What follows belongs to an exercise in optimizing a design on an open flow for small area; a production flow would make more cautious choices. Where RTL was checked, it was by simulation tests only, not by an equivalence proof against the original. Not every run is shown, and edits may drop behaviour that the tests do not exercise. Only the layout flow was run in run 11; the RTL was not checked for function there.

Fig. 1: run 1, placed cells, one color a class
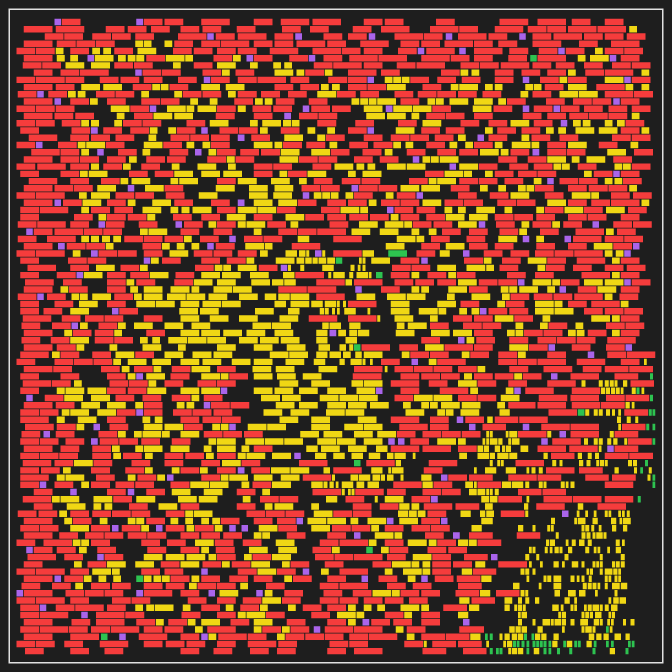
Fig. 2: run 1, metal 2
Scale bar: 50 um. Cells faint in the background.
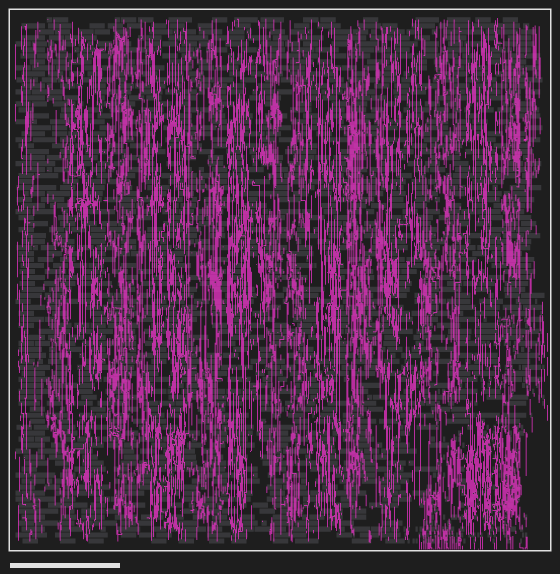
Fig. 3: run 1, met1 routing
Scale bar: 50 um. Supply wires on this layer in gray.
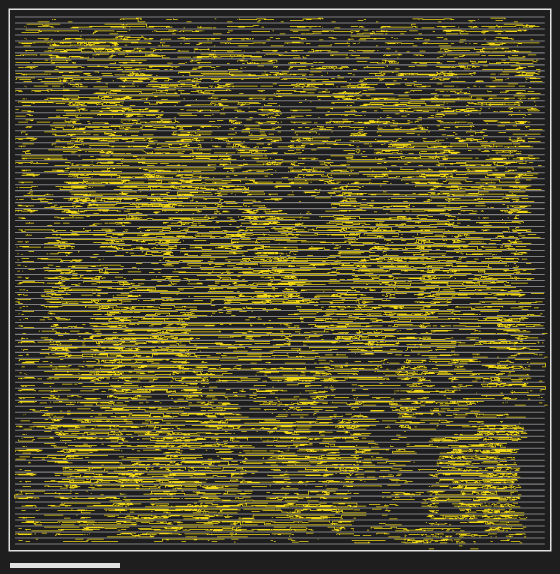
==> flow/design.v <==
`timescale 1ns/100ps
module rst_synch(clk, erst, rst, ena);
    parameter RSTSIZE = 4;
    parameter ENASIZE = 2;
    input clk;
    input erst;
    output rst;
    output ena;
    reg [RSTSIZE+ENASIZE-1:0] buff;
    assign rst = buff[RSTSIZE-1];
    assign ena = ~buff[RSTSIZE+ENASIZE-1];
    always @ (posedge clk or negedge erst) begin
        if (!erst)
            buff <= {(RSTSIZE+ENASIZE){1'd0}};
        else begin
            buff[RSTSIZE+ENASIZE-1:1] <= buff[RSTSIZE+ENASIZE-2:0];
            buff[0] <= 1'd1;
        end
    end
endmodule
`timescale 1ns/100ps
module counter(clk, rst, ena, dout);
    parameter NDATA = 128;
    localparam NDATA_LOG = $clog2(NDATA);
    input clk;
    input rst;
    input ena;
    output reg [NDATA_LOG-1:0] dout;
    wire [NDATA_LOG-1:0] dout_next;
    assign dout_next = dout + {{(NDATA_LOG-1){1'd0}}, 1'd1};
    always @ (posedge clk or negedge rst) begin
        if (!rst)
            dout <= {NDATA_LOG{1'd0}};
        else
            if (!ena)
                dout <= dout_next;
    end
endmodule
`timescale 1ns/100ps
module shift_reg(din, clk, load, dout);
    input din;
    input clk;
    input load;
    output reg [127:0] dout;
    reg [127:0] hist;
    always @ (posedge clk) begin
        hist <= {hist[126:0], din};
        if (load)
            dout <= {hist[126:0], hist[127]};
    end
endmodule
`timescale 1ns/100ps
module serial_buff(din, clk, ph, doutA, doutB);
    input din;
    input clk;
    input ph;
    output reg [127:0] doutA;
    output reg [127:0] doutB;
    always @ (posedge clk) begin
        doutA <= {doutA[126:0], ph ? doutA[127] : din};
        doutB <= {doutB[126:0], ph ? din : doutB[127]};
    end
endmodule
`timescale 1ns/100ps
module input_buff(din, clk, rst, ena, dout);
    input [3:0] din;
    input clk;
    input rst;
    input ena;
    output [3:0] dout;
    reg [7:0] dinBuff;
    assign dout = dinBuff[7:4];
    always @ (posedge clk or negedge rst) begin
        if (!rst)
            dinBuff <= 8'd0;
        else if (!ena) begin
            dinBuff[7:4] <= dinBuff[3:0];
            dinBuff[3:0] <= din;
        end
    end
endmodule
`timescale 1ns/100ps
module bintree(din, dout);
    input [127:0] din;
    output [7:0] dout;
    wire n0;
    wire n1;
    wire n2;
    wire n3;
    wire n4;
    wire n5;
    wire n6;
    wire n7;
    wire n8;
    wire n9;
    wire n10;
    wire n11;
    wire n12;
    wire n13;
    wire n14;
    wire n15;
    wire n16;
    wire n17;
    wire n18;
    wire n19;
    wire n20;
    wire n21;
    wire n22;
    wire n23;
    wire n24;
    wire n25;
    wire n26;
    wire n27;
    wire n28;
    wire n29;
    wire n30;
    wire n31;
    wire n32;
    wire n33;
    wire n34;
    wire n35;
    wire n36;
    wire n37;
    wire n38;
    wire n39;
    wire n40;
    wire n41;
    wire n42;
    wire n43;
    wire n44;
    wire n45;
    wire n46;
    wire n47;
    wire n48;
    wire n49;
    wire n50;
    wire n51;
    wire n52;
    wire n53;
    wire n54;
    wire n55;
    wire n56;
    wire n57;
    wire n58;
    wire n59;
    wire n60;
    wire n61;
    wire n62;
    wire n63;
    wire n64;
    wire n65;
    wire n66;
    wire n67;
    wire n68;
    wire n69;
    wire n70;
    wire n71;
    wire n72;
    wire n73;
    wire n74;
    wire n75;
    wire n76;
    wire n77;
    wire n78;
    wire n79;
    wire n80;
    wire n81;
    wire n82;
    wire n83;
    wire n84;
    wire n85;
    wire n86;
    wire n87;
    wire n88;
    wire n89;
    wire n90;
    wire n91;
    wire n92;
    wire n93;
    wire n94;
    wire n95;
    wire n96;
    wire n97;
    wire n98;
    wire n99;
    wire n100;
    wire n101;
    wire n102;
    wire n103;
    wire n104;
    wire n105;
    wire n106;
    wire n107;
    wire n108;
    wire n109;
    wire n110;
    wire n111;
    wire n112;
    wire n113;
    wire n114;
    wire n115;
    wire n116;
    wire n117;
    wire n118;
    wire n119;
    wire n120;
    wire n121;
    wire n122;
    wire n123;
    wire n124;
    wire n125;
    wire n126;
    wire n127;
    wire n128;
    wire n129;
    wire n130;
    wire n131;
    wire n132;
    wire n133;
    wire n134;
    wire n135;
    wire n136;
    wire n137;
    wire n138;
    wire n139;
    wire n140;
    wire n141;
    wire n142;
    wire n143;
    wire n144;
    wire n145;
    wire n146;
    wire n147;
    wire n148;
    wire n149;
    wire n150;
    wire n151;
    wire n152;
    wire n153;
    wire n154;
    wire n155;
    wire n156;
    wire n157;
    wire n158;
    wire n159;
    wire n160;
    wire n161;
    wire n162;
    wire n163;
    wire n164;
    wire n165;
    wire n166;
    wire n167;
    wire n168;
    wire n169;
    wire n170;
    wire n171;
    wire n172;
    wire n173;
    wire n174;
    wire n175;
    wire n176;
    wire n177;
    wire n178;
    wire n179;
    wire n180;
    wire n181;
    wire n182;
    wire n183;
    wire n184;
    wire n185;
    wire n186;
    wire n187;
    wire n188;
    wire n189;
    wire n190;
    wire n191;
    wire n192;
    wire n193;
    wire n194;
    wire n195;
    wire n196;
    wire n197;
    wire n198;
    wire n199;
    wire n200;
    wire n201;
    wire n202;
    wire n203;
    wire n204;
    wire n205;
    wire n206;
    wire n207;
    wire n208;
    wire n209;
    wire n210;
    wire n211;
    wire n212;
    wire n213;
    wire n214;
    wire n215;
    wire n216;
    wire n217;
    wire n218;
    wire n219;
    wire n220;
    wire n221;
    wire n222;
    wire n223;
    wire n224;
    wire n225;
    wire n226;
    wire n227;
    wire n228;
    wire n229;
    wire n230;
    wire n231;
    wire n232;
    wire n233;
    wire n234;
    wire n235;
    wire n236;
    wire n237;
    wire n238;
    wire n239;
    wire n240;
    wire n241;
    wire n242;
    wire n243;
    wire n244;
    wire n245;
    wire n246;
    wire n247;
    wire n248;
    wire n249;
    wire n250;
    wire n251;
    wire n252;
    wire n253;
    fadd fa2 (.a(din[0]), .b(din[1]), .c(din[2]), .s(n0), .co(n1));
    fadd fa4 (.a(din[3]), .b(din[4]), .c(din[5]), .s(n2), .co(n3));
    fadd fa6 (.a(din[6]), .b(din[7]), .c(din[8]), .s(n4), .co(n5));
    fadd fa8 (.a(din[9]), .b(din[10]), .c(din[11]), .s(n6), .co(n7));
    fadd fa10 (.a(din[12]), .b(din[13]), .c(din[14]), .s(n8), .co(n9));
    fadd fa12 (.a(din[15]), .b(din[16]), .c(din[17]), .s(n10), .co(n11));
    fadd fa14 (.a(din[18]), .b(din[19]), .c(din[20]), .s(n12), .co(n13));
    fadd fa16 (.a(din[21]), .b(din[22]), .c(din[23]), .s(n14), .co(n15));
    fadd fa18 (.a(din[24]), .b(din[25]), .c(din[26]), .s(n16), .co(n17));
    fadd fa20 (.a(din[27]), .b(din[28]), .c(din[29]), .s(n18), .co(n19));
    fadd fa22 (.a(din[30]), .b(din[31]), .c(din[32]), .s(n20), .co(n21));
    fadd fa24 (.a(din[33]), .b(din[34]), .c(din[35]), .s(n22), .co(n23));
    fadd fa26 (.a(din[36]), .b(din[37]), .c(din[38]), .s(n24), .co(n25));
    fadd fa28 (.a(din[39]), .b(din[40]), .c(din[41]), .s(n26), .co(n27));
    fadd fa30 (.a(din[42]), .b(din[43]), .c(din[44]), .s(n28), .co(n29));
    fadd fa32 (.a(din[45]), .b(din[46]), .c(din[47]), .s(n30), .co(n31));
    fadd fa34 (.a(din[48]), .b(din[49]), .c(din[50]), .s(n32), .co(n33));
    fadd fa36 (.a(din[51]), .b(din[52]), .c(din[53]), .s(n34), .co(n35));
    fadd fa38 (.a(din[54]), .b(din[55]), .c(din[56]), .s(n36), .co(n37));
    fadd fa40 (.a(din[57]), .b(din[58]), .c(din[59]), .s(n38), .co(n39));
    fadd fa42 (.a(din[60]), .b(din[61]), .c(din[62]), .s(n40), .co(n41));
    fadd fa44 (.a(din[63]), .b(din[64]), .c(din[65]), .s(n42), .co(n43));
    fadd fa46 (.a(din[66]), .b(din[67]), .c(din[68]), .s(n44), .co(n45));
    fadd fa48 (.a(din[69]), .b(din[70]), .c(din[71]), .s(n46), .co(n47));
    fadd fa50 (.a(din[72]), .b(din[73]), .c(din[74]), .s(n48), .co(n49));
    fadd fa52 (.a(din[75]), .b(din[76]), .c(din[77]), .s(n50), .co(n51));
    fadd fa54 (.a(din[78]), .b(din[79]), .c(din[80]), .s(n52), .co(n53));
    fadd fa56 (.a(din[81]), .b(din[82]), .c(din[83]), .s(n54), .co(n55));
    fadd fa58 (.a(din[84]), .b(din[85]), .c(din[86]), .s(n56), .co(n57));
    fadd fa60 (.a(din[87]), .b(din[88]), .c(din[89]), .s(n58), .co(n59));
    fadd fa62 (.a(din[90]), .b(din[91]), .c(din[92]), .s(n60), .co(n61));
    fadd fa64 (.a(din[93]), .b(din[94]), .c(din[95]), .s(n62), .co(n63));
    fadd fa66 (.a(din[96]), .b(din[97]), .c(din[98]), .s(n64), .co(n65));
    fadd fa68 (.a(din[99]), .b(din[100]), .c(din[101]), .s(n66), .co(n67));
    fadd fa70 (.a(din[102]), .b(din[103]), .c(din[104]), .s(n68), .co(n69));
    fadd fa72 (.a(din[105]), .b(din[106]), .c(din[107]), .s(n70), .co(n71));
    fadd fa74 (.a(din[108]), .b(din[109]), .c(din[110]), .s(n72), .co(n73));
    fadd fa76 (.a(din[111]), .b(din[112]), .c(din[113]), .s(n74), .co(n75));
    fadd fa78 (.a(din[114]), .b(din[115]), .c(din[116]), .s(n76), .co(n77));
    fadd fa80 (.a(din[117]), .b(din[118]), .c(din[119]), .s(n78), .co(n79));
    fadd fa82 (.a(din[120]), .b(din[121]), .c(din[122]), .s(n80), .co(n81));
    fadd fa84 (.a(din[123]), .b(din[124]), .c(din[125]), .s(n82), .co(n83));
    fadd fa86 (.a(n0), .b(n2), .c(n4), .s(n84), .co(n85));
    fadd fa88 (.a(n6), .b(n8), .c(n10), .s(n86), .co(n87));
    fadd fa90 (.a(n12), .b(n14), .c(n16), .s(n88), .co(n89));
    fadd fa92 (.a(n18), .b(n20), .c(n22), .s(n90), .co(n91));
    fadd fa94 (.a(n24), .b(n26), .c(n28), .s(n92), .co(n93));
    fadd fa96 (.a(n30), .b(n32), .c(n34), .s(n94), .co(n95));
    fadd fa98 (.a(n36), .b(n38), .c(n40), .s(n96), .co(n97));
    fadd fa100 (.a(n42), .b(n44), .c(n46), .s(n98), .co(n99));
    fadd fa102 (.a(n48), .b(n50), .c(n52), .s(n100), .co(n101));
    fadd fa104 (.a(n54), .b(n56), .c(n58), .s(n102), .co(n103));
    fadd fa106 (.a(n60), .b(n62), .c(n64), .s(n104), .co(n105));
    fadd fa108 (.a(n66), .b(n68), .c(n70), .s(n106), .co(n107));
    fadd fa110 (.a(n72), .b(n74), .c(n76), .s(n108), .co(n109));
    fadd fa112 (.a(n78), .b(n80), .c(n82), .s(n110), .co(n111));
    fadd fa114 (.a(n1), .b(n3), .c(n5), .s(n112), .co(n113));
    fadd fa116 (.a(n7), .b(n9), .c(n11), .s(n114), .co(n115));
    fadd fa118 (.a(n13), .b(n15), .c(n17), .s(n116), .co(n117));
    fadd fa120 (.a(n19), .b(n21), .c(n23), .s(n118), .co(n119));
    fadd fa122 (.a(n25), .b(n27), .c(n29), .s(n120), .co(n121));
    fadd fa124 (.a(n31), .b(n33), .c(n35), .s(n122), .co(n123));
    fadd fa126 (.a(n37), .b(n39), .c(n41), .s(n124), .co(n125));
    fadd fa128 (.a(n43), .b(n45), .c(n47), .s(n126), .co(n127));
    fadd fa130 (.a(n49), .b(n51), .c(n53), .s(n128), .co(n129));
    fadd fa132 (.a(n55), .b(n57), .c(n59), .s(n130), .co(n131));
    fadd fa134 (.a(n61), .b(n63), .c(n65), .s(n132), .co(n133));
    fadd fa136 (.a(n67), .b(n69), .c(n71), .s(n134), .co(n135));
    fadd fa138 (.a(n73), .b(n75), .c(n77), .s(n136), .co(n137));
    fadd fa140 (.a(n79), .b(n81), .c(n83), .s(n138), .co(n139));
    fadd fa142 (.a(n84), .b(n86), .c(n88), .s(n140), .co(n141));
    fadd fa144 (.a(n90), .b(n92), .c(n94), .s(n142), .co(n143));
    fadd fa146 (.a(n96), .b(n98), .c(n100), .s(n144), .co(n145));
    fadd fa148 (.a(n102), .b(n104), .c(n106), .s(n146), .co(n147));
    fadd fa150 (.a(n108), .b(n110), .c(din[126]), .s(n148), .co(n149));
    fadd fa152 (.a(n85), .b(n87), .c(n89), .s(n150), .co(n151));
    fadd fa154 (.a(n91), .b(n93), .c(n95), .s(n152), .co(n153));
    fadd fa156 (.a(n97), .b(n99), .c(n101), .s(n154), .co(n155));
    fadd fa158 (.a(n103), .b(n105), .c(n107), .s(n156), .co(n157));
    fadd fa160 (.a(n109), .b(n111), .c(n112), .s(n158), .co(n159));
    fadd fa162 (.a(n114), .b(n116), .c(n118), .s(n160), .co(n161));
    fadd fa164 (.a(n120), .b(n122), .c(n124), .s(n162), .co(n163));
    fadd fa166 (.a(n126), .b(n128), .c(n130), .s(n164), .co(n165));
    fadd fa168 (.a(n132), .b(n134), .c(n136), .s(n166), .co(n167));
    fadd fa170 (.a(n113), .b(n115), .c(n117), .s(n168), .co(n169));
    fadd fa172 (.a(n119), .b(n121), .c(n123), .s(n170), .co(n171));
    fadd fa174 (.a(n125), .b(n127), .c(n129), .s(n172), .co(n173));
    fadd fa176 (.a(n131), .b(n133), .c(n135), .s(n174), .co(n175));
    fadd fa178 (.a(n140), .b(n142), .c(n144), .s(n176), .co(n177));
    fadd fa180 (.a(n146), .b(n148), .c(din[127]), .s(n178), .co(n179));
    fadd fa182 (.a(n141), .b(n143), .c(n145), .s(n180), .co(n181));
    fadd fa184 (.a(n147), .b(n149), .c(n150), .s(n182), .co(n183));
    fadd fa186 (.a(n152), .b(n154), .c(n156), .s(n184), .co(n185));
    fadd fa188 (.a(n158), .b(n160), .c(n162), .s(n186), .co(n187));
    fadd fa190 (.a(n164), .b(n166), .c(n138), .s(n188), .co(n189));
    fadd fa192 (.a(n151), .b(n153), .c(n155), .s(n190), .co(n191));
    fadd fa194 (.a(n157), .b(n159), .c(n161), .s(n192), .co(n193));
    fadd fa196 (.a(n163), .b(n165), .c(n167), .s(n194), .co(n195));
    fadd fa198 (.a(n168), .b(n170), .c(n172), .s(n196), .co(n197));
    fadd fa200 (.a(n174), .b(n137), .c(n139), .s(n198), .co(n199));
    fadd fa202 (.a(n169), .b(n171), .c(n173), .s(n200), .co(n201));
    fadd fa204 (.a(n177), .b(n179), .c(n180), .s(n202), .co(n203));
    fadd fa206 (.a(n182), .b(n184), .c(n186), .s(n204), .co(n205));
    fadd fa208 (.a(n181), .b(n183), .c(n185), .s(n206), .co(n207));
    fadd fa210 (.a(n187), .b(n189), .c(n190), .s(n208), .co(n209));
    fadd fa212 (.a(n192), .b(n194), .c(n196), .s(n210), .co(n211));
    fadd fa214 (.a(n191), .b(n193), .c(n195), .s(n212), .co(n213));
    fadd fa216 (.a(n197), .b(n199), .c(n200), .s(n214), .co(n215));
    fadd fa218 (.a(n202), .b(n204), .c(n188), .s(n216), .co(n217));
    fadd fa220 (.a(n203), .b(n205), .c(n206), .s(n218), .co(n219));
    fadd fa222 (.a(n208), .b(n210), .c(n198), .s(n220), .co(n221));
    fadd fa224 (.a(n207), .b(n209), .c(n211), .s(n222), .co(n223));
    fadd fa226 (.a(n212), .b(n214), .c(n175), .s(n224), .co(n225));
    fadd fa228 (.a(n213), .b(n215), .c(n201), .s(n226), .co(n227));
    fadd fa230 (.a(n217), .b(n218), .c(n220), .s(n228), .co(n229));
    fadd fa232 (.a(n219), .b(n221), .c(n222), .s(n230), .co(n231));
    fadd fa234 (.a(n223), .b(n225), .c(n226), .s(n232), .co(n233));
    fadd fa236 (.a(n229), .b(n230), .c(n224), .s(n234), .co(n235));
    fadd fa238 (.a(n235), .b(n231), .c(n232), .s(n236), .co(n237));
    fadd fa240 (.a(n237), .b(n233), .c(n227), .s(n238), .co(n239));
    hadd ha242 (.a(n176), .b(n178), .s(n240), .co(n241));
    hadd ha244 (.a(n216), .b(n241), .s(n242), .co(n243));
    hadd ha246 (.a(n228), .b(n243), .s(n244), .co(n245));
    hadd ha248 (.a(n234), .b(n245), .s(n246), .co(n247));
    hadd ha250 (.a(n236), .b(n247), .s(n248), .co(n249));
    hadd ha252 (.a(n238), .b(n249), .s(n250), .co(n251));
    hadd ha254 (.a(n239), .b(n251), .s(n252), .co(n253));
    assign dout = {n253, n252, n250, n248, n246, n244, n242, n240};
endmodule
module fadd(a, b, c, s, co);
    input a, b, c;
    output s, co;
    assign s = a ^ b ^ c;
    assign co = (a & b) | (a & c) | (b & c);
endmodule
module hadd(a, b, s, co);
    input a, b;
    output s, co;
    assign s = a ^ b;
    assign co = a & b;
endmodule
`timescale 1ns/100ps
module xcorr_proc(dinA, dinB0, dinB1, sel, seln, dout);
    input [127:0] dinA;
    input [127:0] dinB0;
    input [127:0] dinB1;
    input sel;
    input seln;
    output [7:0] dout;
    wire [127:0] nprod;
    genvar i;
    generate
        for (i = 0; i < 128; i = i + 1) begin: gbit
            xcorr_bit xcorrBitInst (
                .a (dinA[i]),
                .b0 (dinB0[i]),
                .b1 (dinB1[i]),
                .s (sel),
                .sn (seln),
                .y (nprod[i])
            );
        end
    endgenerate
    bintree bintreeInst (
        .din (nprod),
        .dout (dout)
    );
endmodule
module xcorr_bit(a, b0, b1, s, sn, y);
    input a, b0, b1, s, sn;
    output y;
    assign y = ~(a & (b1 | sn) & (b0 | s));
endmodule
`timescale 1ns/100ps
module proc_array(dinRef, din, clk, rst, ph, phn, first, inwin, lag, cnt0,
                  valid, dout);
    input [127:0] dinRef;
    input din;
    input clk;
    input rst;
    input ph;
    input phn;
    input first;         
    input inwin;         
    input [6:0] lag;     
    input cnt0;          
    input valid;         
    output reg [6:0] dout;
    wire [127:0] dinSigA;
    wire [127:0] dinSigB;
    wire [7:0] score;
    reg [7:0] best;
    reg [6:0] bestId;
    serial_buff serialBuffInst (
        .din (din),
        .clk (clk),
        .ph (ph),
        .doutA (dinSigA),
        .doutB (dinSigB)
    );
    xcorr_proc xcorrProcInst (
        .dinA (dinRef),
        .dinB0 (dinSigB),
        .dinB1 (dinSigA),
        .sel (ph),
        .seln (phn),
        .dout (score)
    );
    always @ (posedge clk) begin
        if (first | (inwin & (score < best))) begin
            best <= score;
            bestId <= lag;
        end
    end
    always @ (posedge clk or negedge rst) begin
        if (!rst)
            dout <= 7'd0;
        else if (cnt0)
            dout <= valid ? bestId : 7'd0;
    end
endmodule
`timescale 1ns/100ps
module output_lut(din, dout);
    input [6:0] din;
    output [20:0] dout;
    wire _000_;
    wire _001_;
    wire _002_;
    wire _003_;
    wire _004_;
    wire _005_;
    wire _006_;
    wire _007_;
    wire _008_;
    wire _009_;
    wire _010_;
    wire _011_;
    wire _012_;
    wire _013_;
    wire _014_;
    wire _015_;
    wire _016_;
    wire _017_;
    wire _018_;
    wire _019_;
    wire _020_;
    wire _021_;
    wire _022_;
    wire _023_;
    wire _024_;
    wire _025_;
    wire _026_;
    wire _027_;
    wire _028_;
    wire _029_;
    wire _030_;
    wire _031_;
    wire _032_;
    wire _033_;
    wire _034_;
    wire _035_;
    wire _036_;
    wire _037_;
    wire _038_;
    wire _039_;
    wire _040_;
    wire _041_;
    wire _042_;
    wire _043_;
    wire _044_;
    wire _045_;
    wire _046_;
    wire _047_;
    wire _048_;
    wire _049_;
    wire _050_;
    wire _051_;
    wire _052_;
    wire _053_;
    wire _054_;
    wire _055_;
    wire _056_;
    wire _057_;
    wire _058_;
    wire _059_;
    wire _060_;
    wire _061_;
    wire _062_;
    wire _063_;
    wire _064_;
    wire _065_;
    wire _066_;
    wire _067_;
    wire _068_;
    wire _069_;
    wire _070_;
    wire _071_;
    wire _072_;
    wire _073_;
    wire _074_;
    wire _075_;
    wire _076_;
    wire _077_;
    wire _078_;
    wire _079_;
    wire _080_;
    wire _081_;
    wire _082_;
    wire _083_;
    wire _084_;
    wire _085_;
    wire _086_;
    wire _087_;
    wire _088_;
    wire _089_;
    wire _090_;
    wire _091_;
    wire _092_;
    wire _093_;
    wire _094_;
    wire _095_;
    wire _096_;
    wire _097_;
    wire _098_;
    wire _099_;
    wire _100_;
    wire _101_;
    wire _102_;
    wire _103_;
    wire _104_;
    wire _105_;
    wire _106_;
    wire _107_;
    wire _108_;
    wire _109_;
    wire _110_;
    wire _111_;
    wire _112_;
    wire _113_;
    wire _114_;
    wire _115_;
    wire _116_;
    wire _117_;
    wire _118_;
    wire _119_;
    wire _120_;
    wire _121_;
    wire _122_;
    wire _123_;
    wire _124_;
    wire _125_;
    wire _126_;
    wire _127_;
    wire _128_;
    wire _129_;
    wire _130_;
    wire _131_;
    wire _132_;
    wire _133_;
    wire _134_;
    wire _135_;
    wire _136_;
    wire _137_;
    wire _138_;
    wire _139_;
    wire _140_;
    wire _141_;
    wire _142_;
    wire _143_;
    wire _144_;
    wire _145_;
    wire _146_;
    wire _147_;
    wire _148_;
    wire _149_;
    wire _150_;
    wire _151_;
    wire _152_;
    wire _153_;
    wire _154_;
    wire _155_;
    wire _156_;
    wire _157_;
    wire _158_;
    wire _159_;
    wire _160_;
    wire _161_;
    wire _162_;
    wire _163_;
    wire _164_;
    wire _165_;
    wire _166_;
    wire [17:0] _167_;
    wire [17:0] _168_;
    wire [17:0] _169_;
    wire [17:0] _170_;
    wire [17:0] _171_;
    wire [17:0] _172_;
    wire [17:0] _173_;
    wire [17:0] _174_;
    wire [17:0] _175_;
    wire [17:0] _176_;
    wire [17:0] _177_;
    wire [17:0] _178_;
    wire [17:0] _179_;
    wire [17:0] _180_;
    wire [17:0] _181_;
    wire [17:0] _182_;
    wire [17:0] _183_;
    wire [17:0] _184_;
    wire [17:0] _185_;
    wire [17:0] _186_;
    wire [17:0] _187_;
    wire [17:0] _188_;
    wire [17:0] _189_;
    wire [17:0] _190_;
    wire [17:0] _191_;
    wire [17:0] _192_;
    wire [17:0] _193_;
    wire [17:0] _194_;
    wire [17:0] _195_;
    wire [17:0] _196_;
    wire [17:0] _197_;
    wire [17:0] _198_;
    wire [17:0] _199_;
    wire [17:0] _200_;
    wire [17:0] _201_;
    wire [17:0] _202_;
    wire [17:0] _203_;
    wire [17:0] _204_;
    assign { _203_[17:5], _203_[3:0] } = { _201_[1], _201_[1], _201_[1], _201_[1], _201_[1], 1'h0, din[1], 4'h0, _201_[1], _196_[11], _196_[11], 2'h0, _196_[11] };
    assign _200_[17:1] = { 12'hf48, din[1], _197_[1], _200_[0], _196_[3], _196_[11] };
    assign { _198_[17:7], _198_[5:4], _198_[2:0] } = { 5'h1e, _197_[4], 1'h1, _196_[11], 2'h0, _196_[11], _198_[3], _198_[3], 1'h0, _196_[3], 1'h0 };
    assign { _199_[17:5], _199_[3:0] } = { 11'h7b0, _196_[3], _197_[4], _196_[6], _198_[3], 1'h0, _196_[6] };
    assign { _201_[17:2], _201_[0] } = { 12'hff2, _196_[3], _197_[4], _198_[3], 1'h0, _198_[3] };
    assign { _204_[17:5], _204_[3:0] } = { 11'h010, _196_[11], _196_[11], _196_[11], 1'h0, _197_[4], 1'h0 };
    assign { _197_[17:5], _197_[3:2], _197_[0] } = { 13'h0000, _196_[3], 1'h0, _196_[3] };
    assign { _196_[17:12], _196_[10:7], _196_[5:4], _196_[2:0] } = { 10'h000, _196_[3], din[0], 3'h0 };
    assign { _195_[17:7], _195_[2], _195_[0] } = { 11'h010, _184_[2], _184_[0] };
    assign { _194_[17:14], _194_[12], _194_[10:6], _194_[3:1] } = { _194_[13], _194_[13], _194_[13], _194_[13], 5'h00, _192_[1], _194_[0], _181_[5], _181_[11] };
    assign { _193_[17:8], _193_[2:0] } = { 5'h1f, _193_[7], _193_[7], _193_[7], 2'h0, _181_[11], _181_[0], _182_[2] };
    assign { _192_[17:6], _192_[2] } = { 4'hf, _186_[7], 1'h1, _186_[7], _186_[7], _181_[11], 1'h0, _186_[7], _181_[6], 1'h0 };
    assign { _202_[17:7], _202_[5:0] } = { 5'h1f, _197_[1], _197_[1], _197_[1], 2'h0, _197_[1], _201_[1], din[0], _200_[0], _196_[11], 1'h0, _200_[0] };
    assign { _191_[17:7], _191_[5], _191_[2:0] } = { 5'h1e, _186_[7], 1'h1, _181_[11], 2'h0, _181_[11], _189_[11], _184_[2], _181_[5], _184_[0] };
    assign { _190_[17:9], _190_[3:1] } = { 7'h79, _190_[7], 1'h0, din[0], 1'h0, _186_[1] };
    assign { _189_[17:14], _189_[12], _189_[10:9], _189_[7:6], _189_[3:0] } = { _186_[7], _186_[7], _186_[7], _186_[7], _182_[0], _182_[0], 2'h0, _182_[5], _184_[2], _186_[1], _181_[3], 1'h0 };
    assign { _188_[17:10], _188_[8:6], _188_[3:1] } = { 4'h0, din[2], _183_[10], _181_[1], _181_[1], 1'h0, _181_[1], _186_[5], _186_[3], 1'h0, _182_[2] };
    assign { _187_[17:7], _187_[2:1] } = { 5'h00, _186_[7], _183_[10], _181_[11], _181_[0], 1'h0, _181_[11], 1'h0, _181_[5] };
    assign { _186_[17:8], _186_[6], _186_[2] } = { 7'h01, _186_[7], 1'h0, _181_[11], _181_[6], _181_[0] };
    assign { _185_[17:6], _185_[2] } = { 11'h012, _182_[0], _181_[0] };
    assign _184_[17:7] = 11'h002;
    assign { _183_[17:11], _183_[9:6], _183_[3:1] } = { 4'h0, _183_[10], _183_[10], _183_[10], 1'h0, _181_[0], 1'h0, _181_[1], _183_[0], _181_[5], _181_[11] };
    assign { _182_[17:7], _182_[1] } = { 4'h0, din[2], din[2], din[2], din[2], 3'h0, _181_[0] };
    assign { _181_[17:12], _181_[10:7], _181_[2] } = 11'h000;
    assign { _180_[17:14], _180_[12], _180_[10:7], _180_[2] } = { _180_[13], _180_[13], _180_[13], _180_[13], 5'h00, _174_[2] };
    assign { _179_[17:13], _179_[11:8] } = { 4'hf, _177_[14], _179_[7], _179_[7], _178_[7], 1'h0 };
    assign { _178_[17:12], _178_[10:8] } = { 5'h1e, _177_[14], _178_[7], din[3], 1'h0 };
    assign { _177_[17:15], _177_[9] } = { _177_[14], _177_[14], _177_[14], 1'h0 };
    assign { _176_[17:13], _176_[10], _176_[8], _176_[2] } = { 4'h0, _173_[10], _176_[7], 2'h0 };
    assign _175_[17:9] = { 7'h01, _175_[7], 1'h0 };
    assign { _174_[17:11], _174_[9], _174_[7] } = { 4'h0, _174_[10], _174_[10], _174_[10], 2'h0 };
    assign { _173_[17:12], _173_[9:7] } = { 4'h0, _173_[10], _173_[10], 3'h0 };
    assign { _172_[17:15], _172_[10], _172_[8] } = { _172_[14], _172_[14], _172_[14], _172_[7], 1'h0 };
    assign _171_[17:15] = { _171_[14], _171_[14], _171_[14] };
    assign { _170_[17:14], _170_[10] } = { 4'h0, _170_[7] };
    assign { _169_[17:12], _169_[9], _169_[7] } = { 4'h0, _169_[10], _169_[10], 2'h0 };
    assign _168_[17:15] = { _168_[14], _168_[14], _168_[14] };
    assign _167_[17:14] = 4'h0;
    assign dout[20:15] = { 1'h1, dout[14], dout[14], dout[14], 2'h0 };
    assign _002_ = din[2];
    assign _001_ = din[1];
    assign _000_ = din[0];
    assign _003_ = din[3];
    assign _004_ = din[4];
    assign _005_ = din[5];
    assign _006_ = din[6];
    assign dout[13] = _011_;
    assign dout[12] = _010_;
    assign dout[11] = _009_;
    assign dout[10] = _008_;
    assign dout[9] = _021_;
    assign dout[8] = _020_;
    assign dout[7] = _019_;
    assign dout[6] = _018_;
    assign dout[5] = _017_;
    assign dout[4] = _016_;
    assign dout[3] = _015_;
    assign dout[2] = _014_;
    assign dout[1] = _013_;
    assign dout[0] = _007_;
    assign dout[14] = _012_;
    lut_a31oi g0 (.A1(_052_), .A2(_001_), .A3(_004_), .B1(_068_), .Y(_069_));
    lut_o21ai g1 (.A1(_164_), .A2(_160_), .B1(_102_), .Y(_070_));
    lut_clkinv g2 (.A(_133_), .Y(_071_));
    lut_a211oi g3 (.A1(_157_), .A2(_071_), .B1(_067_), .C1(_046_), .Y(_072_));
    lut_o311ai g4 (.A1(_006_), .A2(_115_), .A3(_061_), .B1(_070_), .C1(_072_), .Y(_073_));
    lut_nor2 g5 (.A(_073_), .B(_069_), .Y(_074_));
    lut_clkinv g6 (.A(_074_), .Y(_075_));
    lut_nor2 g7 (.A(_016_), .B(_075_), .Y(_014_));
    lut_a311oi g8 (.A1(_094_), .A2(_107_), .A3(_122_), .B1(_067_), .C1(_014_), .Y(_076_));
    lut_nand3 g9 (.A(_076_), .B(_065_), .C(_066_), .Y(_077_));
    lut_a22oi g10 (.A1(_095_), .A2(_104_), .B1(_077_), .B2(_060_), .Y(_018_));
    lut_nand2 g11 (.A(_018_), .B(_016_), .Y(_078_));
    lut_o211ai g12 (.A1(_125_), .A2(_064_), .B1(_075_), .C1(_078_), .Y(_017_));
    lut_clkinv g13 (.A(_078_), .Y(_079_));
    lut_nand2 g14 (.A(_071_), .B(_121_), .Y(_080_));
    lut_a21oi g15 (.A1(_144_), .A2(_113_), .B1(_155_), .Y(_081_));
    lut_nand3 g16 (.A(_094_), .B(_004_), .C(_005_), .Y(_082_));
    lut_nand2 g17 (.A(_104_), .B(_002_), .Y(_083_));
    lut_a21oi g18 (.A1(_083_), .A2(_082_), .B1(_047_), .Y(_084_));
    lut_a31oi g19 (.A1(_095_), .A2(_137_), .A3(_111_), .B1(_084_), .Y(_085_));
    lut_a22oi g20 (.A1(_081_), .A2(_085_), .B1(_142_), .B2(_080_), .Y(_086_));
    lut_nor2 g21 (.A(_086_), .B(_079_), .Y(_087_));
    lut_clkinv g22 (.A(_087_), .Y(_015_));
    lut_a21oi g23 (.A1(_002_), .A2(_001_), .B1(_064_), .Y(_088_));
    lut_nor4 g24 (.A(_031_), .B(_074_), .C(_088_), .D(_015_), .Y(_013_));
    lut_nand3 g25 (.A(_122_), .B(_091_), .C(_101_), .Y(_089_));
    lut_o21ai g26 (.A1(_117_), .A2(_122_), .B1(_089_), .Y(_090_));
    lut_a2111oi g27 (.A1(_156_), .A2(_079_), .B1(_135_), .C1(_090_), .D1(_087_), .Y(_007_));
    lut_a22o g28 (.A1(_160_), .A2(_052_), .B1(_077_), .B2(_029_), .X(_012_));
    lut_clkinv g29 (.A(_002_), .Y(_091_));
    lut_clkinv g30 (.A(_003_), .Y(_092_));
    lut_nor2 g31 (.A(_091_), .B(_092_), .Y(_093_));
    lut_nor2 g32 (.A(_002_), .B(_003_), .Y(_094_));
    lut_nor2 g33 (.A(_001_), .B(_000_), .Y(_095_));
    lut_a21oi g34 (.A1(_094_), .A2(_095_), .B1(_093_), .Y(_096_));
    lut_nor3 g35 (.A(_004_), .B(_005_), .C(_006_), .Y(_097_));
    lut_clkinv g36 (.A(_005_), .Y(_098_));
    lut_nor2 g37 (.A(_003_), .B(_004_), .Y(_099_));
    lut_clkinv g38 (.A(_004_), .Y(_100_));
    lut_nor2 g39 (.A(_092_), .B(_100_), .Y(_101_));
    lut_a211oi g40 (.A1(_000_), .A2(_099_), .B1(_091_), .C1(_101_), .Y(_102_));
    lut_nand3 g41 (.A(_102_), .B(_000_), .C(_005_), .Y(_103_));
    lut_nor2 g42 (.A(_005_), .B(_092_), .Y(_104_));
    lut_nor2 g43 (.A(_003_), .B(_098_), .Y(_105_));
    lut_nor2 g44 (.A(_104_), .B(_105_), .Y(_106_));
    lut_clkinv g45 (.A(_095_), .Y(_107_));
    lut_nor2 g46 (.A(_004_), .B(_091_), .Y(_108_));
    lut_clkinv g47 (.A(_108_), .Y(_109_));
    lut_nor3 g48 (.A(_107_), .B(_109_), .C(_106_), .Y(_110_));
    lut_nor2 g49 (.A(_091_), .B(_100_), .Y(_111_));
    lut_clkinv g50 (.A(_001_), .Y(_112_));
    lut_nor2 g51 (.A(_000_), .B(_112_), .Y(_113_));
    lut_a31oi g52 (.A1(_106_), .A2(_111_), .A3(_113_), .B1(_110_), .Y(_114_));
    lut_nor2 g53 (.A(_001_), .B(_003_), .Y(_115_));
    lut_nor2 g54 (.A(_002_), .B(_004_), .Y(_116_));
    lut_clkinv g55 (.A(_116_), .Y(_117_));
    lut_nor4 g56 (.A(_000_), .B(_098_), .C(_115_), .D(_117_), .Y(_118_));
    lut_nor2 g57 (.A(_005_), .B(_100_), .Y(_119_));
    lut_clkinv g58 (.A(_000_), .Y(_120_));
    lut_nor2 g59 (.A(_112_), .B(_120_), .Y(_121_));
    lut_clkinv g60 (.A(_121_), .Y(_122_));
    lut_nor2 g61 (.A(_092_), .B(_122_), .Y(_123_));
    lut_nor2 g62 (.A(_120_), .B(_100_), .Y(_124_));
    lut_clkinv g63 (.A(_124_), .Y(_125_));
    lut_nor4 g64 (.A(_002_), .B(_001_), .C(_092_), .D(_125_), .Y(_126_));
    lut_clkinv g65 (.A(_094_), .Y(_127_));
    lut_nor2 g66 (.A(_005_), .B(_127_), .Y(_128_));
    lut_clkinv g67 (.A(_128_), .Y(_129_));
    lut_a21oi g68 (.A1(_001_), .A2(_004_), .B1(_129_), .Y(_130_));
    lut_a2111oi g69 (.A1(_119_), .A2(_123_), .B1(_118_), .C1(_126_), .D1(_130_), .Y(_131_));
    lut_nand3 g70 (.A(_131_), .B(_103_), .C(_114_), .Y(_132_));
    lut_nand2 g71 (.A(_099_), .B(_098_), .Y(_133_));
    lut_nor2 g72 (.A(_133_), .B(_107_), .Y(_134_));
    lut_nor2 g73 (.A(_112_), .B(_127_), .Y(_135_));
    lut_nor2 g74 (.A(_001_), .B(_120_), .Y(_136_));
    lut_clkinv g75 (.A(_104_), .Y(_137_));
    lut_o21ai g76 (.A1(_119_), .A2(_093_), .B1(_137_), .Y(_138_));
    lut_o21ai g77 (.A1(_098_), .A2(_109_), .B1(_138_), .Y(_139_));
    lut_clkinv g78 (.A(_111_), .Y(_140_));
    lut_a211oi g79 (.A1(_003_), .A2(_005_), .B1(_107_), .C1(_140_), .Y(_141_));
    lut_a211oi g80 (.A1(_139_), .A2(_136_), .B1(_006_), .C1(_141_), .Y(_142_));
    lut_nor2 g81 (.A(_004_), .B(_106_), .Y(_143_));
    lut_nor2 g82 (.A(_098_), .B(_109_), .Y(_144_));
    lut_o21ai g83 (.A1(_144_), .A2(_143_), .B1(_000_), .Y(_145_));
    lut_nand2 g84 (.A(_004_), .B(_005_), .Y(_146_));
    lut_nand3 g85 (.A(_127_), .B(_119_), .C(_120_), .Y(_147_));
    lut_clkinv g86 (.A(_093_), .Y(_148_));
    lut_nor3 g87 (.A(_001_), .B(_098_), .C(_148_), .Y(_149_));
    lut_a31oi g88 (.A1(_106_), .A2(_116_), .A3(_113_), .B1(_149_), .Y(_150_));
    lut_o2111ai g89 (.A1(_096_), .A2(_146_), .B1(_147_), .C1(_145_), .D1(_150_), .Y(_151_));
    lut_a221oi g90 (.A1(_124_), .A2(_135_), .B1(_151_), .B2(_142_), .C1(_134_), .Y(_152_));
    lut_clkinv g91 (.A(_152_), .Y(_153_));
    lut_a21oi g92 (.A1(_006_), .A2(_132_), .B1(_153_), .Y(_016_));
    lut_a2111oi g93 (.A1(_002_), .A2(_006_), .B1(_000_), .C1(_098_), .D1(_016_), .Y(_154_));
    lut_clkinv g94 (.A(_006_), .Y(_155_));
    lut_nor2 g95 (.A(_000_), .B(_109_), .Y(_156_));
    lut_clkinv g96 (.A(_156_), .Y(_157_));
    lut_a21oi g97 (.A1(_157_), .A2(_129_), .B1(_155_), .Y(_158_));
    lut_clkinv g98 (.A(_158_), .Y(_159_));
    lut_nor2 g99 (.A(_098_), .B(_155_), .Y(_160_));
    lut_clkinv g100 (.A(_160_), .Y(_161_));
    lut_nor2 g101 (.A(_002_), .B(_001_), .Y(_162_));
    lut_a31oi g102 (.A1(_162_), .A2(_100_), .A3(_006_), .B1(_099_), .Y(_163_));
    lut_nor2 g103 (.A(_005_), .B(_006_), .Y(_164_));
    lut_nor2 g104 (.A(_164_), .B(_160_), .Y(_165_));
    lut_nand2 g105 (.A(_165_), .B(_163_), .Y(_166_));
    lut_nor2 g106 (.A(_100_), .B(_149_), .Y(_022_));
    lut_o22ai g107 (.A1(_161_), .A2(_163_), .B1(_166_), .B2(_022_), .Y(_023_));
    lut_a21oi g108 (.A1(_004_), .A2(_095_), .B1(_023_), .Y(_024_));
    lut_a21oi g109 (.A1(_095_), .A2(_159_), .B1(_024_), .Y(_025_));
    lut_nor2 g110 (.A(_025_), .B(_154_), .Y(_026_));
    lut_clkinv g111 (.A(_026_), .Y(_019_));
    lut_nor2 g112 (.A(_101_), .B(_160_), .Y(_027_));
    lut_nor2 g113 (.A(_098_), .B(_108_), .Y(_028_));
    lut_nor2 g114 (.A(_005_), .B(_155_), .Y(_029_));
    lut_a22oi g115 (.A1(_148_), .A2(_029_), .B1(_027_), .B2(_028_), .Y(_030_));
    lut_o22ai g116 (.A1(_104_), .A2(_140_), .B1(_121_), .B2(_030_), .Y(_031_));
    lut_a21oi g117 (.A1(_092_), .A2(_113_), .B1(_123_), .Y(_032_));
    lut_o21ai g118 (.A1(_100_), .A2(_005_), .B1(_032_), .Y(_033_));
    lut_nor3 g119 (.A(_003_), .B(_091_), .C(_112_), .Y(_034_));
    lut_nor3 g120 (.A(_092_), .B(_100_), .C(_161_), .Y(_035_));
    lut_o32ai g121 (.A1(_027_), .A2(_034_), .A3(_035_), .B1(_033_), .B2(_159_), .Y(_036_));
    lut_a31oi g122 (.A1(_155_), .A2(_121_), .A3(_031_), .B1(_036_), .Y(_037_));
    lut_nor2 g123 (.A(_037_), .B(_019_), .Y(_038_));
    lut_a21oi g124 (.A1(_096_), .A2(_097_), .B1(_038_), .Y(_009_));
    lut_nor2 g125 (.A(_004_), .B(_127_), .Y(_039_));
    lut_nor2 g126 (.A(_164_), .B(_039_), .Y(_040_));
    lut_a21oi g127 (.A1(_155_), .A2(_039_), .B1(_040_), .Y(_041_));
    lut_o21ai g128 (.A1(_019_), .A2(_041_), .B1(_009_), .Y(_042_));
    lut_nand2 g129 (.A(_111_), .B(_120_), .Y(_043_));
    lut_o211ai g130 (.A1(_034_), .A2(_125_), .B1(_029_), .C1(_043_), .Y(_044_));
    lut_nand2 g131 (.A(_112_), .B(_100_), .Y(_045_));
    lut_nor3 g132 (.A(_003_), .B(_098_), .C(_045_), .Y(_046_));
    lut_clkinv g133 (.A(_136_), .Y(_047_));
    lut_nand3 g134 (.A(_028_), .B(_047_), .C(_155_), .Y(_048_));
    lut_o21ai g135 (.A1(_046_), .A2(_048_), .B1(_044_), .Y(_049_));
    lut_o21a g136 (.A1(_162_), .A2(_033_), .B1(_049_), .X(_050_));
    lut_nor2 g137 (.A(_005_), .B(_050_), .Y(_051_));
    lut_o21ai g138 (.A1(_009_), .A2(_051_), .B1(_042_), .Y(_052_));
    lut_a31oi g139 (.A1(_002_), .A2(_155_), .A3(_101_), .B1(_166_), .Y(_053_));
    lut_clkinv g140 (.A(_053_), .Y(_054_));
    lut_nor2 g141 (.A(_005_), .B(_153_), .Y(_055_));
    lut_o21bai g142 (.A1(_023_), .A2(_055_), .B1_N(_009_), .Y(_056_));
    lut_nand3 g143 (.A(_052_), .B(_054_), .C(_056_), .Y(_057_));
    lut_clkinv g144 (.A(_057_), .Y(_011_));
    lut_clkinv g145 (.A(_042_), .Y(_008_));
    lut_nor2 g146 (.A(_023_), .B(_008_), .Y(_058_));
    lut_xor2 g147 (.A(_054_), .B(_058_), .X(_010_));
    lut_lpflow_inputiso0p g148 (.A(_010_), .SLEEP(_009_), .X(_021_));
    lut_nor2 g149 (.A(_100_), .B(_164_), .Y(_059_));
    lut_nor3 g150 (.A(_097_), .B(_059_), .C(_052_), .Y(_020_));
    lut_clkinv g151 (.A(_050_), .Y(_060_));
    lut_clkinv g152 (.A(_031_), .Y(_061_));
    lut_o211ai g153 (.A1(_120_), .A2(_098_), .B1(_112_), .C1(_003_), .Y(_062_));
    lut_a31oi g154 (.A1(_148_), .A2(_062_), .A3(_117_), .B1(_165_), .Y(_063_));
    lut_clkinv g155 (.A(_063_), .Y(_064_));
    lut_o21ai g156 (.A1(_061_), .A2(_057_), .B1(_064_), .Y(_065_));
    lut_nand3 g157 (.A(_011_), .B(_033_), .C(_063_), .Y(_066_));
    lut_nor2 g158 (.A(_001_), .B(_148_), .Y(_067_));
    lut_o21ai g159 (.A1(_091_), .A2(_095_), .B1(_045_), .Y(_068_));
endmodule
module lut_a2111oi(A1, A2, B1, C1, D1, Y);
    input A1, A2, B1, C1, D1;
    output Y;
    assign Y = (~(A1)&~(B1)&~(C1)&~(D1)) | (~(A2)&~(B1)&~(C1)&~(D1));
endmodule
module lut_a211oi(A1, A2, B1, C1, Y);
    input A1, A2, B1, C1;
    output Y;
    assign Y = (~(A1)&~(B1)&~(C1)) | (~(A2)&~(B1)&~(C1));
endmodule
module lut_a21oi(A1, A2, B1, Y);
    input A1, A2, B1;
    output Y;
    assign Y = (~(A1)&~(B1)) | (~(A2)&~(B1));
endmodule
module lut_a221oi(A1, A2, B1, B2, C1, Y);
    input A1, A2, B1, B2, C1;
    output Y;
    assign Y = (~(A1)&~(B1)&~(C1)) | (~(A1)&~(B2)&~(C1)) | (~(A2)&~(B1)&~(C1)) | (~(A2)&~(B2)&~(C1));
endmodule
module lut_a22o(A1, A2, B1, B2, X);
    input A1, A2, B1, B2;
    output X;
    assign X = ((B1)&(B2)) | ((A1)&(A2));
endmodule
module lut_a22oi(A1, A2, B1, B2, Y);
    input A1, A2, B1, B2;
    output Y;
    assign Y = (~(A1)&~(B1)) | (~(A1)&~(B2)) | (~(A2)&~(B1)) | (~(A2)&~(B2));
endmodule
module lut_a311oi(A1, A2, A3, B1, C1, Y);
    input A1, A2, A3, B1, C1;
    output Y;
    assign Y = (~(A1)&~(B1)&~(C1)) | (~(A2)&~(B1)&~(C1)) | (~(A3)&~(B1)&~(C1));
endmodule
module lut_a31oi(A1, A2, A3, B1, Y);
    input A1, A2, A3, B1;
    output Y;
    assign Y = (~(A1)&~(B1)) | (~(A2)&~(B1)) | (~(A3)&~(B1));
endmodule
module lut_clkinv(A, Y);
    input A;
    output Y;
    assign Y = (~(A));
endmodule
module lut_lpflow_inputiso0p(A, SLEEP, X);
    input A, SLEEP;
    output X;
    assign X = (~(SLEEP)&(A));
endmodule
module lut_nand2(A, B, Y);
    input A, B;
    output Y;
    assign Y = (~(A)) | (~(B));
endmodule
module lut_nand3(A, B, C, Y);
    input A, B, C;
    output Y;
    assign Y = (~(A)) | (~(B)) | (~(C));
endmodule
module lut_nor2(A, B, Y);
    input A, B;
    output Y;
    assign Y = (~(A)&~(B));
endmodule
module lut_nor3(A, B, C, Y);
    input A, B, C;
    output Y;
    assign Y = (~(A)&~(B)&~(C));
endmodule
module lut_nor4(A, B, C, D, Y);
    input A, B, C, D;
    output Y;
    assign Y = (~(A)&~(B)&~(C)&~(D));
endmodule
module lut_o2111ai(A1, A2, B1, C1, D1, Y);
    input A1, A2, B1, C1, D1;
    output Y;
    assign Y = (~(A1)&~(A2)) | (~(B1)) | (~(C1)) | (~(D1));
endmodule
module lut_o211ai(A1, A2, B1, C1, Y);
    input A1, A2, B1, C1;
    output Y;
    assign Y = (~(A1)&~(A2)) | (~(B1)) | (~(C1));
endmodule
module lut_o21a(A1, A2, B1, X);
    input A1, A2, B1;
    output X;
    assign X = ((A1)&(B1)) | ((A2)&(B1));
endmodule
module lut_o21ai(A1, A2, B1, Y);
    input A1, A2, B1;
    output Y;
    assign Y = (~(A1)&~(A2)) | (~(B1));
endmodule
module lut_o21bai(A1, A2, B1_N, Y);
    input A1, A2, B1_N;
    output Y;
    assign Y = (~(A1)&~(A2)) | ((B1_N));
endmodule
module lut_o22ai(A1, A2, B1, B2, Y);
    input A1, A2, B1, B2;
    output Y;
    assign Y = (~(B1)&~(B2)) | (~(A1)&~(A2));
endmodule
module lut_o311ai(A1, A2, A3, B1, C1, Y);
    input A1, A2, A3, B1, C1;
    output Y;
    assign Y = (~(A1)&~(A2)&~(A3)) | (~(B1)) | (~(C1));
endmodule
module lut_o32ai(A1, A2, A3, B1, B2, Y);
    input A1, A2, A3, B1, B2;
    output Y;
    assign Y = (~(A1)&~(A2)&~(A3)) | (~(B1)&~(B2));
endmodule
module lut_xor2(A, B, X);
    input A, B;
    output X;
    assign X = ((A)&~(B)) | (~(A)&(B));
endmodule
`timescale 1ns/100ps
module output_proc(din, clk, rst, load, dout);
    input [6:0] din;
    input clk;
    input rst;
    input load;
    output [20:0] dout;
    reg [6:0] idx;
    reg loaded;
    wire [20:0] seg;
    output_lut outputLutInst (
        .din (idx),
        .dout (seg)
    );
    assign dout = loaded ? seg : 21'd1;
    always @ (posedge clk or negedge rst) begin
        if (!rst)
            loaded <= 1'b0;
        else if (load)
            loaded <= 1'b1;
    end
    always @ (posedge clk) begin
        if (load)
            idx <= din;
    end
endmodule
`timescale 1ns/100ps
module ssl(clk, erst, din, dIdA, dIdB, dIdC, dSsA);
    input clk;
    input erst;
    input [3:0] din;
    output [6:0] dIdA;
    output [6:0] dIdB;
    output [6:0] dIdC;
    output [20:0] dSsA;
    wire rst;
    wire ena;
    wire [6:0] cntin;
    wire [3:0] dline;
    wire [127:0] dinRef;
    reg ph;
    reg valid0, valid1;
    rst_synch #(4, 2) rstSynchInst (
        .clk (clk),
        .erst (erst),
        .rst (rst),
        .ena (ena)
    );
    counter #(128) counterInst (
        .clk (clk),
        .rst (rst),
        .ena (ena),
        .dout (cntin)
    );
    input_buff inputBuffInst (
        .din (din),
        .clk (clk),
        .rst (rst),
        .ena (ena),
        .dout (dline)
    );
    always @ (posedge clk or negedge rst) begin
        if (!rst) begin
            ph <= 1'b0;
            valid0 <= 1'b0;
            valid1 <= 1'b0;
        end
        else if (cntin == 7'd127) begin
            ph <= ~ph;
            valid0 <= 1'b1;
            valid1 <= valid0;
        end
    end
    wire cnt0 = (cntin == 7'd0);
    wire first = (cntin == 7'd1);
    wire inwin = (cntin != 7'd0) && (cntin < 7'd125);
    wire [6:0] lag = cntin - 7'd1;
    shift_reg refInst (
        .din (dline[0]),
        .clk (clk),
        .load (cnt0),
        .dout (dinRef)
    );
    proc_array procArrayA (
        .dinRef (dinRef), .din (dline[1]), .clk (clk), .rst (rst),
        .ph (ph), .phn (~ph), .first (first), .inwin (inwin), .lag (lag),
        .cnt0 (cnt0), .valid (valid1), .dout (dIdA)
    );
    proc_array procArrayB (
        .dinRef (dinRef), .din (dline[2]), .clk (clk), .rst (rst),
        .ph (ph), .phn (~ph), .first (first), .inwin (inwin), .lag (lag),
        .cnt0 (cnt0), .valid (valid1), .dout (dIdB)
    );
    proc_array procArrayC (
        .dinRef (dinRef), .din (dline[3]), .clk (clk), .rst (rst),
        .ph (ph), .phn (~ph), .first (first), .inwin (inwin), .lag (lag),
        .cnt0 (cnt0), .valid (valid1), .dout (dIdC)
    );
    output_proc outputProcA (
        .din (dIdA),
        .clk (clk),
        .rst (rst),
        .load (cntin == 7'd4),
        .dout (dSsA)
    );
endmodule
==> flow/flow/run.sh <==
#!/bin/bash
# Own layout flow: the standard synthesis, then the standard ORFS layout
# with these changes (settings in flow/knobs.sh):
#  * combinational cells in the synthesized netlist start at their smallest
#    drive strength (downsize.py); repair_design and repair_timing size up
#    whatever needs it;
#  * floorplan removes synthesis buffers instead of sizing on wire-load
#    estimates (REMOVE_ABC_BUFFERS);
#  * the port buffers are the smallest buffer cell;
#  * CTS uses the clock buffer and clustering in knobs.sh and no dummy loads.
set -euo pipefail
R=orfs/results/${FLOW_PLATFORM}/ssl/base
source flow/knobs.sh

bash standard.sh synth > synth.log 2>&1
cp $R/1_2_yosys.v synth_netlist.v
python3 flow/downsize.py $R/1_2_yosys.v > downsize.log 2>&1

CTS="-sink_clustering_enable -repair_clock_nets -dont_use_dummy_load"
CTS="$CTS -buf_list $CTS_BUF $CTS_EXTRA"
bash standard.sh REMOVE_ABC_BUFFERS=1 "CTS_ARGS=$CTS" \
    "BUFFER_PORTS_ARGS=-buffer_cell sky130_fd_sc_hd__buf_1" \
    $EXTRA_VARS finish > layout.log 2>&1
==> flow/flow/downsize.py <==
#!/usr/bin/env python3
"""Rewrite a sky130hd gate-level netlist so that every combinational cell is
the smallest drive strength of its function (same cell family, same pins).
Flip-flops, tie cells and clock cells are left alone."""
import re
import sys

LIB = '/OpenROAD-flow-scripts/flow/platforms/sky130hd/lib/sky130_fd_sc_hd__tt_025C_1v80.lib'
DONT = ('probe', 'lpflow', 'df', 'sdf', 'edf', 'dl', 'conb', 'clk', 'tap',
        'fill', 'decap', 'diode', 'mux4')


def areas():
    t = open(LIB).read()
    res = {}
    for m in re.finditer(r'\n\s*cell\s*\(\s*"?(\w+)"?\s*\)', t):
        a = re.search(r'area\s*:\s*([\d.]+)', t[m.end():m.end() + 5000])
        if a:
            res[m.group(1)] = float(a.group(1))
    return res


def main(path):
    area = areas()
    fam = {}
    for c in area:
        m = re.match(r'(sky130_fd_sc_hd__\w+?)_(\d+)$', c)
        if m:
            fam.setdefault(m.group(1), []).append(c)
    best = {}
    for base, cells in fam.items():
        if any(k in base[len('sky130_fd_sc_hd__'):] for k in DONT):
            continue
        small = min(cells, key=lambda c: (area[c], int(c.rsplit('_', 1)[1])))
        for c in cells:
            if c != small and area[c] > area[small]:
                best[c] = small
    text = open(path).read()
    count = {}

    def sub(m):
        c = m.group(1)
        if c in best:
            count[c] = count.get(c, 0) + 1
            return best[c] + m.group(2)
        return m.group(0)

    text = re.sub(r'\b(sky130_fd_sc_hd__\w+)(\s+\S+\s*\()', sub, text)
    open(path, 'w').write(text)
    for c, n in sorted(count.items()):
        print('%5d %s -> %s' % (n, c, best[c]))


if __name__ == '__main__':
    main(sys.argv[1])
==> flow/flow/knobs.sh <==
CTS_BUF=sky130_fd_sc_hd__clkbuf_4
CTS_EXTRA="-sink_clustering_size 10 -sink_clustering_max_diameter 40"
EXTRA_VARS=""
==> flow/standard.sh <==
#!/bin/bash
# synth_recipe.tcl (not shown) runs the flow's synth.tcl, then flattens the netlist and writes it again
# the make line also repeats each setting of config.mk as NAME=value (left out here)
make -C /OpenROAD-flow-scripts/flow DESIGN_CONFIG=/design/flow/config.mk WORK_HOME=/design/flow/orfs CLKGATE_MAP_FILE= SYNTH_SCRIPT=/design/flow/synth_recipe.tcl "${@:-finish}"
==> flow/config.mk <==
export PLATFORM = sky130hd
export DESIGN_NAME = ssl
export DESIGN_NICKNAME = ssl
export VERILOG_FILES = /design/flow/design.v
export SDC_FILE = /design/flow/constraint.sdc
export NUM_CORES = 4
export LEC_CHECK = 0
export CAP_MARGIN = 20
export CORE_MARGIN = 2
export CORE_UTILIZATION = 65
export SLEW_MARGIN = 20
export SYNTH_HIERARCHICAL = 1
export SYNTH_MINIMUM_KEEP_SIZE = 0
==> flow/constraint.sdc <==
create_clock -name core_clock -period 15.0 [get_ports {clk}]
set_input_delay 3.0000 -clock core_clock [delete_from_list [all_inputs] [get_ports {clk}]]
set_output_delay 3.0000 -clock core_clock [all_outputs]
set_load 0.01 [all_outputs]
==> results.cfg, run 1 <==
[floorplan]
die_w_um = 245
core_mm2 = 0.0576
dieHeight_um = 245
ios = 48
initial_core_util = 0.657
die-area_mm2 = 0.0601

[sta]
finalSetupViolCount = 0
slew_headroom = 0.238
finalSetupTns_ns = 0
fmax_ghz = 0.0955
fin_ws_ns = 4.53
fin_skew_ns = 0.114
period_share = 0.698
min_period_ns = 10.47
worst_slew_pin_slew_ns = 1.14
slew_viol_final = 0
hold_viol_final = 0
rsz0062_at_grt = false
holdWs_ns = 0.288

[global_routing]
grt_max_degree = 226
grt_pass1_wl_mm = 122
grt_usage = 0.270
antenna_found_initial = 2
use_met3 = 0.0578
grt_pass1_vias = 21000
grt.busiest_layer = met2
grt-ovfl-total = 0

[route]
drt-met1-wl_mm = 34.8
viasPerCell = 6.11
avgRoutedWirePerCell_um = 23.9
highest_layer = met4
dr.pass1.iters = 5
wl_met2_mm = 36.2
drt_iter0_drc = 1353
drc = 0
ant_nets = 0
met3_length_mm = 4.29

[clocking]
ctsResizeCount = 0
clock_sinks = 1122
clk_latency_ns = 1.00
htree_levels = 4
hold_buffers = 0
postCtsSetupBuffers = 0
cts_max_path_buffers = 3
tritoncts = done

[worst_hold_path]
hold_start = procArrayA.serialBuffInst.doutB[74]
worstHoldPathType = reg2reg

[setup_path]
regToRegStartpoint = ph
path_delay_family = adder cells
crit_chain = buf_4 > buf_4 > o221ai_1 > fa_1 > fa_1 > fa_1 > fa_1 > fa_1 > fa_1 > fa_1 > fa_1 > fa_1 > fa_1 > ha_1 > ha_1 > ha_1 > a21o_1 > a211oi_1 > a2bb2oi_1 > buf_4
critPathLaunchType = flip-flop
end_kind = flip-flop
cp-startpoint = ph
cp_max_fo = 98
worstPathArrival_ns = 11.09
cpMostUsedCell = fa_1
cp.buffers_inverters = 3
path_class = reg2reg
critical-path-max-stage-delay_ns = 0.91

[final_layout]
drive_gt1_frac = 0.0656
layout.nets = 2886

[synthesis]
syn_inst = 2331
syn_area_mm2 = 0.0378
yosysWarnings = 14

[run_status]
status = timing/DRC/antenna clean

[placed_design]
place_area_mm2 = 0.0389
dp_worst_setup_slack_ns = 4.64
port_buffers = 45
dp_hpwl_mm = 56.8

[job]
timing.max_cap.violations = 0
Notes on Fig. 1 above:
Key: sequential cells = red [cells 1122]; remaining buffers and delay cells = green [cells 55]; clock drivers = purple [cells 139]; combinational and other logic = yellow [cells 1155]
row count: 88
fin area: 0.0399 mm2

Notes on Fig. 2 above:
The wires run mostly vertical. The longest straight run is 79.9 um.
met2 usage: 0.415
Routed WL: 77.5 mm
vias post-DR: 19800

Notes on Fig. 3 above:
The layer carries 34.8 mm of wire. The layer holds 45% of the routed length.
M1 GR Usage: 0.387

[run 1: layout by cell type, fill, tap and decap left out, types with 6 or more instances in the layout]
cell / instances
a211oi_1: 7
a21oi_1: 12
a31oi_1: 9
and2_0: 9
and2_1: 11
buf_1: 45
buf_4: 9
clkbuf_4: 139
dfrtp_1: 44
dfxtp_1: 896
edfxtp_1: 180
fa_1: 360
ha_1: 47
inv_1: 79
mux2_1: 9
mux2_2: 7
nand2_1: 13
nand3_1: 34
nor2_1: 57
nor3_1: 8
o21ai_0: 24
o21ai_1: 14
o221ai_1: 384
xnor2_1: 7
xor2_1: 6
[run 1: metrics by stage]
step                std cells   util
floorplan                2277      -
global placement         3097  0.675
detailed placement       3097  0.675
CTS                      3236  0.693
global route             3238  0.693
finish                   3238  0.693
[run 1: path summary, 6_finish.rpt]
check	to	slack, ns	depth (start not counted)
max	procArrayC.best[6]	4.53	20
min	procArrayA.serialBuffInst.doutB[75]	0.29	0
max reg2reg	procArrayC.best[6]	4.53	20
min reg2reg	procArrayA.serialBuffInst.doutB[75]	0.29	0
max in group asynchronous	rstSynchInst.buff[3]	12.84	1
min in group asynchronous	inputBuffInst.dinBuff[0]	0.36	0
[run 1: state kept, by name, summed over array words and instances (netlist names), 6 cells and up]
name	flops
counterInst.dout	7
inputBuffInst.dinBuff	8
outputProcA.idx	7
procArrayA.best	8
procArrayA.bestId	7
procArrayA.dout	7
procArrayA.serialBuffInst.doutA	128
procArrayA.serialBuffInst.doutB	128
procArrayB.best	8
procArrayB.bestId	7
procArrayB.dout	7
procArrayB.serialBuffInst.doutA	128
procArrayB.serialBuffInst.doutB	128
procArrayC.best	8
procArrayC.bestId	7
procArrayC.dout	7
procArrayC.serialBuffInst.doutA	128
procArrayC.serialBuffInst.doutB	128
refInst.dout	128
refInst.hist	128
rstSynchInst.buff	6
[run 1: cell type report]
type                            instances  area, um2
Tap cell                              765        957
Sequential cell                      1122      24500
Timing Repair Buffer                   55        256
Fill cell                            4014      17700
Antenna cell                            2       5.00
Inverter                               80        308
Clock buffer                          139       1040
Multi-Input combinational cell       1075      12800
==> run 2: changes to the inputs <==
--- a/flow/design.v
+++ b/flow/design.v
@@ -20,20 +20,15 @@
 endmodule
 `timescale 1ns/100ps
 module counter(clk, rst, ena, dout);
-    parameter NDATA = 128;
-    localparam NDATA_LOG = $clog2(NDATA);
     input clk;
     input rst;
     input ena;
-    output reg [NDATA_LOG-1:0] dout;
-    wire [NDATA_LOG-1:0] dout_next;
-    assign dout_next = dout + {{(NDATA_LOG-1){1'd0}}, 1'd1};
+    output reg [6:0] dout;
     always @ (posedge clk or negedge rst) begin
         if (!rst)
-            dout <= {NDATA_LOG{1'd0}};
-        else
-            if (!ena)
-                dout <= dout_next;
+            dout <= 7'd127;
+        else if (!ena)
+            dout <= dout + 7'd1;
     end
 endmodule
 `timescale 1ns/100ps
@@ -1157,7 +1152,7 @@
         .rst (rst),
         .ena (ena)
     );
-    counter #(128) counterInst (
+    counter counterInst (
         .clk (clk),
         .rst (rst),
         .ena (ena),
@@ -1176,16 +1171,16 @@
             valid0 <= 1'b0;
             valid1 <= 1'b0;
         end
-        else if (cntin == 7'd127) begin
+        else if (cntin == 7'd126) begin
             ph <= ~ph;
             valid0 <= 1'b1;
             valid1 <= valid0;
         end
     end
-    wire cnt0 = (cntin == 7'd0);
-    wire first = (cntin == 7'd1);
-    wire inwin = (cntin != 7'd0) && (cntin < 7'd125);
-    wire [6:0] lag = cntin - 7'd1;
+    wire cnt0 = (cntin == 7'd127);
+    wire first = (cntin == 7'd0);
+    wire inwin = (cntin < 7'd124);
+    wire [6:0] lag = cntin;
     shift_reg refInst (
         .din (dline[0]),
         .clk (clk),
@@ -1211,7 +1206,7 @@
         .din (dIdA),
         .clk (clk),
         .rst (rst),
-        .load (cntin == 7'd4),
+        .load (cntin == 7'd3),
         .dout (dSsA)
     );
 endmodule
Fig. 4: run 2, metal 2
Scale bar: 50 um. Cells faint in the background.
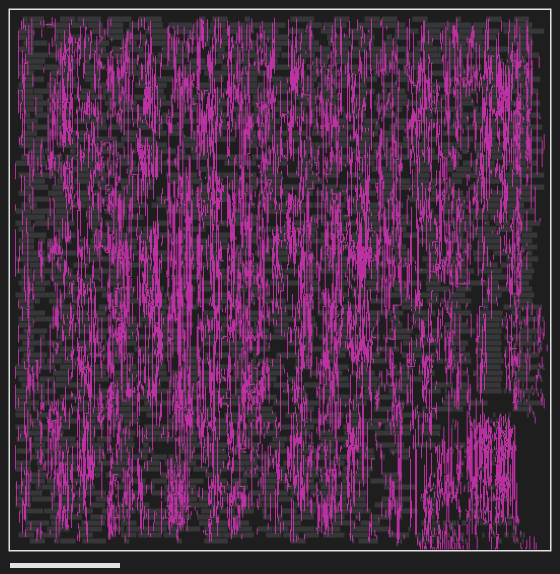
2665 nets have wire on it. The wires run mostly vertical. The layer holds 47% of the routed length.
Routed WL: 76.9 mm
vias post-DR: 19700
met2 usage: 0.419

Fig. 5: run 2, placed cells, one color a class
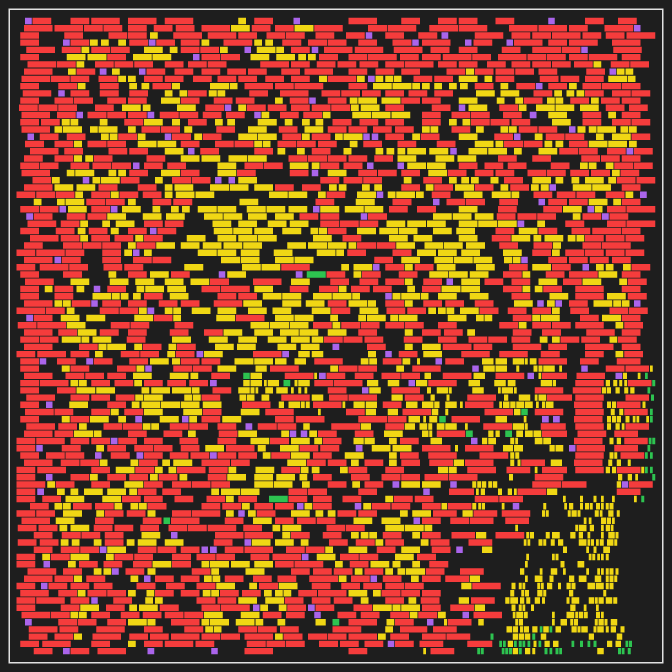
Key: remaining buffers and delay cells = green [cells 55]; clock drivers = purple [cells 140]; combinational and other logic = yellow [cells 1135]; sequential cells = red [cells 1122]
register fraction of the total cell area: 0.616
Core Area: 0.0575 mm2

==> run 2 against run 1 <==
Compared with the run above: worst hold slack improved by 0.0077 ns; routed wire length down 0.73%; non-clock buffer count did not move; synthesized cell count shrank 0.86%.
==> results.cfg, run 2 <==
[floorplan]
dieHeight_um = 245
die-area_mm2 = 0.0599
die_w_um = 245
initial_core_util = 0.656
rows = 88

[clocking]
root_buffer = clkbuf_4
tritoncts = done
htree_levels = 4
clock_sinks = 1122
ctsResizeCount = 0
cts_max_path_buffers = 3
hold_buffers = 0
postCtsSetupBuffers = 0
clk_pin_slew_worst_paths_ns = 0.10
cts_buffers = 140
clk_latency_ns = 0.96

[placed_design]
dp_hpwl_mm = 56.2
place_area_mm2 = 0.0387

[sta]
slew_headroom = 0.252
finalSetupViolCount = 0
fmax_ghz = 0.0958
holdWs_ns = 0.296
finalSetupTns_ns = 0
hold_viol_final = 0
min_period_ns = 10.44
fin_skew_ns = 0.0903
rsz0062_at_grt = false
worst_slew_pin_slew_ns = 1.12
period_share = 0.696
slew_viol_final = 0

[setup_path]
worstPathArrival_ns = 11.06
cp_max_fo = 216
slowest_stage = dfrtp_4
cp_data_required_time_ns = 15.62
critical-path-max-stage-delay_ns = 0.69
critPathLaunchType = flip-flop
path_class = reg2reg
path_delay_family = adder cells
cp.buffers_inverters = 3
cpMostUsedCell = fa_1
end_kind = flip-flop
crit_chain = inv_8 > buf_12 > o221ai_1 > fa_1 > fa_1 > fa_1 > fa_1 > fa_1 > fa_1 > fa_1 > fa_1 > fa_1 > fa_1 > ha_1 > ha_1 > ha_1 > a21o_1 > a211oi_1 > a2bb2oi_1 > buf_4

[final_layout]
final_cell_mix = dfxtp_1 (896), o221ai_1 (384), fa_1 (360), edfxtp_1 (180), clkbuf_4 (140)
fillCellCount = 3963
drive_gt1_frac = 0.0697
layout.nets = 2863
layout_commonest_cell = dfxtp_1
syn2layout_area_growth_pct = 5.60
stdcell_area_mm2 = 0.0398
seq_area_mm2 = 0.0245
multi_input_comb_area_mm2 = 0.0127

[worst_hold_path]
worstHoldPathType = reg2reg

[global_routing]
grt_max_degree = 217
grt_usage = 0.269
antenna_found_initial = 2
grt-ovfl-total = 0
grt_pass1_wl_mm = 121
grt_pass1_vias = 21000

[job]
timing.max_cap.violations = 0

[synthesis]
syn_inst = 2311
synth_area_per_cell_um2 = 16.3
yosysWarnings = 14
syn_area_mm2 = 0.0377

[route]
drc = 0
drt_iter0_drc = 1522
avgRoutedWirePerCell_um = 23.9
viasPerCell = 6.10
ant_nets = 0
dr.pass1.iters = 5

[run_status]
status = timing/DRC/antenna clean
Fig. 6: run 2, nets reached from selected ports
Scale bar: 50 um.
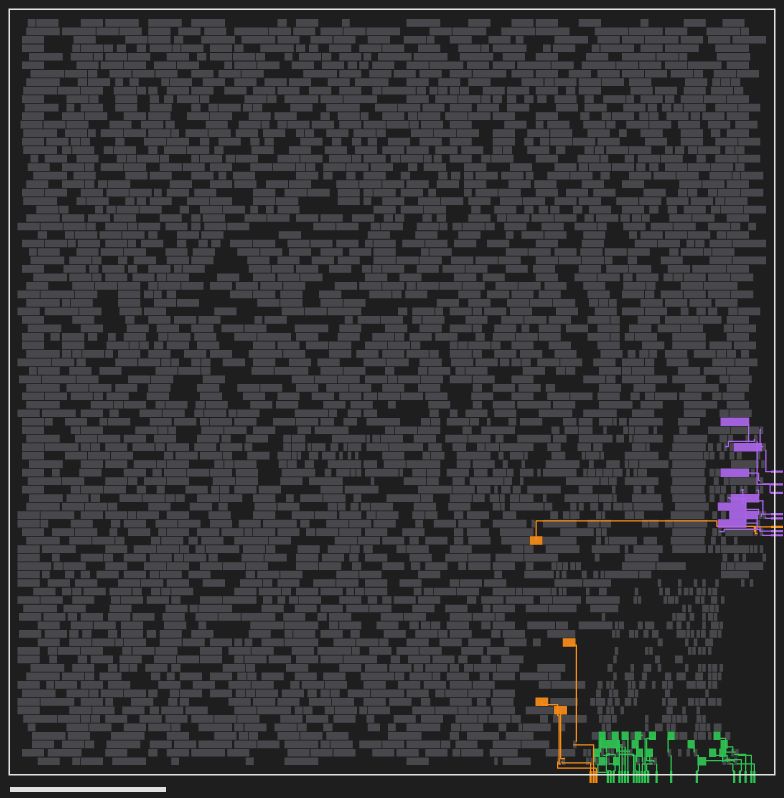
Key: din = orange [direction input, edge 3 bottom, 1 right, end cells 4, buffers 4, wire 208 um]; dSsA = green [direction output, edge bottom, end cells 21, buffers 19, wire 246 um]; dIdC = purple [direction output, edge right, end cells 7, buffers 7, wire 135 um]
I/O pin count: 48
PortBufs: 45

-- run 2: worst paths after layout --
check | from | end | slack [ns] | cells after the start
max | ph | procArrayA.bestId[5] | 4.56 | 20
min | procArrayB.serialBuffInst.doutA[48] | procArrayB.serialBuffInst.doutA[49] | 0.30 | 0
max reg2reg | ph | procArrayA.bestId[5] | 4.56 | 20
min reg2reg | procArrayB.serialBuffInst.doutA[48] | procArrayB.serialBuffInst.doutA[49] | 0.30 | 0
max in group asynchronous | erst | rstSynchInst.buff[3] | 12.84 | 1
min in group asynchronous | rstSynchInst.buff[3] | ph | 0.38 | 0
-- run 2: layout make-up --
class	instances	area share
sequential	1122	0.616
multi-input combinational	1058	0.320
clock buffer	140	0.0264
tap	765	0.0240
inverter	77	0.00745
timing repair buffer	55	0.00676
antenna	3	0.000189
-- run 2: routing by layer --
layer,part of all wire,up-vias,track usage
li1,-,8808,-
met1,0.44,10200,0.381
met2,0.47,535,0.419
met3,0.054,144,0.0529
met4,0.029,0,0.0983
met5,0,-,0
-- run 2: worst register-to-register path, cell delays in order (launching register included) --
cell and delay [ns]:
dfrtp_4 0.69, inv_8 0.68, buf_12 0.83, o221ai_1 0.50, fa_1 0.56, fa_1 0.68, fa_1 0.50, fa_1 0.51
fa_1 0.52, fa_1 0.48, fa_1 0.48, fa_1 0.47, fa_1 0.47, fa_1 0.57, ha_1 0.24, ha_1 0.29
ha_1 0.34, a21o_1 0.17, a211oi_1 0.25, a2bb2oi_1 0.58, buf_4 0.31
-- run 2: per-stage QoR --
| step | setup WS (ns) | utilization | instances |
|---|---|---|---|
| 2_1_floorplan | -9.96 | - | 2257 |
| 3_3_place_gp | 4.94 | 0.674 | 3077 |
| 3_5_place_dp | 4.75 | 0.674 | 3077 |
| 4_1_cts | 4.65 | 0.692 | 3217 |
| 5_1_grt | 4.18 | 0.693 | 3220 |
| 6_report | 4.56 | 0.693 | 3220 |
==> run 3: changes to the inputs <==
--- a/flow/design.v
+++ b/flow/design.v
@@ -506,8 +506,152 @@
     assign y = ~(a & (b1 | sn) & (b0 | s));
 endmodule
 `timescale 1ns/100ps
-module proc_array(dinRef, din, clk, rst, ph, phn, first, inwin, lag, cnt0,
-                  valid, dout);
+module proc_comp(score, best, first, inwin, upd);
+    input [7:0] score;
+    input [7:0] best;
+    input first;
+    input inwin;
+    output upd;
+    wire _00_;
+    wire _01_;
+    wire _02_;
+    wire _03_;
+    wire _04_;
+    wire _05_;
+    wire _06_;
+    wire _07_;
+    wire _08_;
+    wire _09_;
+    wire _10_;
+    wire _11_;
+    wire _12_;
+    wire _13_;
+    wire _14_;
+    wire _15_;
+    wire _16_;
+    wire _17_;
+    wire _18_;
+    wire _19_;
+    wire _20_;
+    wire _21_;
+    wire _22_;
+    wire _23_;
+    wire _24_;
+    wire _25_;
+    wire _26_;
+    wire _27_;
+    wire _28_;
+    wire _29_;
+    wire _30_;
+    wire _31_;
+    wire _32_;
+    wire _33_;
+    wire _34_;
+    wire _35_;
+    wire _36_;
+    wire _37_;
+    wire [7:0] _38_;
+    wire [7:0] _39_;
+    wire [7:0] _40_;
+    wire [7:0] _41_;
+    wire _42_;
+    wire _43_;
+    wire _44_;
+    wire _45_;
+    wire _46_;
+    wire _47_;
+    wire _48_;
+    wire _49_;
+    wire _50_;
+    wire _51_;
+    wire _52_;
+    wire _53_;
+    wire _54_;
+    wire _55_;
+    wire _56_;
+    wire _57_;
+    assign _06_ = best[6];
+    assign _05_ = best[5];
+    assign _04_ = best[4];
+    assign _03_ = best[3];
+    assign _02_ = best[2];
+    assign _01_ = best[1];
+    assign _00_ = best[0];
+    assign _33_ = score[5];
+    assign _35_ = score[7];
+    assign _31_ = score[3];
+    assign _28_ = score[0];
+    assign _29_ = score[1];
+    assign _32_ = score[4];
+    assign _30_ = score[2];
+    assign _34_ = score[6];
+    assign _07_ = best[7];
+    assign _08_ = first;
+    assign upd = _36_;
+    assign _09_ = inwin;
+    cg_clkinv g0 (.A(_35_), .Y(_10_));
+    cg_clkinv g1 (.A(_34_), .Y(_11_));
+    cg_clkinv g2 (.A(_32_), .Y(_12_));
+    cg_clkinv g3 (.A(_03_), .Y(_13_));
+    cg_clkinv g4 (.A(_01_), .Y(_14_));
+    cg_a21oi g5 (.A1(_14_), .A2(_29_), .B1(_28_), .Y(_15_));
+    cg_clkinv g6 (.A(_02_), .Y(_16_));
+    cg_o22ai g7 (.A1(_29_), .A2(_14_), .B1(_16_), .B2(_30_), .Y(_17_));
+    cg_a21oi g8 (.A1(_15_), .A2(_00_), .B1(_17_), .Y(_18_));
+    cg_a22o g9 (.A1(_13_), .A2(_31_), .B1(_16_), .B2(_30_), .X(_19_));
+    cg_o22ai g10 (.A1(_13_), .A2(_31_), .B1(_19_), .B2(_18_), .Y(_20_));
+    cg_o21ai g11 (.A1(_04_), .A2(_12_), .B1(_20_), .Y(_21_));
+    cg_clkinv g12 (.A(_33_), .Y(_22_));
+    cg_a22oi g13 (.A1(_22_), .A2(_05_), .B1(_04_), .B2(_12_), .Y(_23_));
+    cg_o22ai g14 (.A1(_06_), .A2(_11_), .B1(_05_), .B2(_22_), .Y(_24_));
+    cg_a21oi g15 (.A1(_21_), .A2(_23_), .B1(_24_), .Y(_25_));
+    cg_a221oi g16 (.A1(_06_), .A2(_11_), .B1(_10_), .B2(_07_), .C1(_25_), .Y(_26_));
+    cg_o21ai g17 (.A1(_07_), .A2(_10_), .B1(_09_), .Y(_27_));
+    cg_o21bai g18 (.A1(_27_), .A2(_26_), .B1_N(_08_), .Y(_36_));
+endmodule
+module cg_a21oi(A1, A2, B1, Y);
+    input A1, A2, B1;
+    output Y;
+    assign Y = (~(A1)&~(B1)) | (~(A2)&~(B1));
+endmodule
+module cg_a221oi(A1, A2, B1, B2, C1, Y);
+    input A1, A2, B1, B2, C1;
+    output Y;
+    assign Y = (~(A1)&~(B1)&~(C1)) | (~(A1)&~(B2)&~(C1)) | (~(A2)&~(B1)&~(C1)) | (~(A2)&~(B2)&~(C1));
+endmodule
+module cg_a22o(A1, A2, B1, B2, X);
+    input A1, A2, B1, B2;
+    output X;
+    assign X = ((B1)&(B2)) | ((A1)&(A2));
+endmodule
+module cg_a22oi(A1, A2, B1, B2, Y);
+    input A1, A2, B1, B2;
+    output Y;
+    assign Y = (~(A1)&~(B1)) | (~(A1)&~(B2)) | (~(A2)&~(B1)) | (~(A2)&~(B2));
+endmodule
+module cg_clkinv(A, Y);
+    input A;
+    output Y;
+    assign Y = (~(A));
+endmodule
+module cg_o21ai(A1, A2, B1, Y);
+    input A1, A2, B1;
+    output Y;
+    assign Y = (~(A1)&~(A2)) | (~(B1));
+endmodule
+module cg_o21bai(A1, A2, B1_N, Y);
+    input A1, A2, B1_N;
+    output Y;
+    assign Y = (~(A1)&~(A2)) | ((B1_N));
+endmodule
+module cg_o22ai(A1, A2, B1, B2, Y);
+    input A1, A2, B1, B2;
+    output Y;
+    assign Y = (~(B1)&~(B2)) | (~(A1)&~(A2));
+endmodule
+`timescale 1ns/100ps
+module proc_array(dinRef, din, clk, rst, ph, phn, first, inwin, lag, pub,
+                  hold, dout);
     input [127:0] dinRef;
     input din;
     input clk;
@@ -517,14 +661,15 @@
     input first;         
     input inwin;         
     input [6:0] lag;     
-    input cnt0;          
-    input valid;         
+    input pub;           
+    input hold;          
     output reg [6:0] dout;
     wire [127:0] dinSigA;
     wire [127:0] dinSigB;
     wire [7:0] score;
     reg [7:0] best;
     reg [6:0] bestId;
+    wire upd;
     serial_buff serialBuffInst (
         .din (din),
         .clk (clk),
@@ -540,8 +685,15 @@
         .seln (phn),
         .dout (score)
     );
+    proc_comp procCompInst (
+        .score (score),
+        .best (best),
+        .first (first),
+        .inwin (inwin),
+        .upd (upd)
+    );
     always @ (posedge clk) begin
-        if (first | (inwin & (score < best))) begin
+        if (upd) begin
             best <= score;
             bestId <= lag;
         end
@@ -549,8 +701,8 @@
     always @ (posedge clk or negedge rst) begin
         if (!rst)
             dout <= 7'd0;
-        else if (cnt0)
-            dout <= valid ? bestId : 7'd0;
+        else
+            dout <= ({7{pub}} & bestId) | ({7{hold}} & dout);
     end
 endmodule
 `timescale 1ns/100ps
@@ -1190,17 +1342,17 @@
     proc_array procArrayA (
         .dinRef (dinRef), .din (dline[1]), .clk (clk), .rst (rst),
         .ph (ph), .phn (~ph), .first (first), .inwin (inwin), .lag (lag),
-        .cnt0 (cnt0), .valid (valid1), .dout (dIdA)
+        .pub (cnt0 & valid1), .hold (~cnt0), .dout (dIdA)
     );
     proc_array procArrayB (
         .dinRef (dinRef), .din (dline[2]), .clk (clk), .rst (rst),
         .ph (ph), .phn (~ph), .first (first), .inwin (inwin), .lag (lag),
-        .cnt0 (cnt0), .valid (valid1), .dout (dIdB)
+        .pub (cnt0 & valid1), .hold (~cnt0), .dout (dIdB)
     );
     proc_array procArrayC (
         .dinRef (dinRef), .din (dline[3]), .clk (clk), .rst (rst),
         .ph (ph), .phn (~ph), .first (first), .inwin (inwin), .lag (lag),
-        .cnt0 (cnt0), .valid (valid1), .dout (dIdC)
+        .pub (cnt0 & valid1), .hold (~cnt0), .dout (dIdC)
     );
     output_proc outputProcA (
         .din (dIdA),
==> flow/flow/knobs.sh (replaced) <==
CTS_BUF=sky130_fd_sc_hd__clkbuf_4
CTS_EXTRA="-sink_clustering_size 10 -sink_clustering_max_diameter 60"
EXTRA_VARS=""
Fig. 7: run 3, placed cells, one color a class
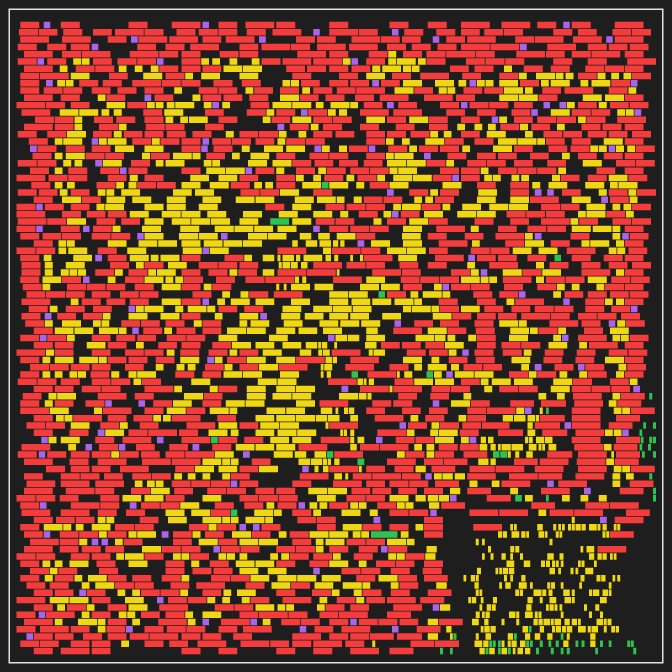
row count: 87
Core Area: 0.0566 mm2
register fraction of the total cell area: 0.622
fin util: 0.696
fin area: 0.0394 mm2

Fig. 8: run 3, metal 2
Scale bar: 50 um. Cells faint in the background.
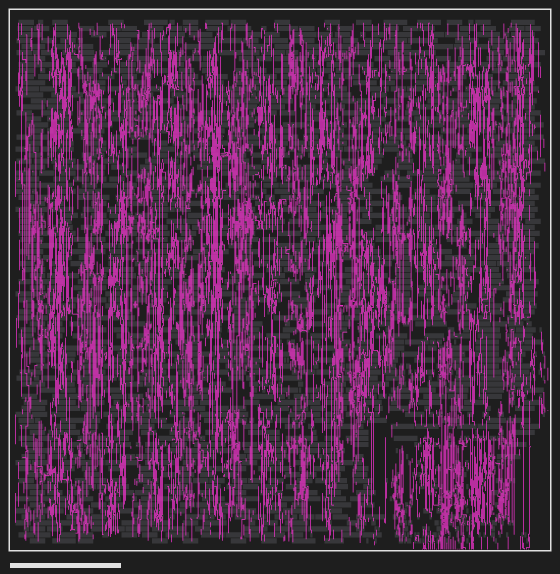
vias post-DR: 19300
met2 usage: 0.432
Routed WL: 77.0 mm

==> run 3 against run 2 <==
Compared with the run above: still clean; synthesized cell count shrank 2.7%; synthesized area shrank 0.99%; clock skew shrank 0.015 ns; first-iteration DRC count shrank 15%; clock-buffer cell count shrank 10; routed wire length is essentially flat; global-route usage grew 0.23 points; register-to-register slack gained 0.40 ns; final cell count shrank 2.2%; design area shrank 1.0%; largest cell class unchanged.
==> results.cfg, run 3 <==
[run_status]
status = timing/DRC/antenna clean

[clocking]
cts_max_path_buffers = 3
htree_levels = 4
postCtsSetupBuffers = 0
clk_pin_slew_worst_paths_ns = 0.10
clock_sinks = 1122
root_buffer = clkbuf_4
clk_latency_ns = 1.01
hold_buffers = 0
ctsResizeCount = 0
tritoncts = done
cts_buffers = 130

[sta]
holdWs_ns = 0.301
fin_skew_ns = 0.0754
worst_slew_pin_slew_ns = 1.11
slew_viol_final = 0
min_period_ns = 10.04
finalSetupTns_ns = 0
fin_ws_ns = 4.96
rsz0062_at_grt = false
hold_viol_final = 0
period_share = 0.670
slew_headroom = 0.259
fmax_ghz = 0.0996
finalSetupViolCount = 0

[route]
drc = 0
ant_nets = 0
dr.pass1.iters = 5
viasPerCell = 6.12
avgRoutedWirePerCell_um = 24.4
drt_iter0_drc = 1299

[global_routing]
grt-ovfl-total = 0
grt_usage = 0.271
antenna_found_initial = 2
grt_pass1_vias = 20800
grt_pass1_wl_mm = 121
grt_max_degree = 170

[final_layout]
fillCellCount = 3875
drive_gt1_frac = 0.0696
multi_input_comb_area_mm2 = 0.0124
seq_area_mm2 = 0.0245
syn2layout_area_growth_pct = 5.56
layout_commonest_cell = dfxtp_1
final_cell_mix = dfxtp_1 (896), o221ai_1 (384), fa_1 (360), edfxtp_1 (180), clkbuf_4 (130)
layout.nets = 2776
instances_no_fill = 3149

[setup_path]
r2r-end = procArrayB.bestId[3]
crit_chain = buf_4 > buf_4 > o221ai_1 > fa_1 > fa_1 > fa_1 > fa_1 > fa_1 > fa_1 > fa_1 > fa_1 > fa_1 > fa_1 > ha_1 > ha_1 > inv_1 > o22ai_1 > a21oi_1 > a221oi_1 > o21bai_1 > buf_4
critPathLaunchType = flip-flop
worst-path-stages = 21
cp_max_fo = 79
end_kind = flip-flop
cp.buffers_inverters = 4
worstPathArrival_ns = 10.69
r2r_setup_slack_ns = 4.96
slowest_stage = dfrtp_4
r2r_cells = 21
cp_data_required_time_ns = 15.65
path_delay_family = adder cells
cpMostUsedCell = fa_1
path_class = reg2reg
critical-path-max-stage-delay_ns = 0.92
regToRegStartpoint = ph

[worst_hold_path]
worstHoldPathType = reg2reg
min_path_cells = 0
hold_start = procArrayB.serialBuffInst.doutB[59]
hold_end = procArrayB.serialBuffInst.doutB[60]

[floorplan]
initial_core_util = 0.659
dieHeight_um = 244
die_w_um = 244
die-area_mm2 = 0.0594
ios = 48

[synthesis]
yosysWarnings = 14
syn_inst = 2248
syn_area_mm2 = 0.0373
synth_area_per_cell_um2 = 16.6

[placed_design]
port_buffers = 45
dp_worst_setup_slack_ns = 4.95
dp.cells = 3011
dp_hpwl_mm = 55.5
place_congestion = 0.928
place_area_mm2 = 0.0384

[job]
timing.max_cap.violations = 0
Fig. 9: run 3, nets reached from selected ports
Scale bar: 50 um.
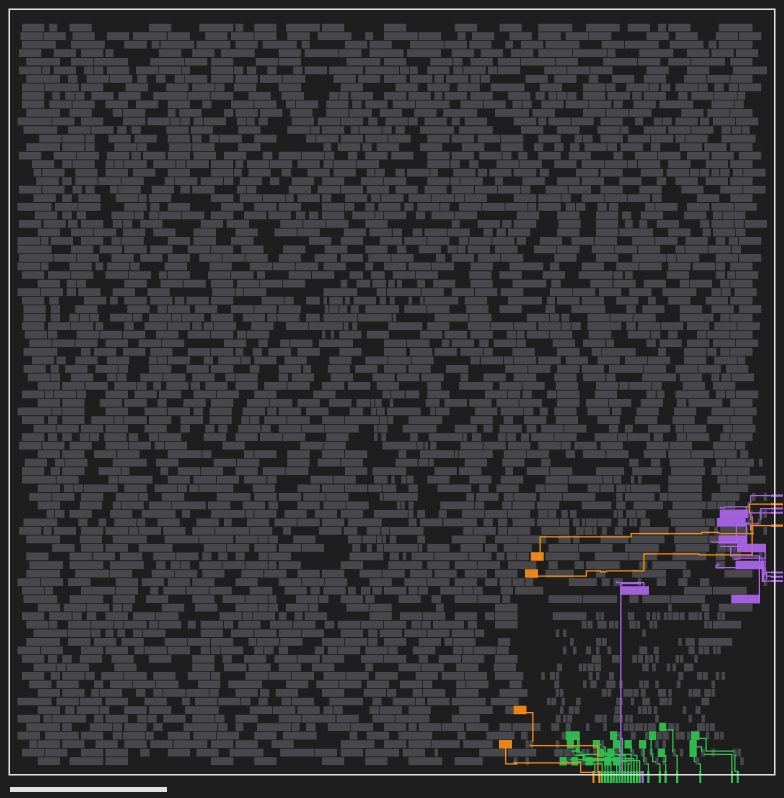

==> run 3: metrics by stage <==
step,util
2_1_floorplan,-
3_3_place_gp,0.678
3_5_place_dp,0.678
4_1_cts,0.695
5_1_grt,0.696
6_report,0.696
==> run 3: final cells by class <==
class / instances / area share
Antenna cell: 7 / 0.000445
Clock buffer: 130 / 0.0248
Inverter: 58 / 0.00572
Multi-Input combinational cell: 1017 / 0.315
Sequential cell: 1122 / 0.622
Tap cell: 756 / 0.0240
Timing Repair Buffer: 59 / 0.00778
==> run 3: worst max-delay path by stage <==
stage	startpoint	endpoint	slack, ns
final	ph	procArrayB.bestId[3]	4.96
after global routing	ph	procArrayB.bestId[1]	4.53
after CTS	ph	procArrayB.bestId[4]	4.89
after floorplan	ph	procArrayA.bestId[0]	-9.46
after detailed placement	ph	procArrayB.bestId[3]	4.95
after global placement	ph	procArrayB.bestId[1]	5.16
==> run 3: per-layer routing <==
layer / global-route usage / vias to the layer above / part of all wire
li1: - / 8608 / -
met1: 0.384 / 10100 / 0.44
met2: 0.432 / 464 / 0.49
met3: 0.0490 / 129 / 0.043
met4: 0.0891 / 0 / 0.027
met5: 0 / - / 0
==> run 4: changes to the inputs <==
==> flow/flow/knobs.sh (replaced) <==
CTS_BUF=sky130_fd_sc_hd__clkbuf_4
CTS_EXTRA="-sink_clustering_size 10 -sink_clustering_max_diameter 90"
EXTRA_VARS=""
Fig. 10: run 4, nets reached from selected ports
Scale bar: 50 um.
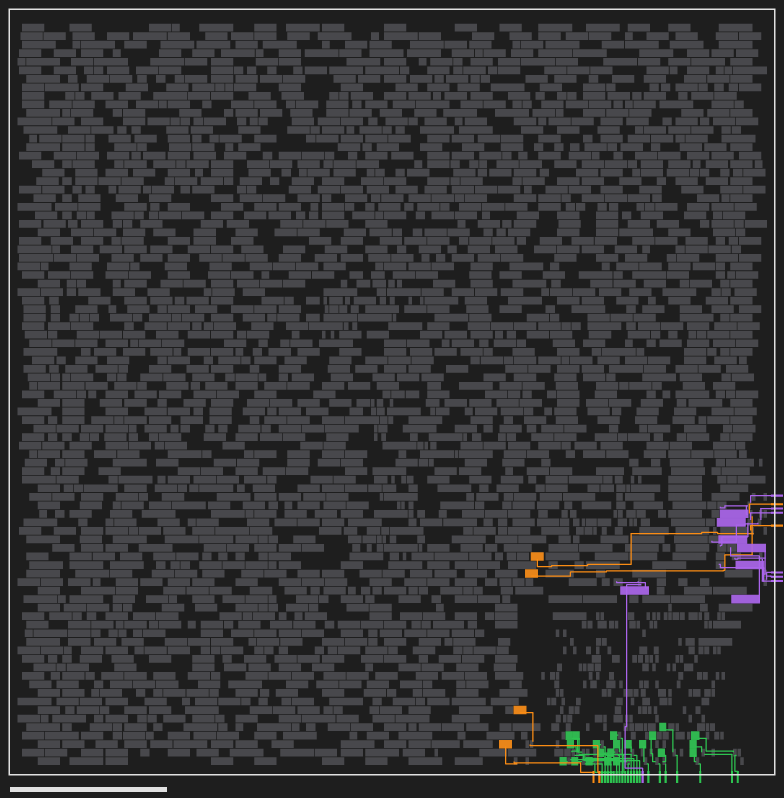
Key: din = orange [direction input, edge 2 bottom, 2 right, end cells 4, buffers 4, wire 274 um]; dSsA = green [direction output, edge bottom, end cells 21, buffers 19, wire 277 um]; dIdC = purple [direction output, edge 6 right, 1 bottom, end cells 7, buffers 7, wire 241 um]

Fig. 11: run 4, met1 routing
Scale bar: 50 um. Supply wires on this layer in gray.
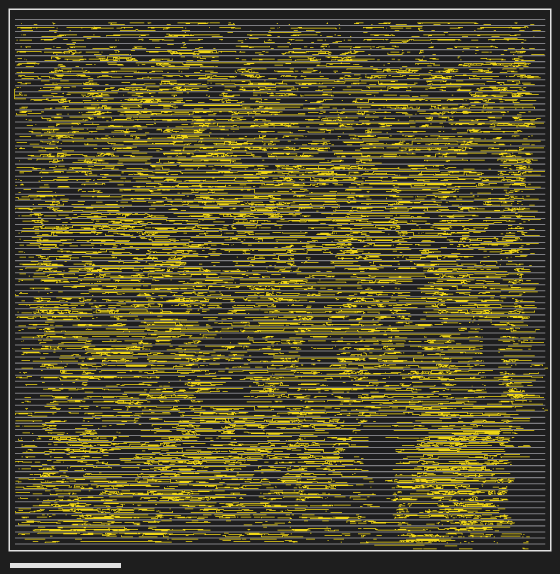
The layer holds 45% of the routed length. The longest straight run is 74.1 um. 2638 nets have wire on it. The wires run mostly horizontal.
M1 GR Usage: 0.384
vias post-DR: 19300
Routed WL: 76.9 mm

==> run 4 against run 3 <==
Compared with the run above: via count rose by 0.35%; fmax fell by 0.48%; largest cell class unchanged; synthesized area did not move; synthesized cell count unchanged; register-to-register slack worse by 0.05 ns; still clean.
==> results.cfg, run 4 <==
[run_status]
status = timing/DRC/antenna clean

[setup_path]
end_kind = flip-flop
critPathLaunchType = flip-flop
path_class = reg2reg
cp_data_required_time_ns = 15.63
worstPathArrival_ns = 10.73
cp_max_fo = 79
r2r_cells = 21

[clocking]
root_buffer = clkbuf_4
clk_latency_ns = 1.02
clock_sinks = 1122
htree_levels = 4
hold_buffers = 0
tritoncts = done
ctsResizeCount = 0
postCtsSetupBuffers = 0
cts_buffers = 130
cts_max_path_buffers = 3

[global_routing]
antenna_found_initial = 3
grt_max_degree = 170
grt-ovfl-total = 0
grt_pass1_wl_mm = 121
grt_usage = 0.270
grt_pass1_vias = 20900

[route]
ant_nets = 0
drt_iter0_drc = 1272
wl_met2_mm = 37.5
drt-met1-wl_mm = 34.5
viasPerCell = 6.14
dr.pass1.iters = 6
drc = 0
avgRoutedWirePerCell_um = 24.4
met3_length_mm = 3.06

[worst_hold_path]
min_path_cells = 0
worstHoldPathType = reg2reg

[synthesis]
syn_area_mm2 = 0.0373
syn_inst = 2248
yosysWarnings = 14
synth_area_per_cell_um2 = 16.6

[placed_design]
port_buffers = 45
place_area_mm2 = 0.0384
dp_hpwl_mm = 55.5
dp_worst_setup_slack_ns = 4.95
place_congestion = 0.928

[job]
timing.max_cap.violations = 0

[floorplan]
initial_core_util = 0.659
core_mm2 = 0.0566
die_w_um = 244
die-area_mm2 = 0.0594
dieHeight_um = 244
ios = 48
rows = 87

[sta]
fmax_ghz = 0.0991
hold_viol_final = 0
min_period_ns = 10.09
period_share = 0.673
finalSetupTns_ns = 0
fin_skew_ns = 0.0977
fin_ws_ns = 4.91
worst_slew_pin_slew_ns = 1.10
slew_viol_final = 0
rsz0062_at_grt = false
finalSetupViolCount = 0
slew_headroom = 0.269

[final_layout]
drive_gt1_frac = 0.0696
stdcell_area_mm2 = 0.0394
final_cell_mix = dfxtp_1 (896), o221ai_1 (384), fa_1 (360), edfxtp_1 (180), clkbuf_4 (130)
layout_commonest_cell = dfxtp_1
fillCellCount = 3865
layout.nets = 2776
syn2layout_area_growth_pct = 5.56
Fig. 12: run 4, metal 2
Scale bar: 50 um. Cells faint in the background.
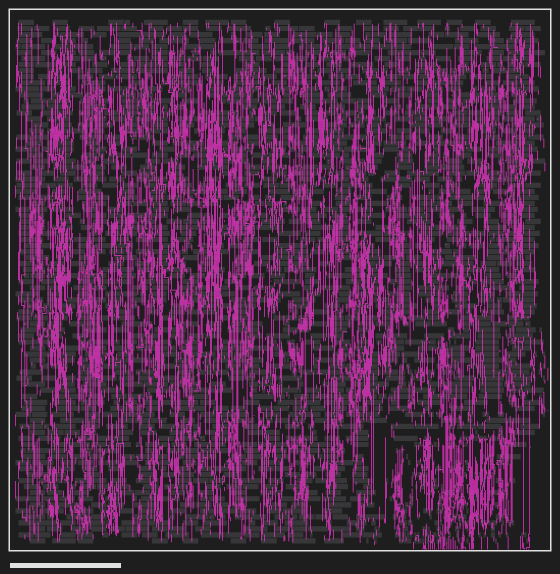
met2 usage: 0.435

## run 4: area by class of cell
type	count	area (um2)	area share
clock buffer	130	976	0.0248
antenna	7	17.5	0.000445
timing repair buffer	59	307	0.00778
sequential	1122	24500	0.622
multi-input combinational	1017	12400	0.315
inverter	58	225	0.00572
tap	756	946	0.0240
## run 4: through the flow
step / hold WS [ns] / instances / utilization
6_report: 0.298 / 3149 / 0.696
5_1_grt: 0.285 / 3148 / 0.696
4_1_cts: 0.290 / 3141 / 0.695
3_5_place_dp: 0.332 / 3011 / 0.678
3_3_place_gp: 0.328 / 3011 / 0.678
2_1_floorplan: 0.327 / 2197 / -
## run 4: per-layer routing
layer / global-route usage / up-vias
met5: 0 / -
li1: - / 8620
met2: 0.435 / 462
met4: 0.0850 / 2
met1: 0.384 / 10100
met3: 0.0441 / 123
## run 4: worst paths after layout
check	startpoint	endpoint	slack (ns)
setup / recovery	ph	procArrayB.bestId[3]	4.91
hold / removal	procArrayB.serialBuffInst.doutA[74]	procArrayB.serialBuffInst.doutA[75]	0.30
setup reg to reg	ph	procArrayB.bestId[3]	4.91
hold reg to reg	procArrayB.serialBuffInst.doutA[74]	procArrayB.serialBuffInst.doutA[75]	0.30
max in group asynchronous	erst	rstSynchInst.buff[3]	12.89
min in group asynchronous	rstSynchInst.buff[3]	inputBuffInst.dinBuff[0]	0.38
## run 4: critical path, stage by stage (launching register included)
cell      delay, ns
dfrtp_4        0.92
buf_4          0.78
buf_4          0.75
o221ai_1       0.31
fa_1           0.57
fa_1           0.54
fa_1           0.54
fa_1           0.41
fa_1           0.48
fa_1           0.48
fa_1           0.53
fa_1           0.45
fa_1           0.47
fa_1           0.50
ha_1           0.21
ha_1           0.30
inv_1          0.09
o22ai_1        0.09
a21oi_1        0.14
a221oi_1       0.07
o21bai_1       0.69
buf_4          0.32
==> run 5: changes to the inputs <==
==> flow/flow/knobs.sh (replaced) <==
CTS_BUF=sky130_fd_sc_hd__clkbuf_4
CTS_EXTRA="-sink_clustering_size 10 -sink_clustering_max_diameter 40"
EXTRA_VARS=""
Fig. 13: run 5, met1 routing
Scale bar: 50 um. Supply wires on this layer in gray.
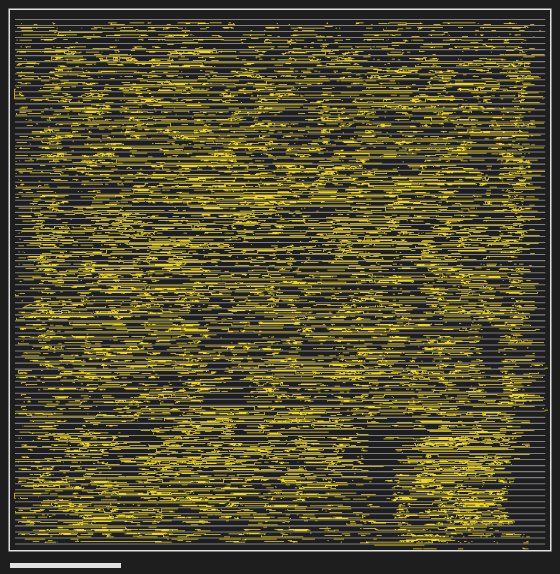
M1 GR Usage: 0.384
Routed WL: 77.0 mm
vias post-DR: 19400

Fig. 14: run 5, placed cells, one color a class
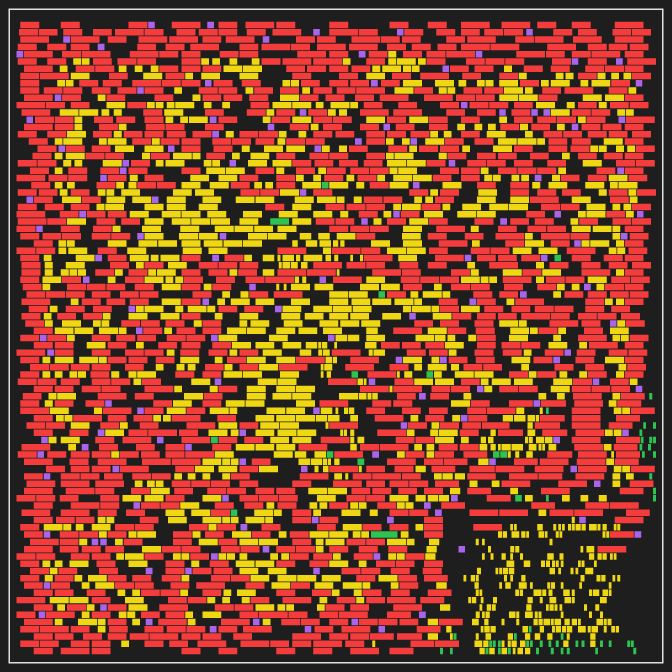
register fraction of the total cell area: 0.621
fin util: 0.697
fin area: 0.0395 mm2

==> run 5 against run 4 <==
Compared with the run above: still clean on timing, DRC and antenna; worst hold slack worse by 0.055 ns; register-to-register slack worse by 0.02 ns; global-route usage is 0.11 points higher; non-clock buffer count stayed put; sequential share of layout area is 0.12 points lower; via count is 0.16% higher; final cell count is 0.29% higher; critical path type unchanged; critical endpoint unchanged; largest cell class unchanged; highest routed layer is now met4.
==> results.cfg, run 5 <==
[sta]
period_share = 0.674
slew_viol_final = 0
min_period_ns = 10.11
fmax_ghz = 0.0989
rsz0062_at_grt = false
fin_ws_ns = 4.89
finalSetupViolCount = 0
worst_slew_pin_slew_ns = 1.12
fin_skew_ns = 0.110
finalSetupTns_ns = 0
slew_headroom = 0.253
hold_viol_final = 0

[route]
dr.pass1.iters = 5
drc = 0
viasPerCell = 6.13
ant_nets = 0
drt_iter0_drc = 1225
avgRoutedWirePerCell_um = 24.4

[setup_path]
cp_data_required_time_ns = 15.65
critPathLaunchType = flip-flop
r2r_cells = 21
regToRegStartpoint = ph
r2r-end = procArrayB.bestId[3]
cpMostUsedCell = fa_1
cp_max_fo = 79
path_class = reg2reg
worstPathArrival_ns = 10.76
end_kind = flip-flop
slowest_stage = dfrtp_4
critical-path-max-stage-delay_ns = 0.92
crit_chain = buf_4 > buf_4 > o221ai_1 > fa_1 > fa_1 > fa_1 > fa_1 > fa_1 > fa_1 > fa_1 > fa_1 > fa_1 > fa_1 > ha_1 > ha_1 > inv_1 > o22ai_1 > a21oi_1 > a221oi_1 > o21bai_1 > buf_4
r2r_setup_slack_ns = 4.89
cp-startpoint = ph

[clocking]
clock_sinks = 1122
root_buffer = clkbuf_4
clk_pin_slew_worst_paths_ns = 0.10
clk_latency_ns = 1.01
ctsResizeCount = 0
hold_buffers = 0
tritoncts = done
htree_levels = 4
postCtsSetupBuffers = 0
cts_max_path_buffers = 3
cts_buffers = 141

[placed_design]
place_congestion = 0.928
dp_worst_setup_slack_ns = 4.95
port_buffers = 45
place_area_mm2 = 0.0384
dp_hpwl_mm = 55.5

[synthesis]
yosysWarnings = 14
synth_area_per_cell_um2 = 16.6
syn_area_mm2 = 0.0373
syn_inst = 2248

[worst_hold_path]
hold_start = procArrayB.serialBuffInst.doutB[63]
min_path_cells = 0
hold_end = procArrayB.serialBuffInst.doutB[64]
worstHoldPathType = reg2reg

[global_routing]
grt_pass1_wl_mm = 121
grt_pass1_vias = 20900
grt_max_degree = 170
grt-ovfl-total = 0
grt_usage = 0.271
antenna_found_initial = 2

[final_layout]
final_cell_mix = dfxtp_1 (896), o221ai_1 (384), fa_1 (360), edfxtp_1 (180), clkbuf_4 (141)
fillCellCount = 3848
layout_commonest_cell = dfxtp_1
syn2layout_area_growth_pct = 5.77
layout.nets = 2787
seq_area_mm2 = 0.0245
multi_input_comb_area_mm2 = 0.0124
drive_gt1_frac = 0.0738

[floorplan]
rows = 87
core_mm2 = 0.0566
initial_core_util = 0.659
die-area_mm2 = 0.0594
dieHeight_um = 244
ios = 48
die_w_um = 244

[run_status]
status = timing/DRC/antenna clean

[job]
timing.max_cap.violations = 0
Fig. 15: run 5, nets reached from selected ports
Scale bar: 50 um.
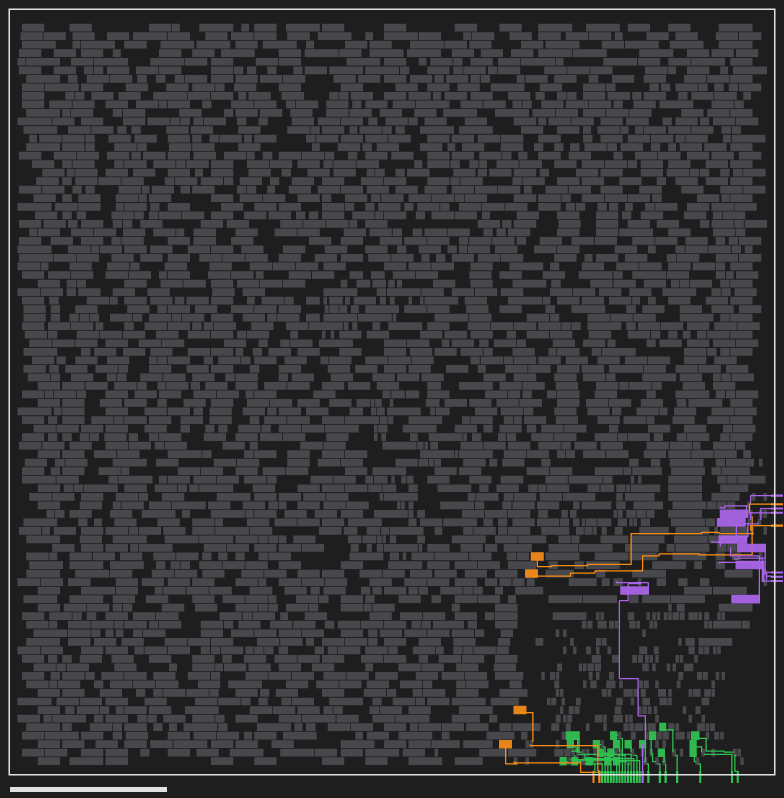
Key: dIdC = purple [direction output, edge 6 right, 1 bottom, end cells 7, buffers 7, wire 246 um]; dSsA = green [direction output, edge bottom, end cells 21, buffers 19, wire 276 um]; din = orange [direction input, edge 2 bottom, 2 right, end cells 4, buffers 4, wire 274 um]

[run 5: through the flow]
stage               hold WS, ns  std cells  utilization
floorplan                 0.327       2197            -
global placement          0.328       3011        0.678
detailed placement        0.332       3011        0.678
CTS                       0.215       3152        0.697
global route              0.223       3156        0.697
finish                    0.243       3158        0.697
[run 5: worst max path at each step]
| stage | endpoint | slack, ns | cells after the start |
|---|---|---|---|
| global route | procArrayB.bestId[3] | 4.51 | 21 |
| global placement | procArrayB.bestId[1] | 5.16 | 21 |
| finish | procArrayB.bestId[3] | 4.89 | 21 |
| CTS | procArrayB.bestId[3] | 4.86 | 21 |
| floorplan | procArrayA.bestId[0] | -9.46 | 19 |
| detailed placement | procArrayB.bestId[3] | 4.95 | 21 |
[run 5: per-layer routing]
layer  vias to the layer above  track usage  wire length (um)
li1                       8633            -                 -
met1                     10100        0.384             34300
met2                       505        0.433             37400
met3                       127       0.0441              3300
met4                         0       0.0972              2050
met5                         -            0                 0
[run 5: final cells by class]
cell class / count / share of cell area
antenna: 5 / 0.000317
clock buffer: 141 / 0.0268
inverter: 58 / 0.00571
multi-input combinational: 1017 / 0.315
sequential: 1122 / 0.621
tap: 756 / 0.0240
timing repair buffer: 59 / 0.00777
[run 5: critical path: cells and delay by family, from the launching register on]
kind	cells	cell delay [ns]
flops	1	0.92
buf+inv	4	1.95
compound gates	5	1.30
fa+ha+maj	12	5.47
==> run 6: changes to the inputs <==
--- a/flow/design.v
+++ b/flow/design.v
@@ -57,21 +57,16 @@
     end
 endmodule
 `timescale 1ns/100ps
-module input_buff(din, clk, rst, ena, dout);
+module input_buff(din, clk, zero, dout);
     input [3:0] din;
     input clk;
-    input rst;
-    input ena;
+    input zero;
     output [3:0] dout;
     reg [7:0] dinBuff;
-    assign dout = dinBuff[7:4];
-    always @ (posedge clk or negedge rst) begin
-        if (!rst)
-            dinBuff <= 8'd0;
-        else if (!ena) begin
-            dinBuff[7:4] <= dinBuff[3:0];
-            dinBuff[3:0] <= din;
-        end
+    assign dout = zero ? 4'd0 : dinBuff[7:4];
+    always @ (posedge clk) begin
+        dinBuff[7:4] <= dinBuff[3:0];
+        dinBuff[3:0] <= din;
     end
 endmodule
 `timescale 1ns/100ps
@@ -1313,8 +1308,7 @@
     input_buff inputBuffInst (
         .din (din),
         .clk (clk),
-        .rst (rst),
-        .ena (ena),
+        .zero (~valid0 & ((cntin == 7'd127) | (cntin == 7'd0))),
         .dout (dline)
     );
     always @ (posedge clk or negedge rst) begin
==> flow/flow/knobs.sh (replaced) <==
CTS_BUF=sky130_fd_sc_hd__clkbuf_4
CTS_EXTRA="-sink_clustering_size 10 -sink_clustering_max_diameter 60"
EXTRA_VARS=""
--- a/flow/config.mk
+++ b/flow/config.mk
@@ -7,7 +7,8 @@
 export LEC_CHECK = 0
 export CAP_MARGIN = 20
 export CORE_MARGIN = 2
-export CORE_UTILIZATION = 65
+export CORE_UTILIZATION = 80
+export PLACE_DENSITY = 0.85
 export SLEW_MARGIN = 20
 export SYNTH_HIERARCHICAL = 1
 export SYNTH_MINIMUM_KEEP_SIZE = 0
Fig. 16: run 6, nets reached from selected ports
Scale bar: 50 um.
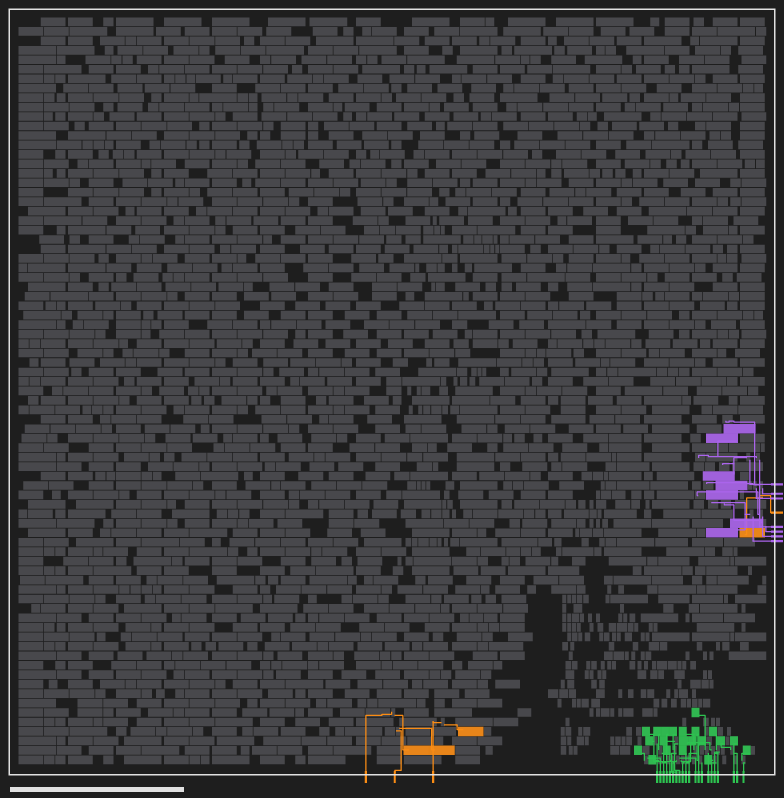
Key: dSsA = green [direction output, edge bottom, end cells 21, buffers 19, wire 237 um]; din = orange [direction input, edge 3 bottom, 1 right, end cells 4, buffers 4, wire 119 um]; dIdC = purple [direction output, edge right, end cells 7, buffers 7, wire 220 um]

Fig. 17: run 6, metal 2
Scale bar: 50 um. Cells faint in the background.
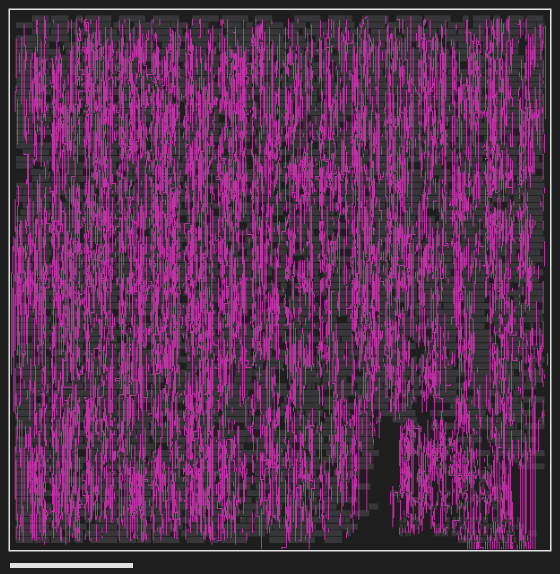
The longest straight run is 73.4 um. The layer holds 49% of the routed length. 2675 nets have wire on it. The wires run mostly vertical.
Routed WL: 88.2 mm
met2 usage: 0.612
vias post-DR: 20800

==> run 6 against run 5 <==
Compared with the run above: via count up 7.5%; highest routed layer unchanged; critical path depth unchanged; clock skew shrank 0.049 ns; sequential share of layout area is 0.47 points higher; synthesized cell count fell by 0.27%.
==> results.cfg, run 6 <==
[sta]
min_period_ns = 10.07
slew_viol_final = 0
worst_slew_pin_slew_ns = 1.14
rsz0062_at_grt = false
hold_viol_final = 0
finalSetupViolCount = 0
slew_headroom = 0.241
fin_skew_ns = 0.0607
fmax_ghz = 0.0993
period_share = 0.672

[setup_path]
cp-startpoint = ph
cp_max_fo = 189
cp.buffers_inverters = 4
critical-path-max-stage-delay_ns = 0.95
crit_chain = buf_12 > buf_4 > o221ai_1 > fa_1 > fa_1 > fa_1 > fa_1 > fa_1 > fa_1 > fa_1 > fa_1 > fa_1 > fa_1 > ha_1 > ha_1 > inv_1 > o22ai_1 > a21oi_1 > a221oi_1 > o21bai_1 > buf_4
path_delay_family = adder cells
worstPathArrival_ns = 10.77
cpMostUsedCell = fa_1
end_kind = flip-flop
regToRegStartpoint = ph
path_class = reg2reg
slowest_stage = buf_4
cp_data_required_time_ns = 15.70
critPathLaunchType = flip-flop

[final_layout]
final_cell_mix = dfxtp_1 (904), o221ai_1 (384), fa_1 (360), edfxtp_1 (180), clkbuf_4 (130)
layout.nets = 2773
stdcell_area_mm2 = 0.0391
syn2layout_area_growth_pct = 5.11
layout_commonest_cell = dfxtp_1
drive_gt1_frac = 0.0680
post-route-util = 0.846

[route]
avgRoutedWirePerCell_um = 29.5
ant_nets = 0
dr.pass1.iters = 7
drc = 0
viasPerCell = 6.96
drt_iter0_drc = 2208

[floorplan]
rows = 79
die_w_um = 220
core_mm2 = 0.0463
die-area_mm2 = 0.0483
initial_core_util = 0.804
ios = 48
dieHeight_um = 220

[clocking]
clk_pin_slew_worst_paths_ns = 0.11
clock_sinks = 1122
tritoncts = done
htree_levels = 4
ctsResizeCount = 0
hold_buffers = 0
postCtsSetupBuffers = 0
clk_latency_ns = 1.00
cts_buffers = 130
cts_max_path_buffers = 3
root_buffer = clkbuf_4

[synthesis]
yosysWarnings = 14
synth_area_per_cell_um2 = 16.6
syn_area_mm2 = 0.0372
syn_inst = 2242

[global_routing]
grt_pass1_wl_mm = 133
grt_usage = 0.384
grt_pass1_vias = 22100
grt-ovfl-total = 0
grt.busiest_layer = met2
antenna_found_initial = 1
grt_max_degree = 203
use_met3 = 0.0980

[run_status]
status = timing/DRC/antenna clean

[worst_hold_path]
worstHoldPathType = reg2async

[placed_design]
place_congestion = 0.929
place_area_mm2 = 0.0381
dp_hpwl_mm = 58.2
port_buffers = 45

[job]
timing.max_cap.violations = 0
Fig. 18: run 6, met1 routing
Scale bar: 50 um. Supply wires on this layer in gray.
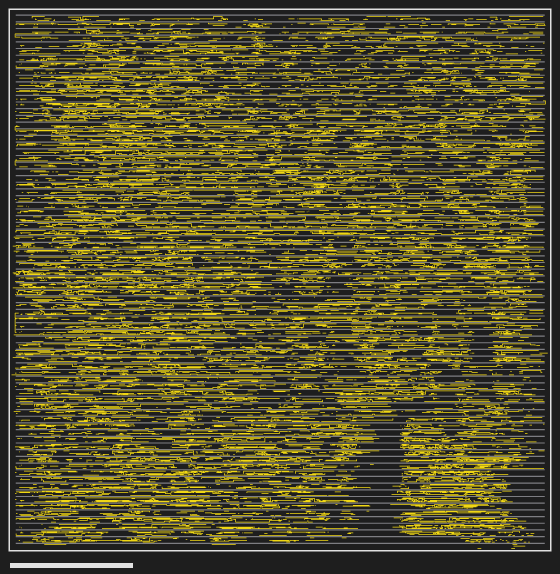
The wires run mostly horizontal. The longest straight run is 55.7 um. 2614 nets have wire on it. The layer carries 32.7 mm of wire.
M1 GR Usage: 0.486

run 6: final timing paths:
check,endpoint,slack (ns),cells after the start
worst min-delay path,procArrayC.dout[5],0.21,1
min in group core_clock,procArrayB.serialBuffInst.doutA[112],0.31,0
max in group asynchronous,rstSynchInst.buff[3],12.83,1
worst max-delay path,procArrayC.bestId[3],4.93,21
worst min register to register,procArrayC.dout[5],0.21,1
worst max register to register,procArrayC.bestId[3],4.93,21
run 6: per-stage QoR:
step	setup TNS [ns]	hold slack (ns)	std cells	worst slack (ns)
after floorplan	-601.56	0.310	2196	-9.46
after global placement	0	0.275	2858	4.97
after detailed placement	0	0.305	2858	4.55
after CTS	0	0.237	2988	4.39
after global routing	0	0.273	2991	4.61
final	0	0.207	2991	4.93
run 6: final cells by class:
type                       instances  area, um2
antenna                            1       2.50
fill                            2045       7140
multi-input combinational       1015      12400
tap                              607        759
inverter                          59        229
clock buffer                     130        976
sequential                      1122      24500
timing repair buffer              57        324
run 6: metal layers:
| layer | wire [um] | vias to the layer above |
|---|---|---|
| li1 | - | 8605 |
| met1 | 32700 | 10700 |
| met2 | 43100 | 1184 |
| met3 | 7300 | 298 |
| met4 | 5150 | 0 |
| met5 | 0 | - |
==> run 7: changes to the inputs <==
--- a/flow/config.mk
+++ b/flow/config.mk
@@ -7,8 +7,7 @@
 export LEC_CHECK = 0
 export CAP_MARGIN = 20
 export CORE_MARGIN = 2
-export CORE_UTILIZATION = 80
-export PLACE_DENSITY = 0.85
+export CORE_UTILIZATION = 65
 export SLEW_MARGIN = 20
 export SYNTH_HIERARCHICAL = 1
 export SYNTH_MINIMUM_KEEP_SIZE = 0
Fig. 19: run 7, met1 routing
Scale bar: 50 um. Supply wires on this layer in gray.
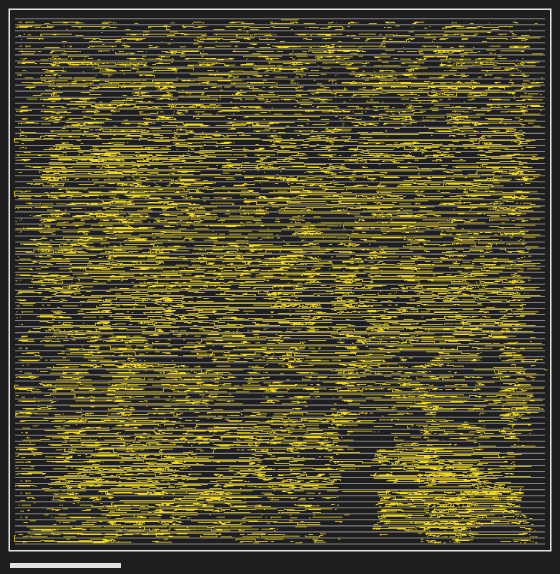
2642 nets have wire on it. The wires run mostly horizontal.
vias post-DR: 19300
Routed WL: 77.1 mm
M1 GR Usage: 0.390

Fig. 20: run 7, metal 2
Scale bar: 50 um. Cells faint in the background.
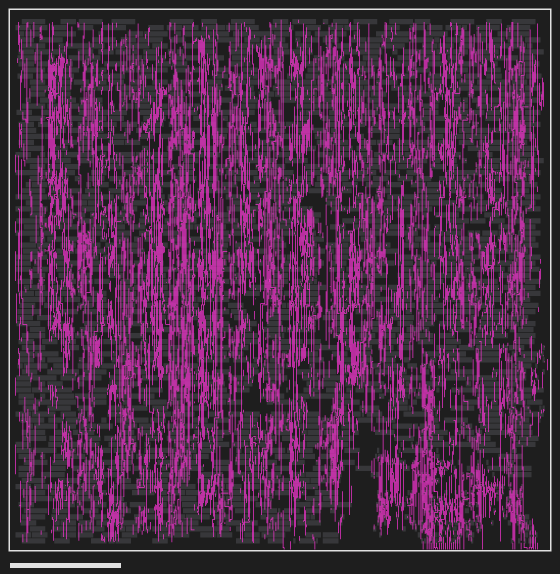
The layer holds 47% of the routed length. 2602 nets have wire on it. The layer carries 36.5 mm of wire. The wires run mostly vertical.
met2 usage: 0.424

==> run 7 against run 6 <==
Compared with the run above: synthesized area unchanged; routed wire length decreased by 13%; worst hold slack improved by 0.063 ns; global-route usage decreased by 11 points; worst setup slack got worse by 0.40 ns.
==> results.cfg, run 7 <==
[placed_design]
dp_worst_setup_slack_ns = 4.76
port_buffers = 45
place_congestion = 0.889
dp_hpwl_mm = 56.2

[clocking]
clk_latency_ns = 0.99
hold_buffers = 0
cts_buffers = 131
postCtsSetupBuffers = 0
ctsResizeCount = 0
htree_levels = 4
cts_max_path_buffers = 3
root_buffer = clkbuf_4
clock_sinks = 1122
tritoncts = done
clk_pin_slew_worst_paths_ns = 0.10

[run_status]
status = timing/DRC/antenna clean

[sta]
slew_viol_final = 0
fmax_ghz = 0.0955
slew_headroom = 0.134
hold_viol_final = 0
fin_ws_ns = 4.53
worst_slew_pin_slew_ns = 1.30
finalSetupViolCount = 0
min_period_ns = 10.47
rsz0062_at_grt = false
period_share = 0.698
fin_skew_ns = 0.0899
holdWs_ns = 0.269

[final_layout]
layout.nets = 2775
layout_commonest_cell = dfxtp_1
multi_input_comb_area_mm2 = 0.0124
drive_gt1_frac = 0.0688
fillCellCount = 3824
syn2layout_area_growth_pct = 5.53
final_cell_mix = dfxtp_1 (904), o221ai_1 (384), fa_1 (360), edfxtp_1 (180), clkbuf_4 (131)
seq_area_mm2 = 0.0245

[synthesis]
yosysWarnings = 14
synth_area_per_cell_um2 = 16.6
syn_inst = 2242
syn_area_mm2 = 0.0372

[global_routing]
grt_max_degree = 223
grt_pass1_wl_mm = 121
grt_usage = 0.272
grt_pass1_vias = 20600
grt-ovfl-total = 0
antenna_found_initial = 2

[route]
avgRoutedWirePerCell_um = 24.5
ant_nets = 0
dr.pass1.iters = 5
drt_iter0_drc = 1381
drc = 0
viasPerCell = 6.15

[setup_path]
end_kind = flip-flop
r2r_setup_slack_ns = 4.53
cp_data_required_time_ns = 15.63
worstPathArrival_ns = 11.10
cp_max_fo = 222
path_class = reg2reg
critPathLaunchType = flip-flop

[floorplan]
rows = 87
initial_core_util = 0.659
die-area_mm2 = 0.0592
ios = 48
die_w_um = 243
dieHeight_um = 243

[worst_hold_path]
worstHoldPathType = reg2async

[job]
timing.max_cap.violations = 0
Fig. 21: run 7, placed cells, one color a class
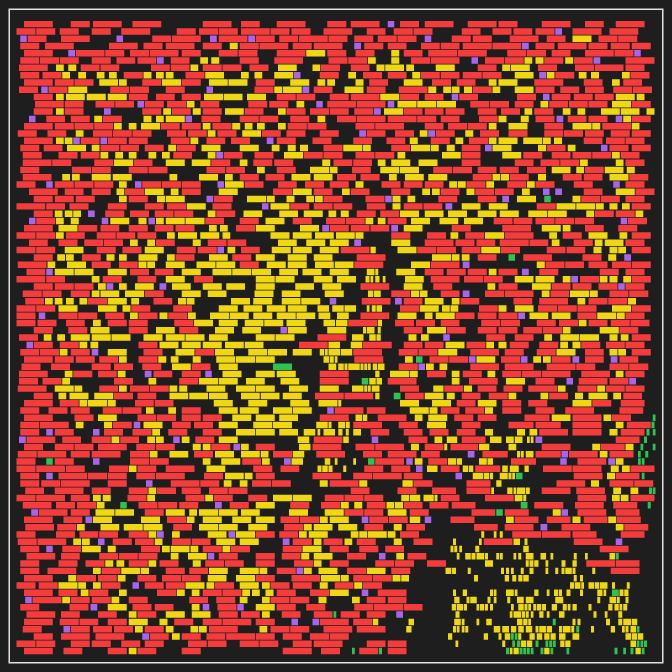
Key: sequential cells = red [cells 1122]; combinational and other logic = yellow [cells 1074]; remaining buffers and delay cells = green [cells 58]; clock drivers = purple [cells 131]
register fraction of the total cell area: 0.623
fin area: 0.0393 mm2
Core Area: 0.0565 mm2
fin util: 0.695

## run 7: critical path, stage by stage (launching register included)
cell and delay, ns:
dfrtp_4 0.79, inv_8 0.70, buf_12 0.54, o221ai_1 0.33
fa_1 0.56, fa_1 0.65, fa_1 0.54, fa_1 0.55
fa_1 0.52, fa_1 0.47, fa_1 0.47, fa_1 0.47
fa_1 0.48, fa_1 0.51, ha_1 0.22, ha_1 0.30
inv_1 0.09, o22ai_1 0.08, a21oi_1 0.13, a221oi_1 0.06
o21bai_1 0.67, buf_4 0.31
## run 7: metrics by stage
stage,util,TNS (ns),cell area (um2),cells
detailed placement,0.678,0,38300,3010
CTS,0.695,0,39300,3141
global placement,0.678,0,38300,3010
global route,0.695,0,39300,3145
finish,0.695,0,39300,3145
floorplan,-,-601.56,37000,2196
## run 7: area by class of cell
type,count,area share
multi-input combinational,1015,0.315
sequential,1122,0.623
clock buffer,131,0.0250
antenna,4,0.000255
inverter,59,0.00583
timing repair buffer,58,0.00710
tap,756,0.0241
## run 7: final timing paths
kind | from | endpoint | cells after the start
max | ph | procArrayB.bestId[5] | 21
min | rstSynchInst.buff[3] | valid1 | 1
max reg2reg | ph | procArrayB.bestId[5] | 21
min reg2reg | rstSynchInst.buff[3] | valid1 | 1
max in group asynchronous | erst | rstSynchInst.buff[2] | 1
min in group core_clock | inputBuffInst.dinBuff[0] | inputBuffInst.dinBuff[4] | 0
## run 7: metal layers
layer	GRT usage	vias up	share of wire
li1	-	8627	-
met1	0.390	10100	0.45
met2	0.424	537	0.47
met3	0.0535	121	0.054
met4	0.0909	0	0.026
met5	0	-	0
==> run 8: changes to the inputs <==
--- a/flow/config.mk
+++ b/flow/config.mk
@@ -5,9 +5,9 @@
 export SDC_FILE = /design/flow/constraint.sdc
 export NUM_CORES = 4
 export LEC_CHECK = 0
-export CAP_MARGIN = 20
+export CAP_MARGIN = 0
 export CORE_MARGIN = 2
 export CORE_UTILIZATION = 65
-export SLEW_MARGIN = 20
+export SLEW_MARGIN = 0
 export SYNTH_HIERARCHICAL = 1
 export SYNTH_MINIMUM_KEEP_SIZE = 0
Fig. 22: run 8, nets reached from selected ports
Scale bar: 50 um.
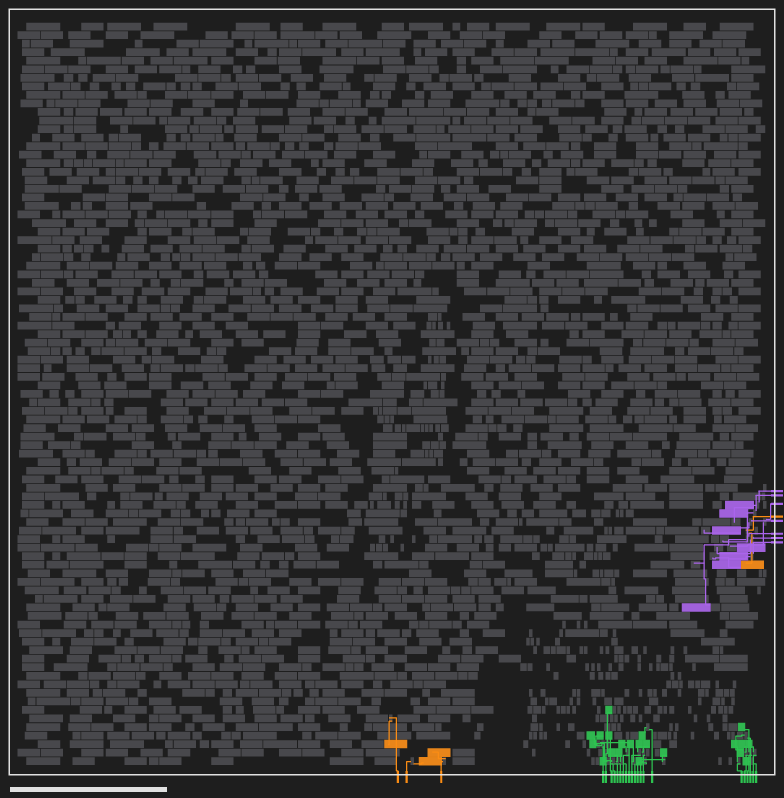
Key: din = orange [direction input, edge 3 bottom, 1 right, end cells 4, buffers 4, wire 72.4 um]; dSsA = green [direction output, edge bottom, end cells 21, buffers 19, wire 251 um]; dIdC = purple [direction output, edge right, end cells 7, buffers 7, wire 199 um]

==> run 8 against run 7 <==
Compared with the run above: register-to-register slack hardly changed; non-clock buffer count stayed put; critical endpoint unchanged.
==> results.cfg, run 8 <==
[placed_design]
dp.cells = 3010
dp_worst_setup_slack_ns = 4.76
dp_hpwl_mm = 56.2
place_area_mm2 = 0.0383
place_congestion = 0.889
port_buffers = 45

[floorplan]
ios = 48
core_mm2 = 0.0565
die-area_mm2 = 0.0592
dieHeight_um = 243
rows = 87
die_w_um = 243
initial_core_util = 0.659

[clocking]
clk_pin_slew_worst_paths_ns = 0.10
cts_buffers = 131
hold_buffers = 0
cts_max_path_buffers = 3
postCtsSetupBuffers = 0
root_buffer = clkbuf_4
clk_latency_ns = 0.99
ctsResizeCount = 0
tritoncts = done
htree_levels = 4
clock_sinks = 1122

[global_routing]
grt.busiest_layer = met2
use_met2 = 0.424
use_met3 = 0.0535
grt_use_met1 = 0.390
grt_usage = 0.272
grt_pass1_vias = 20600
grt_pass1_wl_mm = 121
grt-ovfl-total = 0
antenna_found_initial = 2
grt_max_degree = 223

[sta]
period_share = 0.698
fin_ws_ns = 4.53
worst_slew_pin_slew_ns = 1.30
slew_viol_final = 0
min_period_ns = 10.47
slew_headroom = 0.134
fin_skew_ns = 0.0899
hold_viol_final = 0
finalSetupViolCount = 0
rsz0062_at_grt = false
fmax_ghz = 0.0955

[run_status]
status = timing/DRC/antenna clean

[final_layout]
final_cell_mix = dfxtp_1 (904), o221ai_1 (384), fa_1 (360), edfxtp_1 (180), clkbuf_4 (131)
instances_no_fill = 3145
drive_gt1_frac = 0.0688
layout_commonest_cell = dfxtp_1
fillCellCount = 3824
syn2layout_area_growth_pct = 5.53
stdcell_area_mm2 = 0.0393
layout.nets = 2775

[setup_path]
path_class = reg2reg
end_kind = flip-flop
cp_data_required_time_ns = 15.63
cpMostUsedCell = fa_1
regToRegStartpoint = ph
crit_end = procArrayB.bestId[5]
r2r-end = procArrayB.bestId[5]
worstPathArrival_ns = 11.10
cp_max_fo = 222
r2r_setup_slack_ns = 4.53
slowest_stage = dfrtp_4
critical-path-max-stage-delay_ns = 0.79
critPathLaunchType = flip-flop
crit_chain = inv_8 > buf_12 > o221ai_1 > fa_1 > fa_1 > fa_1 > fa_1 > fa_1 > fa_1 > fa_1 > fa_1 > fa_1 > fa_1 > ha_1 > ha_1 > inv_1 > o22ai_1 > a21oi_1 > a221oi_1 > o21bai_1 > buf_4
cp-startpoint = ph
r2r_cells = 21

[job]
timing.max_cap.violations = 0

[synthesis]
synth_area_per_cell_um2 = 16.6
syn_inst = 2242
syn_area_mm2 = 0.0372
yosysWarnings = 14

[route]
routed-via-count = 19300
viasPerCell = 6.15
wl_mm = 77.1
drc = 0
drt_iter0_drc = 1381
dr.pass1.iters = 5
avgRoutedWirePerCell_um = 24.5
ant_nets = 0

[worst_hold_path]
worstHoldPathType = reg2async
==> run 8: how the worst min path moves through the flow <==
stage | startpoint | end | slack, ns
after floorplan | inputBuffInst.dinBuff[0] | inputBuffInst.dinBuff[4] | 0.31
after detailed placement | rstSynchInst.buff[3] | valid1 | 0.27
after CTS | rstSynchInst.buff[3] | valid1 | 0.28
final | rstSynchInst.buff[3] | valid1 | 0.27
after global routing | procArrayC.serialBuffInst.doutB[65] | procArrayC.serialBuffInst.doutB[66] | 0.29
after global placement | rstSynchInst.buff[3] | valid0 | 0.27
==> run 8: metal layers <==
layer | wire length [um] | vias up
met3 | 4170 | 121
met5 | 0 | -
li1 | - | 8627
met4 | 1990 | 0
met2 | 36500 | 537
met1 | 34500 | 10100
==> run 8: final cells by class <==
type,count,area [um2],area share
antenna,4,10.0,0.000255
clock buffer,131,983,0.0250
inverter,59,229,0.00583
multi-input combinational,1015,12400,0.315
sequential,1122,24500,0.623
tap,756,946,0.0241
timing repair buffer,58,279,0.00710
==> run 8: through the flow <==
step	util	hold slack (ns)	setup TNS (ns)
global placement	0.678	0.272	0
CTS	0.695	0.283	0
floorplan	-	0.310	-601.56
global route	0.695	0.292	0
detailed placement	0.678	0.273	0
finish	0.695	0.269	0
==> run 8: worst max-delay path: cells and delay by family, from the launching register on <==
family | cells | cell delay, ns
buffers and inverters | 4 | 1.64
DFF | 1 | 0.79
AOI/OAI and AO/OA | 5 | 1.27
adders and majority gates | 12 | 5.74
==> run 9: changes to the inputs <==
==> flow/flow/knobs.sh (replaced) <==
CTS_BUF=sky130_fd_sc_hd__clkbuf_4
CTS_EXTRA="-sink_clustering_size 11 -sink_clustering_max_diameter 60"
EXTRA_VARS=""
--- a/flow/config.mk
+++ b/flow/config.mk
@@ -5,9 +5,9 @@
 export SDC_FILE = /design/flow/constraint.sdc
 export NUM_CORES = 4
 export LEC_CHECK = 0
-export CAP_MARGIN = 0
+export CAP_MARGIN = 20
 export CORE_MARGIN = 2
 export CORE_UTILIZATION = 65
-export SLEW_MARGIN = 0
+export SLEW_MARGIN = 20
 export SYNTH_HIERARCHICAL = 1
 export SYNTH_MINIMUM_KEEP_SIZE = 0
Fig. 23: run 9, met1 routing
Scale bar: 50 um. Supply wires on this layer in gray.
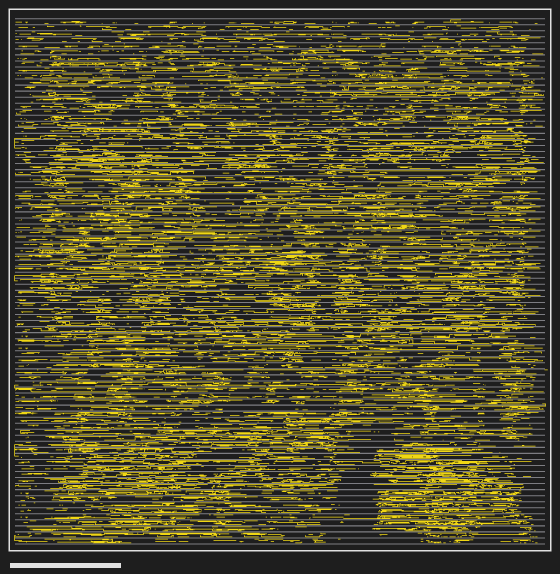
vias post-DR: 19200
M1 GR Usage: 0.382
Routed WL: 76.5 mm

Fig. 24: run 9, metal 2
Scale bar: 50 um. Cells faint in the background.
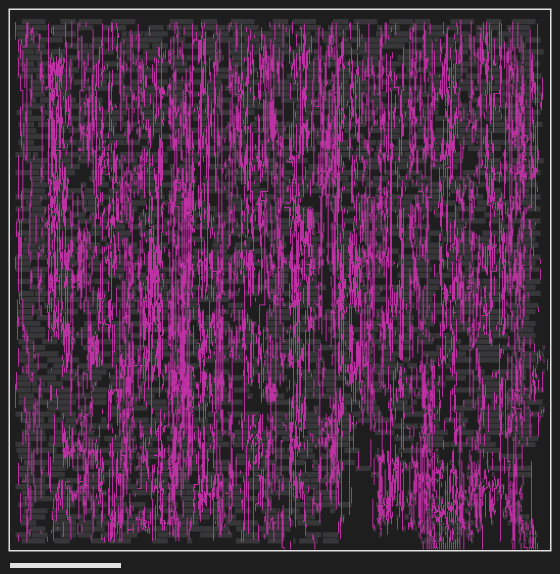
The longest straight run is 87.8 um. The wires run mostly vertical. The layer carries 35.7 mm of wire. The layer holds 47% of the routed length. 2590 nets have wire on it.
met2 usage: 0.415

==> run 9 against run 8 <==
Compared with the run above: still clean; clock skew rose by 0.017 ns; die area did not move; critical path type unchanged; non-clock buffer count did not move; synthesized cell count did not move; design area fell by 0.34%; register-to-register slack improved by 0.05 ns; clock-buffer cell count fell by 18.
==> results.cfg, run 9 <==
[route]
avgRoutedWirePerCell_um = 24.5
ant_nets = 0
drt_iter0_drc = 1422
dr.pass1.iters = 5
drc = 0
viasPerCell = 6.14

[floorplan]
initial_core_util = 0.659
dieHeight_um = 243
core_mm2 = 0.0565
die_w_um = 243
rows = 87
die-area_mm2 = 0.0592
ios = 48

[job]
timing.max_cap.violations = 0

[global_routing]
grt-ovfl-total = 0
grt_usage = 0.268
grt_pass1_wl_mm = 120
antenna_found_initial = 2
grt_max_degree = 223
grt_pass1_vias = 20500

[final_layout]
instances_no_fill = 3128
drive_gt1_frac = 0.0617
fillCellCount = 3858
syn2layout_area_growth_pct = 5.18
layout.nets = 2757
final_cell_mix = dfxtp_1 (904), o221ai_1 (384), fa_1 (360), edfxtp_1 (180), clkbuf_4 (113)
seq_area_mm2 = 0.0245
multi_input_comb_area_mm2 = 0.0124
layout_commonest_cell = dfxtp_1

[clocking]
tritoncts = done
root_buffer = clkbuf_4
clk_pin_slew_worst_paths_ns = 0.11
cts_max_path_buffers = 3
postCtsSetupBuffers = 0
hold_buffers = 0
cts_buffers = 113
clock_sinks = 1122
clk_latency_ns = 0.93
ctsResizeCount = 0
htree_levels = 3

[setup_path]
critPathLaunchType = flip-flop
path_class = reg2reg
end_kind = flip-flop
cp_max_fo = 96
cp_data_required_time_ns = 15.59
worstPathArrival_ns = 11.00

[sta]
fmax_ghz = 0.0960
slew_headroom = 0.226
holdWs_ns = 0.264
finalSetupViolCount = 0
fin_ws_ns = 4.58
min_period_ns = 10.42
hold_viol_final = 0
worst_slew_pin_slew_ns = 1.16
slew_viol_final = 0
fin_skew_ns = 0.107
period_share = 0.695
rsz0062_at_grt = false
finalSetupTns_ns = 0

[placed_design]
port_buffers = 45
dp_worst_setup_slack_ns = 4.76
place_congestion = 0.889
dp.cells = 3010
dp_hpwl_mm = 56.2

[synthesis]
syn_inst = 2242
syn_area_mm2 = 0.0372
yosysWarnings = 14
synth_area_per_cell_um2 = 16.6

[worst_hold_path]
worstHoldPathType = reg2async

[run_status]
status = timing/DRC/antenna clean
Fig. 25: run 9, placed cells, one color a class
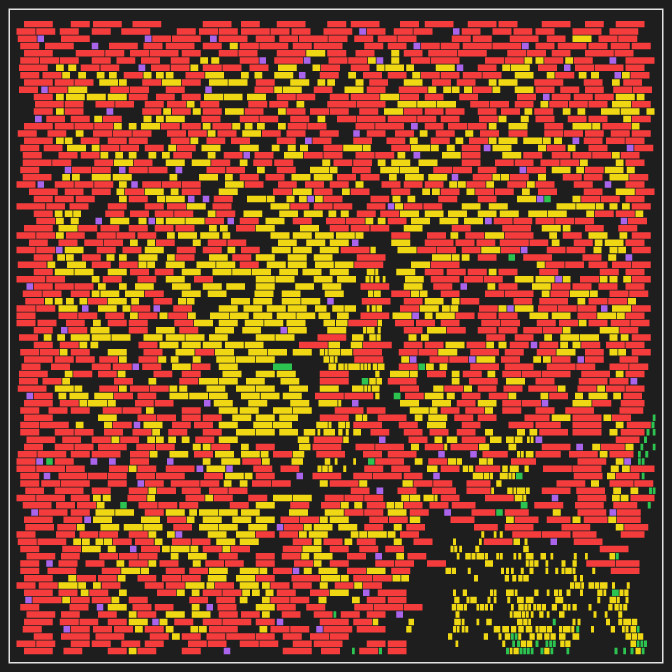
Key: clock drivers = purple [cells 113]; remaining buffers and delay cells = green [cells 58]; combinational and other logic = yellow [cells 1074]; sequential cells = red [cells 1122]
register fraction of the total cell area: 0.625
fin util: 0.693

[run 9: layer usage]
metal | up-vias | routed length, um | track usage
met3 | 133 | 4600 | 0.0584
li1 | 8572 | - | -
met1 | 9945 | 33700 | 0.382
met4 | 0 | 2480 | 0.0904
met5 | - | 0 | 0
met2 | 544 | 35700 | 0.415
[run 9: worst paths after layout]
path,start,slack [ns],endpoint,depth (start not counted)
max in group asynchronous,erst,12.70,rstSynchInst.buff[2],1
min in group core_clock,procArrayA.serialBuffInst.doutB[35],0.28,procArrayA.serialBuffInst.doutB[36],0
hold / removal,rstSynchInst.buff[3],0.26,procArrayA.dout[0],1
setup / recovery,ph,4.58,procArrayB.bestId[1],21
setup reg to reg,ph,4.58,procArrayB.bestId[1],21
hold reg to reg,rstSynchInst.buff[3],0.26,procArrayA.dout[0],1
[run 9: worst max-delay path, cell delays in order, from the launching register on]
cell and delay, ns:
dfrtp_4 0.99, buf_4 0.86, buf_4 0.77, o221ai_1 0.32, fa_1 0.67, fa_1 0.46
fa_1 0.56, fa_1 0.48, fa_1 0.52, fa_1 0.47, fa_1 0.48, fa_1 0.48
fa_1 0.48, fa_1 0.51, ha_1 0.22, ha_1 0.30, inv_1 0.09, o22ai_1 0.08
a21oi_1 0.13, a221oi_1 0.06, o21bai_1 0.71, buf_4 0.32
[run 9: per-stage QoR]
stage	instance area [um2]
3_5_place_dp	38300
2_1_floorplan	37000
4_1_cts	39100
5_1_grt	39100
6_report	39100
3_3_place_gp	38300
[run 9: cell type report]
type | instances | share of cell area
well taps | 756 | 0.0242
repair buffers | 58 | 0.00713
inverters | 59 | 0.00585
multi-input cells | 1015 | 0.316
diodes | 5 | 0.000320
clock buffers | 113 | 0.0217
flip-flops and latches | 1122 | 0.625
--- run 10 (changed files replaced; the others as in run 9) ---
==> flow/design.v <==
`timescale 1ns/100ps
module rst_synch(clk, erst, rst, ena);
    parameter RSTSIZE = 4;
    parameter ENASIZE = 2;
    input clk;
    input erst;
    output rst;
    output ena;
    reg [RSTSIZE+ENASIZE-1:0] buff;
    assign rst = buff[RSTSIZE-1];
    assign ena = ~buff[RSTSIZE+ENASIZE-1];
    always @ (posedge clk or negedge erst) begin
        if (!erst)
            buff <= {(RSTSIZE+ENASIZE){1'd0}};
        else begin
            buff[RSTSIZE+ENASIZE-1:1] <= buff[RSTSIZE+ENASIZE-2:0];
            buff[0] <= 1'd1;
        end
    end
endmodule
`timescale 1ns/100ps
module counter(clk, rst, ena, dout);
    input clk;
    input rst;
    input ena;
    output reg [6:0] dout;
    always @ (posedge clk or negedge rst) begin
        if (!rst)
            dout <= 7'd127;
        else if (!ena)
            dout <= dout + 7'd1;
    end
endmodule
`timescale 1ns/100ps
module shift_reg(din, clk, load, dout);
    input din;
    input clk;
    input load;
    output reg [127:0] dout;
    reg [127:0] hist;
    always @ (posedge clk) begin
        hist <= {hist[126:0], din};
        if (load)
            dout <= {hist[126:0], hist[127]};
    end
endmodule
`timescale 1ns/100ps
module serial_buff(din, clk, ph, doutA, doutB);
    input din;
    input clk;
    input ph;
    output reg [127:0] doutA;
    output reg [127:0] doutB;
    always @ (posedge clk) begin
        doutA <= {doutA[126:0], ph ? doutA[127] : din};
        doutB <= {doutB[126:0], ph ? din : doutB[127]};
    end
endmodule
`timescale 1ns/100ps
module input_buff(din, clk, zero, dout);
    input [3:0] din;
    input clk;
    input zero;
    output [3:0] dout;
    reg [7:0] dinBuff;
    assign dout = zero ? 4'd0 : dinBuff[7:4];
    always @ (posedge clk) begin
        dinBuff[7:4] <= dinBuff[3:0];
        dinBuff[3:0] <= din;
    end
endmodule
`timescale 1ns/100ps
module bintree(din, dout);
    input [127:0] din;
    output [7:0] dout;
    wire n0;
    wire n1;
    wire n2;
    wire n3;
    wire n4;
    wire n5;
    wire n6;
    wire n7;
    wire n8;
    wire n9;
    wire n10;
    wire n11;
    wire n12;
    wire n13;
    wire n14;
    wire n15;
    wire n16;
    wire n17;
    wire n18;
    wire n19;
    wire n20;
    wire n21;
    wire n22;
    wire n23;
    wire n24;
    wire n25;
    wire n26;
    wire n27;
    wire n28;
    wire n29;
    wire n30;
    wire n31;
    wire n32;
    wire n33;
    wire n34;
    wire n35;
    wire n36;
    wire n37;
    wire n38;
    wire n39;
    wire n40;
    wire n41;
    wire n42;
    wire n43;
    wire n44;
    wire n45;
    wire n46;
    wire n47;
    wire n48;
    wire n49;
    wire n50;
    wire n51;
    wire n52;
    wire n53;
    wire n54;
    wire n55;
    wire n56;
    wire n57;
    wire n58;
    wire n59;
    wire n60;
    wire n61;
    wire n62;
    wire n63;
    wire n64;
    wire n65;
    wire n66;
    wire n67;
    wire n68;
    wire n69;
    wire n70;
    wire n71;
    wire n72;
    wire n73;
    wire n74;
    wire n75;
    wire n76;
    wire n77;
    wire n78;
    wire n79;
    wire n80;
    wire n81;
    wire n82;
    wire n83;
    wire n84;
    wire n85;
    wire n86;
    wire n87;
    wire n88;
    wire n89;
    wire n90;
    wire n91;
    wire n92;
    wire n93;
    wire n94;
    wire n95;
    wire n96;
    wire n97;
    wire n98;
    wire n99;
    wire n100;
    wire n101;
    wire n102;
    wire n103;
    wire n104;
    wire n105;
    wire n106;
    wire n107;
    wire n108;
    wire n109;
    wire n110;
    wire n111;
    wire n112;
    wire n113;
    wire n114;
    wire n115;
    wire n116;
    wire n117;
    wire n118;
    wire n119;
    wire n120;
    wire n121;
    wire n122;
    wire n123;
    wire n124;
    wire n125;
    wire n126;
    wire n127;
    wire n128;
    wire n129;
    wire n130;
    wire n131;
    wire n132;
    wire n133;
    wire n134;
    wire n135;
    wire n136;
    wire n137;
    wire n138;
    wire n139;
    wire n140;
    wire n141;
    wire n142;
    wire n143;
    wire n144;
    wire n145;
    wire n146;
    wire n147;
    wire n148;
    wire n149;
    wire n150;
    wire n151;
    wire n152;
    wire n153;
    wire n154;
    wire n155;
    wire n156;
    wire n157;
    wire n158;
    wire n159;
    wire n160;
    wire n161;
    wire n162;
    wire n163;
    wire n164;
    wire n165;
    wire n166;
    wire n167;
    wire n168;
    wire n169;
    wire n170;
    wire n171;
    wire n172;
    wire n173;
    wire n174;
    wire n175;
    wire n176;
    wire n177;
    wire n178;
    wire n179;
    wire n180;
    wire n181;
    wire n182;
    wire n183;
    wire n184;
    wire n185;
    wire n186;
    wire n187;
    wire n188;
    wire n189;
    wire n190;
    wire n191;
    wire n192;
    wire n193;
    wire n194;
    wire n195;
    wire n196;
    wire n197;
    wire n198;
    wire n199;
    wire n200;
    wire n201;
    wire n202;
    wire n203;
    wire n204;
    wire n205;
    wire n206;
    wire n207;
    wire n208;
    wire n209;
    wire n210;
    wire n211;
    wire n212;
    wire n213;
    wire n214;
    wire n215;
    wire n216;
    wire n217;
    wire n218;
    wire n219;
    wire n220;
    wire n221;
    wire n222;
    wire n223;
    wire n224;
    wire n225;
    wire n226;
    wire n227;
    wire n228;
    wire n229;
    wire n230;
    wire n231;
    wire n232;
    wire n233;
    wire n234;
    wire n235;
    wire n236;
    wire n237;
    wire n238;
    wire n239;
    wire n240;
    wire n241;
    wire n242;
    wire n243;
    wire n244;
    wire n245;
    wire n246;
    wire n247;
    wire n248;
    wire n249;
    wire n250;
    wire n251;
    wire n252;
    wire n253;
    fadd fa2 (.a(din[0]), .b(din[1]), .c(din[2]), .s(n0), .co(n1));
    fadd fa4 (.a(din[3]), .b(din[4]), .c(din[5]), .s(n2), .co(n3));
    fadd fa6 (.a(din[6]), .b(din[7]), .c(din[8]), .s(n4), .co(n5));
    fadd fa8 (.a(din[9]), .b(din[10]), .c(din[11]), .s(n6), .co(n7));
    fadd fa10 (.a(din[12]), .b(din[13]), .c(din[14]), .s(n8), .co(n9));
    fadd fa12 (.a(din[15]), .b(din[16]), .c(din[17]), .s(n10), .co(n11));
    fadd fa14 (.a(din[18]), .b(din[19]), .c(din[20]), .s(n12), .co(n13));
    fadd fa16 (.a(din[21]), .b(din[22]), .c(din[23]), .s(n14), .co(n15));
    fadd fa18 (.a(din[24]), .b(din[25]), .c(din[26]), .s(n16), .co(n17));
    fadd fa20 (.a(din[27]), .b(din[28]), .c(din[29]), .s(n18), .co(n19));
    fadd fa22 (.a(din[30]), .b(din[31]), .c(din[32]), .s(n20), .co(n21));
    fadd fa24 (.a(din[33]), .b(din[34]), .c(din[35]), .s(n22), .co(n23));
    fadd fa26 (.a(din[36]), .b(din[37]), .c(din[38]), .s(n24), .co(n25));
    fadd fa28 (.a(din[39]), .b(din[40]), .c(din[41]), .s(n26), .co(n27));
    fadd fa30 (.a(din[42]), .b(din[43]), .c(din[44]), .s(n28), .co(n29));
    fadd fa32 (.a(din[45]), .b(din[46]), .c(din[47]), .s(n30), .co(n31));
    fadd fa34 (.a(din[48]), .b(din[49]), .c(din[50]), .s(n32), .co(n33));
    fadd fa36 (.a(din[51]), .b(din[52]), .c(din[53]), .s(n34), .co(n35));
    fadd fa38 (.a(din[54]), .b(din[55]), .c(din[56]), .s(n36), .co(n37));
    fadd fa40 (.a(din[57]), .b(din[58]), .c(din[59]), .s(n38), .co(n39));
    fadd fa42 (.a(din[60]), .b(din[61]), .c(din[62]), .s(n40), .co(n41));
    fadd fa44 (.a(din[63]), .b(din[64]), .c(din[65]), .s(n42), .co(n43));
    fadd fa46 (.a(din[66]), .b(din[67]), .c(din[68]), .s(n44), .co(n45));
    fadd fa48 (.a(din[69]), .b(din[70]), .c(din[71]), .s(n46), .co(n47));
    fadd fa50 (.a(din[72]), .b(din[73]), .c(din[74]), .s(n48), .co(n49));
    fadd fa52 (.a(din[75]), .b(din[76]), .c(din[77]), .s(n50), .co(n51));
    fadd fa54 (.a(din[78]), .b(din[79]), .c(din[80]), .s(n52), .co(n53));
    fadd fa56 (.a(din[81]), .b(din[82]), .c(din[83]), .s(n54), .co(n55));
    fadd fa58 (.a(din[84]), .b(din[85]), .c(din[86]), .s(n56), .co(n57));
    fadd fa60 (.a(din[87]), .b(din[88]), .c(din[89]), .s(n58), .co(n59));
    fadd fa62 (.a(din[90]), .b(din[91]), .c(din[92]), .s(n60), .co(n61));
    fadd fa64 (.a(din[93]), .b(din[94]), .c(din[95]), .s(n62), .co(n63));
    fadd fa66 (.a(din[96]), .b(din[97]), .c(din[98]), .s(n64), .co(n65));
    fadd fa68 (.a(din[99]), .b(din[100]), .c(din[101]), .s(n66), .co(n67));
    fadd fa70 (.a(din[102]), .b(din[103]), .c(din[104]), .s(n68), .co(n69));
    fadd fa72 (.a(din[105]), .b(din[106]), .c(din[107]), .s(n70), .co(n71));
    fadd fa74 (.a(din[108]), .b(din[109]), .c(din[110]), .s(n72), .co(n73));
    fadd fa76 (.a(din[111]), .b(din[112]), .c(din[113]), .s(n74), .co(n75));
    fadd fa78 (.a(din[114]), .b(din[115]), .c(din[116]), .s(n76), .co(n77));
    fadd fa80 (.a(din[117]), .b(din[118]), .c(din[119]), .s(n78), .co(n79));
    fadd fa82 (.a(din[120]), .b(din[121]), .c(din[122]), .s(n80), .co(n81));
    fadd fa84 (.a(din[123]), .b(din[124]), .c(din[125]), .s(n82), .co(n83));
    fadd fa86 (.a(n0), .b(n2), .c(n4), .s(n84), .co(n85));
    fadd fa88 (.a(n6), .b(n8), .c(n10), .s(n86), .co(n87));
    fadd fa90 (.a(n12), .b(n14), .c(n16), .s(n88), .co(n89));
    fadd fa92 (.a(n18), .b(n20), .c(n22), .s(n90), .co(n91));
    fadd fa94 (.a(n24), .b(n26), .c(n28), .s(n92), .co(n93));
    fadd fa96 (.a(n30), .b(n32), .c(n34), .s(n94), .co(n95));
    fadd fa98 (.a(n36), .b(n38), .c(n40), .s(n96), .co(n97));
    fadd fa100 (.a(n42), .b(n44), .c(n46), .s(n98), .co(n99));
    fadd fa102 (.a(n48), .b(n50), .c(n52), .s(n100), .co(n101));
    fadd fa104 (.a(n54), .b(n56), .c(n58), .s(n102), .co(n103));
    fadd fa106 (.a(n60), .b(n62), .c(n64), .s(n104), .co(n105));
    fadd fa108 (.a(n66), .b(n68), .c(n70), .s(n106), .co(n107));
    fadd fa110 (.a(n72), .b(n74), .c(n76), .s(n108), .co(n109));
    fadd fa112 (.a(n78), .b(n80), .c(n82), .s(n110), .co(n111));
    fadd fa114 (.a(n1), .b(n3), .c(n5), .s(n112), .co(n113));
    fadd fa116 (.a(n7), .b(n9), .c(n11), .s(n114), .co(n115));
    fadd fa118 (.a(n13), .b(n15), .c(n17), .s(n116), .co(n117));
    fadd fa120 (.a(n19), .b(n21), .c(n23), .s(n118), .co(n119));
    fadd fa122 (.a(n25), .b(n27), .c(n29), .s(n120), .co(n121));
    fadd fa124 (.a(n31), .b(n33), .c(n35), .s(n122), .co(n123));
    fadd fa126 (.a(n37), .b(n39), .c(n41), .s(n124), .co(n125));
    fadd fa128 (.a(n43), .b(n45), .c(n47), .s(n126), .co(n127));
    fadd fa130 (.a(n49), .b(n51), .c(n53), .s(n128), .co(n129));
    fadd fa132 (.a(n55), .b(n57), .c(n59), .s(n130), .co(n131));
    fadd fa134 (.a(n61), .b(n63), .c(n65), .s(n132), .co(n133));
    fadd fa136 (.a(n67), .b(n69), .c(n71), .s(n134), .co(n135));
    fadd fa138 (.a(n73), .b(n75), .c(n77), .s(n136), .co(n137));
    fadd fa140 (.a(n79), .b(n81), .c(n83), .s(n138), .co(n139));
    fadd fa142 (.a(n84), .b(n86), .c(n88), .s(n140), .co(n141));
    fadd fa144 (.a(n90), .b(n92), .c(n94), .s(n142), .co(n143));
    fadd fa146 (.a(n96), .b(n98), .c(n100), .s(n144), .co(n145));
    fadd fa148 (.a(n102), .b(n104), .c(n106), .s(n146), .co(n147));
    fadd fa150 (.a(n108), .b(n110), .c(din[126]), .s(n148), .co(n149));
    fadd fa152 (.a(n85), .b(n87), .c(n89), .s(n150), .co(n151));
    fadd fa154 (.a(n91), .b(n93), .c(n95), .s(n152), .co(n153));
    fadd fa156 (.a(n97), .b(n99), .c(n101), .s(n154), .co(n155));
    fadd fa158 (.a(n103), .b(n105), .c(n107), .s(n156), .co(n157));
    fadd fa160 (.a(n109), .b(n111), .c(n112), .s(n158), .co(n159));
    fadd fa162 (.a(n114), .b(n116), .c(n118), .s(n160), .co(n161));
    fadd fa164 (.a(n120), .b(n122), .c(n124), .s(n162), .co(n163));
    fadd fa166 (.a(n126), .b(n128), .c(n130), .s(n164), .co(n165));
    fadd fa168 (.a(n132), .b(n134), .c(n136), .s(n166), .co(n167));
    fadd fa170 (.a(n113), .b(n115), .c(n117), .s(n168), .co(n169));
    fadd fa172 (.a(n119), .b(n121), .c(n123), .s(n170), .co(n171));
    fadd fa174 (.a(n125), .b(n127), .c(n129), .s(n172), .co(n173));
    fadd fa176 (.a(n131), .b(n133), .c(n135), .s(n174), .co(n175));
    fadd fa178 (.a(n140), .b(n142), .c(n144), .s(n176), .co(n177));
    fadd fa180 (.a(n146), .b(n148), .c(din[127]), .s(n178), .co(n179));
    fadd fa182 (.a(n141), .b(n143), .c(n145), .s(n180), .co(n181));
    fadd fa184 (.a(n147), .b(n149), .c(n150), .s(n182), .co(n183));
    fadd fa186 (.a(n152), .b(n154), .c(n156), .s(n184), .co(n185));
    fadd fa188 (.a(n158), .b(n160), .c(n162), .s(n186), .co(n187));
    fadd fa190 (.a(n164), .b(n166), .c(n138), .s(n188), .co(n189));
    fadd fa192 (.a(n151), .b(n153), .c(n155), .s(n190), .co(n191));
    fadd fa194 (.a(n157), .b(n159), .c(n161), .s(n192), .co(n193));
    fadd fa196 (.a(n163), .b(n165), .c(n167), .s(n194), .co(n195));
    fadd fa198 (.a(n168), .b(n170), .c(n172), .s(n196), .co(n197));
    fadd fa200 (.a(n174), .b(n137), .c(n139), .s(n198), .co(n199));
    fadd fa202 (.a(n169), .b(n171), .c(n173), .s(n200), .co(n201));
    fadd fa204 (.a(n177), .b(n179), .c(n180), .s(n202), .co(n203));
    fadd fa206 (.a(n182), .b(n184), .c(n186), .s(n204), .co(n205));
    fadd fa208 (.a(n181), .b(n183), .c(n185), .s(n206), .co(n207));
    fadd fa210 (.a(n187), .b(n189), .c(n190), .s(n208), .co(n209));
    fadd fa212 (.a(n192), .b(n194), .c(n196), .s(n210), .co(n211));
    fadd fa214 (.a(n191), .b(n193), .c(n195), .s(n212), .co(n213));
    fadd fa216 (.a(n197), .b(n199), .c(n200), .s(n214), .co(n215));
    fadd fa218 (.a(n202), .b(n204), .c(n188), .s(n216), .co(n217));
    fadd fa220 (.a(n203), .b(n205), .c(n206), .s(n218), .co(n219));
    fadd fa222 (.a(n208), .b(n210), .c(n198), .s(n220), .co(n221));
    fadd fa224 (.a(n207), .b(n209), .c(n211), .s(n222), .co(n223));
    fadd fa226 (.a(n212), .b(n214), .c(n175), .s(n224), .co(n225));
    fadd fa228 (.a(n213), .b(n215), .c(n201), .s(n226), .co(n227));
    fadd fa230 (.a(n217), .b(n218), .c(n220), .s(n228), .co(n229));
    fadd fa232 (.a(n219), .b(n221), .c(n222), .s(n230), .co(n231));
    fadd fa234 (.a(n223), .b(n225), .c(n226), .s(n232), .co(n233));
    fadd fa236 (.a(n229), .b(n230), .c(n224), .s(n234), .co(n235));
    fadd fa238 (.a(n235), .b(n231), .c(n232), .s(n236), .co(n237));
    fadd fa240 (.a(n237), .b(n233), .c(n227), .s(n238), .co(n239));
    hadd ha242 (.a(n176), .b(n178), .s(n240), .co(n241));
    hadd ha244 (.a(n216), .b(n241), .s(n242), .co(n243));
    hadd ha246 (.a(n228), .b(n243), .s(n244), .co(n245));
    hadd ha248 (.a(n234), .b(n245), .s(n246), .co(n247));
    hadd ha250 (.a(n236), .b(n247), .s(n248), .co(n249));
    hadd ha252 (.a(n238), .b(n249), .s(n250), .co(n251));
    hadd ha254 (.a(n239), .b(n251), .s(n252), .co(n253));
    assign dout = {n253, n252, n250, n248, n246, n244, n242, n240};
endmodule
module fadd(a, b, c, s, co);
    input a, b, c;
    output s, co;
    assign s = a ^ b ^ c;
    assign co = (a & b) | (a & c) | (b & c);
endmodule
module hadd(a, b, s, co);
    input a, b;
    output s, co;
    assign s = a ^ b;
    assign co = a & b;
endmodule
`timescale 1ns/100ps
module xcorr_proc(dinA, dinB0, dinB1, sel, seln, dout);
    input [127:0] dinA;
    input [127:0] dinB0;
    input [127:0] dinB1;
    input sel;
    input seln;
    output [7:0] dout;
    wire [127:0] nprod;
    genvar i;
    generate
        for (i = 0; i < 128; i = i + 1) begin: gbit
            xcorr_bit xcorrBitInst (
                .a (dinA[i]),
                .b0 (dinB0[i]),
                .b1 (dinB1[i]),
                .s (sel),
                .sn (seln),
                .y (nprod[i])
            );
        end
    endgenerate
    bintree bintreeInst (
        .din (nprod),
        .dout (dout)
    );
endmodule
module xcorr_bit(a, b0, b1, s, sn, y);
    input a, b0, b1, s, sn;
    output y;
    assign y = ~(a & (b1 | sn) & (b0 | s));
endmodule
`timescale 1ns/100ps
module proc_comp(score, best, first, inwin, upd);
    input [7:0] score;
    input [7:0] best;
    input first;
    input inwin;
    output upd;
    wire _00_;
    wire _01_;
    wire _02_;
    wire _03_;
    wire _04_;
    wire _05_;
    wire _06_;
    wire _07_;
    wire _08_;
    wire _09_;
    wire _10_;
    wire _11_;
    wire _12_;
    wire _13_;
    wire _14_;
    wire _15_;
    wire _16_;
    wire _17_;
    wire _18_;
    wire _19_;
    wire _20_;
    wire _21_;
    wire _22_;
    wire _23_;
    wire _24_;
    wire _25_;
    wire _26_;
    wire _27_;
    wire _28_;
    wire _29_;
    wire _30_;
    wire _31_;
    wire _32_;
    wire _33_;
    wire _34_;
    wire _35_;
    wire _36_;
    wire _37_;
    wire [7:0] _38_;
    wire [7:0] _39_;
    wire [7:0] _40_;
    wire [7:0] _41_;
    wire _42_;
    wire _43_;
    wire _44_;
    wire _45_;
    wire _46_;
    wire _47_;
    wire _48_;
    wire _49_;
    wire _50_;
    wire _51_;
    wire _52_;
    wire _53_;
    wire _54_;
    wire _55_;
    wire _56_;
    wire _57_;
    assign _06_ = best[6];
    assign _05_ = best[5];
    assign _04_ = best[4];
    assign _03_ = best[3];
    assign _02_ = best[2];
    assign _01_ = best[1];
    assign _00_ = best[0];
    assign _33_ = score[5];
    assign _35_ = score[7];
    assign _31_ = score[3];
    assign _28_ = score[0];
    assign _29_ = score[1];
    assign _32_ = score[4];
    assign _30_ = score[2];
    assign _34_ = score[6];
    assign _07_ = best[7];
    assign _08_ = first;
    assign upd = _36_;
    assign _09_ = inwin;
    cg_clkinv g0 (.A(_35_), .Y(_10_));
    cg_clkinv g1 (.A(_34_), .Y(_11_));
    cg_clkinv g2 (.A(_32_), .Y(_12_));
    cg_clkinv g3 (.A(_03_), .Y(_13_));
    cg_clkinv g4 (.A(_01_), .Y(_14_));
    cg_a21oi g5 (.A1(_14_), .A2(_29_), .B1(_28_), .Y(_15_));
    cg_clkinv g6 (.A(_02_), .Y(_16_));
    cg_o22ai g7 (.A1(_29_), .A2(_14_), .B1(_16_), .B2(_30_), .Y(_17_));
    cg_a21oi g8 (.A1(_15_), .A2(_00_), .B1(_17_), .Y(_18_));
    cg_a22o g9 (.A1(_13_), .A2(_31_), .B1(_16_), .B2(_30_), .X(_19_));
    cg_o22ai g10 (.A1(_13_), .A2(_31_), .B1(_19_), .B2(_18_), .Y(_20_));
    cg_o21ai g11 (.A1(_04_), .A2(_12_), .B1(_20_), .Y(_21_));
    cg_clkinv g12 (.A(_33_), .Y(_22_));
    cg_a22oi g13 (.A1(_22_), .A2(_05_), .B1(_04_), .B2(_12_), .Y(_23_));
    cg_o22ai g14 (.A1(_06_), .A2(_11_), .B1(_05_), .B2(_22_), .Y(_24_));
    cg_a21oi g15 (.A1(_21_), .A2(_23_), .B1(_24_), .Y(_25_));
    cg_a221oi g16 (.A1(_06_), .A2(_11_), .B1(_10_), .B2(_07_), .C1(_25_), .Y(_26_));
    cg_o21ai g17 (.A1(_07_), .A2(_10_), .B1(_09_), .Y(_27_));
    cg_o21bai g18 (.A1(_27_), .A2(_26_), .B1_N(_08_), .Y(_36_));
endmodule
module cg_a21oi(A1, A2, B1, Y);
    input A1, A2, B1;
    output Y;
    assign Y = (~(A1)&~(B1)) | (~(A2)&~(B1));
endmodule
module cg_a221oi(A1, A2, B1, B2, C1, Y);
    input A1, A2, B1, B2, C1;
    output Y;
    assign Y = (~(A1)&~(B1)&~(C1)) | (~(A1)&~(B2)&~(C1)) | (~(A2)&~(B1)&~(C1)) | (~(A2)&~(B2)&~(C1));
endmodule
module cg_a22o(A1, A2, B1, B2, X);
    input A1, A2, B1, B2;
    output X;
    assign X = ((B1)&(B2)) | ((A1)&(A2));
endmodule
module cg_a22oi(A1, A2, B1, B2, Y);
    input A1, A2, B1, B2;
    output Y;
    assign Y = (~(A1)&~(B1)) | (~(A1)&~(B2)) | (~(A2)&~(B1)) | (~(A2)&~(B2));
endmodule
module cg_clkinv(A, Y);
    input A;
    output Y;
    assign Y = (~(A));
endmodule
module cg_o21ai(A1, A2, B1, Y);
    input A1, A2, B1;
    output Y;
    assign Y = (~(A1)&~(A2)) | (~(B1));
endmodule
module cg_o21bai(A1, A2, B1_N, Y);
    input A1, A2, B1_N;
    output Y;
    assign Y = (~(A1)&~(A2)) | ((B1_N));
endmodule
module cg_o22ai(A1, A2, B1, B2, Y);
    input A1, A2, B1, B2;
    output Y;
    assign Y = (~(B1)&~(B2)) | (~(A1)&~(A2));
endmodule
`timescale 1ns/100ps
module proc_array(dinRef, din, clk, rst, ph, phn, first, inwin, lag, pub,
                  hold, dout);
    input [127:0] dinRef;
    input din;
    input clk;
    input rst;
    input ph;
    input phn;
    input first;         
    input inwin;         
    input [6:0] lag;     
    input pub;           
    input hold;          
    output reg [6:0] dout;
    wire [127:0] dinSigA;
    wire [127:0] dinSigB;
    wire [7:0] score;
    reg [7:0] best;
    reg [6:0] bestId;
    wire upd;
    serial_buff serialBuffInst (
        .din (din),
        .clk (clk),
        .ph (ph),
        .doutA (dinSigA),
        .doutB (dinSigB)
    );
    xcorr_proc xcorrProcInst (
        .dinA (dinRef),
        .dinB0 (dinSigB),
        .dinB1 (dinSigA),
        .sel (ph),
        .seln (phn),
        .dout (score)
    );
    proc_comp procCompInst (
        .score (score),
        .best (best),
        .first (first),
        .inwin (inwin),
        .upd (upd)
    );
    always @ (posedge clk) begin
        if (upd) begin
            best <= score;
            bestId <= lag;
        end
    end
    always @ (posedge clk or negedge rst) begin
        if (!rst)
            dout <= 7'd0;
        else
            dout <= ({7{pub}} & bestId) | ({7{hold}} & dout);
    end
endmodule
`timescale 1ns/100ps
module output_lut(din, dout);
    input [6:0] din;
    output [20:0] dout;
    wire _000_;
    wire _001_;
    wire _002_;
    wire _003_;
    wire _004_;
    wire _005_;
    wire _006_;
    wire _007_;
    wire _008_;
    wire _009_;
    wire _010_;
    wire _011_;
    wire _012_;
    wire _013_;
    wire _014_;
    wire _015_;
    wire _016_;
    wire _017_;
    wire _018_;
    wire _019_;
    wire _020_;
    wire _021_;
    wire _022_;
    wire _023_;
    wire _024_;
    wire _025_;
    wire _026_;
    wire _027_;
    wire _028_;
    wire _029_;
    wire _030_;
    wire _031_;
    wire _032_;
    wire _033_;
    wire _034_;
    wire _035_;
    wire _036_;
    wire _037_;
    wire _038_;
    wire _039_;
    wire _040_;
    wire _041_;
    wire _042_;
    wire _043_;
    wire _044_;
    wire _045_;
    wire _046_;
    wire _047_;
    wire _048_;
    wire _049_;
    wire _050_;
    wire _051_;
    wire _052_;
    wire _053_;
    wire _054_;
    wire _055_;
    wire _056_;
    wire _057_;
    wire _058_;
    wire _059_;
    wire _060_;
    wire _061_;
    wire _062_;
    wire _063_;
    wire _064_;
    wire _065_;
    wire _066_;
    wire _067_;
    wire _068_;
    wire _069_;
    wire _070_;
    wire _071_;
    wire _072_;
    wire _073_;
    wire _074_;
    wire _075_;
    wire _076_;
    wire _077_;
    wire _078_;
    wire _079_;
    wire _080_;
    wire _081_;
    wire _082_;
    wire _083_;
    wire _084_;
    wire _085_;
    wire _086_;
    wire _087_;
    wire _088_;
    wire _089_;
    wire _090_;
    wire _091_;
    wire _092_;
    wire _093_;
    wire _094_;
    wire _095_;
    wire _096_;
    wire _097_;
    wire _098_;
    wire _099_;
    wire _100_;
    wire _101_;
    wire _102_;
    wire _103_;
    wire _104_;
    wire _105_;
    wire _106_;
    wire _107_;
    wire _108_;
    wire _109_;
    wire _110_;
    wire _111_;
    wire _112_;
    wire _113_;
    wire _114_;
    wire _115_;
    wire _116_;
    wire _117_;
    wire _118_;
    wire _119_;
    wire _120_;
    wire _121_;
    wire _122_;
    wire _123_;
    wire _124_;
    wire _125_;
    wire _126_;
    wire _127_;
    wire _128_;
    wire _129_;
    wire _130_;
    wire _131_;
    wire _132_;
    wire _133_;
    wire _134_;
    wire _135_;
    wire _136_;
    wire _137_;
    wire _138_;
    wire _139_;
    wire _140_;
    wire _141_;
    wire _142_;
    wire _143_;
    wire _144_;
    wire _145_;
    wire _146_;
    wire _147_;
    wire _148_;
    wire _149_;
    wire _150_;
    wire _151_;
    wire _152_;
    wire _153_;
    wire _154_;
    wire _155_;
    wire [17:0] _156_;
    wire [17:0] _157_;
    wire [17:0] _158_;
    wire [17:0] _159_;
    wire [17:0] _160_;
    wire [17:0] _161_;
    wire [17:0] _162_;
    wire [17:0] _163_;
    wire [17:0] _164_;
    wire [17:0] _165_;
    wire [17:0] _166_;
    wire [17:0] _167_;
    wire [17:0] _168_;
    wire [17:0] _169_;
    wire [17:0] _170_;
    wire [17:0] _171_;
    wire [17:0] _172_;
    wire [17:0] _173_;
    wire [17:0] _174_;
    wire [17:0] _175_;
    wire [17:0] _176_;
    wire [17:0] _177_;
    wire [17:0] _178_;
    wire [17:0] _179_;
    wire [17:0] _180_;
    wire [17:0] _181_;
    wire [17:0] _182_;
    wire [17:0] _183_;
    wire [17:0] _184_;
    wire [17:0] _185_;
    wire [17:0] _186_;
    wire [17:0] _187_;
    wire [17:0] _188_;
    wire [17:0] _189_;
    wire [17:0] _190_;
    wire [17:0] _191_;
    wire [17:0] _192_;
    wire [17:0] _193_;
    assign { _192_[17:5], _192_[3:0] } = { _190_[1], _190_[1], _190_[1], _190_[1], _190_[1], 1'h0, din[1], 4'h0, _190_[1], _185_[11], _185_[11], 2'h0, _185_[11] };
    assign _189_[17:1] = { 12'hf48, din[1], _186_[1], _189_[0], _185_[3], _185_[11] };
    assign { _187_[17:7], _187_[5:4], _187_[2:0] } = { 5'h1e, _186_[4], 1'h1, _185_[11], 2'h0, _185_[11], _187_[3], _187_[3], 1'h0, _185_[3], 1'h0 };
    assign { _188_[17:5], _188_[3:0] } = { 11'h7b0, _185_[3], _186_[4], _185_[6], _187_[3], 1'h0, _185_[6] };
    assign { _190_[17:2], _190_[0] } = { 12'hff2, _185_[3], _186_[4], _187_[3], 1'h0, _187_[3] };
    assign { _193_[17:5], _193_[3:0] } = { 11'h010, _185_[11], _185_[11], _185_[11], 1'h0, _186_[4], 1'h0 };
    assign { _186_[17:5], _186_[3:2], _186_[0] } = { 13'h0000, _185_[3], 1'h0, _185_[3] };
    assign { _185_[17:12], _185_[10:7], _185_[5:4], _185_[2:0] } = { 10'h000, _185_[3], din[0], 3'h0 };
    assign { _184_[17:7], _184_[2], _184_[0] } = { 11'h010, _173_[2], _173_[0] };
    assign { _183_[17:14], _183_[12], _183_[10:6], _183_[3:1] } = { _183_[13], _183_[13], _183_[13], _183_[13], 5'h00, _181_[1], _183_[0], _170_[5], _170_[11] };
    assign { _182_[17:8], _182_[2:0] } = { 5'h1f, _182_[7], _182_[7], _182_[7], 2'h0, _170_[11], _170_[0], _171_[2] };
    assign { _181_[17:6], _181_[2] } = { 4'hf, _175_[7], 1'h1, _175_[7], _175_[7], _170_[11], 1'h0, _175_[7], _170_[6], 1'h0 };
    assign { _191_[17:7], _191_[5:0] } = { 5'h1f, _186_[1], _186_[1], _186_[1], 2'h0, _186_[1], _190_[1], din[0], _189_[0], _185_[11], 1'h0, _189_[0] };
    assign { _180_[17:7], _180_[5], _180_[2:0] } = { 5'h1e, _175_[7], 1'h1, _170_[11], 2'h0, _170_[11], _178_[11], _173_[2], _170_[5], _173_[0] };
    assign { _179_[17:9], _179_[3:1] } = { 7'h79, _179_[7], 1'h0, din[0], 1'h0, _175_[1] };
    assign { _178_[17:14], _178_[12], _178_[10:9], _178_[7:6], _178_[3:0] } = { _175_[7], _175_[7], _175_[7], _175_[7], _171_[0], _171_[0], 2'h0, _171_[5], _173_[2], _175_[1], _170_[3], 1'h0 };
    assign { _177_[17:10], _177_[8:6], _177_[3:1] } = { 4'h0, din[2], _172_[10], _170_[1], _170_[1], 1'h0, _170_[1], _175_[5], _175_[3], 1'h0, _171_[2] };
    assign { _176_[17:7], _176_[2:1] } = { 5'h00, _175_[7], _172_[10], _170_[11], _170_[0], 1'h0, _170_[11], 1'h0, _170_[5] };
    assign { _175_[17:8], _175_[6], _175_[2] } = { 7'h01, _175_[7], 1'h0, _170_[11], _170_[6], _170_[0] };
    assign { _174_[17:6], _174_[2] } = { 11'h012, _171_[0], _170_[0] };
    assign _173_[17:7] = 11'h002;
    assign { _172_[17:11], _172_[9:6], _172_[3:1] } = { 4'h0, _172_[10], _172_[10], _172_[10], 1'h0, _170_[0], 1'h0, _170_[1], _172_[0], _170_[5], _170_[11] };
    assign { _171_[17:7], _171_[1] } = { 4'h0, din[2], din[2], din[2], din[2], 3'h0, _170_[0] };
    assign { _170_[17:12], _170_[10:7], _170_[2] } = 11'h000;
    assign { _169_[17:14], _169_[12], _169_[10:7], _169_[2] } = { _169_[13], _169_[13], _169_[13], _169_[13], 5'h00, _163_[2] };
    assign { _168_[17:13], _168_[11:8] } = { 4'hf, _166_[14], _168_[7], _168_[7], _167_[7], 1'h0 };
    assign { _167_[17:12], _167_[10:8] } = { 5'h1e, _166_[14], _167_[7], din[3], 1'h0 };
    assign { _166_[17:15], _166_[9] } = { _166_[14], _166_[14], _166_[14], 1'h0 };
    assign { _165_[17:13], _165_[10], _165_[8], _165_[2] } = { 4'h0, _162_[10], _165_[7], 2'h0 };
    assign _164_[17:9] = { 7'h01, _164_[7], 1'h0 };
    assign { _163_[17:11], _163_[9], _163_[7] } = { 4'h0, _163_[10], _163_[10], _163_[10], 2'h0 };
    assign { _162_[17:12], _162_[9:7] } = { 4'h0, _162_[10], _162_[10], 3'h0 };
    assign { _161_[17:15], _161_[10], _161_[8] } = { _161_[14], _161_[14], _161_[14], _161_[7], 1'h0 };
    assign _160_[17:15] = { _160_[14], _160_[14], _160_[14] };
    assign { _159_[17:14], _159_[10] } = { 4'h0, _159_[7] };
    assign { _158_[17:12], _158_[9], _158_[7] } = { 4'h0, _158_[10], _158_[10], 2'h0 };
    assign _157_[17:15] = { _157_[14], _157_[14], _157_[14] };
    assign _156_[17:14] = 4'h0;
    assign dout[20:15] = { 1'h1, dout[14], dout[14], dout[14], 2'h0 };
    assign _002_ = din[2];
    assign _001_ = din[1];
    assign _000_ = din[0];
    assign _003_ = din[3];
    assign _004_ = din[4];
    assign _005_ = din[5];
    assign _006_ = din[6];
    assign dout[13] = _011_;
    assign dout[12] = _010_;
    assign dout[11] = _009_;
    assign dout[10] = _008_;
    assign dout[9] = _021_;
    assign dout[8] = _020_;
    assign dout[7] = _019_;
    assign dout[6] = _018_;
    assign dout[5] = _017_;
    assign dout[4] = _016_;
    assign dout[3] = _015_;
    assign dout[2] = _014_;
    assign dout[1] = _013_;
    assign dout[0] = _007_;
    assign dout[14] = _012_;
    lut_a221oi g0 (.A1(_146_), .A2(_071_), .B1(_064_), .B2(_070_), .C1(_018_), .Y(_072_));
    lut_nor2 g1 (.A(_105_), .B(_147_), .Y(_073_));
    lut_o21ai g2 (.A1(_001_), .A2(_005_), .B1(_045_), .Y(_074_));
    lut_a21oi g3 (.A1(_001_), .A2(_085_), .B1(_137_), .Y(_075_));
    lut_o21ai g4 (.A1(_100_), .A2(_138_), .B1(_002_), .Y(_076_));
    lut_o22ai g5 (.A1(_076_), .A2(_075_), .B1(_073_), .B2(_074_), .Y(_077_));
    lut_clkinv g6 (.A(_068_), .Y(_078_));
    lut_nor2 g7 (.A(_043_), .B(_078_), .Y(_079_));
    lut_a31oi g8 (.A1(_123_), .A2(_101_), .A3(_077_), .B1(_079_), .Y(_080_));
    lut_o21bai g9 (.A1(_018_), .A2(_080_), .B1_N(_054_), .Y(_081_));
    lut_nor2 g10 (.A(_081_), .B(_072_), .Y(_017_));
    lut_clkinv g11 (.A(_064_), .Y(_015_));
    lut_nor3 g12 (.A(_016_), .B(_081_), .C(_072_), .Y(_014_));
    lut_nor2 g13 (.A(_080_), .B(_015_), .Y(_013_));
    lut_o21ai g14 (.A1(_087_), .A2(_078_), .B1(_109_), .Y(_082_));
    lut_a21oi g15 (.A1(_082_), .A2(_065_), .B1(_103_), .Y(_083_));
    lut_a21oi g16 (.A1(_050_), .A2(_083_), .B1(_064_), .Y(_007_));
    lut_a21oi g17 (.A1(_135_), .A2(_124_), .B1(_116_), .Y(_012_));
    lut_clkinv g18 (.A(_002_), .Y(_084_));
    lut_clkinv g19 (.A(_004_), .Y(_085_));
    lut_clkinv g20 (.A(_001_), .Y(_086_));
    lut_clkinv g21 (.A(_000_), .Y(_087_));
    lut_nor2 g22 (.A(_086_), .B(_087_), .Y(_088_));
    lut_nor2 g23 (.A(_085_), .B(_088_), .Y(_089_));
    lut_nor3 g24 (.A(_084_), .B(_003_), .C(_089_), .Y(_090_));
    lut_nor2 g25 (.A(_003_), .B(_085_), .Y(_091_));
    lut_a21oi g26 (.A1(_087_), .A2(_006_), .B1(_091_), .Y(_092_));
    lut_a21oi g27 (.A1(_084_), .A2(_092_), .B1(_090_), .Y(_093_));
    lut_nor2 g28 (.A(_005_), .B(_006_), .Y(_094_));
    lut_nor2 g29 (.A(_085_), .B(_094_), .Y(_095_));
    lut_clkinv g30 (.A(_095_), .Y(_096_));
    lut_clkinv g31 (.A(_003_), .Y(_097_));
    lut_nor2 g32 (.A(_097_), .B(_085_), .Y(_098_));
    lut_clkinv g33 (.A(_098_), .Y(_099_));
    lut_nor2 g34 (.A(_003_), .B(_005_), .Y(_100_));
    lut_o2111ai g35 (.A1(_094_), .A2(_100_), .B1(_096_), .C1(_099_), .D1(_093_), .Y(_101_));
    lut_clkinv g36 (.A(_005_), .Y(_102_));
    lut_nor2 g37 (.A(_084_), .B(_085_), .Y(_103_));
    lut_nand2 g38 (.A(_103_), .B(_001_), .Y(_104_));
    lut_nor2 g39 (.A(_003_), .B(_087_), .Y(_105_));
    lut_nor3 g40 (.A(_084_), .B(_006_), .C(_105_), .Y(_106_));
    lut_a21oi g41 (.A1(_099_), .A2(_104_), .B1(_106_), .Y(_107_));
    lut_nor2 g42 (.A(_002_), .B(_001_), .Y(_108_));
    lut_clkinv g43 (.A(_108_), .Y(_109_));
    lut_nor3 g44 (.A(_000_), .B(_003_), .C(_109_), .Y(_110_));
    lut_a21oi g45 (.A1(_085_), .A2(_110_), .B1(_107_), .Y(_111_));
    lut_nor2 g46 (.A(_006_), .B(_087_), .Y(_112_));
    lut_nor2 g47 (.A(_112_), .B(_109_), .Y(_113_));
    lut_nor2 g48 (.A(_097_), .B(_113_), .Y(_114_));
    lut_nor2 g49 (.A(_006_), .B(_102_), .Y(_115_));
    lut_clkinv g50 (.A(_006_), .Y(_116_));
    lut_nor2 g51 (.A(_005_), .B(_116_), .Y(_117_));
    lut_nor2 g52 (.A(_115_), .B(_117_), .Y(_118_));
    lut_nor2 g53 (.A(_118_), .B(_110_), .Y(_119_));
    lut_clkinv g54 (.A(_119_), .Y(_120_));
    lut_o21ai g55 (.A1(_114_), .A2(_120_), .B1(_111_), .Y(_121_));
    lut_nor2 g56 (.A(_102_), .B(_121_), .Y(_122_));
    lut_o21ai g57 (.A1(_006_), .A2(_098_), .B1(_122_), .Y(_123_));
    lut_nand2 g58 (.A(_123_), .B(_101_), .Y(_011_));
    lut_clkinv g59 (.A(_111_), .Y(_124_));
    lut_nor3 g60 (.A(_002_), .B(_097_), .C(_102_), .Y(_125_));
    lut_clkinv g61 (.A(_125_), .Y(_126_));
    lut_clkinv g62 (.A(_118_), .Y(_127_));
    lut_nor2 g63 (.A(_004_), .B(_127_), .Y(_128_));
    lut_a21oi g64 (.A1(_116_), .A2(_103_), .B1(_128_), .Y(_129_));
    lut_o21ai g65 (.A1(_003_), .A2(_129_), .B1(_126_), .Y(_130_));
    lut_nand2 g66 (.A(_130_), .B(_006_), .Y(_131_));
    lut_a22oi g67 (.A1(_004_), .A2(_120_), .B1(_131_), .B2(_096_), .Y(_132_));
    lut_nand2 g68 (.A(_088_), .B(_003_), .Y(_133_));
    lut_o21ai g69 (.A1(_107_), .A2(_133_), .B1(_132_), .Y(_134_));
    lut_o21ai g70 (.A1(_101_), .A2(_124_), .B1(_134_), .Y(_010_));
    lut_clkinv g71 (.A(_132_), .Y(_135_));
    lut_nor3 g72 (.A(_100_), .B(_111_), .C(_135_), .Y(_021_));
    lut_clkinv g73 (.A(_110_), .Y(_136_));
    lut_clkinv g74 (.A(_100_), .Y(_137_));
    lut_nor2 g75 (.A(_001_), .B(_000_), .Y(_138_));
    lut_nor2 g76 (.A(_084_), .B(_138_), .Y(_139_));
    lut_o22ai g77 (.A1(_005_), .A2(_006_), .B1(_137_), .B2(_139_), .Y(_140_));
    lut_a21oi g78 (.A1(_136_), .A2(_140_), .B1(_011_), .Y(_141_));
    lut_nor2 g79 (.A(_141_), .B(_010_), .Y(_142_));
    lut_nor2 g80 (.A(_021_), .B(_142_), .Y(_009_));
    lut_o22ai g81 (.A1(_086_), .A2(_101_), .B1(_121_), .B2(_142_), .Y(_008_));
    lut_nor2 g82 (.A(_000_), .B(_004_), .Y(_143_));
    lut_a21oi g83 (.A1(_084_), .A2(_003_), .B1(_139_), .Y(_144_));
    lut_clkinv g84 (.A(_117_), .Y(_145_));
    lut_a21oi g85 (.A1(_145_), .A2(_097_), .B1(_115_), .Y(_146_));
    lut_nor2 g86 (.A(_087_), .B(_085_), .Y(_147_));
    lut_nand2 g87 (.A(_146_), .B(_147_), .Y(_148_));
    lut_clkinv g88 (.A(_091_), .Y(_149_));
    lut_nand2 g89 (.A(_149_), .B(_117_), .Y(_150_));
    lut_a21oi g90 (.A1(_148_), .A2(_150_), .B1(_144_), .Y(_151_));
    lut_a221oi g91 (.A1(_139_), .A2(_143_), .B1(_130_), .B2(_000_), .C1(_151_), .Y(_152_));
    lut_nor2 g92 (.A(_121_), .B(_142_), .Y(_153_));
    lut_nand2 g93 (.A(_153_), .B(_101_), .Y(_154_));
    lut_nand2 g94 (.A(_144_), .B(_089_), .Y(_155_));
    lut_o311ai g95 (.A1(_000_), .A2(_098_), .A3(_100_), .B1(_126_), .C1(_155_), .Y(_022_));
    lut_nand2 g96 (.A(_154_), .B(_022_), .Y(_023_));
    lut_nand2 g97 (.A(_023_), .B(_152_), .Y(_024_));
    lut_clkinv g98 (.A(_024_), .Y(_025_));
    lut_a21oi g99 (.A1(_105_), .A2(_001_), .B1(_147_), .Y(_026_));
    lut_nor3 g100 (.A(_138_), .B(_143_), .C(_103_), .Y(_027_));
    lut_o22ai g101 (.A1(_103_), .A2(_026_), .B1(_097_), .B2(_027_), .Y(_028_));
    lut_nor3 g102 (.A(_087_), .B(_102_), .C(_109_), .Y(_029_));
    lut_a21oi g103 (.A1(_003_), .A2(_005_), .B1(_118_), .Y(_030_));
    lut_o21ai g104 (.A1(_029_), .A2(_030_), .B1(_028_), .Y(_031_));
    lut_nor2 g105 (.A(_148_), .B(_031_), .Y(_032_));
    lut_nor2 g106 (.A(_032_), .B(_025_), .Y(_033_));
    lut_nor2 g107 (.A(_001_), .B(_118_), .Y(_034_));
    lut_a21oi g108 (.A1(_139_), .A2(_034_), .B1(_033_), .Y(_035_));
    lut_clkinv g109 (.A(_035_), .Y(_016_));
    lut_nor2 g110 (.A(_086_), .B(_097_), .Y(_036_));
    lut_clkinv g111 (.A(_036_), .Y(_037_));
    lut_a21oi g112 (.A1(_001_), .A2(_004_), .B1(_087_), .Y(_038_));
    lut_o22ai g113 (.A1(_112_), .A2(_037_), .B1(_038_), .B2(_141_), .Y(_039_));
    lut_a31oi g114 (.A1(_112_), .A2(_026_), .A3(_037_), .B1(_039_), .Y(_040_));
    lut_a21oi g115 (.A1(_025_), .A2(_040_), .B1(_086_), .Y(_041_));
    lut_nor2 g116 (.A(_001_), .B(_003_), .Y(_042_));
    lut_o21ai g117 (.A1(_036_), .A2(_042_), .B1(_118_), .Y(_043_));
    lut_nor3 g118 (.A(_000_), .B(_004_), .C(_043_), .Y(_044_));
    lut_nor2 g119 (.A(_002_), .B(_042_), .Y(_045_));
    lut_nand2 g120 (.A(_040_), .B(_045_), .Y(_046_));
    lut_clkinv g121 (.A(_115_), .Y(_047_));
    lut_a21boi g122 (.A1(_152_), .A2(_047_), .B1_N(_093_), .Y(_048_));
    lut_o21ai g123 (.A1(_047_), .A2(_152_), .B1(_048_), .Y(_049_));
    lut_nand3 g124 (.A(_046_), .B(_145_), .C(_049_), .Y(_050_));
    lut_o221ai g125 (.A1(_044_), .A2(_050_), .B1(_084_), .B2(_041_), .C1(_031_), .Y(_051_));
    lut_nand3 g126 (.A(_011_), .B(_002_), .C(_091_), .Y(_052_));
    lut_nand2 g127 (.A(_051_), .B(_052_), .Y(_018_));
    lut_clkinv g128 (.A(_018_), .Y(_053_));
    lut_nor2 g129 (.A(_016_), .B(_053_), .Y(_054_));
    lut_nor4 g130 (.A(_095_), .B(_128_), .C(_008_), .D(_054_), .Y(_020_));
    lut_clkinv g131 (.A(_154_), .Y(_019_));
    lut_clkinv g132 (.A(_034_), .Y(_055_));
    lut_nor2 g133 (.A(_100_), .B(_091_), .Y(_056_));
    lut_clkinv g134 (.A(_139_), .Y(_057_));
    lut_o21ai g135 (.A1(_088_), .A2(_057_), .B1(_137_), .Y(_058_));
    lut_o32ai g136 (.A1(_088_), .A2(_138_), .A3(_056_), .B1(_091_), .B2(_058_), .Y(_059_));
    lut_nor2 g137 (.A(_001_), .B(_085_), .Y(_060_));
    lut_nor3 g138 (.A(_086_), .B(_004_), .C(_059_), .Y(_061_));
    lut_a21oi g139 (.A1(_059_), .A2(_060_), .B1(_061_), .Y(_062_));
    lut_o221ai g140 (.A1(_127_), .A2(_062_), .B1(_055_), .B2(_059_), .C1(_053_), .Y(_063_));
    lut_nand2 g141 (.A(_063_), .B(_016_), .Y(_064_));
    lut_clkinv g142 (.A(_060_), .Y(_065_));
    lut_o21ai g143 (.A1(_000_), .A2(_003_), .B1(_086_), .Y(_066_));
    lut_nor2 g144 (.A(_002_), .B(_004_), .Y(_067_));
    lut_nor2 g145 (.A(_067_), .B(_103_), .Y(_068_));
    lut_nand2 g146 (.A(_068_), .B(_066_), .Y(_069_));
    lut_o21ai g147 (.A1(_057_), .A2(_065_), .B1(_069_), .Y(_070_));
    lut_a21oi g148 (.A1(_109_), .A2(_085_), .B1(_060_), .Y(_071_));
endmodule
module lut_a21boi(A1, A2, B1_N, Y);
    input A1, A2, B1_N;
    output Y;
    assign Y = (~(A1)&(B1_N)) | (~(A2)&(B1_N));
endmodule
module lut_a21oi(A1, A2, B1, Y);
    input A1, A2, B1;
    output Y;
    assign Y = (~(A1)&~(B1)) | (~(A2)&~(B1));
endmodule
module lut_a221oi(A1, A2, B1, B2, C1, Y);
    input A1, A2, B1, B2, C1;
    output Y;
    assign Y = (~(A1)&~(B1)&~(C1)) | (~(A1)&~(B2)&~(C1)) | (~(A2)&~(B1)&~(C1)) | (~(A2)&~(B2)&~(C1));
endmodule
module lut_a22oi(A1, A2, B1, B2, Y);
    input A1, A2, B1, B2;
    output Y;
    assign Y = (~(A1)&~(B1)) | (~(A1)&~(B2)) | (~(A2)&~(B1)) | (~(A2)&~(B2));
endmodule
module lut_a31oi(A1, A2, A3, B1, Y);
    input A1, A2, A3, B1;
    output Y;
    assign Y = (~(A1)&~(B1)) | (~(A2)&~(B1)) | (~(A3)&~(B1));
endmodule
module lut_clkinv(A, Y);
    input A;
    output Y;
    assign Y = (~(A));
endmodule
module lut_nand2(A, B, Y);
    input A, B;
    output Y;
    assign Y = (~(A)) | (~(B));
endmodule
module lut_nand3(A, B, C, Y);
    input A, B, C;
    output Y;
    assign Y = (~(A)) | (~(B)) | (~(C));
endmodule
module lut_nor2(A, B, Y);
    input A, B;
    output Y;
    assign Y = (~(A)&~(B));
endmodule
module lut_nor3(A, B, C, Y);
    input A, B, C;
    output Y;
    assign Y = (~(A)&~(B)&~(C));
endmodule
module lut_nor4(A, B, C, D, Y);
    input A, B, C, D;
    output Y;
    assign Y = (~(A)&~(B)&~(C)&~(D));
endmodule
module lut_o2111ai(A1, A2, B1, C1, D1, Y);
    input A1, A2, B1, C1, D1;
    output Y;
    assign Y = (~(A1)&~(A2)) | (~(B1)) | (~(C1)) | (~(D1));
endmodule
module lut_o21ai(A1, A2, B1, Y);
    input A1, A2, B1;
    output Y;
    assign Y = (~(A1)&~(A2)) | (~(B1));
endmodule
module lut_o21bai(A1, A2, B1_N, Y);
    input A1, A2, B1_N;
    output Y;
    assign Y = (~(A1)&~(A2)) | ((B1_N));
endmodule
module lut_o221ai(A1, A2, B1, B2, C1, Y);
    input A1, A2, B1, B2, C1;
    output Y;
    assign Y = (~(B1)&~(B2)) | (~(A1)&~(A2)) | (~(C1));
endmodule
module lut_o22ai(A1, A2, B1, B2, Y);
    input A1, A2, B1, B2;
    output Y;
    assign Y = (~(B1)&~(B2)) | (~(A1)&~(A2));
endmodule
module lut_o311ai(A1, A2, A3, B1, C1, Y);
    input A1, A2, A3, B1, C1;
    output Y;
    assign Y = (~(A1)&~(A2)&~(A3)) | (~(B1)) | (~(C1));
endmodule
module lut_o32ai(A1, A2, A3, B1, B2, Y);
    input A1, A2, A3, B1, B2;
    output Y;
    assign Y = (~(A1)&~(A2)&~(A3)) | (~(B1)&~(B2));
endmodule
`timescale 1ns/100ps
module output_proc(din, clk, rst, load, dout);
    input [6:0] din;
    input clk;
    input rst;
    input load;
    output [20:0] dout;
    reg [6:0] idx;
    reg loaded;
    wire [20:0] seg;
    output_lut outputLutInst (
        .din (idx),
        .dout (seg)
    );
    assign dout = loaded ? seg : 21'd1;
    always @ (posedge clk or negedge rst) begin
        if (!rst)
            loaded <= 1'b0;
        else if (load)
            loaded <= 1'b1;
    end
    always @ (posedge clk) begin
        if (load)
            idx <= din;
    end
endmodule
`timescale 1ns/100ps
module ssl(clk, erst, din, dIdA, dIdB, dIdC, dSsA);
    input clk;
    input erst;
    input [3:0] din;
    output [6:0] dIdA;
    output [6:0] dIdB;
    output [6:0] dIdC;
    output [20:0] dSsA;
    wire rst;
    wire ena;
    wire [6:0] cntin;
    wire [3:0] dline;
    wire [127:0] dinRef;
    reg ph;
    reg valid0, valid1;
    rst_synch #(4, 2) rstSynchInst (
        .clk (clk),
        .erst (erst),
        .rst (rst),
        .ena (ena)
    );
    counter counterInst (
        .clk (clk),
        .rst (rst),
        .ena (ena),
        .dout (cntin)
    );
    input_buff inputBuffInst (
        .din (din),
        .clk (clk),
        .zero (~valid0 & ((cntin == 7'd127) | (cntin == 7'd0))),
        .dout (dline)
    );
    always @ (posedge clk or negedge rst) begin
        if (!rst) begin
            ph <= 1'b0;
            valid0 <= 1'b0;
            valid1 <= 1'b0;
        end
        else if (cntin == 7'd126) begin
            ph <= ~ph;
            valid0 <= 1'b1;
            valid1 <= valid0;
        end
    end
    wire cnt0 = (cntin == 7'd127);
    wire first = (cntin == 7'd0);
    wire inwin = (cntin < 7'd124);
    wire [6:0] lag = cntin;
    shift_reg refInst (
        .din (dline[0]),
        .clk (clk),
        .load (cnt0),
        .dout (dinRef)
    );
    proc_array procArrayA (
        .dinRef (dinRef), .din (dline[1]), .clk (clk), .rst (rst),
        .ph (ph), .phn (~ph), .first (first), .inwin (inwin), .lag (lag),
        .pub (cnt0 & valid1), .hold (~cnt0), .dout (dIdA)
    );
    proc_array procArrayB (
        .dinRef (dinRef), .din (dline[2]), .clk (clk), .rst (rst),
        .ph (ph), .phn (~ph), .first (first), .inwin (inwin), .lag (lag),
        .pub (cnt0 & valid1), .hold (~cnt0), .dout (dIdB)
    );
    proc_array procArrayC (
        .dinRef (dinRef), .din (dline[3]), .clk (clk), .rst (rst),
        .ph (ph), .phn (~ph), .first (first), .inwin (inwin), .lag (lag),
        .pub (cnt0 & valid1), .hold (~cnt0), .dout (dIdC)
    );
    output_proc outputProcA (
        .din (dIdA),
        .clk (clk),
        .rst (rst),
        .load (cntin == 7'd3),
        .dout (dSsA)
    );
endmodule
==> flow/flow/knobs.sh <==
CTS_BUF=sky130_fd_sc_hd__clkbuf_4
CTS_EXTRA="-sink_clustering_size 10 -sink_clustering_max_diameter 60"
EXTRA_VARS=""
Fig. 26: run 10, met1 routing
Scale bar: 50 um. Supply wires on this layer in gray.
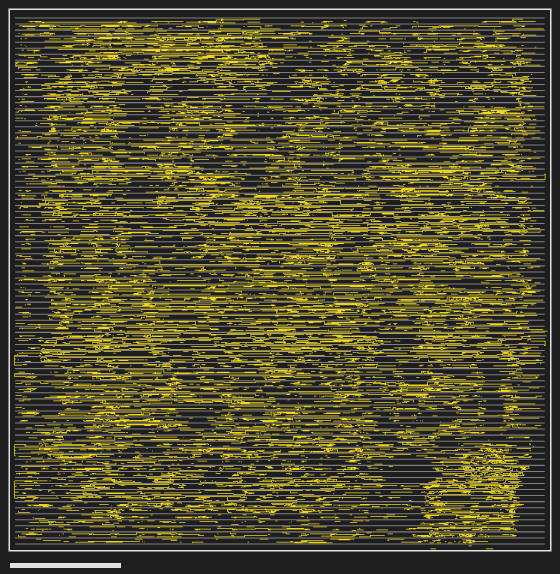
The longest straight run is 64.9 um. The layer carries 33.7 mm of wire. The layer holds 44% of the routed length. The wires run mostly horizontal.
vias post-DR: 19200
Routed WL: 76.8 mm
M1 GR Usage: 0.384

Fig. 27: run 10, nets reached from selected ports
Scale bar: 50 um.
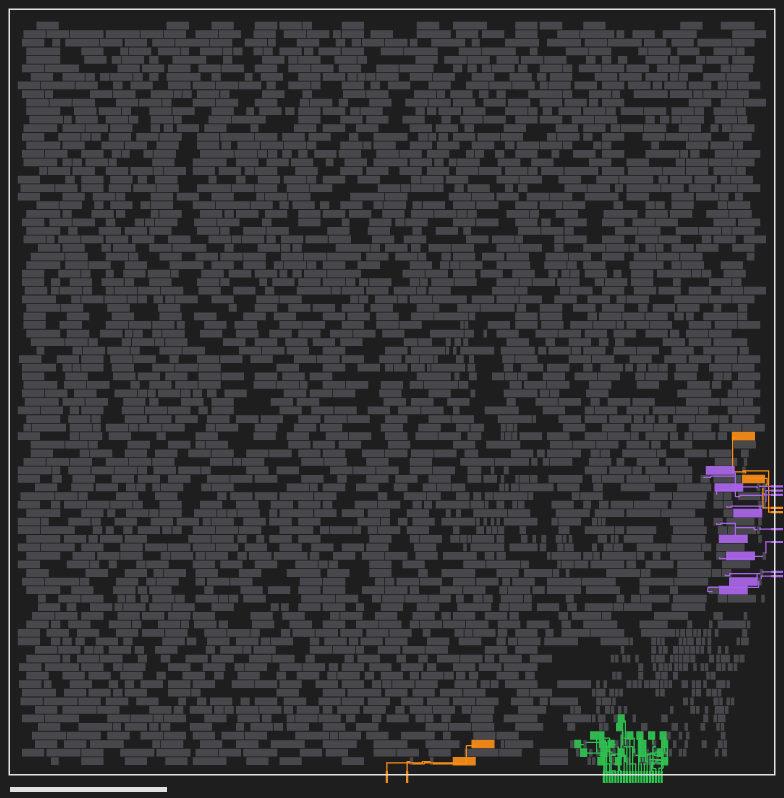
Key: din = orange [direction input, edge 2 bottom, 2 right, end cells 4, buffers 4, wire 113 um]; dIdC = purple [direction output, edge right, end cells 7, buffers 7, wire 159 um]; dSsA = green [direction output, edge bottom, end cells 21, buffers 19, wire 265 um]

==> run 10 against run 9 <==
Compared with the run above: critical endpoint is now procArrayB.bestId[4]; first-iteration DRC count down 0.91%; synthesized area decreased by 0.26%; via count up 0.26%; non-clock buffer count fell by 2; sequential share of layout area is essentially flat; design area hardly changed; still clean on timing, DRC and antenna; routed wire length up 0.35%; global-route usage increased by 0.39 points; die area fell by 0.25%.
==> results.cfg, run 10 <==
[global_routing]
grt_usage = 0.272
antenna_found_initial = 2
grt_max_degree = 229
grt_pass1_wl_mm = 120
grt_pass1_vias = 20500
grt-ovfl-total = 0

[floorplan]
die-area_mm2 = 0.0590
initial_core_util = 0.658
dieHeight_um = 243
die_w_um = 243
rows = 87
ios = 48

[sta]
period_share = 0.686
rsz0062_at_grt = false
finalSetupTns_ns = 0
worst_slew_pin_slew_ns = 1.35
hold_viol_final = 0
slew_headroom = 0.103
fin_skew_ns = 0.0665
slew_viol_final = 0
finalSetupViolCount = 0
fmax_ghz = 0.0972
min_period_ns = 10.29

[worst_hold_path]
worstHoldPathType = reg2async

[setup_path]
slowest_stage = buf_4
path_delay_family = adder cells
cp_data_required_time_ns = 15.63
cp_max_fo = 172
worstPathArrival_ns = 10.92
cp.buffers_inverters = 4
path_class = reg2reg
end_kind = flip-flop
critPathLaunchType = flip-flop
critical-path-max-stage-delay_ns = 0.78
cpMostUsedCell = fa_1
crit_chain = inv_8 > buf_4 > o221ai_1 > fa_1 > fa_1 > fa_1 > fa_1 > fa_1 > fa_1 > fa_1 > fa_1 > fa_1 > fa_1 > ha_1 > ha_1 > inv_1 > o22ai_1 > a21oi_1 > a221oi_1 > o21bai_1 > buf_4

[route]
viasPerCell = 6.15
dr.pass1.iters = 5
avgRoutedWirePerCell_um = 24.5
drt_iter0_drc = 1409
ant_nets = 0
drc = 0

[placed_design]
port_buffers = 45
dp_hpwl_mm = 55.4
place_congestion = 0.910
dp.cells = 2997

[final_layout]
final_cell_mix = dfxtp_1 (904), o221ai_1 (386), fa_1 (360), edfxtp_1 (180), clkbuf_4 (130)
syn2layout_area_growth_pct = 5.52
layout_commonest_cell = dfxtp_1
drive_gt1_frac = 0.0679
instances_no_fill = 3131
layout.nets = 2761

[clocking]
clk_pin_slew_worst_paths_ns = 0.10
cts_buffers = 130
hold_buffers = 0
tritoncts = done
ctsResizeCount = 0
postCtsSetupBuffers = 0
root_buffer = clkbuf_4
clk_latency_ns = 0.97
clock_sinks = 1122
htree_levels = 4
cts_max_path_buffers = 3

[job]
timing.max_cap.violations = 0

[synthesis]
yosysWarnings = 14
syn_inst = 2231
syn_area_mm2 = 0.0371
synth_area_per_cell_um2 = 16.6

[run_status]
status = timing/DRC/antenna clean
Fig. 28: run 10, placed cells, one color a class
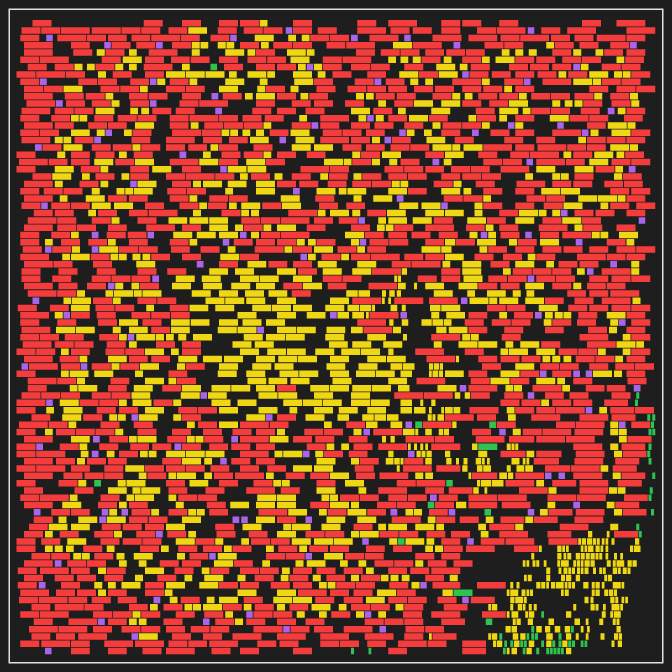
Key: sequential cells = red [cells 1122]; combinational and other logic = yellow [cells 1063]; clock drivers = purple [cells 130]; remaining buffers and delay cells = green [cells 56]
Core Area: 0.0564 mm2
register fraction of the total cell area: 0.625
fin area: 0.0392 mm2
fin util: 0.695

-- run 10: cell types whose count changed in the layout (fill, tap and decap cells not counted), sizes merged, moves of 4 or more --
cell    before  now
clkbuf     113  130
a21oi       22   30
nand3       10    3
a31oi        8    2
nand2       13   19
a211oi       4    0
-- run 10: final timing paths --
path                                                       endpoint                           startpoint  slack (ns)  depth (start not counted)
max in group asynchronous                      rstSynchInst.buff[5]                                 erst       12.85                          1
worst min-delay path                             outputProcA.loaded                 rstSynchInst.buff[3]        0.27                          1
min in group core_clock         procArrayB.serialBuffInst.doutA[49]  procArrayB.serialBuffInst.doutA[48]        0.29                          0
worst max-delay path                           procArrayB.bestId[4]                                   ph        4.71                         21
worst min register to register                   outputProcA.loaded                 rstSynchInst.buff[3]        0.27                          1
worst max register to register                 procArrayB.bestId[4]                                   ph        4.71                         21
-- run 10: per-layer routing --
metal / GRT usage / up-vias / share of wire
met5: 0 / - / 0
met4: 0.0868 / 0 / 0.026
met3: 0.0743 / 137 / 0.067
met2: 0.416 / 594 / 0.47
met1: 0.384 / 9954 / 0.44
li1: - / 8559 / -
-- run 10: final cells by class --
cell class              instances  area (um2)
diodes                          4        10.0
multi-input cells            1007       12300
well taps                     756         946
fillers                      3855       17200
inverters                      56         218
clock buffers                 130         976
flip-flops and latches       1122       24500
repair buffers                 56         277
-- run 10: stage by stage --
stage	worst slack, ns	area (um2)	hold WS (ns)
detailed placement	4.88	38200	0.292
global route	4.29	39200	0.272
finish	4.71	39200	0.270
global placement	5.06	38200	0.278
CTS	4.84	39200	0.249
floorplan	-9.46	36900	0.310
==> run 11: a larger rewrite; changed files in full <==
removed: flow/flow/run.sh
removed: flow/flow/downsize.py
removed: flow/flow/knobs.sh
removed: flow/standard.sh
==> flow/design.v <==
`timescale 1ns/100ps
module rst_synch(clk, erst, rst, ena);
    parameter RSTSIZE = 4;
    parameter ENASIZE = 2;
    input clk;
    input erst;
    output rst;
    output ena;
    reg [RSTSIZE+ENASIZE-1:0] buff;
    assign rst = buff[RSTSIZE-1];
    assign ena = ~buff[RSTSIZE+ENASIZE-1];
    always @ (posedge clk or negedge erst) begin
        if (!erst)
            buff <= {(RSTSIZE+ENASIZE){1'd0}};
        else begin
            buff[RSTSIZE+ENASIZE-1:1] <= buff[RSTSIZE+ENASIZE-2:0];
            buff[0] <= 1'd1;
        end
    end
endmodule
`timescale 1ns/100ps
module counter(clk, rst, ena, dout);
    parameter NDATA = 128;
    localparam NDATA_LOG = $clog2(NDATA);
    input clk;
    input rst;
    input ena;
    output reg [NDATA_LOG-1:0] dout;
    wire [NDATA_LOG-1:0] dout_next;
    assign dout_next = dout + {{(NDATA_LOG-1){1'd0}}, 1'd1};
    always @ (posedge clk or negedge rst) begin
        if (!rst)
            dout <= {NDATA_LOG{1'd0}};
        else
            if (!ena)
                dout <= dout_next;
    end
endmodule
`timescale 1ns/100ps
module shift_reg(din, clk, rst, ena, dout);
    parameter NDATA = 128;
    localparam NDATA_LOG = $clog2(NDATA);
    input din;
    input clk;
    input rst;
    input ena;
    output [NDATA-1:0] dout;
    reg [NDATA-1:0] dout;
    always @ (posedge clk or negedge rst) begin
        if (!rst)
            dout <= {NDATA{1'd0}};
        else begin
            if (!ena) begin
                dout[NDATA-1:1] <= dout[NDATA-2:0];
                dout[0] <= din;
            end
        end
    end
endmodule
`timescale 1ns/100ps
module serial_buff(din, cntin, clk, rst, ena, dout);
    parameter MOVIN = 1'd0;
    parameter NDATA = 128;
    localparam NDATA_LOG = $clog2(NDATA);
    input din;
    input [NDATA_LOG-1:0] cntin;
    input clk;
    input rst;
    input ena;
    output reg [NDATA-1:0] dout;
    wire [NDATA-1:0] buffer;
    shift_reg #(NDATA) shiftRegInst (
        .din (din),
        .clk (clk),
        .rst (rst),
        .ena (ena),
        .dout (buffer)
    );
    always @ (posedge clk or negedge rst) begin
        if (!rst)
            dout <= {NDATA{1'd0}};
        else begin
            if (!ena) begin
                if (cntin == {(NDATA_LOG){1'd0}})
                    dout <= buffer;
                else if (!MOVIN && cntin[1:0] == 2'd0) begin
                    dout[NDATA-1:4] <= dout[NDATA-5:0];
                    dout[3:0] <= dout[NDATA-1:NDATA-4];
                end
                else
                    dout <= dout;
            end
        end
    end
endmodule
`timescale 1ns/100ps
module input_buff(  din, cntin, clk, rst, ena,
                    doutRef, doutSigA, doutSigB, doutSigC);
    parameter NDATA = 128;
    localparam NDATA_LOG = $clog2(NDATA);
    input [3:0] din;
    input [NDATA_LOG-1:0] cntin;
    input clk;
    input rst;
    input ena;
    output [NDATA-1:0] doutRef;
    output [NDATA-1:0] doutSigA;
    output [NDATA-1:0] doutSigB;
    output [NDATA-1:0] doutSigC;
    reg [7:0] dinBuff;
    serial_buff #(1'd1, NDATA) serialBuffInstA (
        .din (dinBuff[4]),
        .cntin (cntin),
        .clk (clk),
        .rst (rst),
        .ena (ena),
        .dout (doutRef)
    );
    serial_buff #(1'd0, NDATA) serialBuffInstB (
        .din (dinBuff[5]),
        .cntin (cntin),
        .clk (clk),
        .rst (rst),
        .ena (ena),
        .dout (doutSigA)
    );
    serial_buff #(1'd0, NDATA) serialBuffInstC (
        .din (dinBuff[6]),
        .cntin (cntin),
        .clk (clk),
        .rst (rst),
        .ena (ena),
        .dout (doutSigB)
    );
    serial_buff #(1'd0, NDATA) serialBuffInstD (
        .din (dinBuff[7]),
        .cntin (cntin),
        .clk (clk),
        .rst (rst),
        .ena (ena),
        .dout (doutSigC)
    );
    always @ (posedge clk or negedge rst) begin
        if (!rst) begin
            dinBuff <= 8'd0;
        end
        else
            if (!ena) begin
                dinBuff[7:4] <= dinBuff[3:0];
                dinBuff[3:0] <= din;
            end
    end
endmodule
`timescale 1ns/100ps
module bintree(din, dout);
    parameter NDATA = 128;
    localparam NDATA_LOG = $clog2(NDATA);
    input [NDATA-1:0] din;
    output [NDATA_LOG:0] dout;
    genvar i,x;
    generate
        for(i=1; i<NDATA_LOG;i = i+1) begin: bAdd
            localparam j = (NDATA >> i);
            wire [i:0] data [0:j-1];
            for(x=0; x<j; x = x + 1) begin: bAdder
                localparam nx = x*2;
                if (i == 1)
                    assign bAdd[i].data[x] = din[nx:nx] + din[nx+1:nx+1];
                else
                    assign bAdd[i].data[x] = bAdd[i-1].data[nx] + bAdd[i-1].data[nx+1];
            end
        end
        assign dout = bAdd[NDATA_LOG-1].data[0] + bAdd[NDATA_LOG-1].data[1];
    endgenerate
endmodule
`timescale 1ns/100ps
module xcorr_proc(dinA, dinB, dout);
    parameter NDATA = 128;
    localparam NDATA_LOG = $clog2(NDATA);
    input [NDATA-1:0]           dinA;
    input [NDATA-1:0]           dinB;
    output [NDATA_LOG:0]        dout;
    wire [NDATA-1:0]            dproc;
    assign dproc = ~(dinA ^ dinB);
    bintree #(NDATA) bintreeInst (
        .din                    (dproc),
        .dout                   (dout)
    );
endmodule
`timescale 1ns/100ps
module proc_comp(dinA, dinB, dinC, dinD, dout, doutVal);
    parameter NDATA = 128;
    parameter NDATA_LOG = $clog2(NDATA);
    input [NDATA_LOG:0] dinA;
    input [NDATA_LOG:0] dinB;
    input [NDATA_LOG:0] dinC;
    input [NDATA_LOG:0] dinD;
    output [1:0] dout;
    output reg [NDATA_LOG:0] doutVal;
    wire dgtA, dgtB, dgtAll;
    assign dgtA = (dinB > dinA);
    assign dgtB = (dinD > dinC);
    assign dgtAll = ((dgtB ? dinD : dinC) > (dgtA ? dinB : dinA));
    assign dout = {dgtAll, (dgtAll ? dgtB : dgtA)};
    always @ (*) begin
        case (dout)
            2'd0: doutVal = dinA;
            2'd1: doutVal = dinB;
            2'd2: doutVal = dinC;
            2'd3: doutVal = dinD;
        endcase
    end
endmodule
`timescale 1ns/100ps
module proc_array(dinRef, dinSig, clk, rst, ena, cntin, dout);
    parameter NDATA = 128;
    parameter NDATA_LOG = $clog2(NDATA);
    input [NDATA-1:0] dinRef;
    input [NDATA-1:0] dinSig;
    input clk;
    input rst;
    input ena;
    input [NDATA_LOG-1:0] cntin;
    output reg [NDATA_LOG-1:0] dout;
    reg [NDATA_LOG-1:0] doutId;
    reg [NDATA_LOG:0] doutVal;
    reg [NDATA_LOG-1:0] cntstore;
    wire [1:0] doutLocal;
    wire [NDATA_LOG:0] doutLocalVal;
    wire isReplace;
    wire [NDATA_LOG:0] doutA;
    wire [NDATA_LOG:0] doutB;
    wire [NDATA_LOG:0] doutC;
    wire [NDATA_LOG:0] doutD;
    wire [NDATA-1:0] dinSigA;
    wire [NDATA-1:0] dinSigB;
    wire [NDATA-1:0] dinSigC;
    wire [NDATA-1:0] dinSigD;
    assign dinSigA = dinSig;
    assign dinSigB = {dinSig[NDATA-2:0], dinSig[NDATA-1]};
    assign dinSigC = {dinSig[NDATA-3:0], dinSig[NDATA-1:NDATA-2]};
    assign dinSigD = {dinSig[NDATA-4:0], dinSig[NDATA-1:NDATA-3]};
    xcorr_proc #(NDATA) xcorrProcInstA (
        .dinA (dinRef),
        .dinB (dinSigA),
        .dout (doutA)
    );
    xcorr_proc #(NDATA) xcorrProcInstB (
        .dinA (dinRef),
        .dinB (dinSigB),
        .dout (doutB)
    );
    xcorr_proc #(NDATA) xcorrProcInstC (
        .dinA (dinRef),
        .dinB (dinSigC),
        .dout (doutC)
    );
    xcorr_proc #(NDATA) xcorrProcInstD (
        .dinA (dinRef),
        .dinB (dinSigD),
        .dout (doutD)
    );
    proc_comp #(NDATA) procCompInst (
        .dinA (doutA),
        .dinB (doutB),
        .dinC (doutC),
        .dinD (doutD),
        .dout (doutLocal),
        .doutVal (doutLocalVal)
    );
    assign isReplace = (doutLocalVal > doutVal);
    always @ (posedge clk or negedge rst) begin
        if (!rst) begin
            dout <= {NDATA_LOG{1'd0}};
            doutId <= {NDATA_LOG{1'd0}};
            doutVal <= {(NDATA_LOG+1){1'd0}};
        end
        else begin
            if (!ena) begin
                if (cntin == {(NDATA_LOG){1'd0}}) begin
                    cntstore <= {(NDATA_LOG-2){1'd0}};
                    dout <= doutId;
                    doutId <= {NDATA_LOG{1'd0}};
                    doutVal <= {(NDATA_LOG+1){1'd0}};
                end
                else if (cntin[1:0] == 2'd0) begin
                    if (isReplace) begin
                        doutId <= {cntstore[NDATA_LOG-1:2], doutLocal};
                        doutVal <= doutLocalVal;
                    end
                    cntstore <= cntin;
                end
            end
        end
    end
endmodule
module output_lut(din, clk, rst, ena, dout);
    parameter NDATA = 128;
    parameter NDATA_LOG = $clog2(NDATA);
    input [NDATA_LOG-1:0] din;
    input clk;
    input rst;
    input ena;
    output reg [8:0] dout;
    always @ (posedge clk or negedge rst) begin
        if (!rst)
            dout <= 9'd0;
        else
            if (!ena)
                case (din)
                    0: dout <= 9'd90;
                    1: dout <= 9'd89;
                    2: dout <= 9'd88;
                    3: dout <= 9'd87;
                    4: dout <= 9'd86;
                    5: dout <= 9'd85;
                    6: dout <= 9'd85;
                    7: dout <= 9'd84;
                    8: dout <= 9'd83;
                    9: dout <= 9'd82;
                    10: dout <= 9'd81;
                    11: dout <= 9'd80;
                    12: dout <= 9'd79;
                    13: dout <= 9'd78;
                    14: dout <= 9'd77;
                    15: dout <= 9'd76;
                    16: dout <= 9'd75;
                    17: dout <= 9'd74;
                    18: dout <= 9'd73;
                    19: dout <= 9'd72;
                    20: dout <= 9'd71;
                    21: dout <= 9'd71;
                    22: dout <= 9'd70;
                    23: dout <= 9'd69;
                    24: dout <= 9'd68;
                    25: dout <= 9'd67;
                    26: dout <= 9'd66;
                    27: dout <= 9'd65;
                    28: dout <= 9'd64;
                    29: dout <= 9'd63;
                    30: dout <= 9'd62;
                    31: dout <= 9'd61;
                    32: dout <= 9'd59;
                    33: dout <= 9'd58;
                    34: dout <= 9'd57;
                    35: dout <= 9'd56;
                    36: dout <= 9'd55;
                    37: dout <= 9'd54;
                    38: dout <= 9'd53;
                    39: dout <= 9'd52;
                    40: dout <= 9'd51;
                    41: dout <= 9'd49;
                    42: dout <= 9'd48;
                    43: dout <= 9'd47;
                    44: dout <= 9'd46;
                    45: dout <= 9'd44;
                    46: dout <= 9'd43;
                    47: dout <= 9'd42;
                    48: dout <= 9'd40;
                    49: dout <= 9'd39;
                    50: dout <= 9'd37;
                    51: dout <= 9'd36;
                    52: dout <= 9'd34;
                    53: dout <= 9'd33;
                    54: dout <= 9'd31;
                    55: dout <= 9'd29;
                    56: dout <= 9'd27;
                    57: dout <= 9'd25;
                    58: dout <= 9'd23;
                    59: dout <= 9'd21;
                    60: dout <= 9'd18;
                    61: dout <= 9'd14;
                    62: dout <= 9'd10;
                    63: dout <= 9'd0;
                    64: dout <= 9'd0;
                    65: dout <= 9'd180;
                    66: dout <= 9'd170;
                    67: dout <= 9'd166;
                    68: dout <= 9'd162;
                    69: dout <= 9'd159;
                    70: dout <= 9'd157;
                    71: dout <= 9'd155;
                    72: dout <= 9'd153;
                    73: dout <= 9'd151;
                    74: dout <= 9'd149;
                    75: dout <= 9'd147;
                    76: dout <= 9'd146;
                    77: dout <= 9'd144;
                    78: dout <= 9'd143;
                    79: dout <= 9'd141;
                    80: dout <= 9'd140;
                    81: dout <= 9'd138;
                    82: dout <= 9'd137;
                    83: dout <= 9'd136;
                    84: dout <= 9'd134;
                    85: dout <= 9'd133;
                    86: dout <= 9'd132;
                    87: dout <= 9'd131;
                    88: dout <= 9'd129;
                    89: dout <= 9'd128;
                    90: dout <= 9'd127;
                    91: dout <= 9'd126;
                    92: dout <= 9'd125;
                    93: dout <= 9'd124;
                    94: dout <= 9'd123;
                    95: dout <= 9'd122;
                    96: dout <= 9'd121;
                    97: dout <= 9'd119;
                    98: dout <= 9'd118;
                    99: dout <= 9'd117;
                    100: dout <= 9'd116;
                    101: dout <= 9'd115;
                    102: dout <= 9'd114;
                    103: dout <= 9'd113;
                    104: dout <= 9'd112;
                    105: dout <= 9'd111;
                    106: dout <= 9'd110;
                    107: dout <= 9'd109;
                    108: dout <= 9'd109;
                    109: dout <= 9'd108;
                    110: dout <= 9'd107;
                    111: dout <= 9'd106;
                    112: dout <= 9'd105;
                    113: dout <= 9'd104;
                    114: dout <= 9'd103;
                    115: dout <= 9'd102;
                    116: dout <= 9'd101;
                    117: dout <= 9'd100;
                    118: dout <= 9'd99;
                    119: dout <= 9'd98;
                    120: dout <= 9'd97;
                    121: dout <= 9'd96;
                    122: dout <= 9'd95;
                    123: dout <= 9'd95;
                    124: dout <= 9'd94;
                    125: dout <= 9'd93;
                    126: dout <= 9'd92;
                    127: dout <= 9'd91;
                endcase
    end
endmodule
`timescale 1ns/100ps
module addthree(din, dout);
    input [3:0] din;
    output reg [3:0] dout;
    always @ (*) begin
        case (din)
            4'd0: dout = 4'd0;
            4'd1: dout = 4'd1;
            4'd2: dout = 4'd2;
            4'd3: dout = 4'd3;
            4'd4: dout = 4'd4;
            4'd5: dout = 4'd8;
            4'd6: dout = 4'd9;
            4'd7: dout = 4'd10;
            4'd8: dout = 4'd11;
            4'd9: dout = 4'd12;
            default: dout = 4'd0;
        endcase
    end
endmodule
`timescale 1ns/100ps
module bcd(din, dout);
    input [8:0] din;
    output [11:0] dout;
    wire [3:0] dat [0:8];
    addthree at0 ({1'd0, din[8:6]}, dat[0]);
    addthree at1 ({dat[0][2:0], din[5]}, dat[1]);
    addthree at2 ({dat[1][2:0], din[4]}, dat[2]);
    addthree at3 ({dat[2][2:0], din[3]}, dat[3]);
    addthree at4 ({dat[3][2:0], din[2]}, dat[4]);
    addthree at5 ({dat[4][2:0], din[1]}, dat[5]);
    addthree at6 ({1'd0, dat[0][3], dat[1][3], dat[2][3]}, dat[6]);
    addthree at7 ({dat[6][2:0], dat[3][3]}, dat[7]);
    addthree at8 ({dat[7][2:0], dat[4][3]}, dat[8]);
    assign dout = {1'd0, dat[6][3], dat[7][3], dat[8], dat[5], din[0]};
endmodule
`timescale 1ns/100ps
module sevenseg(din, dout);
    input [3:0] din;
    output reg [6:0] dout;
    always @ (*) begin
        case (din)
            0: dout = 7'b1000000;
            1: dout = 7'b1111001;
            2: dout = 7'b0100100;
            3: dout = 7'b0110000;
            4: dout = 7'b0011001;
            5: dout = 7'b0010010;
            6: dout = 7'b0000010;
            7: dout = 7'b1111000;
            8: dout = 7'b0000000;
            9: dout = 7'b0010000;
            default: dout = 7'b1111111;
        endcase
    end
endmodule
`timescale 1ns/100ps
module output_proc(din, clk, rst, ena, cntin, dout);
    parameter NDATA = 128;
    parameter NDATA_LOG = $clog2(NDATA);
    input [NDATA_LOG-1:0] din;
    input clk;
    input rst;
    input ena;
    input [NDATA_LOG-1:0] cntin;
    output reg [20:0] dout;
    wire [8:0] lutout;
    wire [11:0] bcdout;
    wire [20:0] dout_next;
    output_lut #(NDATA) outputLutInst(din, clk, rst, ena, lutout);
    bcd bcdInst(lutout, bcdout);
    sevenseg sevensegInstA(bcdout[3:0], dout_next[6:0]);
    sevenseg sevensegInstB(bcdout[7:4], dout_next[13:7]);
    sevenseg sevensegInstC(bcdout[11:8], dout_next[20:14]);
    always @ (posedge clk or negedge rst) begin
        if (!rst)
            dout <= 21'd1;
        else
            if (!ena)
                if (cntin == {{(NDATA_LOG-3){1'd0}}, 3'd4})
                    dout <= dout_next;
    end
endmodule
`timescale 1ns/100ps
module ssl(clk, erst, din, dIdA, dIdB, dIdC, dSsA);
    parameter RSTSIZE = 4;
    parameter ENASIZE = 2;
    parameter NDATA = 128;
    parameter NDATA_LOG = $clog2(NDATA);
    input clk;
    input erst;
    input [3:0] din;
    output [NDATA_LOG-1:0] dIdA;
    output [NDATA_LOG-1:0] dIdB;
    output [NDATA_LOG-1:0] dIdC;
    output [20:0] dSsA;
    wire rst;
    wire ena;
    wire [NDATA_LOG-1:0] cntin;
    wire [NDATA-1:0] dinRef;
    wire [NDATA-1:0] dinSigA;
    wire [NDATA-1:0] dinSigB;
    wire [NDATA-1:0] dinSigC;
    rst_synch #(RSTSIZE, ENASIZE) rstSynchInst (
        .clk (clk),
        .erst (erst),
        .rst (rst),
        .ena (ena)
    );
    counter #(NDATA) counterInst (
        .clk (clk),
        .rst (rst),
        .ena (ena),
        .dout (cntin)
    );
    input_buff #(NDATA) inputBuffInst (
        .din (din),
        .cntin (cntin),
        .clk (clk),
        .rst (rst),
        .ena (ena),
        .doutRef (dinRef),
        .doutSigA (dinSigA),
        .doutSigB (dinSigB),
        .doutSigC (dinSigC)
    );
    proc_array #(NDATA) procArrayA (
        .dinRef (dinRef),
        .dinSig (dinSigA),
        .clk (clk),
        .rst (rst),
        .ena (ena),
        .cntin (cntin),
        .dout (dIdA)
    );
    proc_array #(NDATA) procArrayB (
        .dinRef (dinRef),
        .dinSig (dinSigB),
        .clk (clk),
        .rst (rst),
        .ena (ena),
        .cntin (cntin),
        .dout (dIdB)
    );
    proc_array #(NDATA) procArrayC (
        .dinRef (dinRef),
        .dinSig (dinSigC),
        .clk (clk),
        .rst (rst),
        .ena (ena),
        .cntin (cntin),
        .dout (dIdC)
    );
    output_proc #(NDATA) outputProcA (
        .din (dIdA),
        .clk (clk),
        .rst (rst),
        .ena (ena),
        .cntin (cntin),
        .dout (dSsA)
    );
endmodule
==> flow/run.sh <==
#!/bin/bash
# synth_recipe.tcl (not shown) runs the flow's synth.tcl, then flattens the netlist and writes it again
# the make line also repeats each setting of config.mk as NAME=value (left out here)
make -C /OpenROAD-flow-scripts/flow DESIGN_CONFIG=/design/flow/config.mk WORK_HOME=/design/flow/orfs CLKGATE_MAP_FILE= SYNTH_SCRIPT=/design/flow/synth_recipe.tcl finish
==> flow/config.mk <==
export PLATFORM = sky130hd
export DESIGN_NAME = ssl
export DESIGN_NICKNAME = ssl
export VERILOG_FILES = /design/flow/design.v
export SDC_FILE = /design/flow/constraint.sdc
export NUM_CORES = 4
export LEC_CHECK = 0
export CAP_MARGIN = 20
export CORE_MARGIN = 2
export CORE_UTILIZATION = 40
export SLEW_MARGIN = 20
Fig. 29: run 11, met1 routing
Scale bar: 200 um. Supply wires on this layer in gray.
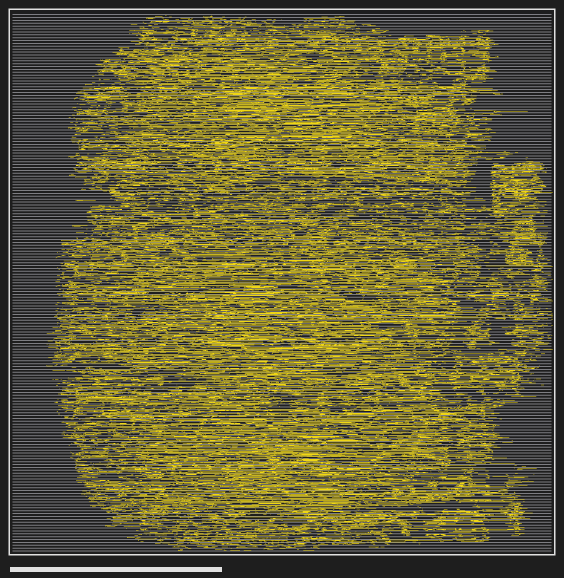
The layer holds 45% of the routed length. The wires run mostly horizontal.
Routed WL: 341 mm
M1 GR Usage: 0.373
vias post-DR: 67600

Fig. 30: run 11, nets reached from selected ports
Scale bar: 200 um.
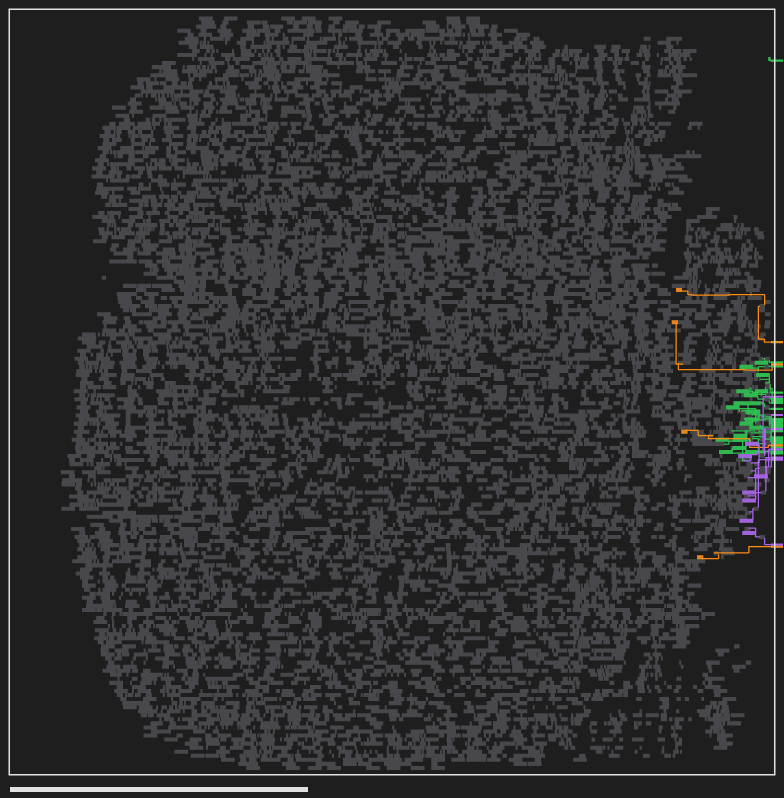
Key: dSsA = green [direction output, edge right, end cells 20, buffers 20, wire 440 um]; dIdC = purple [direction output, edge right, end cells 7, buffers 7, wire 312 um]; din = orange [direction input, edge right, end cells 4, buffers 4, wire 339 um]
PortBufs: 46

==> run 11 against run 10 <==
Compared with the run above: still clean on timing, DRC and antenna; synthesized cell count rose to 4.4 times the previous value; fmax shrank 27%; clock skew shrank 0.0083 ns; worst hold slack gained 0.047 ns; first-iteration DRC count rose to 4.2 times the previous value; critical path depth up 28; design area rose to 2.9 times the previous value; routed wire length grew to 4.4 times the previous value; critical path type unchanged.
==> results.cfg, run 11 <==
[run_status]
status = timing/DRC/antenna clean

[route]
ant_nets = 0
avgRoutedWirePerCell_um = 26.5
viasPerCell = 5.24
drt_iter0_drc = 5865
dr.pass1.iters = 6
drc = 0

[clocking]
cts_max_path_buffers = 3
ctsResizeCount = 0
clk_pin_slew_worst_paths_ns = 0.07
root_buffer = clkbuf_16
tritoncts = done
cts_buffers = 136
clk_latency_ns = 0.85
hold_buffers = 0
htree_levels = 4
clock_sinks = 1143
postCtsSetupBuffers = 0

[global_routing]
antenna_found_initial = 3
grt-ovfl-total = 0
grt_usage = 0.261
grt_pass1_vias = 70300
grt_max_degree = 162
grt_pass1_wl_mm = 499

[setup_path]
cp_data_required_time_ns = 15.69
regToRegStartpoint = inputBuffInst.serialBuffInstA.dout[61]
critical-path-max-stage-delay_ns = 0.79
cp.buffers_inverters = 9
worstPathArrival_ns = 14.86
path_delay_family = adder cells
cpMostUsedCell = fa_1
cp-startpoint = inputBuffInst.serialBuffInstA.dout[61]
slowest_stage = dfrtp_1
critPathLaunchType = flip-flop
cp_max_fo = 16
end_kind = flip-flop
path_class = reg2reg

[placed_design]
dp_hpwl_mm = 278
place_congestion = 0.979
dp_worst_setup_slack_ns = 0.923

[floorplan]
die-area_mm2 = 0.263
initial_core_util = 0.403
rows = 186
ios = 48
die_w_um = 513
core_mm2 = 0.257
dieHeight_um = 513

[sta]
finalSetupTns_ns = 0
slew_viol_final = 0
fmax_ghz = 0.0706
rsz0062_at_grt = false
period_share = 0.944
holdWs_ns = 0.318
slew_headroom = 0.287
fin_ws_ns = 0.835
min_period_ns = 14.17
hold_viol_final = 0
worst_slew_pin_slew_ns = 1.07
fin_skew_ns = 0.0582
finalSetupViolCount = 0

[final_layout]
fillCellCount = 24100
post-route-util = 0.434
drive_gt1_frac = 0.124
layout_commonest_cell = fa_1
layout.nets = 11200
syn2layout_area_growth_pct = 7.82
final_cell_mix = fa_1 (1380), inv_1 (1270), dfrtp_1 (1131), nand2_1 (894), xnor2_1 (863)

[synthesis]
post-synth-top-count-cell = fa_1
netlist.area_leader.share = 0.275
yosysTopAreaCell = dfrtp_1
synth_edf_count = 5
ys_ff_latch = 1143
synth_cell_types = 95
syn_area_mm2 = 0.104
ys.flop_type = dfrtp_1
ys_top_cells_by_count = fa_1 (1380), inv_1 (1270), dfrtp_1 (1137)
syn_inst = 9799
synth_area_per_cell_um2 = 10.6
yosysWarnings = 14
synthArstFlopShare = 0.996
ys_seq_area_frac = 0.276
synth.area.top_cells = dfrtp_1 (27%), fa_1 (27%), mux2_2 (7.4%)

[worst_hold_path]
worstHoldPathType = reg2async

[job]
timing.max_cap.violations = 0
Fig. 31: run 11, metal 2
Scale bar: 200 um. Cells faint in the background.
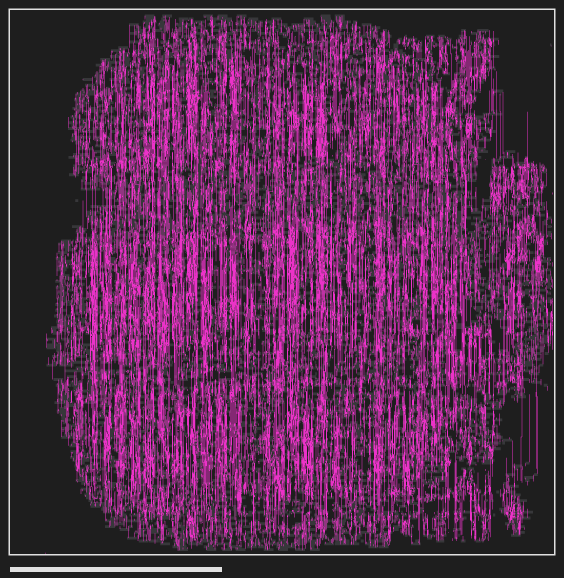
The longest straight run is 141 um. The wires run mostly vertical. The layer holds 46% of the routed length. 9402 nets have wire on it.
met2 usage: 0.411

run 11: cell count changes in the layout (fill, tap and decap cells not counted), sizes merged, moves of 670 or more:
| cell | delta |
|---|---|
| dfrtp | +1106 |
| dfxtp | -904 |
| fa | +1020 |
| inv | +1224 |
| mux2 | +670 |
| nand2 | +876 |
| xnor2 | +859 |
| xor2 | +731 |
run 11: cells by family (layout without fill, tap and decap cells):
family,Yosys count,in the layout,share of synthesized area
flops,1143,1143,0.276
fa+ha+maj,1796,1796,0.317
simple gates,1545,1545,0.0603
xor+xnor,1597,1597,0.135
mux,705,705,0.0766
buf+inv,2094,1791,0.0760
other cells,2,4,0.0000725
compound gates,917,917,0.0589
run 11: worst paths after layout:
path / to / slack (ns) / depth (start not counted)
min: inputBuffInst.dinBuff[7] / 0.32 / 0
max: procArrayC.doutVal[4] / 0.83 / 49
max reg2reg: procArrayC.doutVal[4] / 0.83 / 49
min in group core_clock: rstSynchInst.buff[1] / 0.35 / 0
min reg2reg: inputBuffInst.dinBuff[7] / 0.32 / 0
max in group asynchronous: inputBuffInst.serialBuffInstA.dout[80] / 10.81 / 4
run 11: area by class of cell:
type,count,area [um2],area share
Inverter,1271,4770,0.0427
Clock buffer,190,3850,0.0344
Tap cell,3384,4230,0.0379
Antenna cell,2,5.00,0.0000448
Clock inverter,53,805,0.00720
Timing Repair Buffer,277,2280,0.0204
Sequential cell,1143,28600,0.256
Multi-Input combinational cell,6562,67200,0.601
run 11: worst reg2reg max path, delay by kind of cell (launching register included):
kind	cells	cell delay [ns]
compound gates	16	3.62
xor+xnor	2	0.46
fa+ha+maj	15	6.74
buf+inv	9	1.08
flops	1	0.79
mux	1	0.40
simple gates	6	0.90
run 11: per-stage QoR:
| stage | area [um2] | std cells |
|---|---|---|
| floorplan | 104000 | 9799 |
| detailed placement | 107000 | 12600 |
| global route | 112000 | 12900 |
| finish | 112000 | 12900 |
| CTS | 112000 | 12900 |
| global placement | 107000 | 12600 |
run 11: layer usage:
metal	part of all wire	global-route usage	up-vias
met5	0	0	-
met4	0.034	0.0833	0
met3	0.056	0.0334	423
met2	0.46	0.411	2001
met1	0.45	0.373	35500
li1	-	-	29700

==> layout pictures side by side <==
Placed cells, one color a class.
picture 1
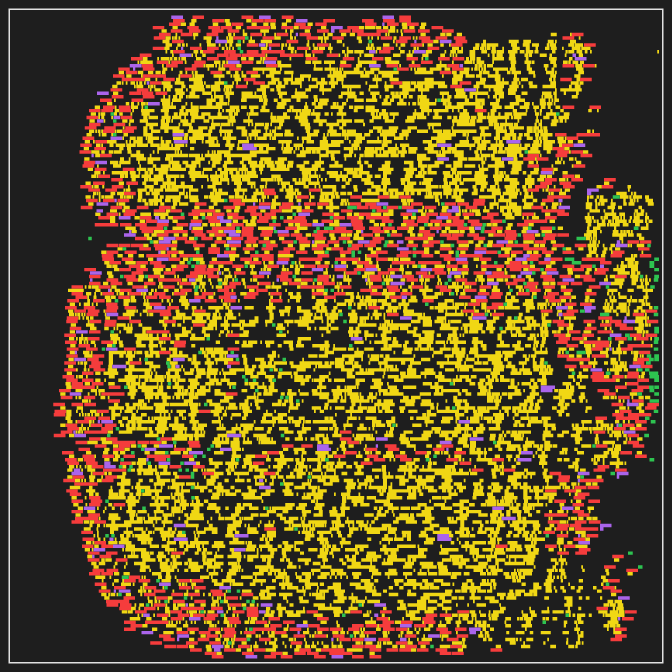
picture 2
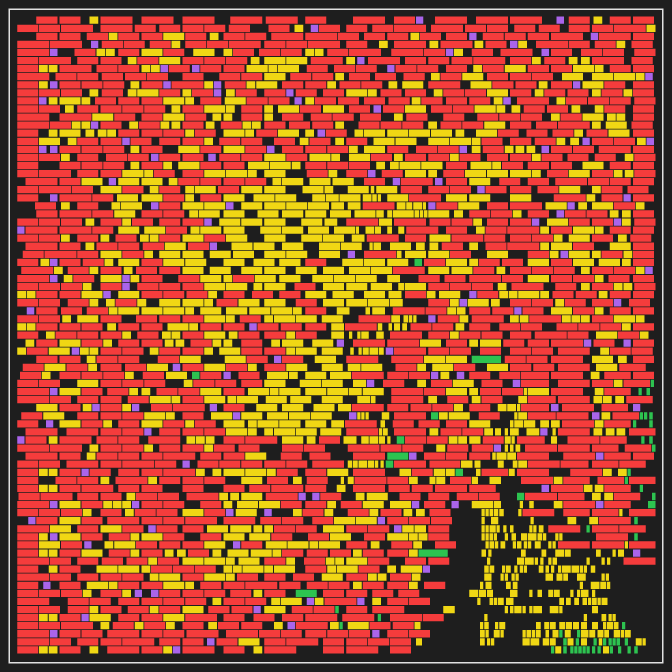
Picture 2 comes from run 6.
Picture 1 comes from run 11.

-- port drivers added, routing unchanged --
No port has a modelled driver above. Below, the same layouts with a new extraction and two added sets of constraints. Step 1: set_driving_cell puts a clkbuf_16 on clk and a buf_2 on each other input, an assumption about the parent block. Step 2 times the ports against the registers' clock, not the clock port: input delays grow and output delays shrink by t, the midpoint of the rising clock arrivals with the driver on. Slacks: ideal ports / drivers / drivers and shift; pairs: ideal ports / drivers.
run | t (ns) | setup slack, ns | worst setup path after step 2 | worst data-port slew with drivers (ns)
run 1 | 1.004 | 4.533 / 4.533 / 4.533 | register to register | 0.03
run 2 | 0.971 | 4.557 / 4.557 / 4.557 | register to register | 0.03
run 3 | 1.026 | 4.957 / 4.957 / 4.957 | register to register | 0.04
run 4 | 1.015 | 4.908 / 4.908 / 4.908 | register to register | 0.04
run 5 | 1.014 | 4.886 / 4.886 / 4.886 | register to register | 0.04
run 6 | 1.042 | 4.927 / 4.927 / 4.927 | register to register | 0.06
run 7 | 1.002 | 4.531 / 4.531 / 4.531 | register to register | 0.03
run 8 | 1.002 | 4.531 / 4.531 / 4.531 | register to register | 0.03
run 9 | 0.931 | 4.582 / 4.582 / 4.582 | register to register | 0.04
run 10 | 1.000 | 4.711 / 4.711 / 4.711 | register to register | 0.04
run 11 | 0.914 | 0.835 / 0.835 / 0.835 | register to register | 0.08
After both steps every run listed still meets setup and hold.
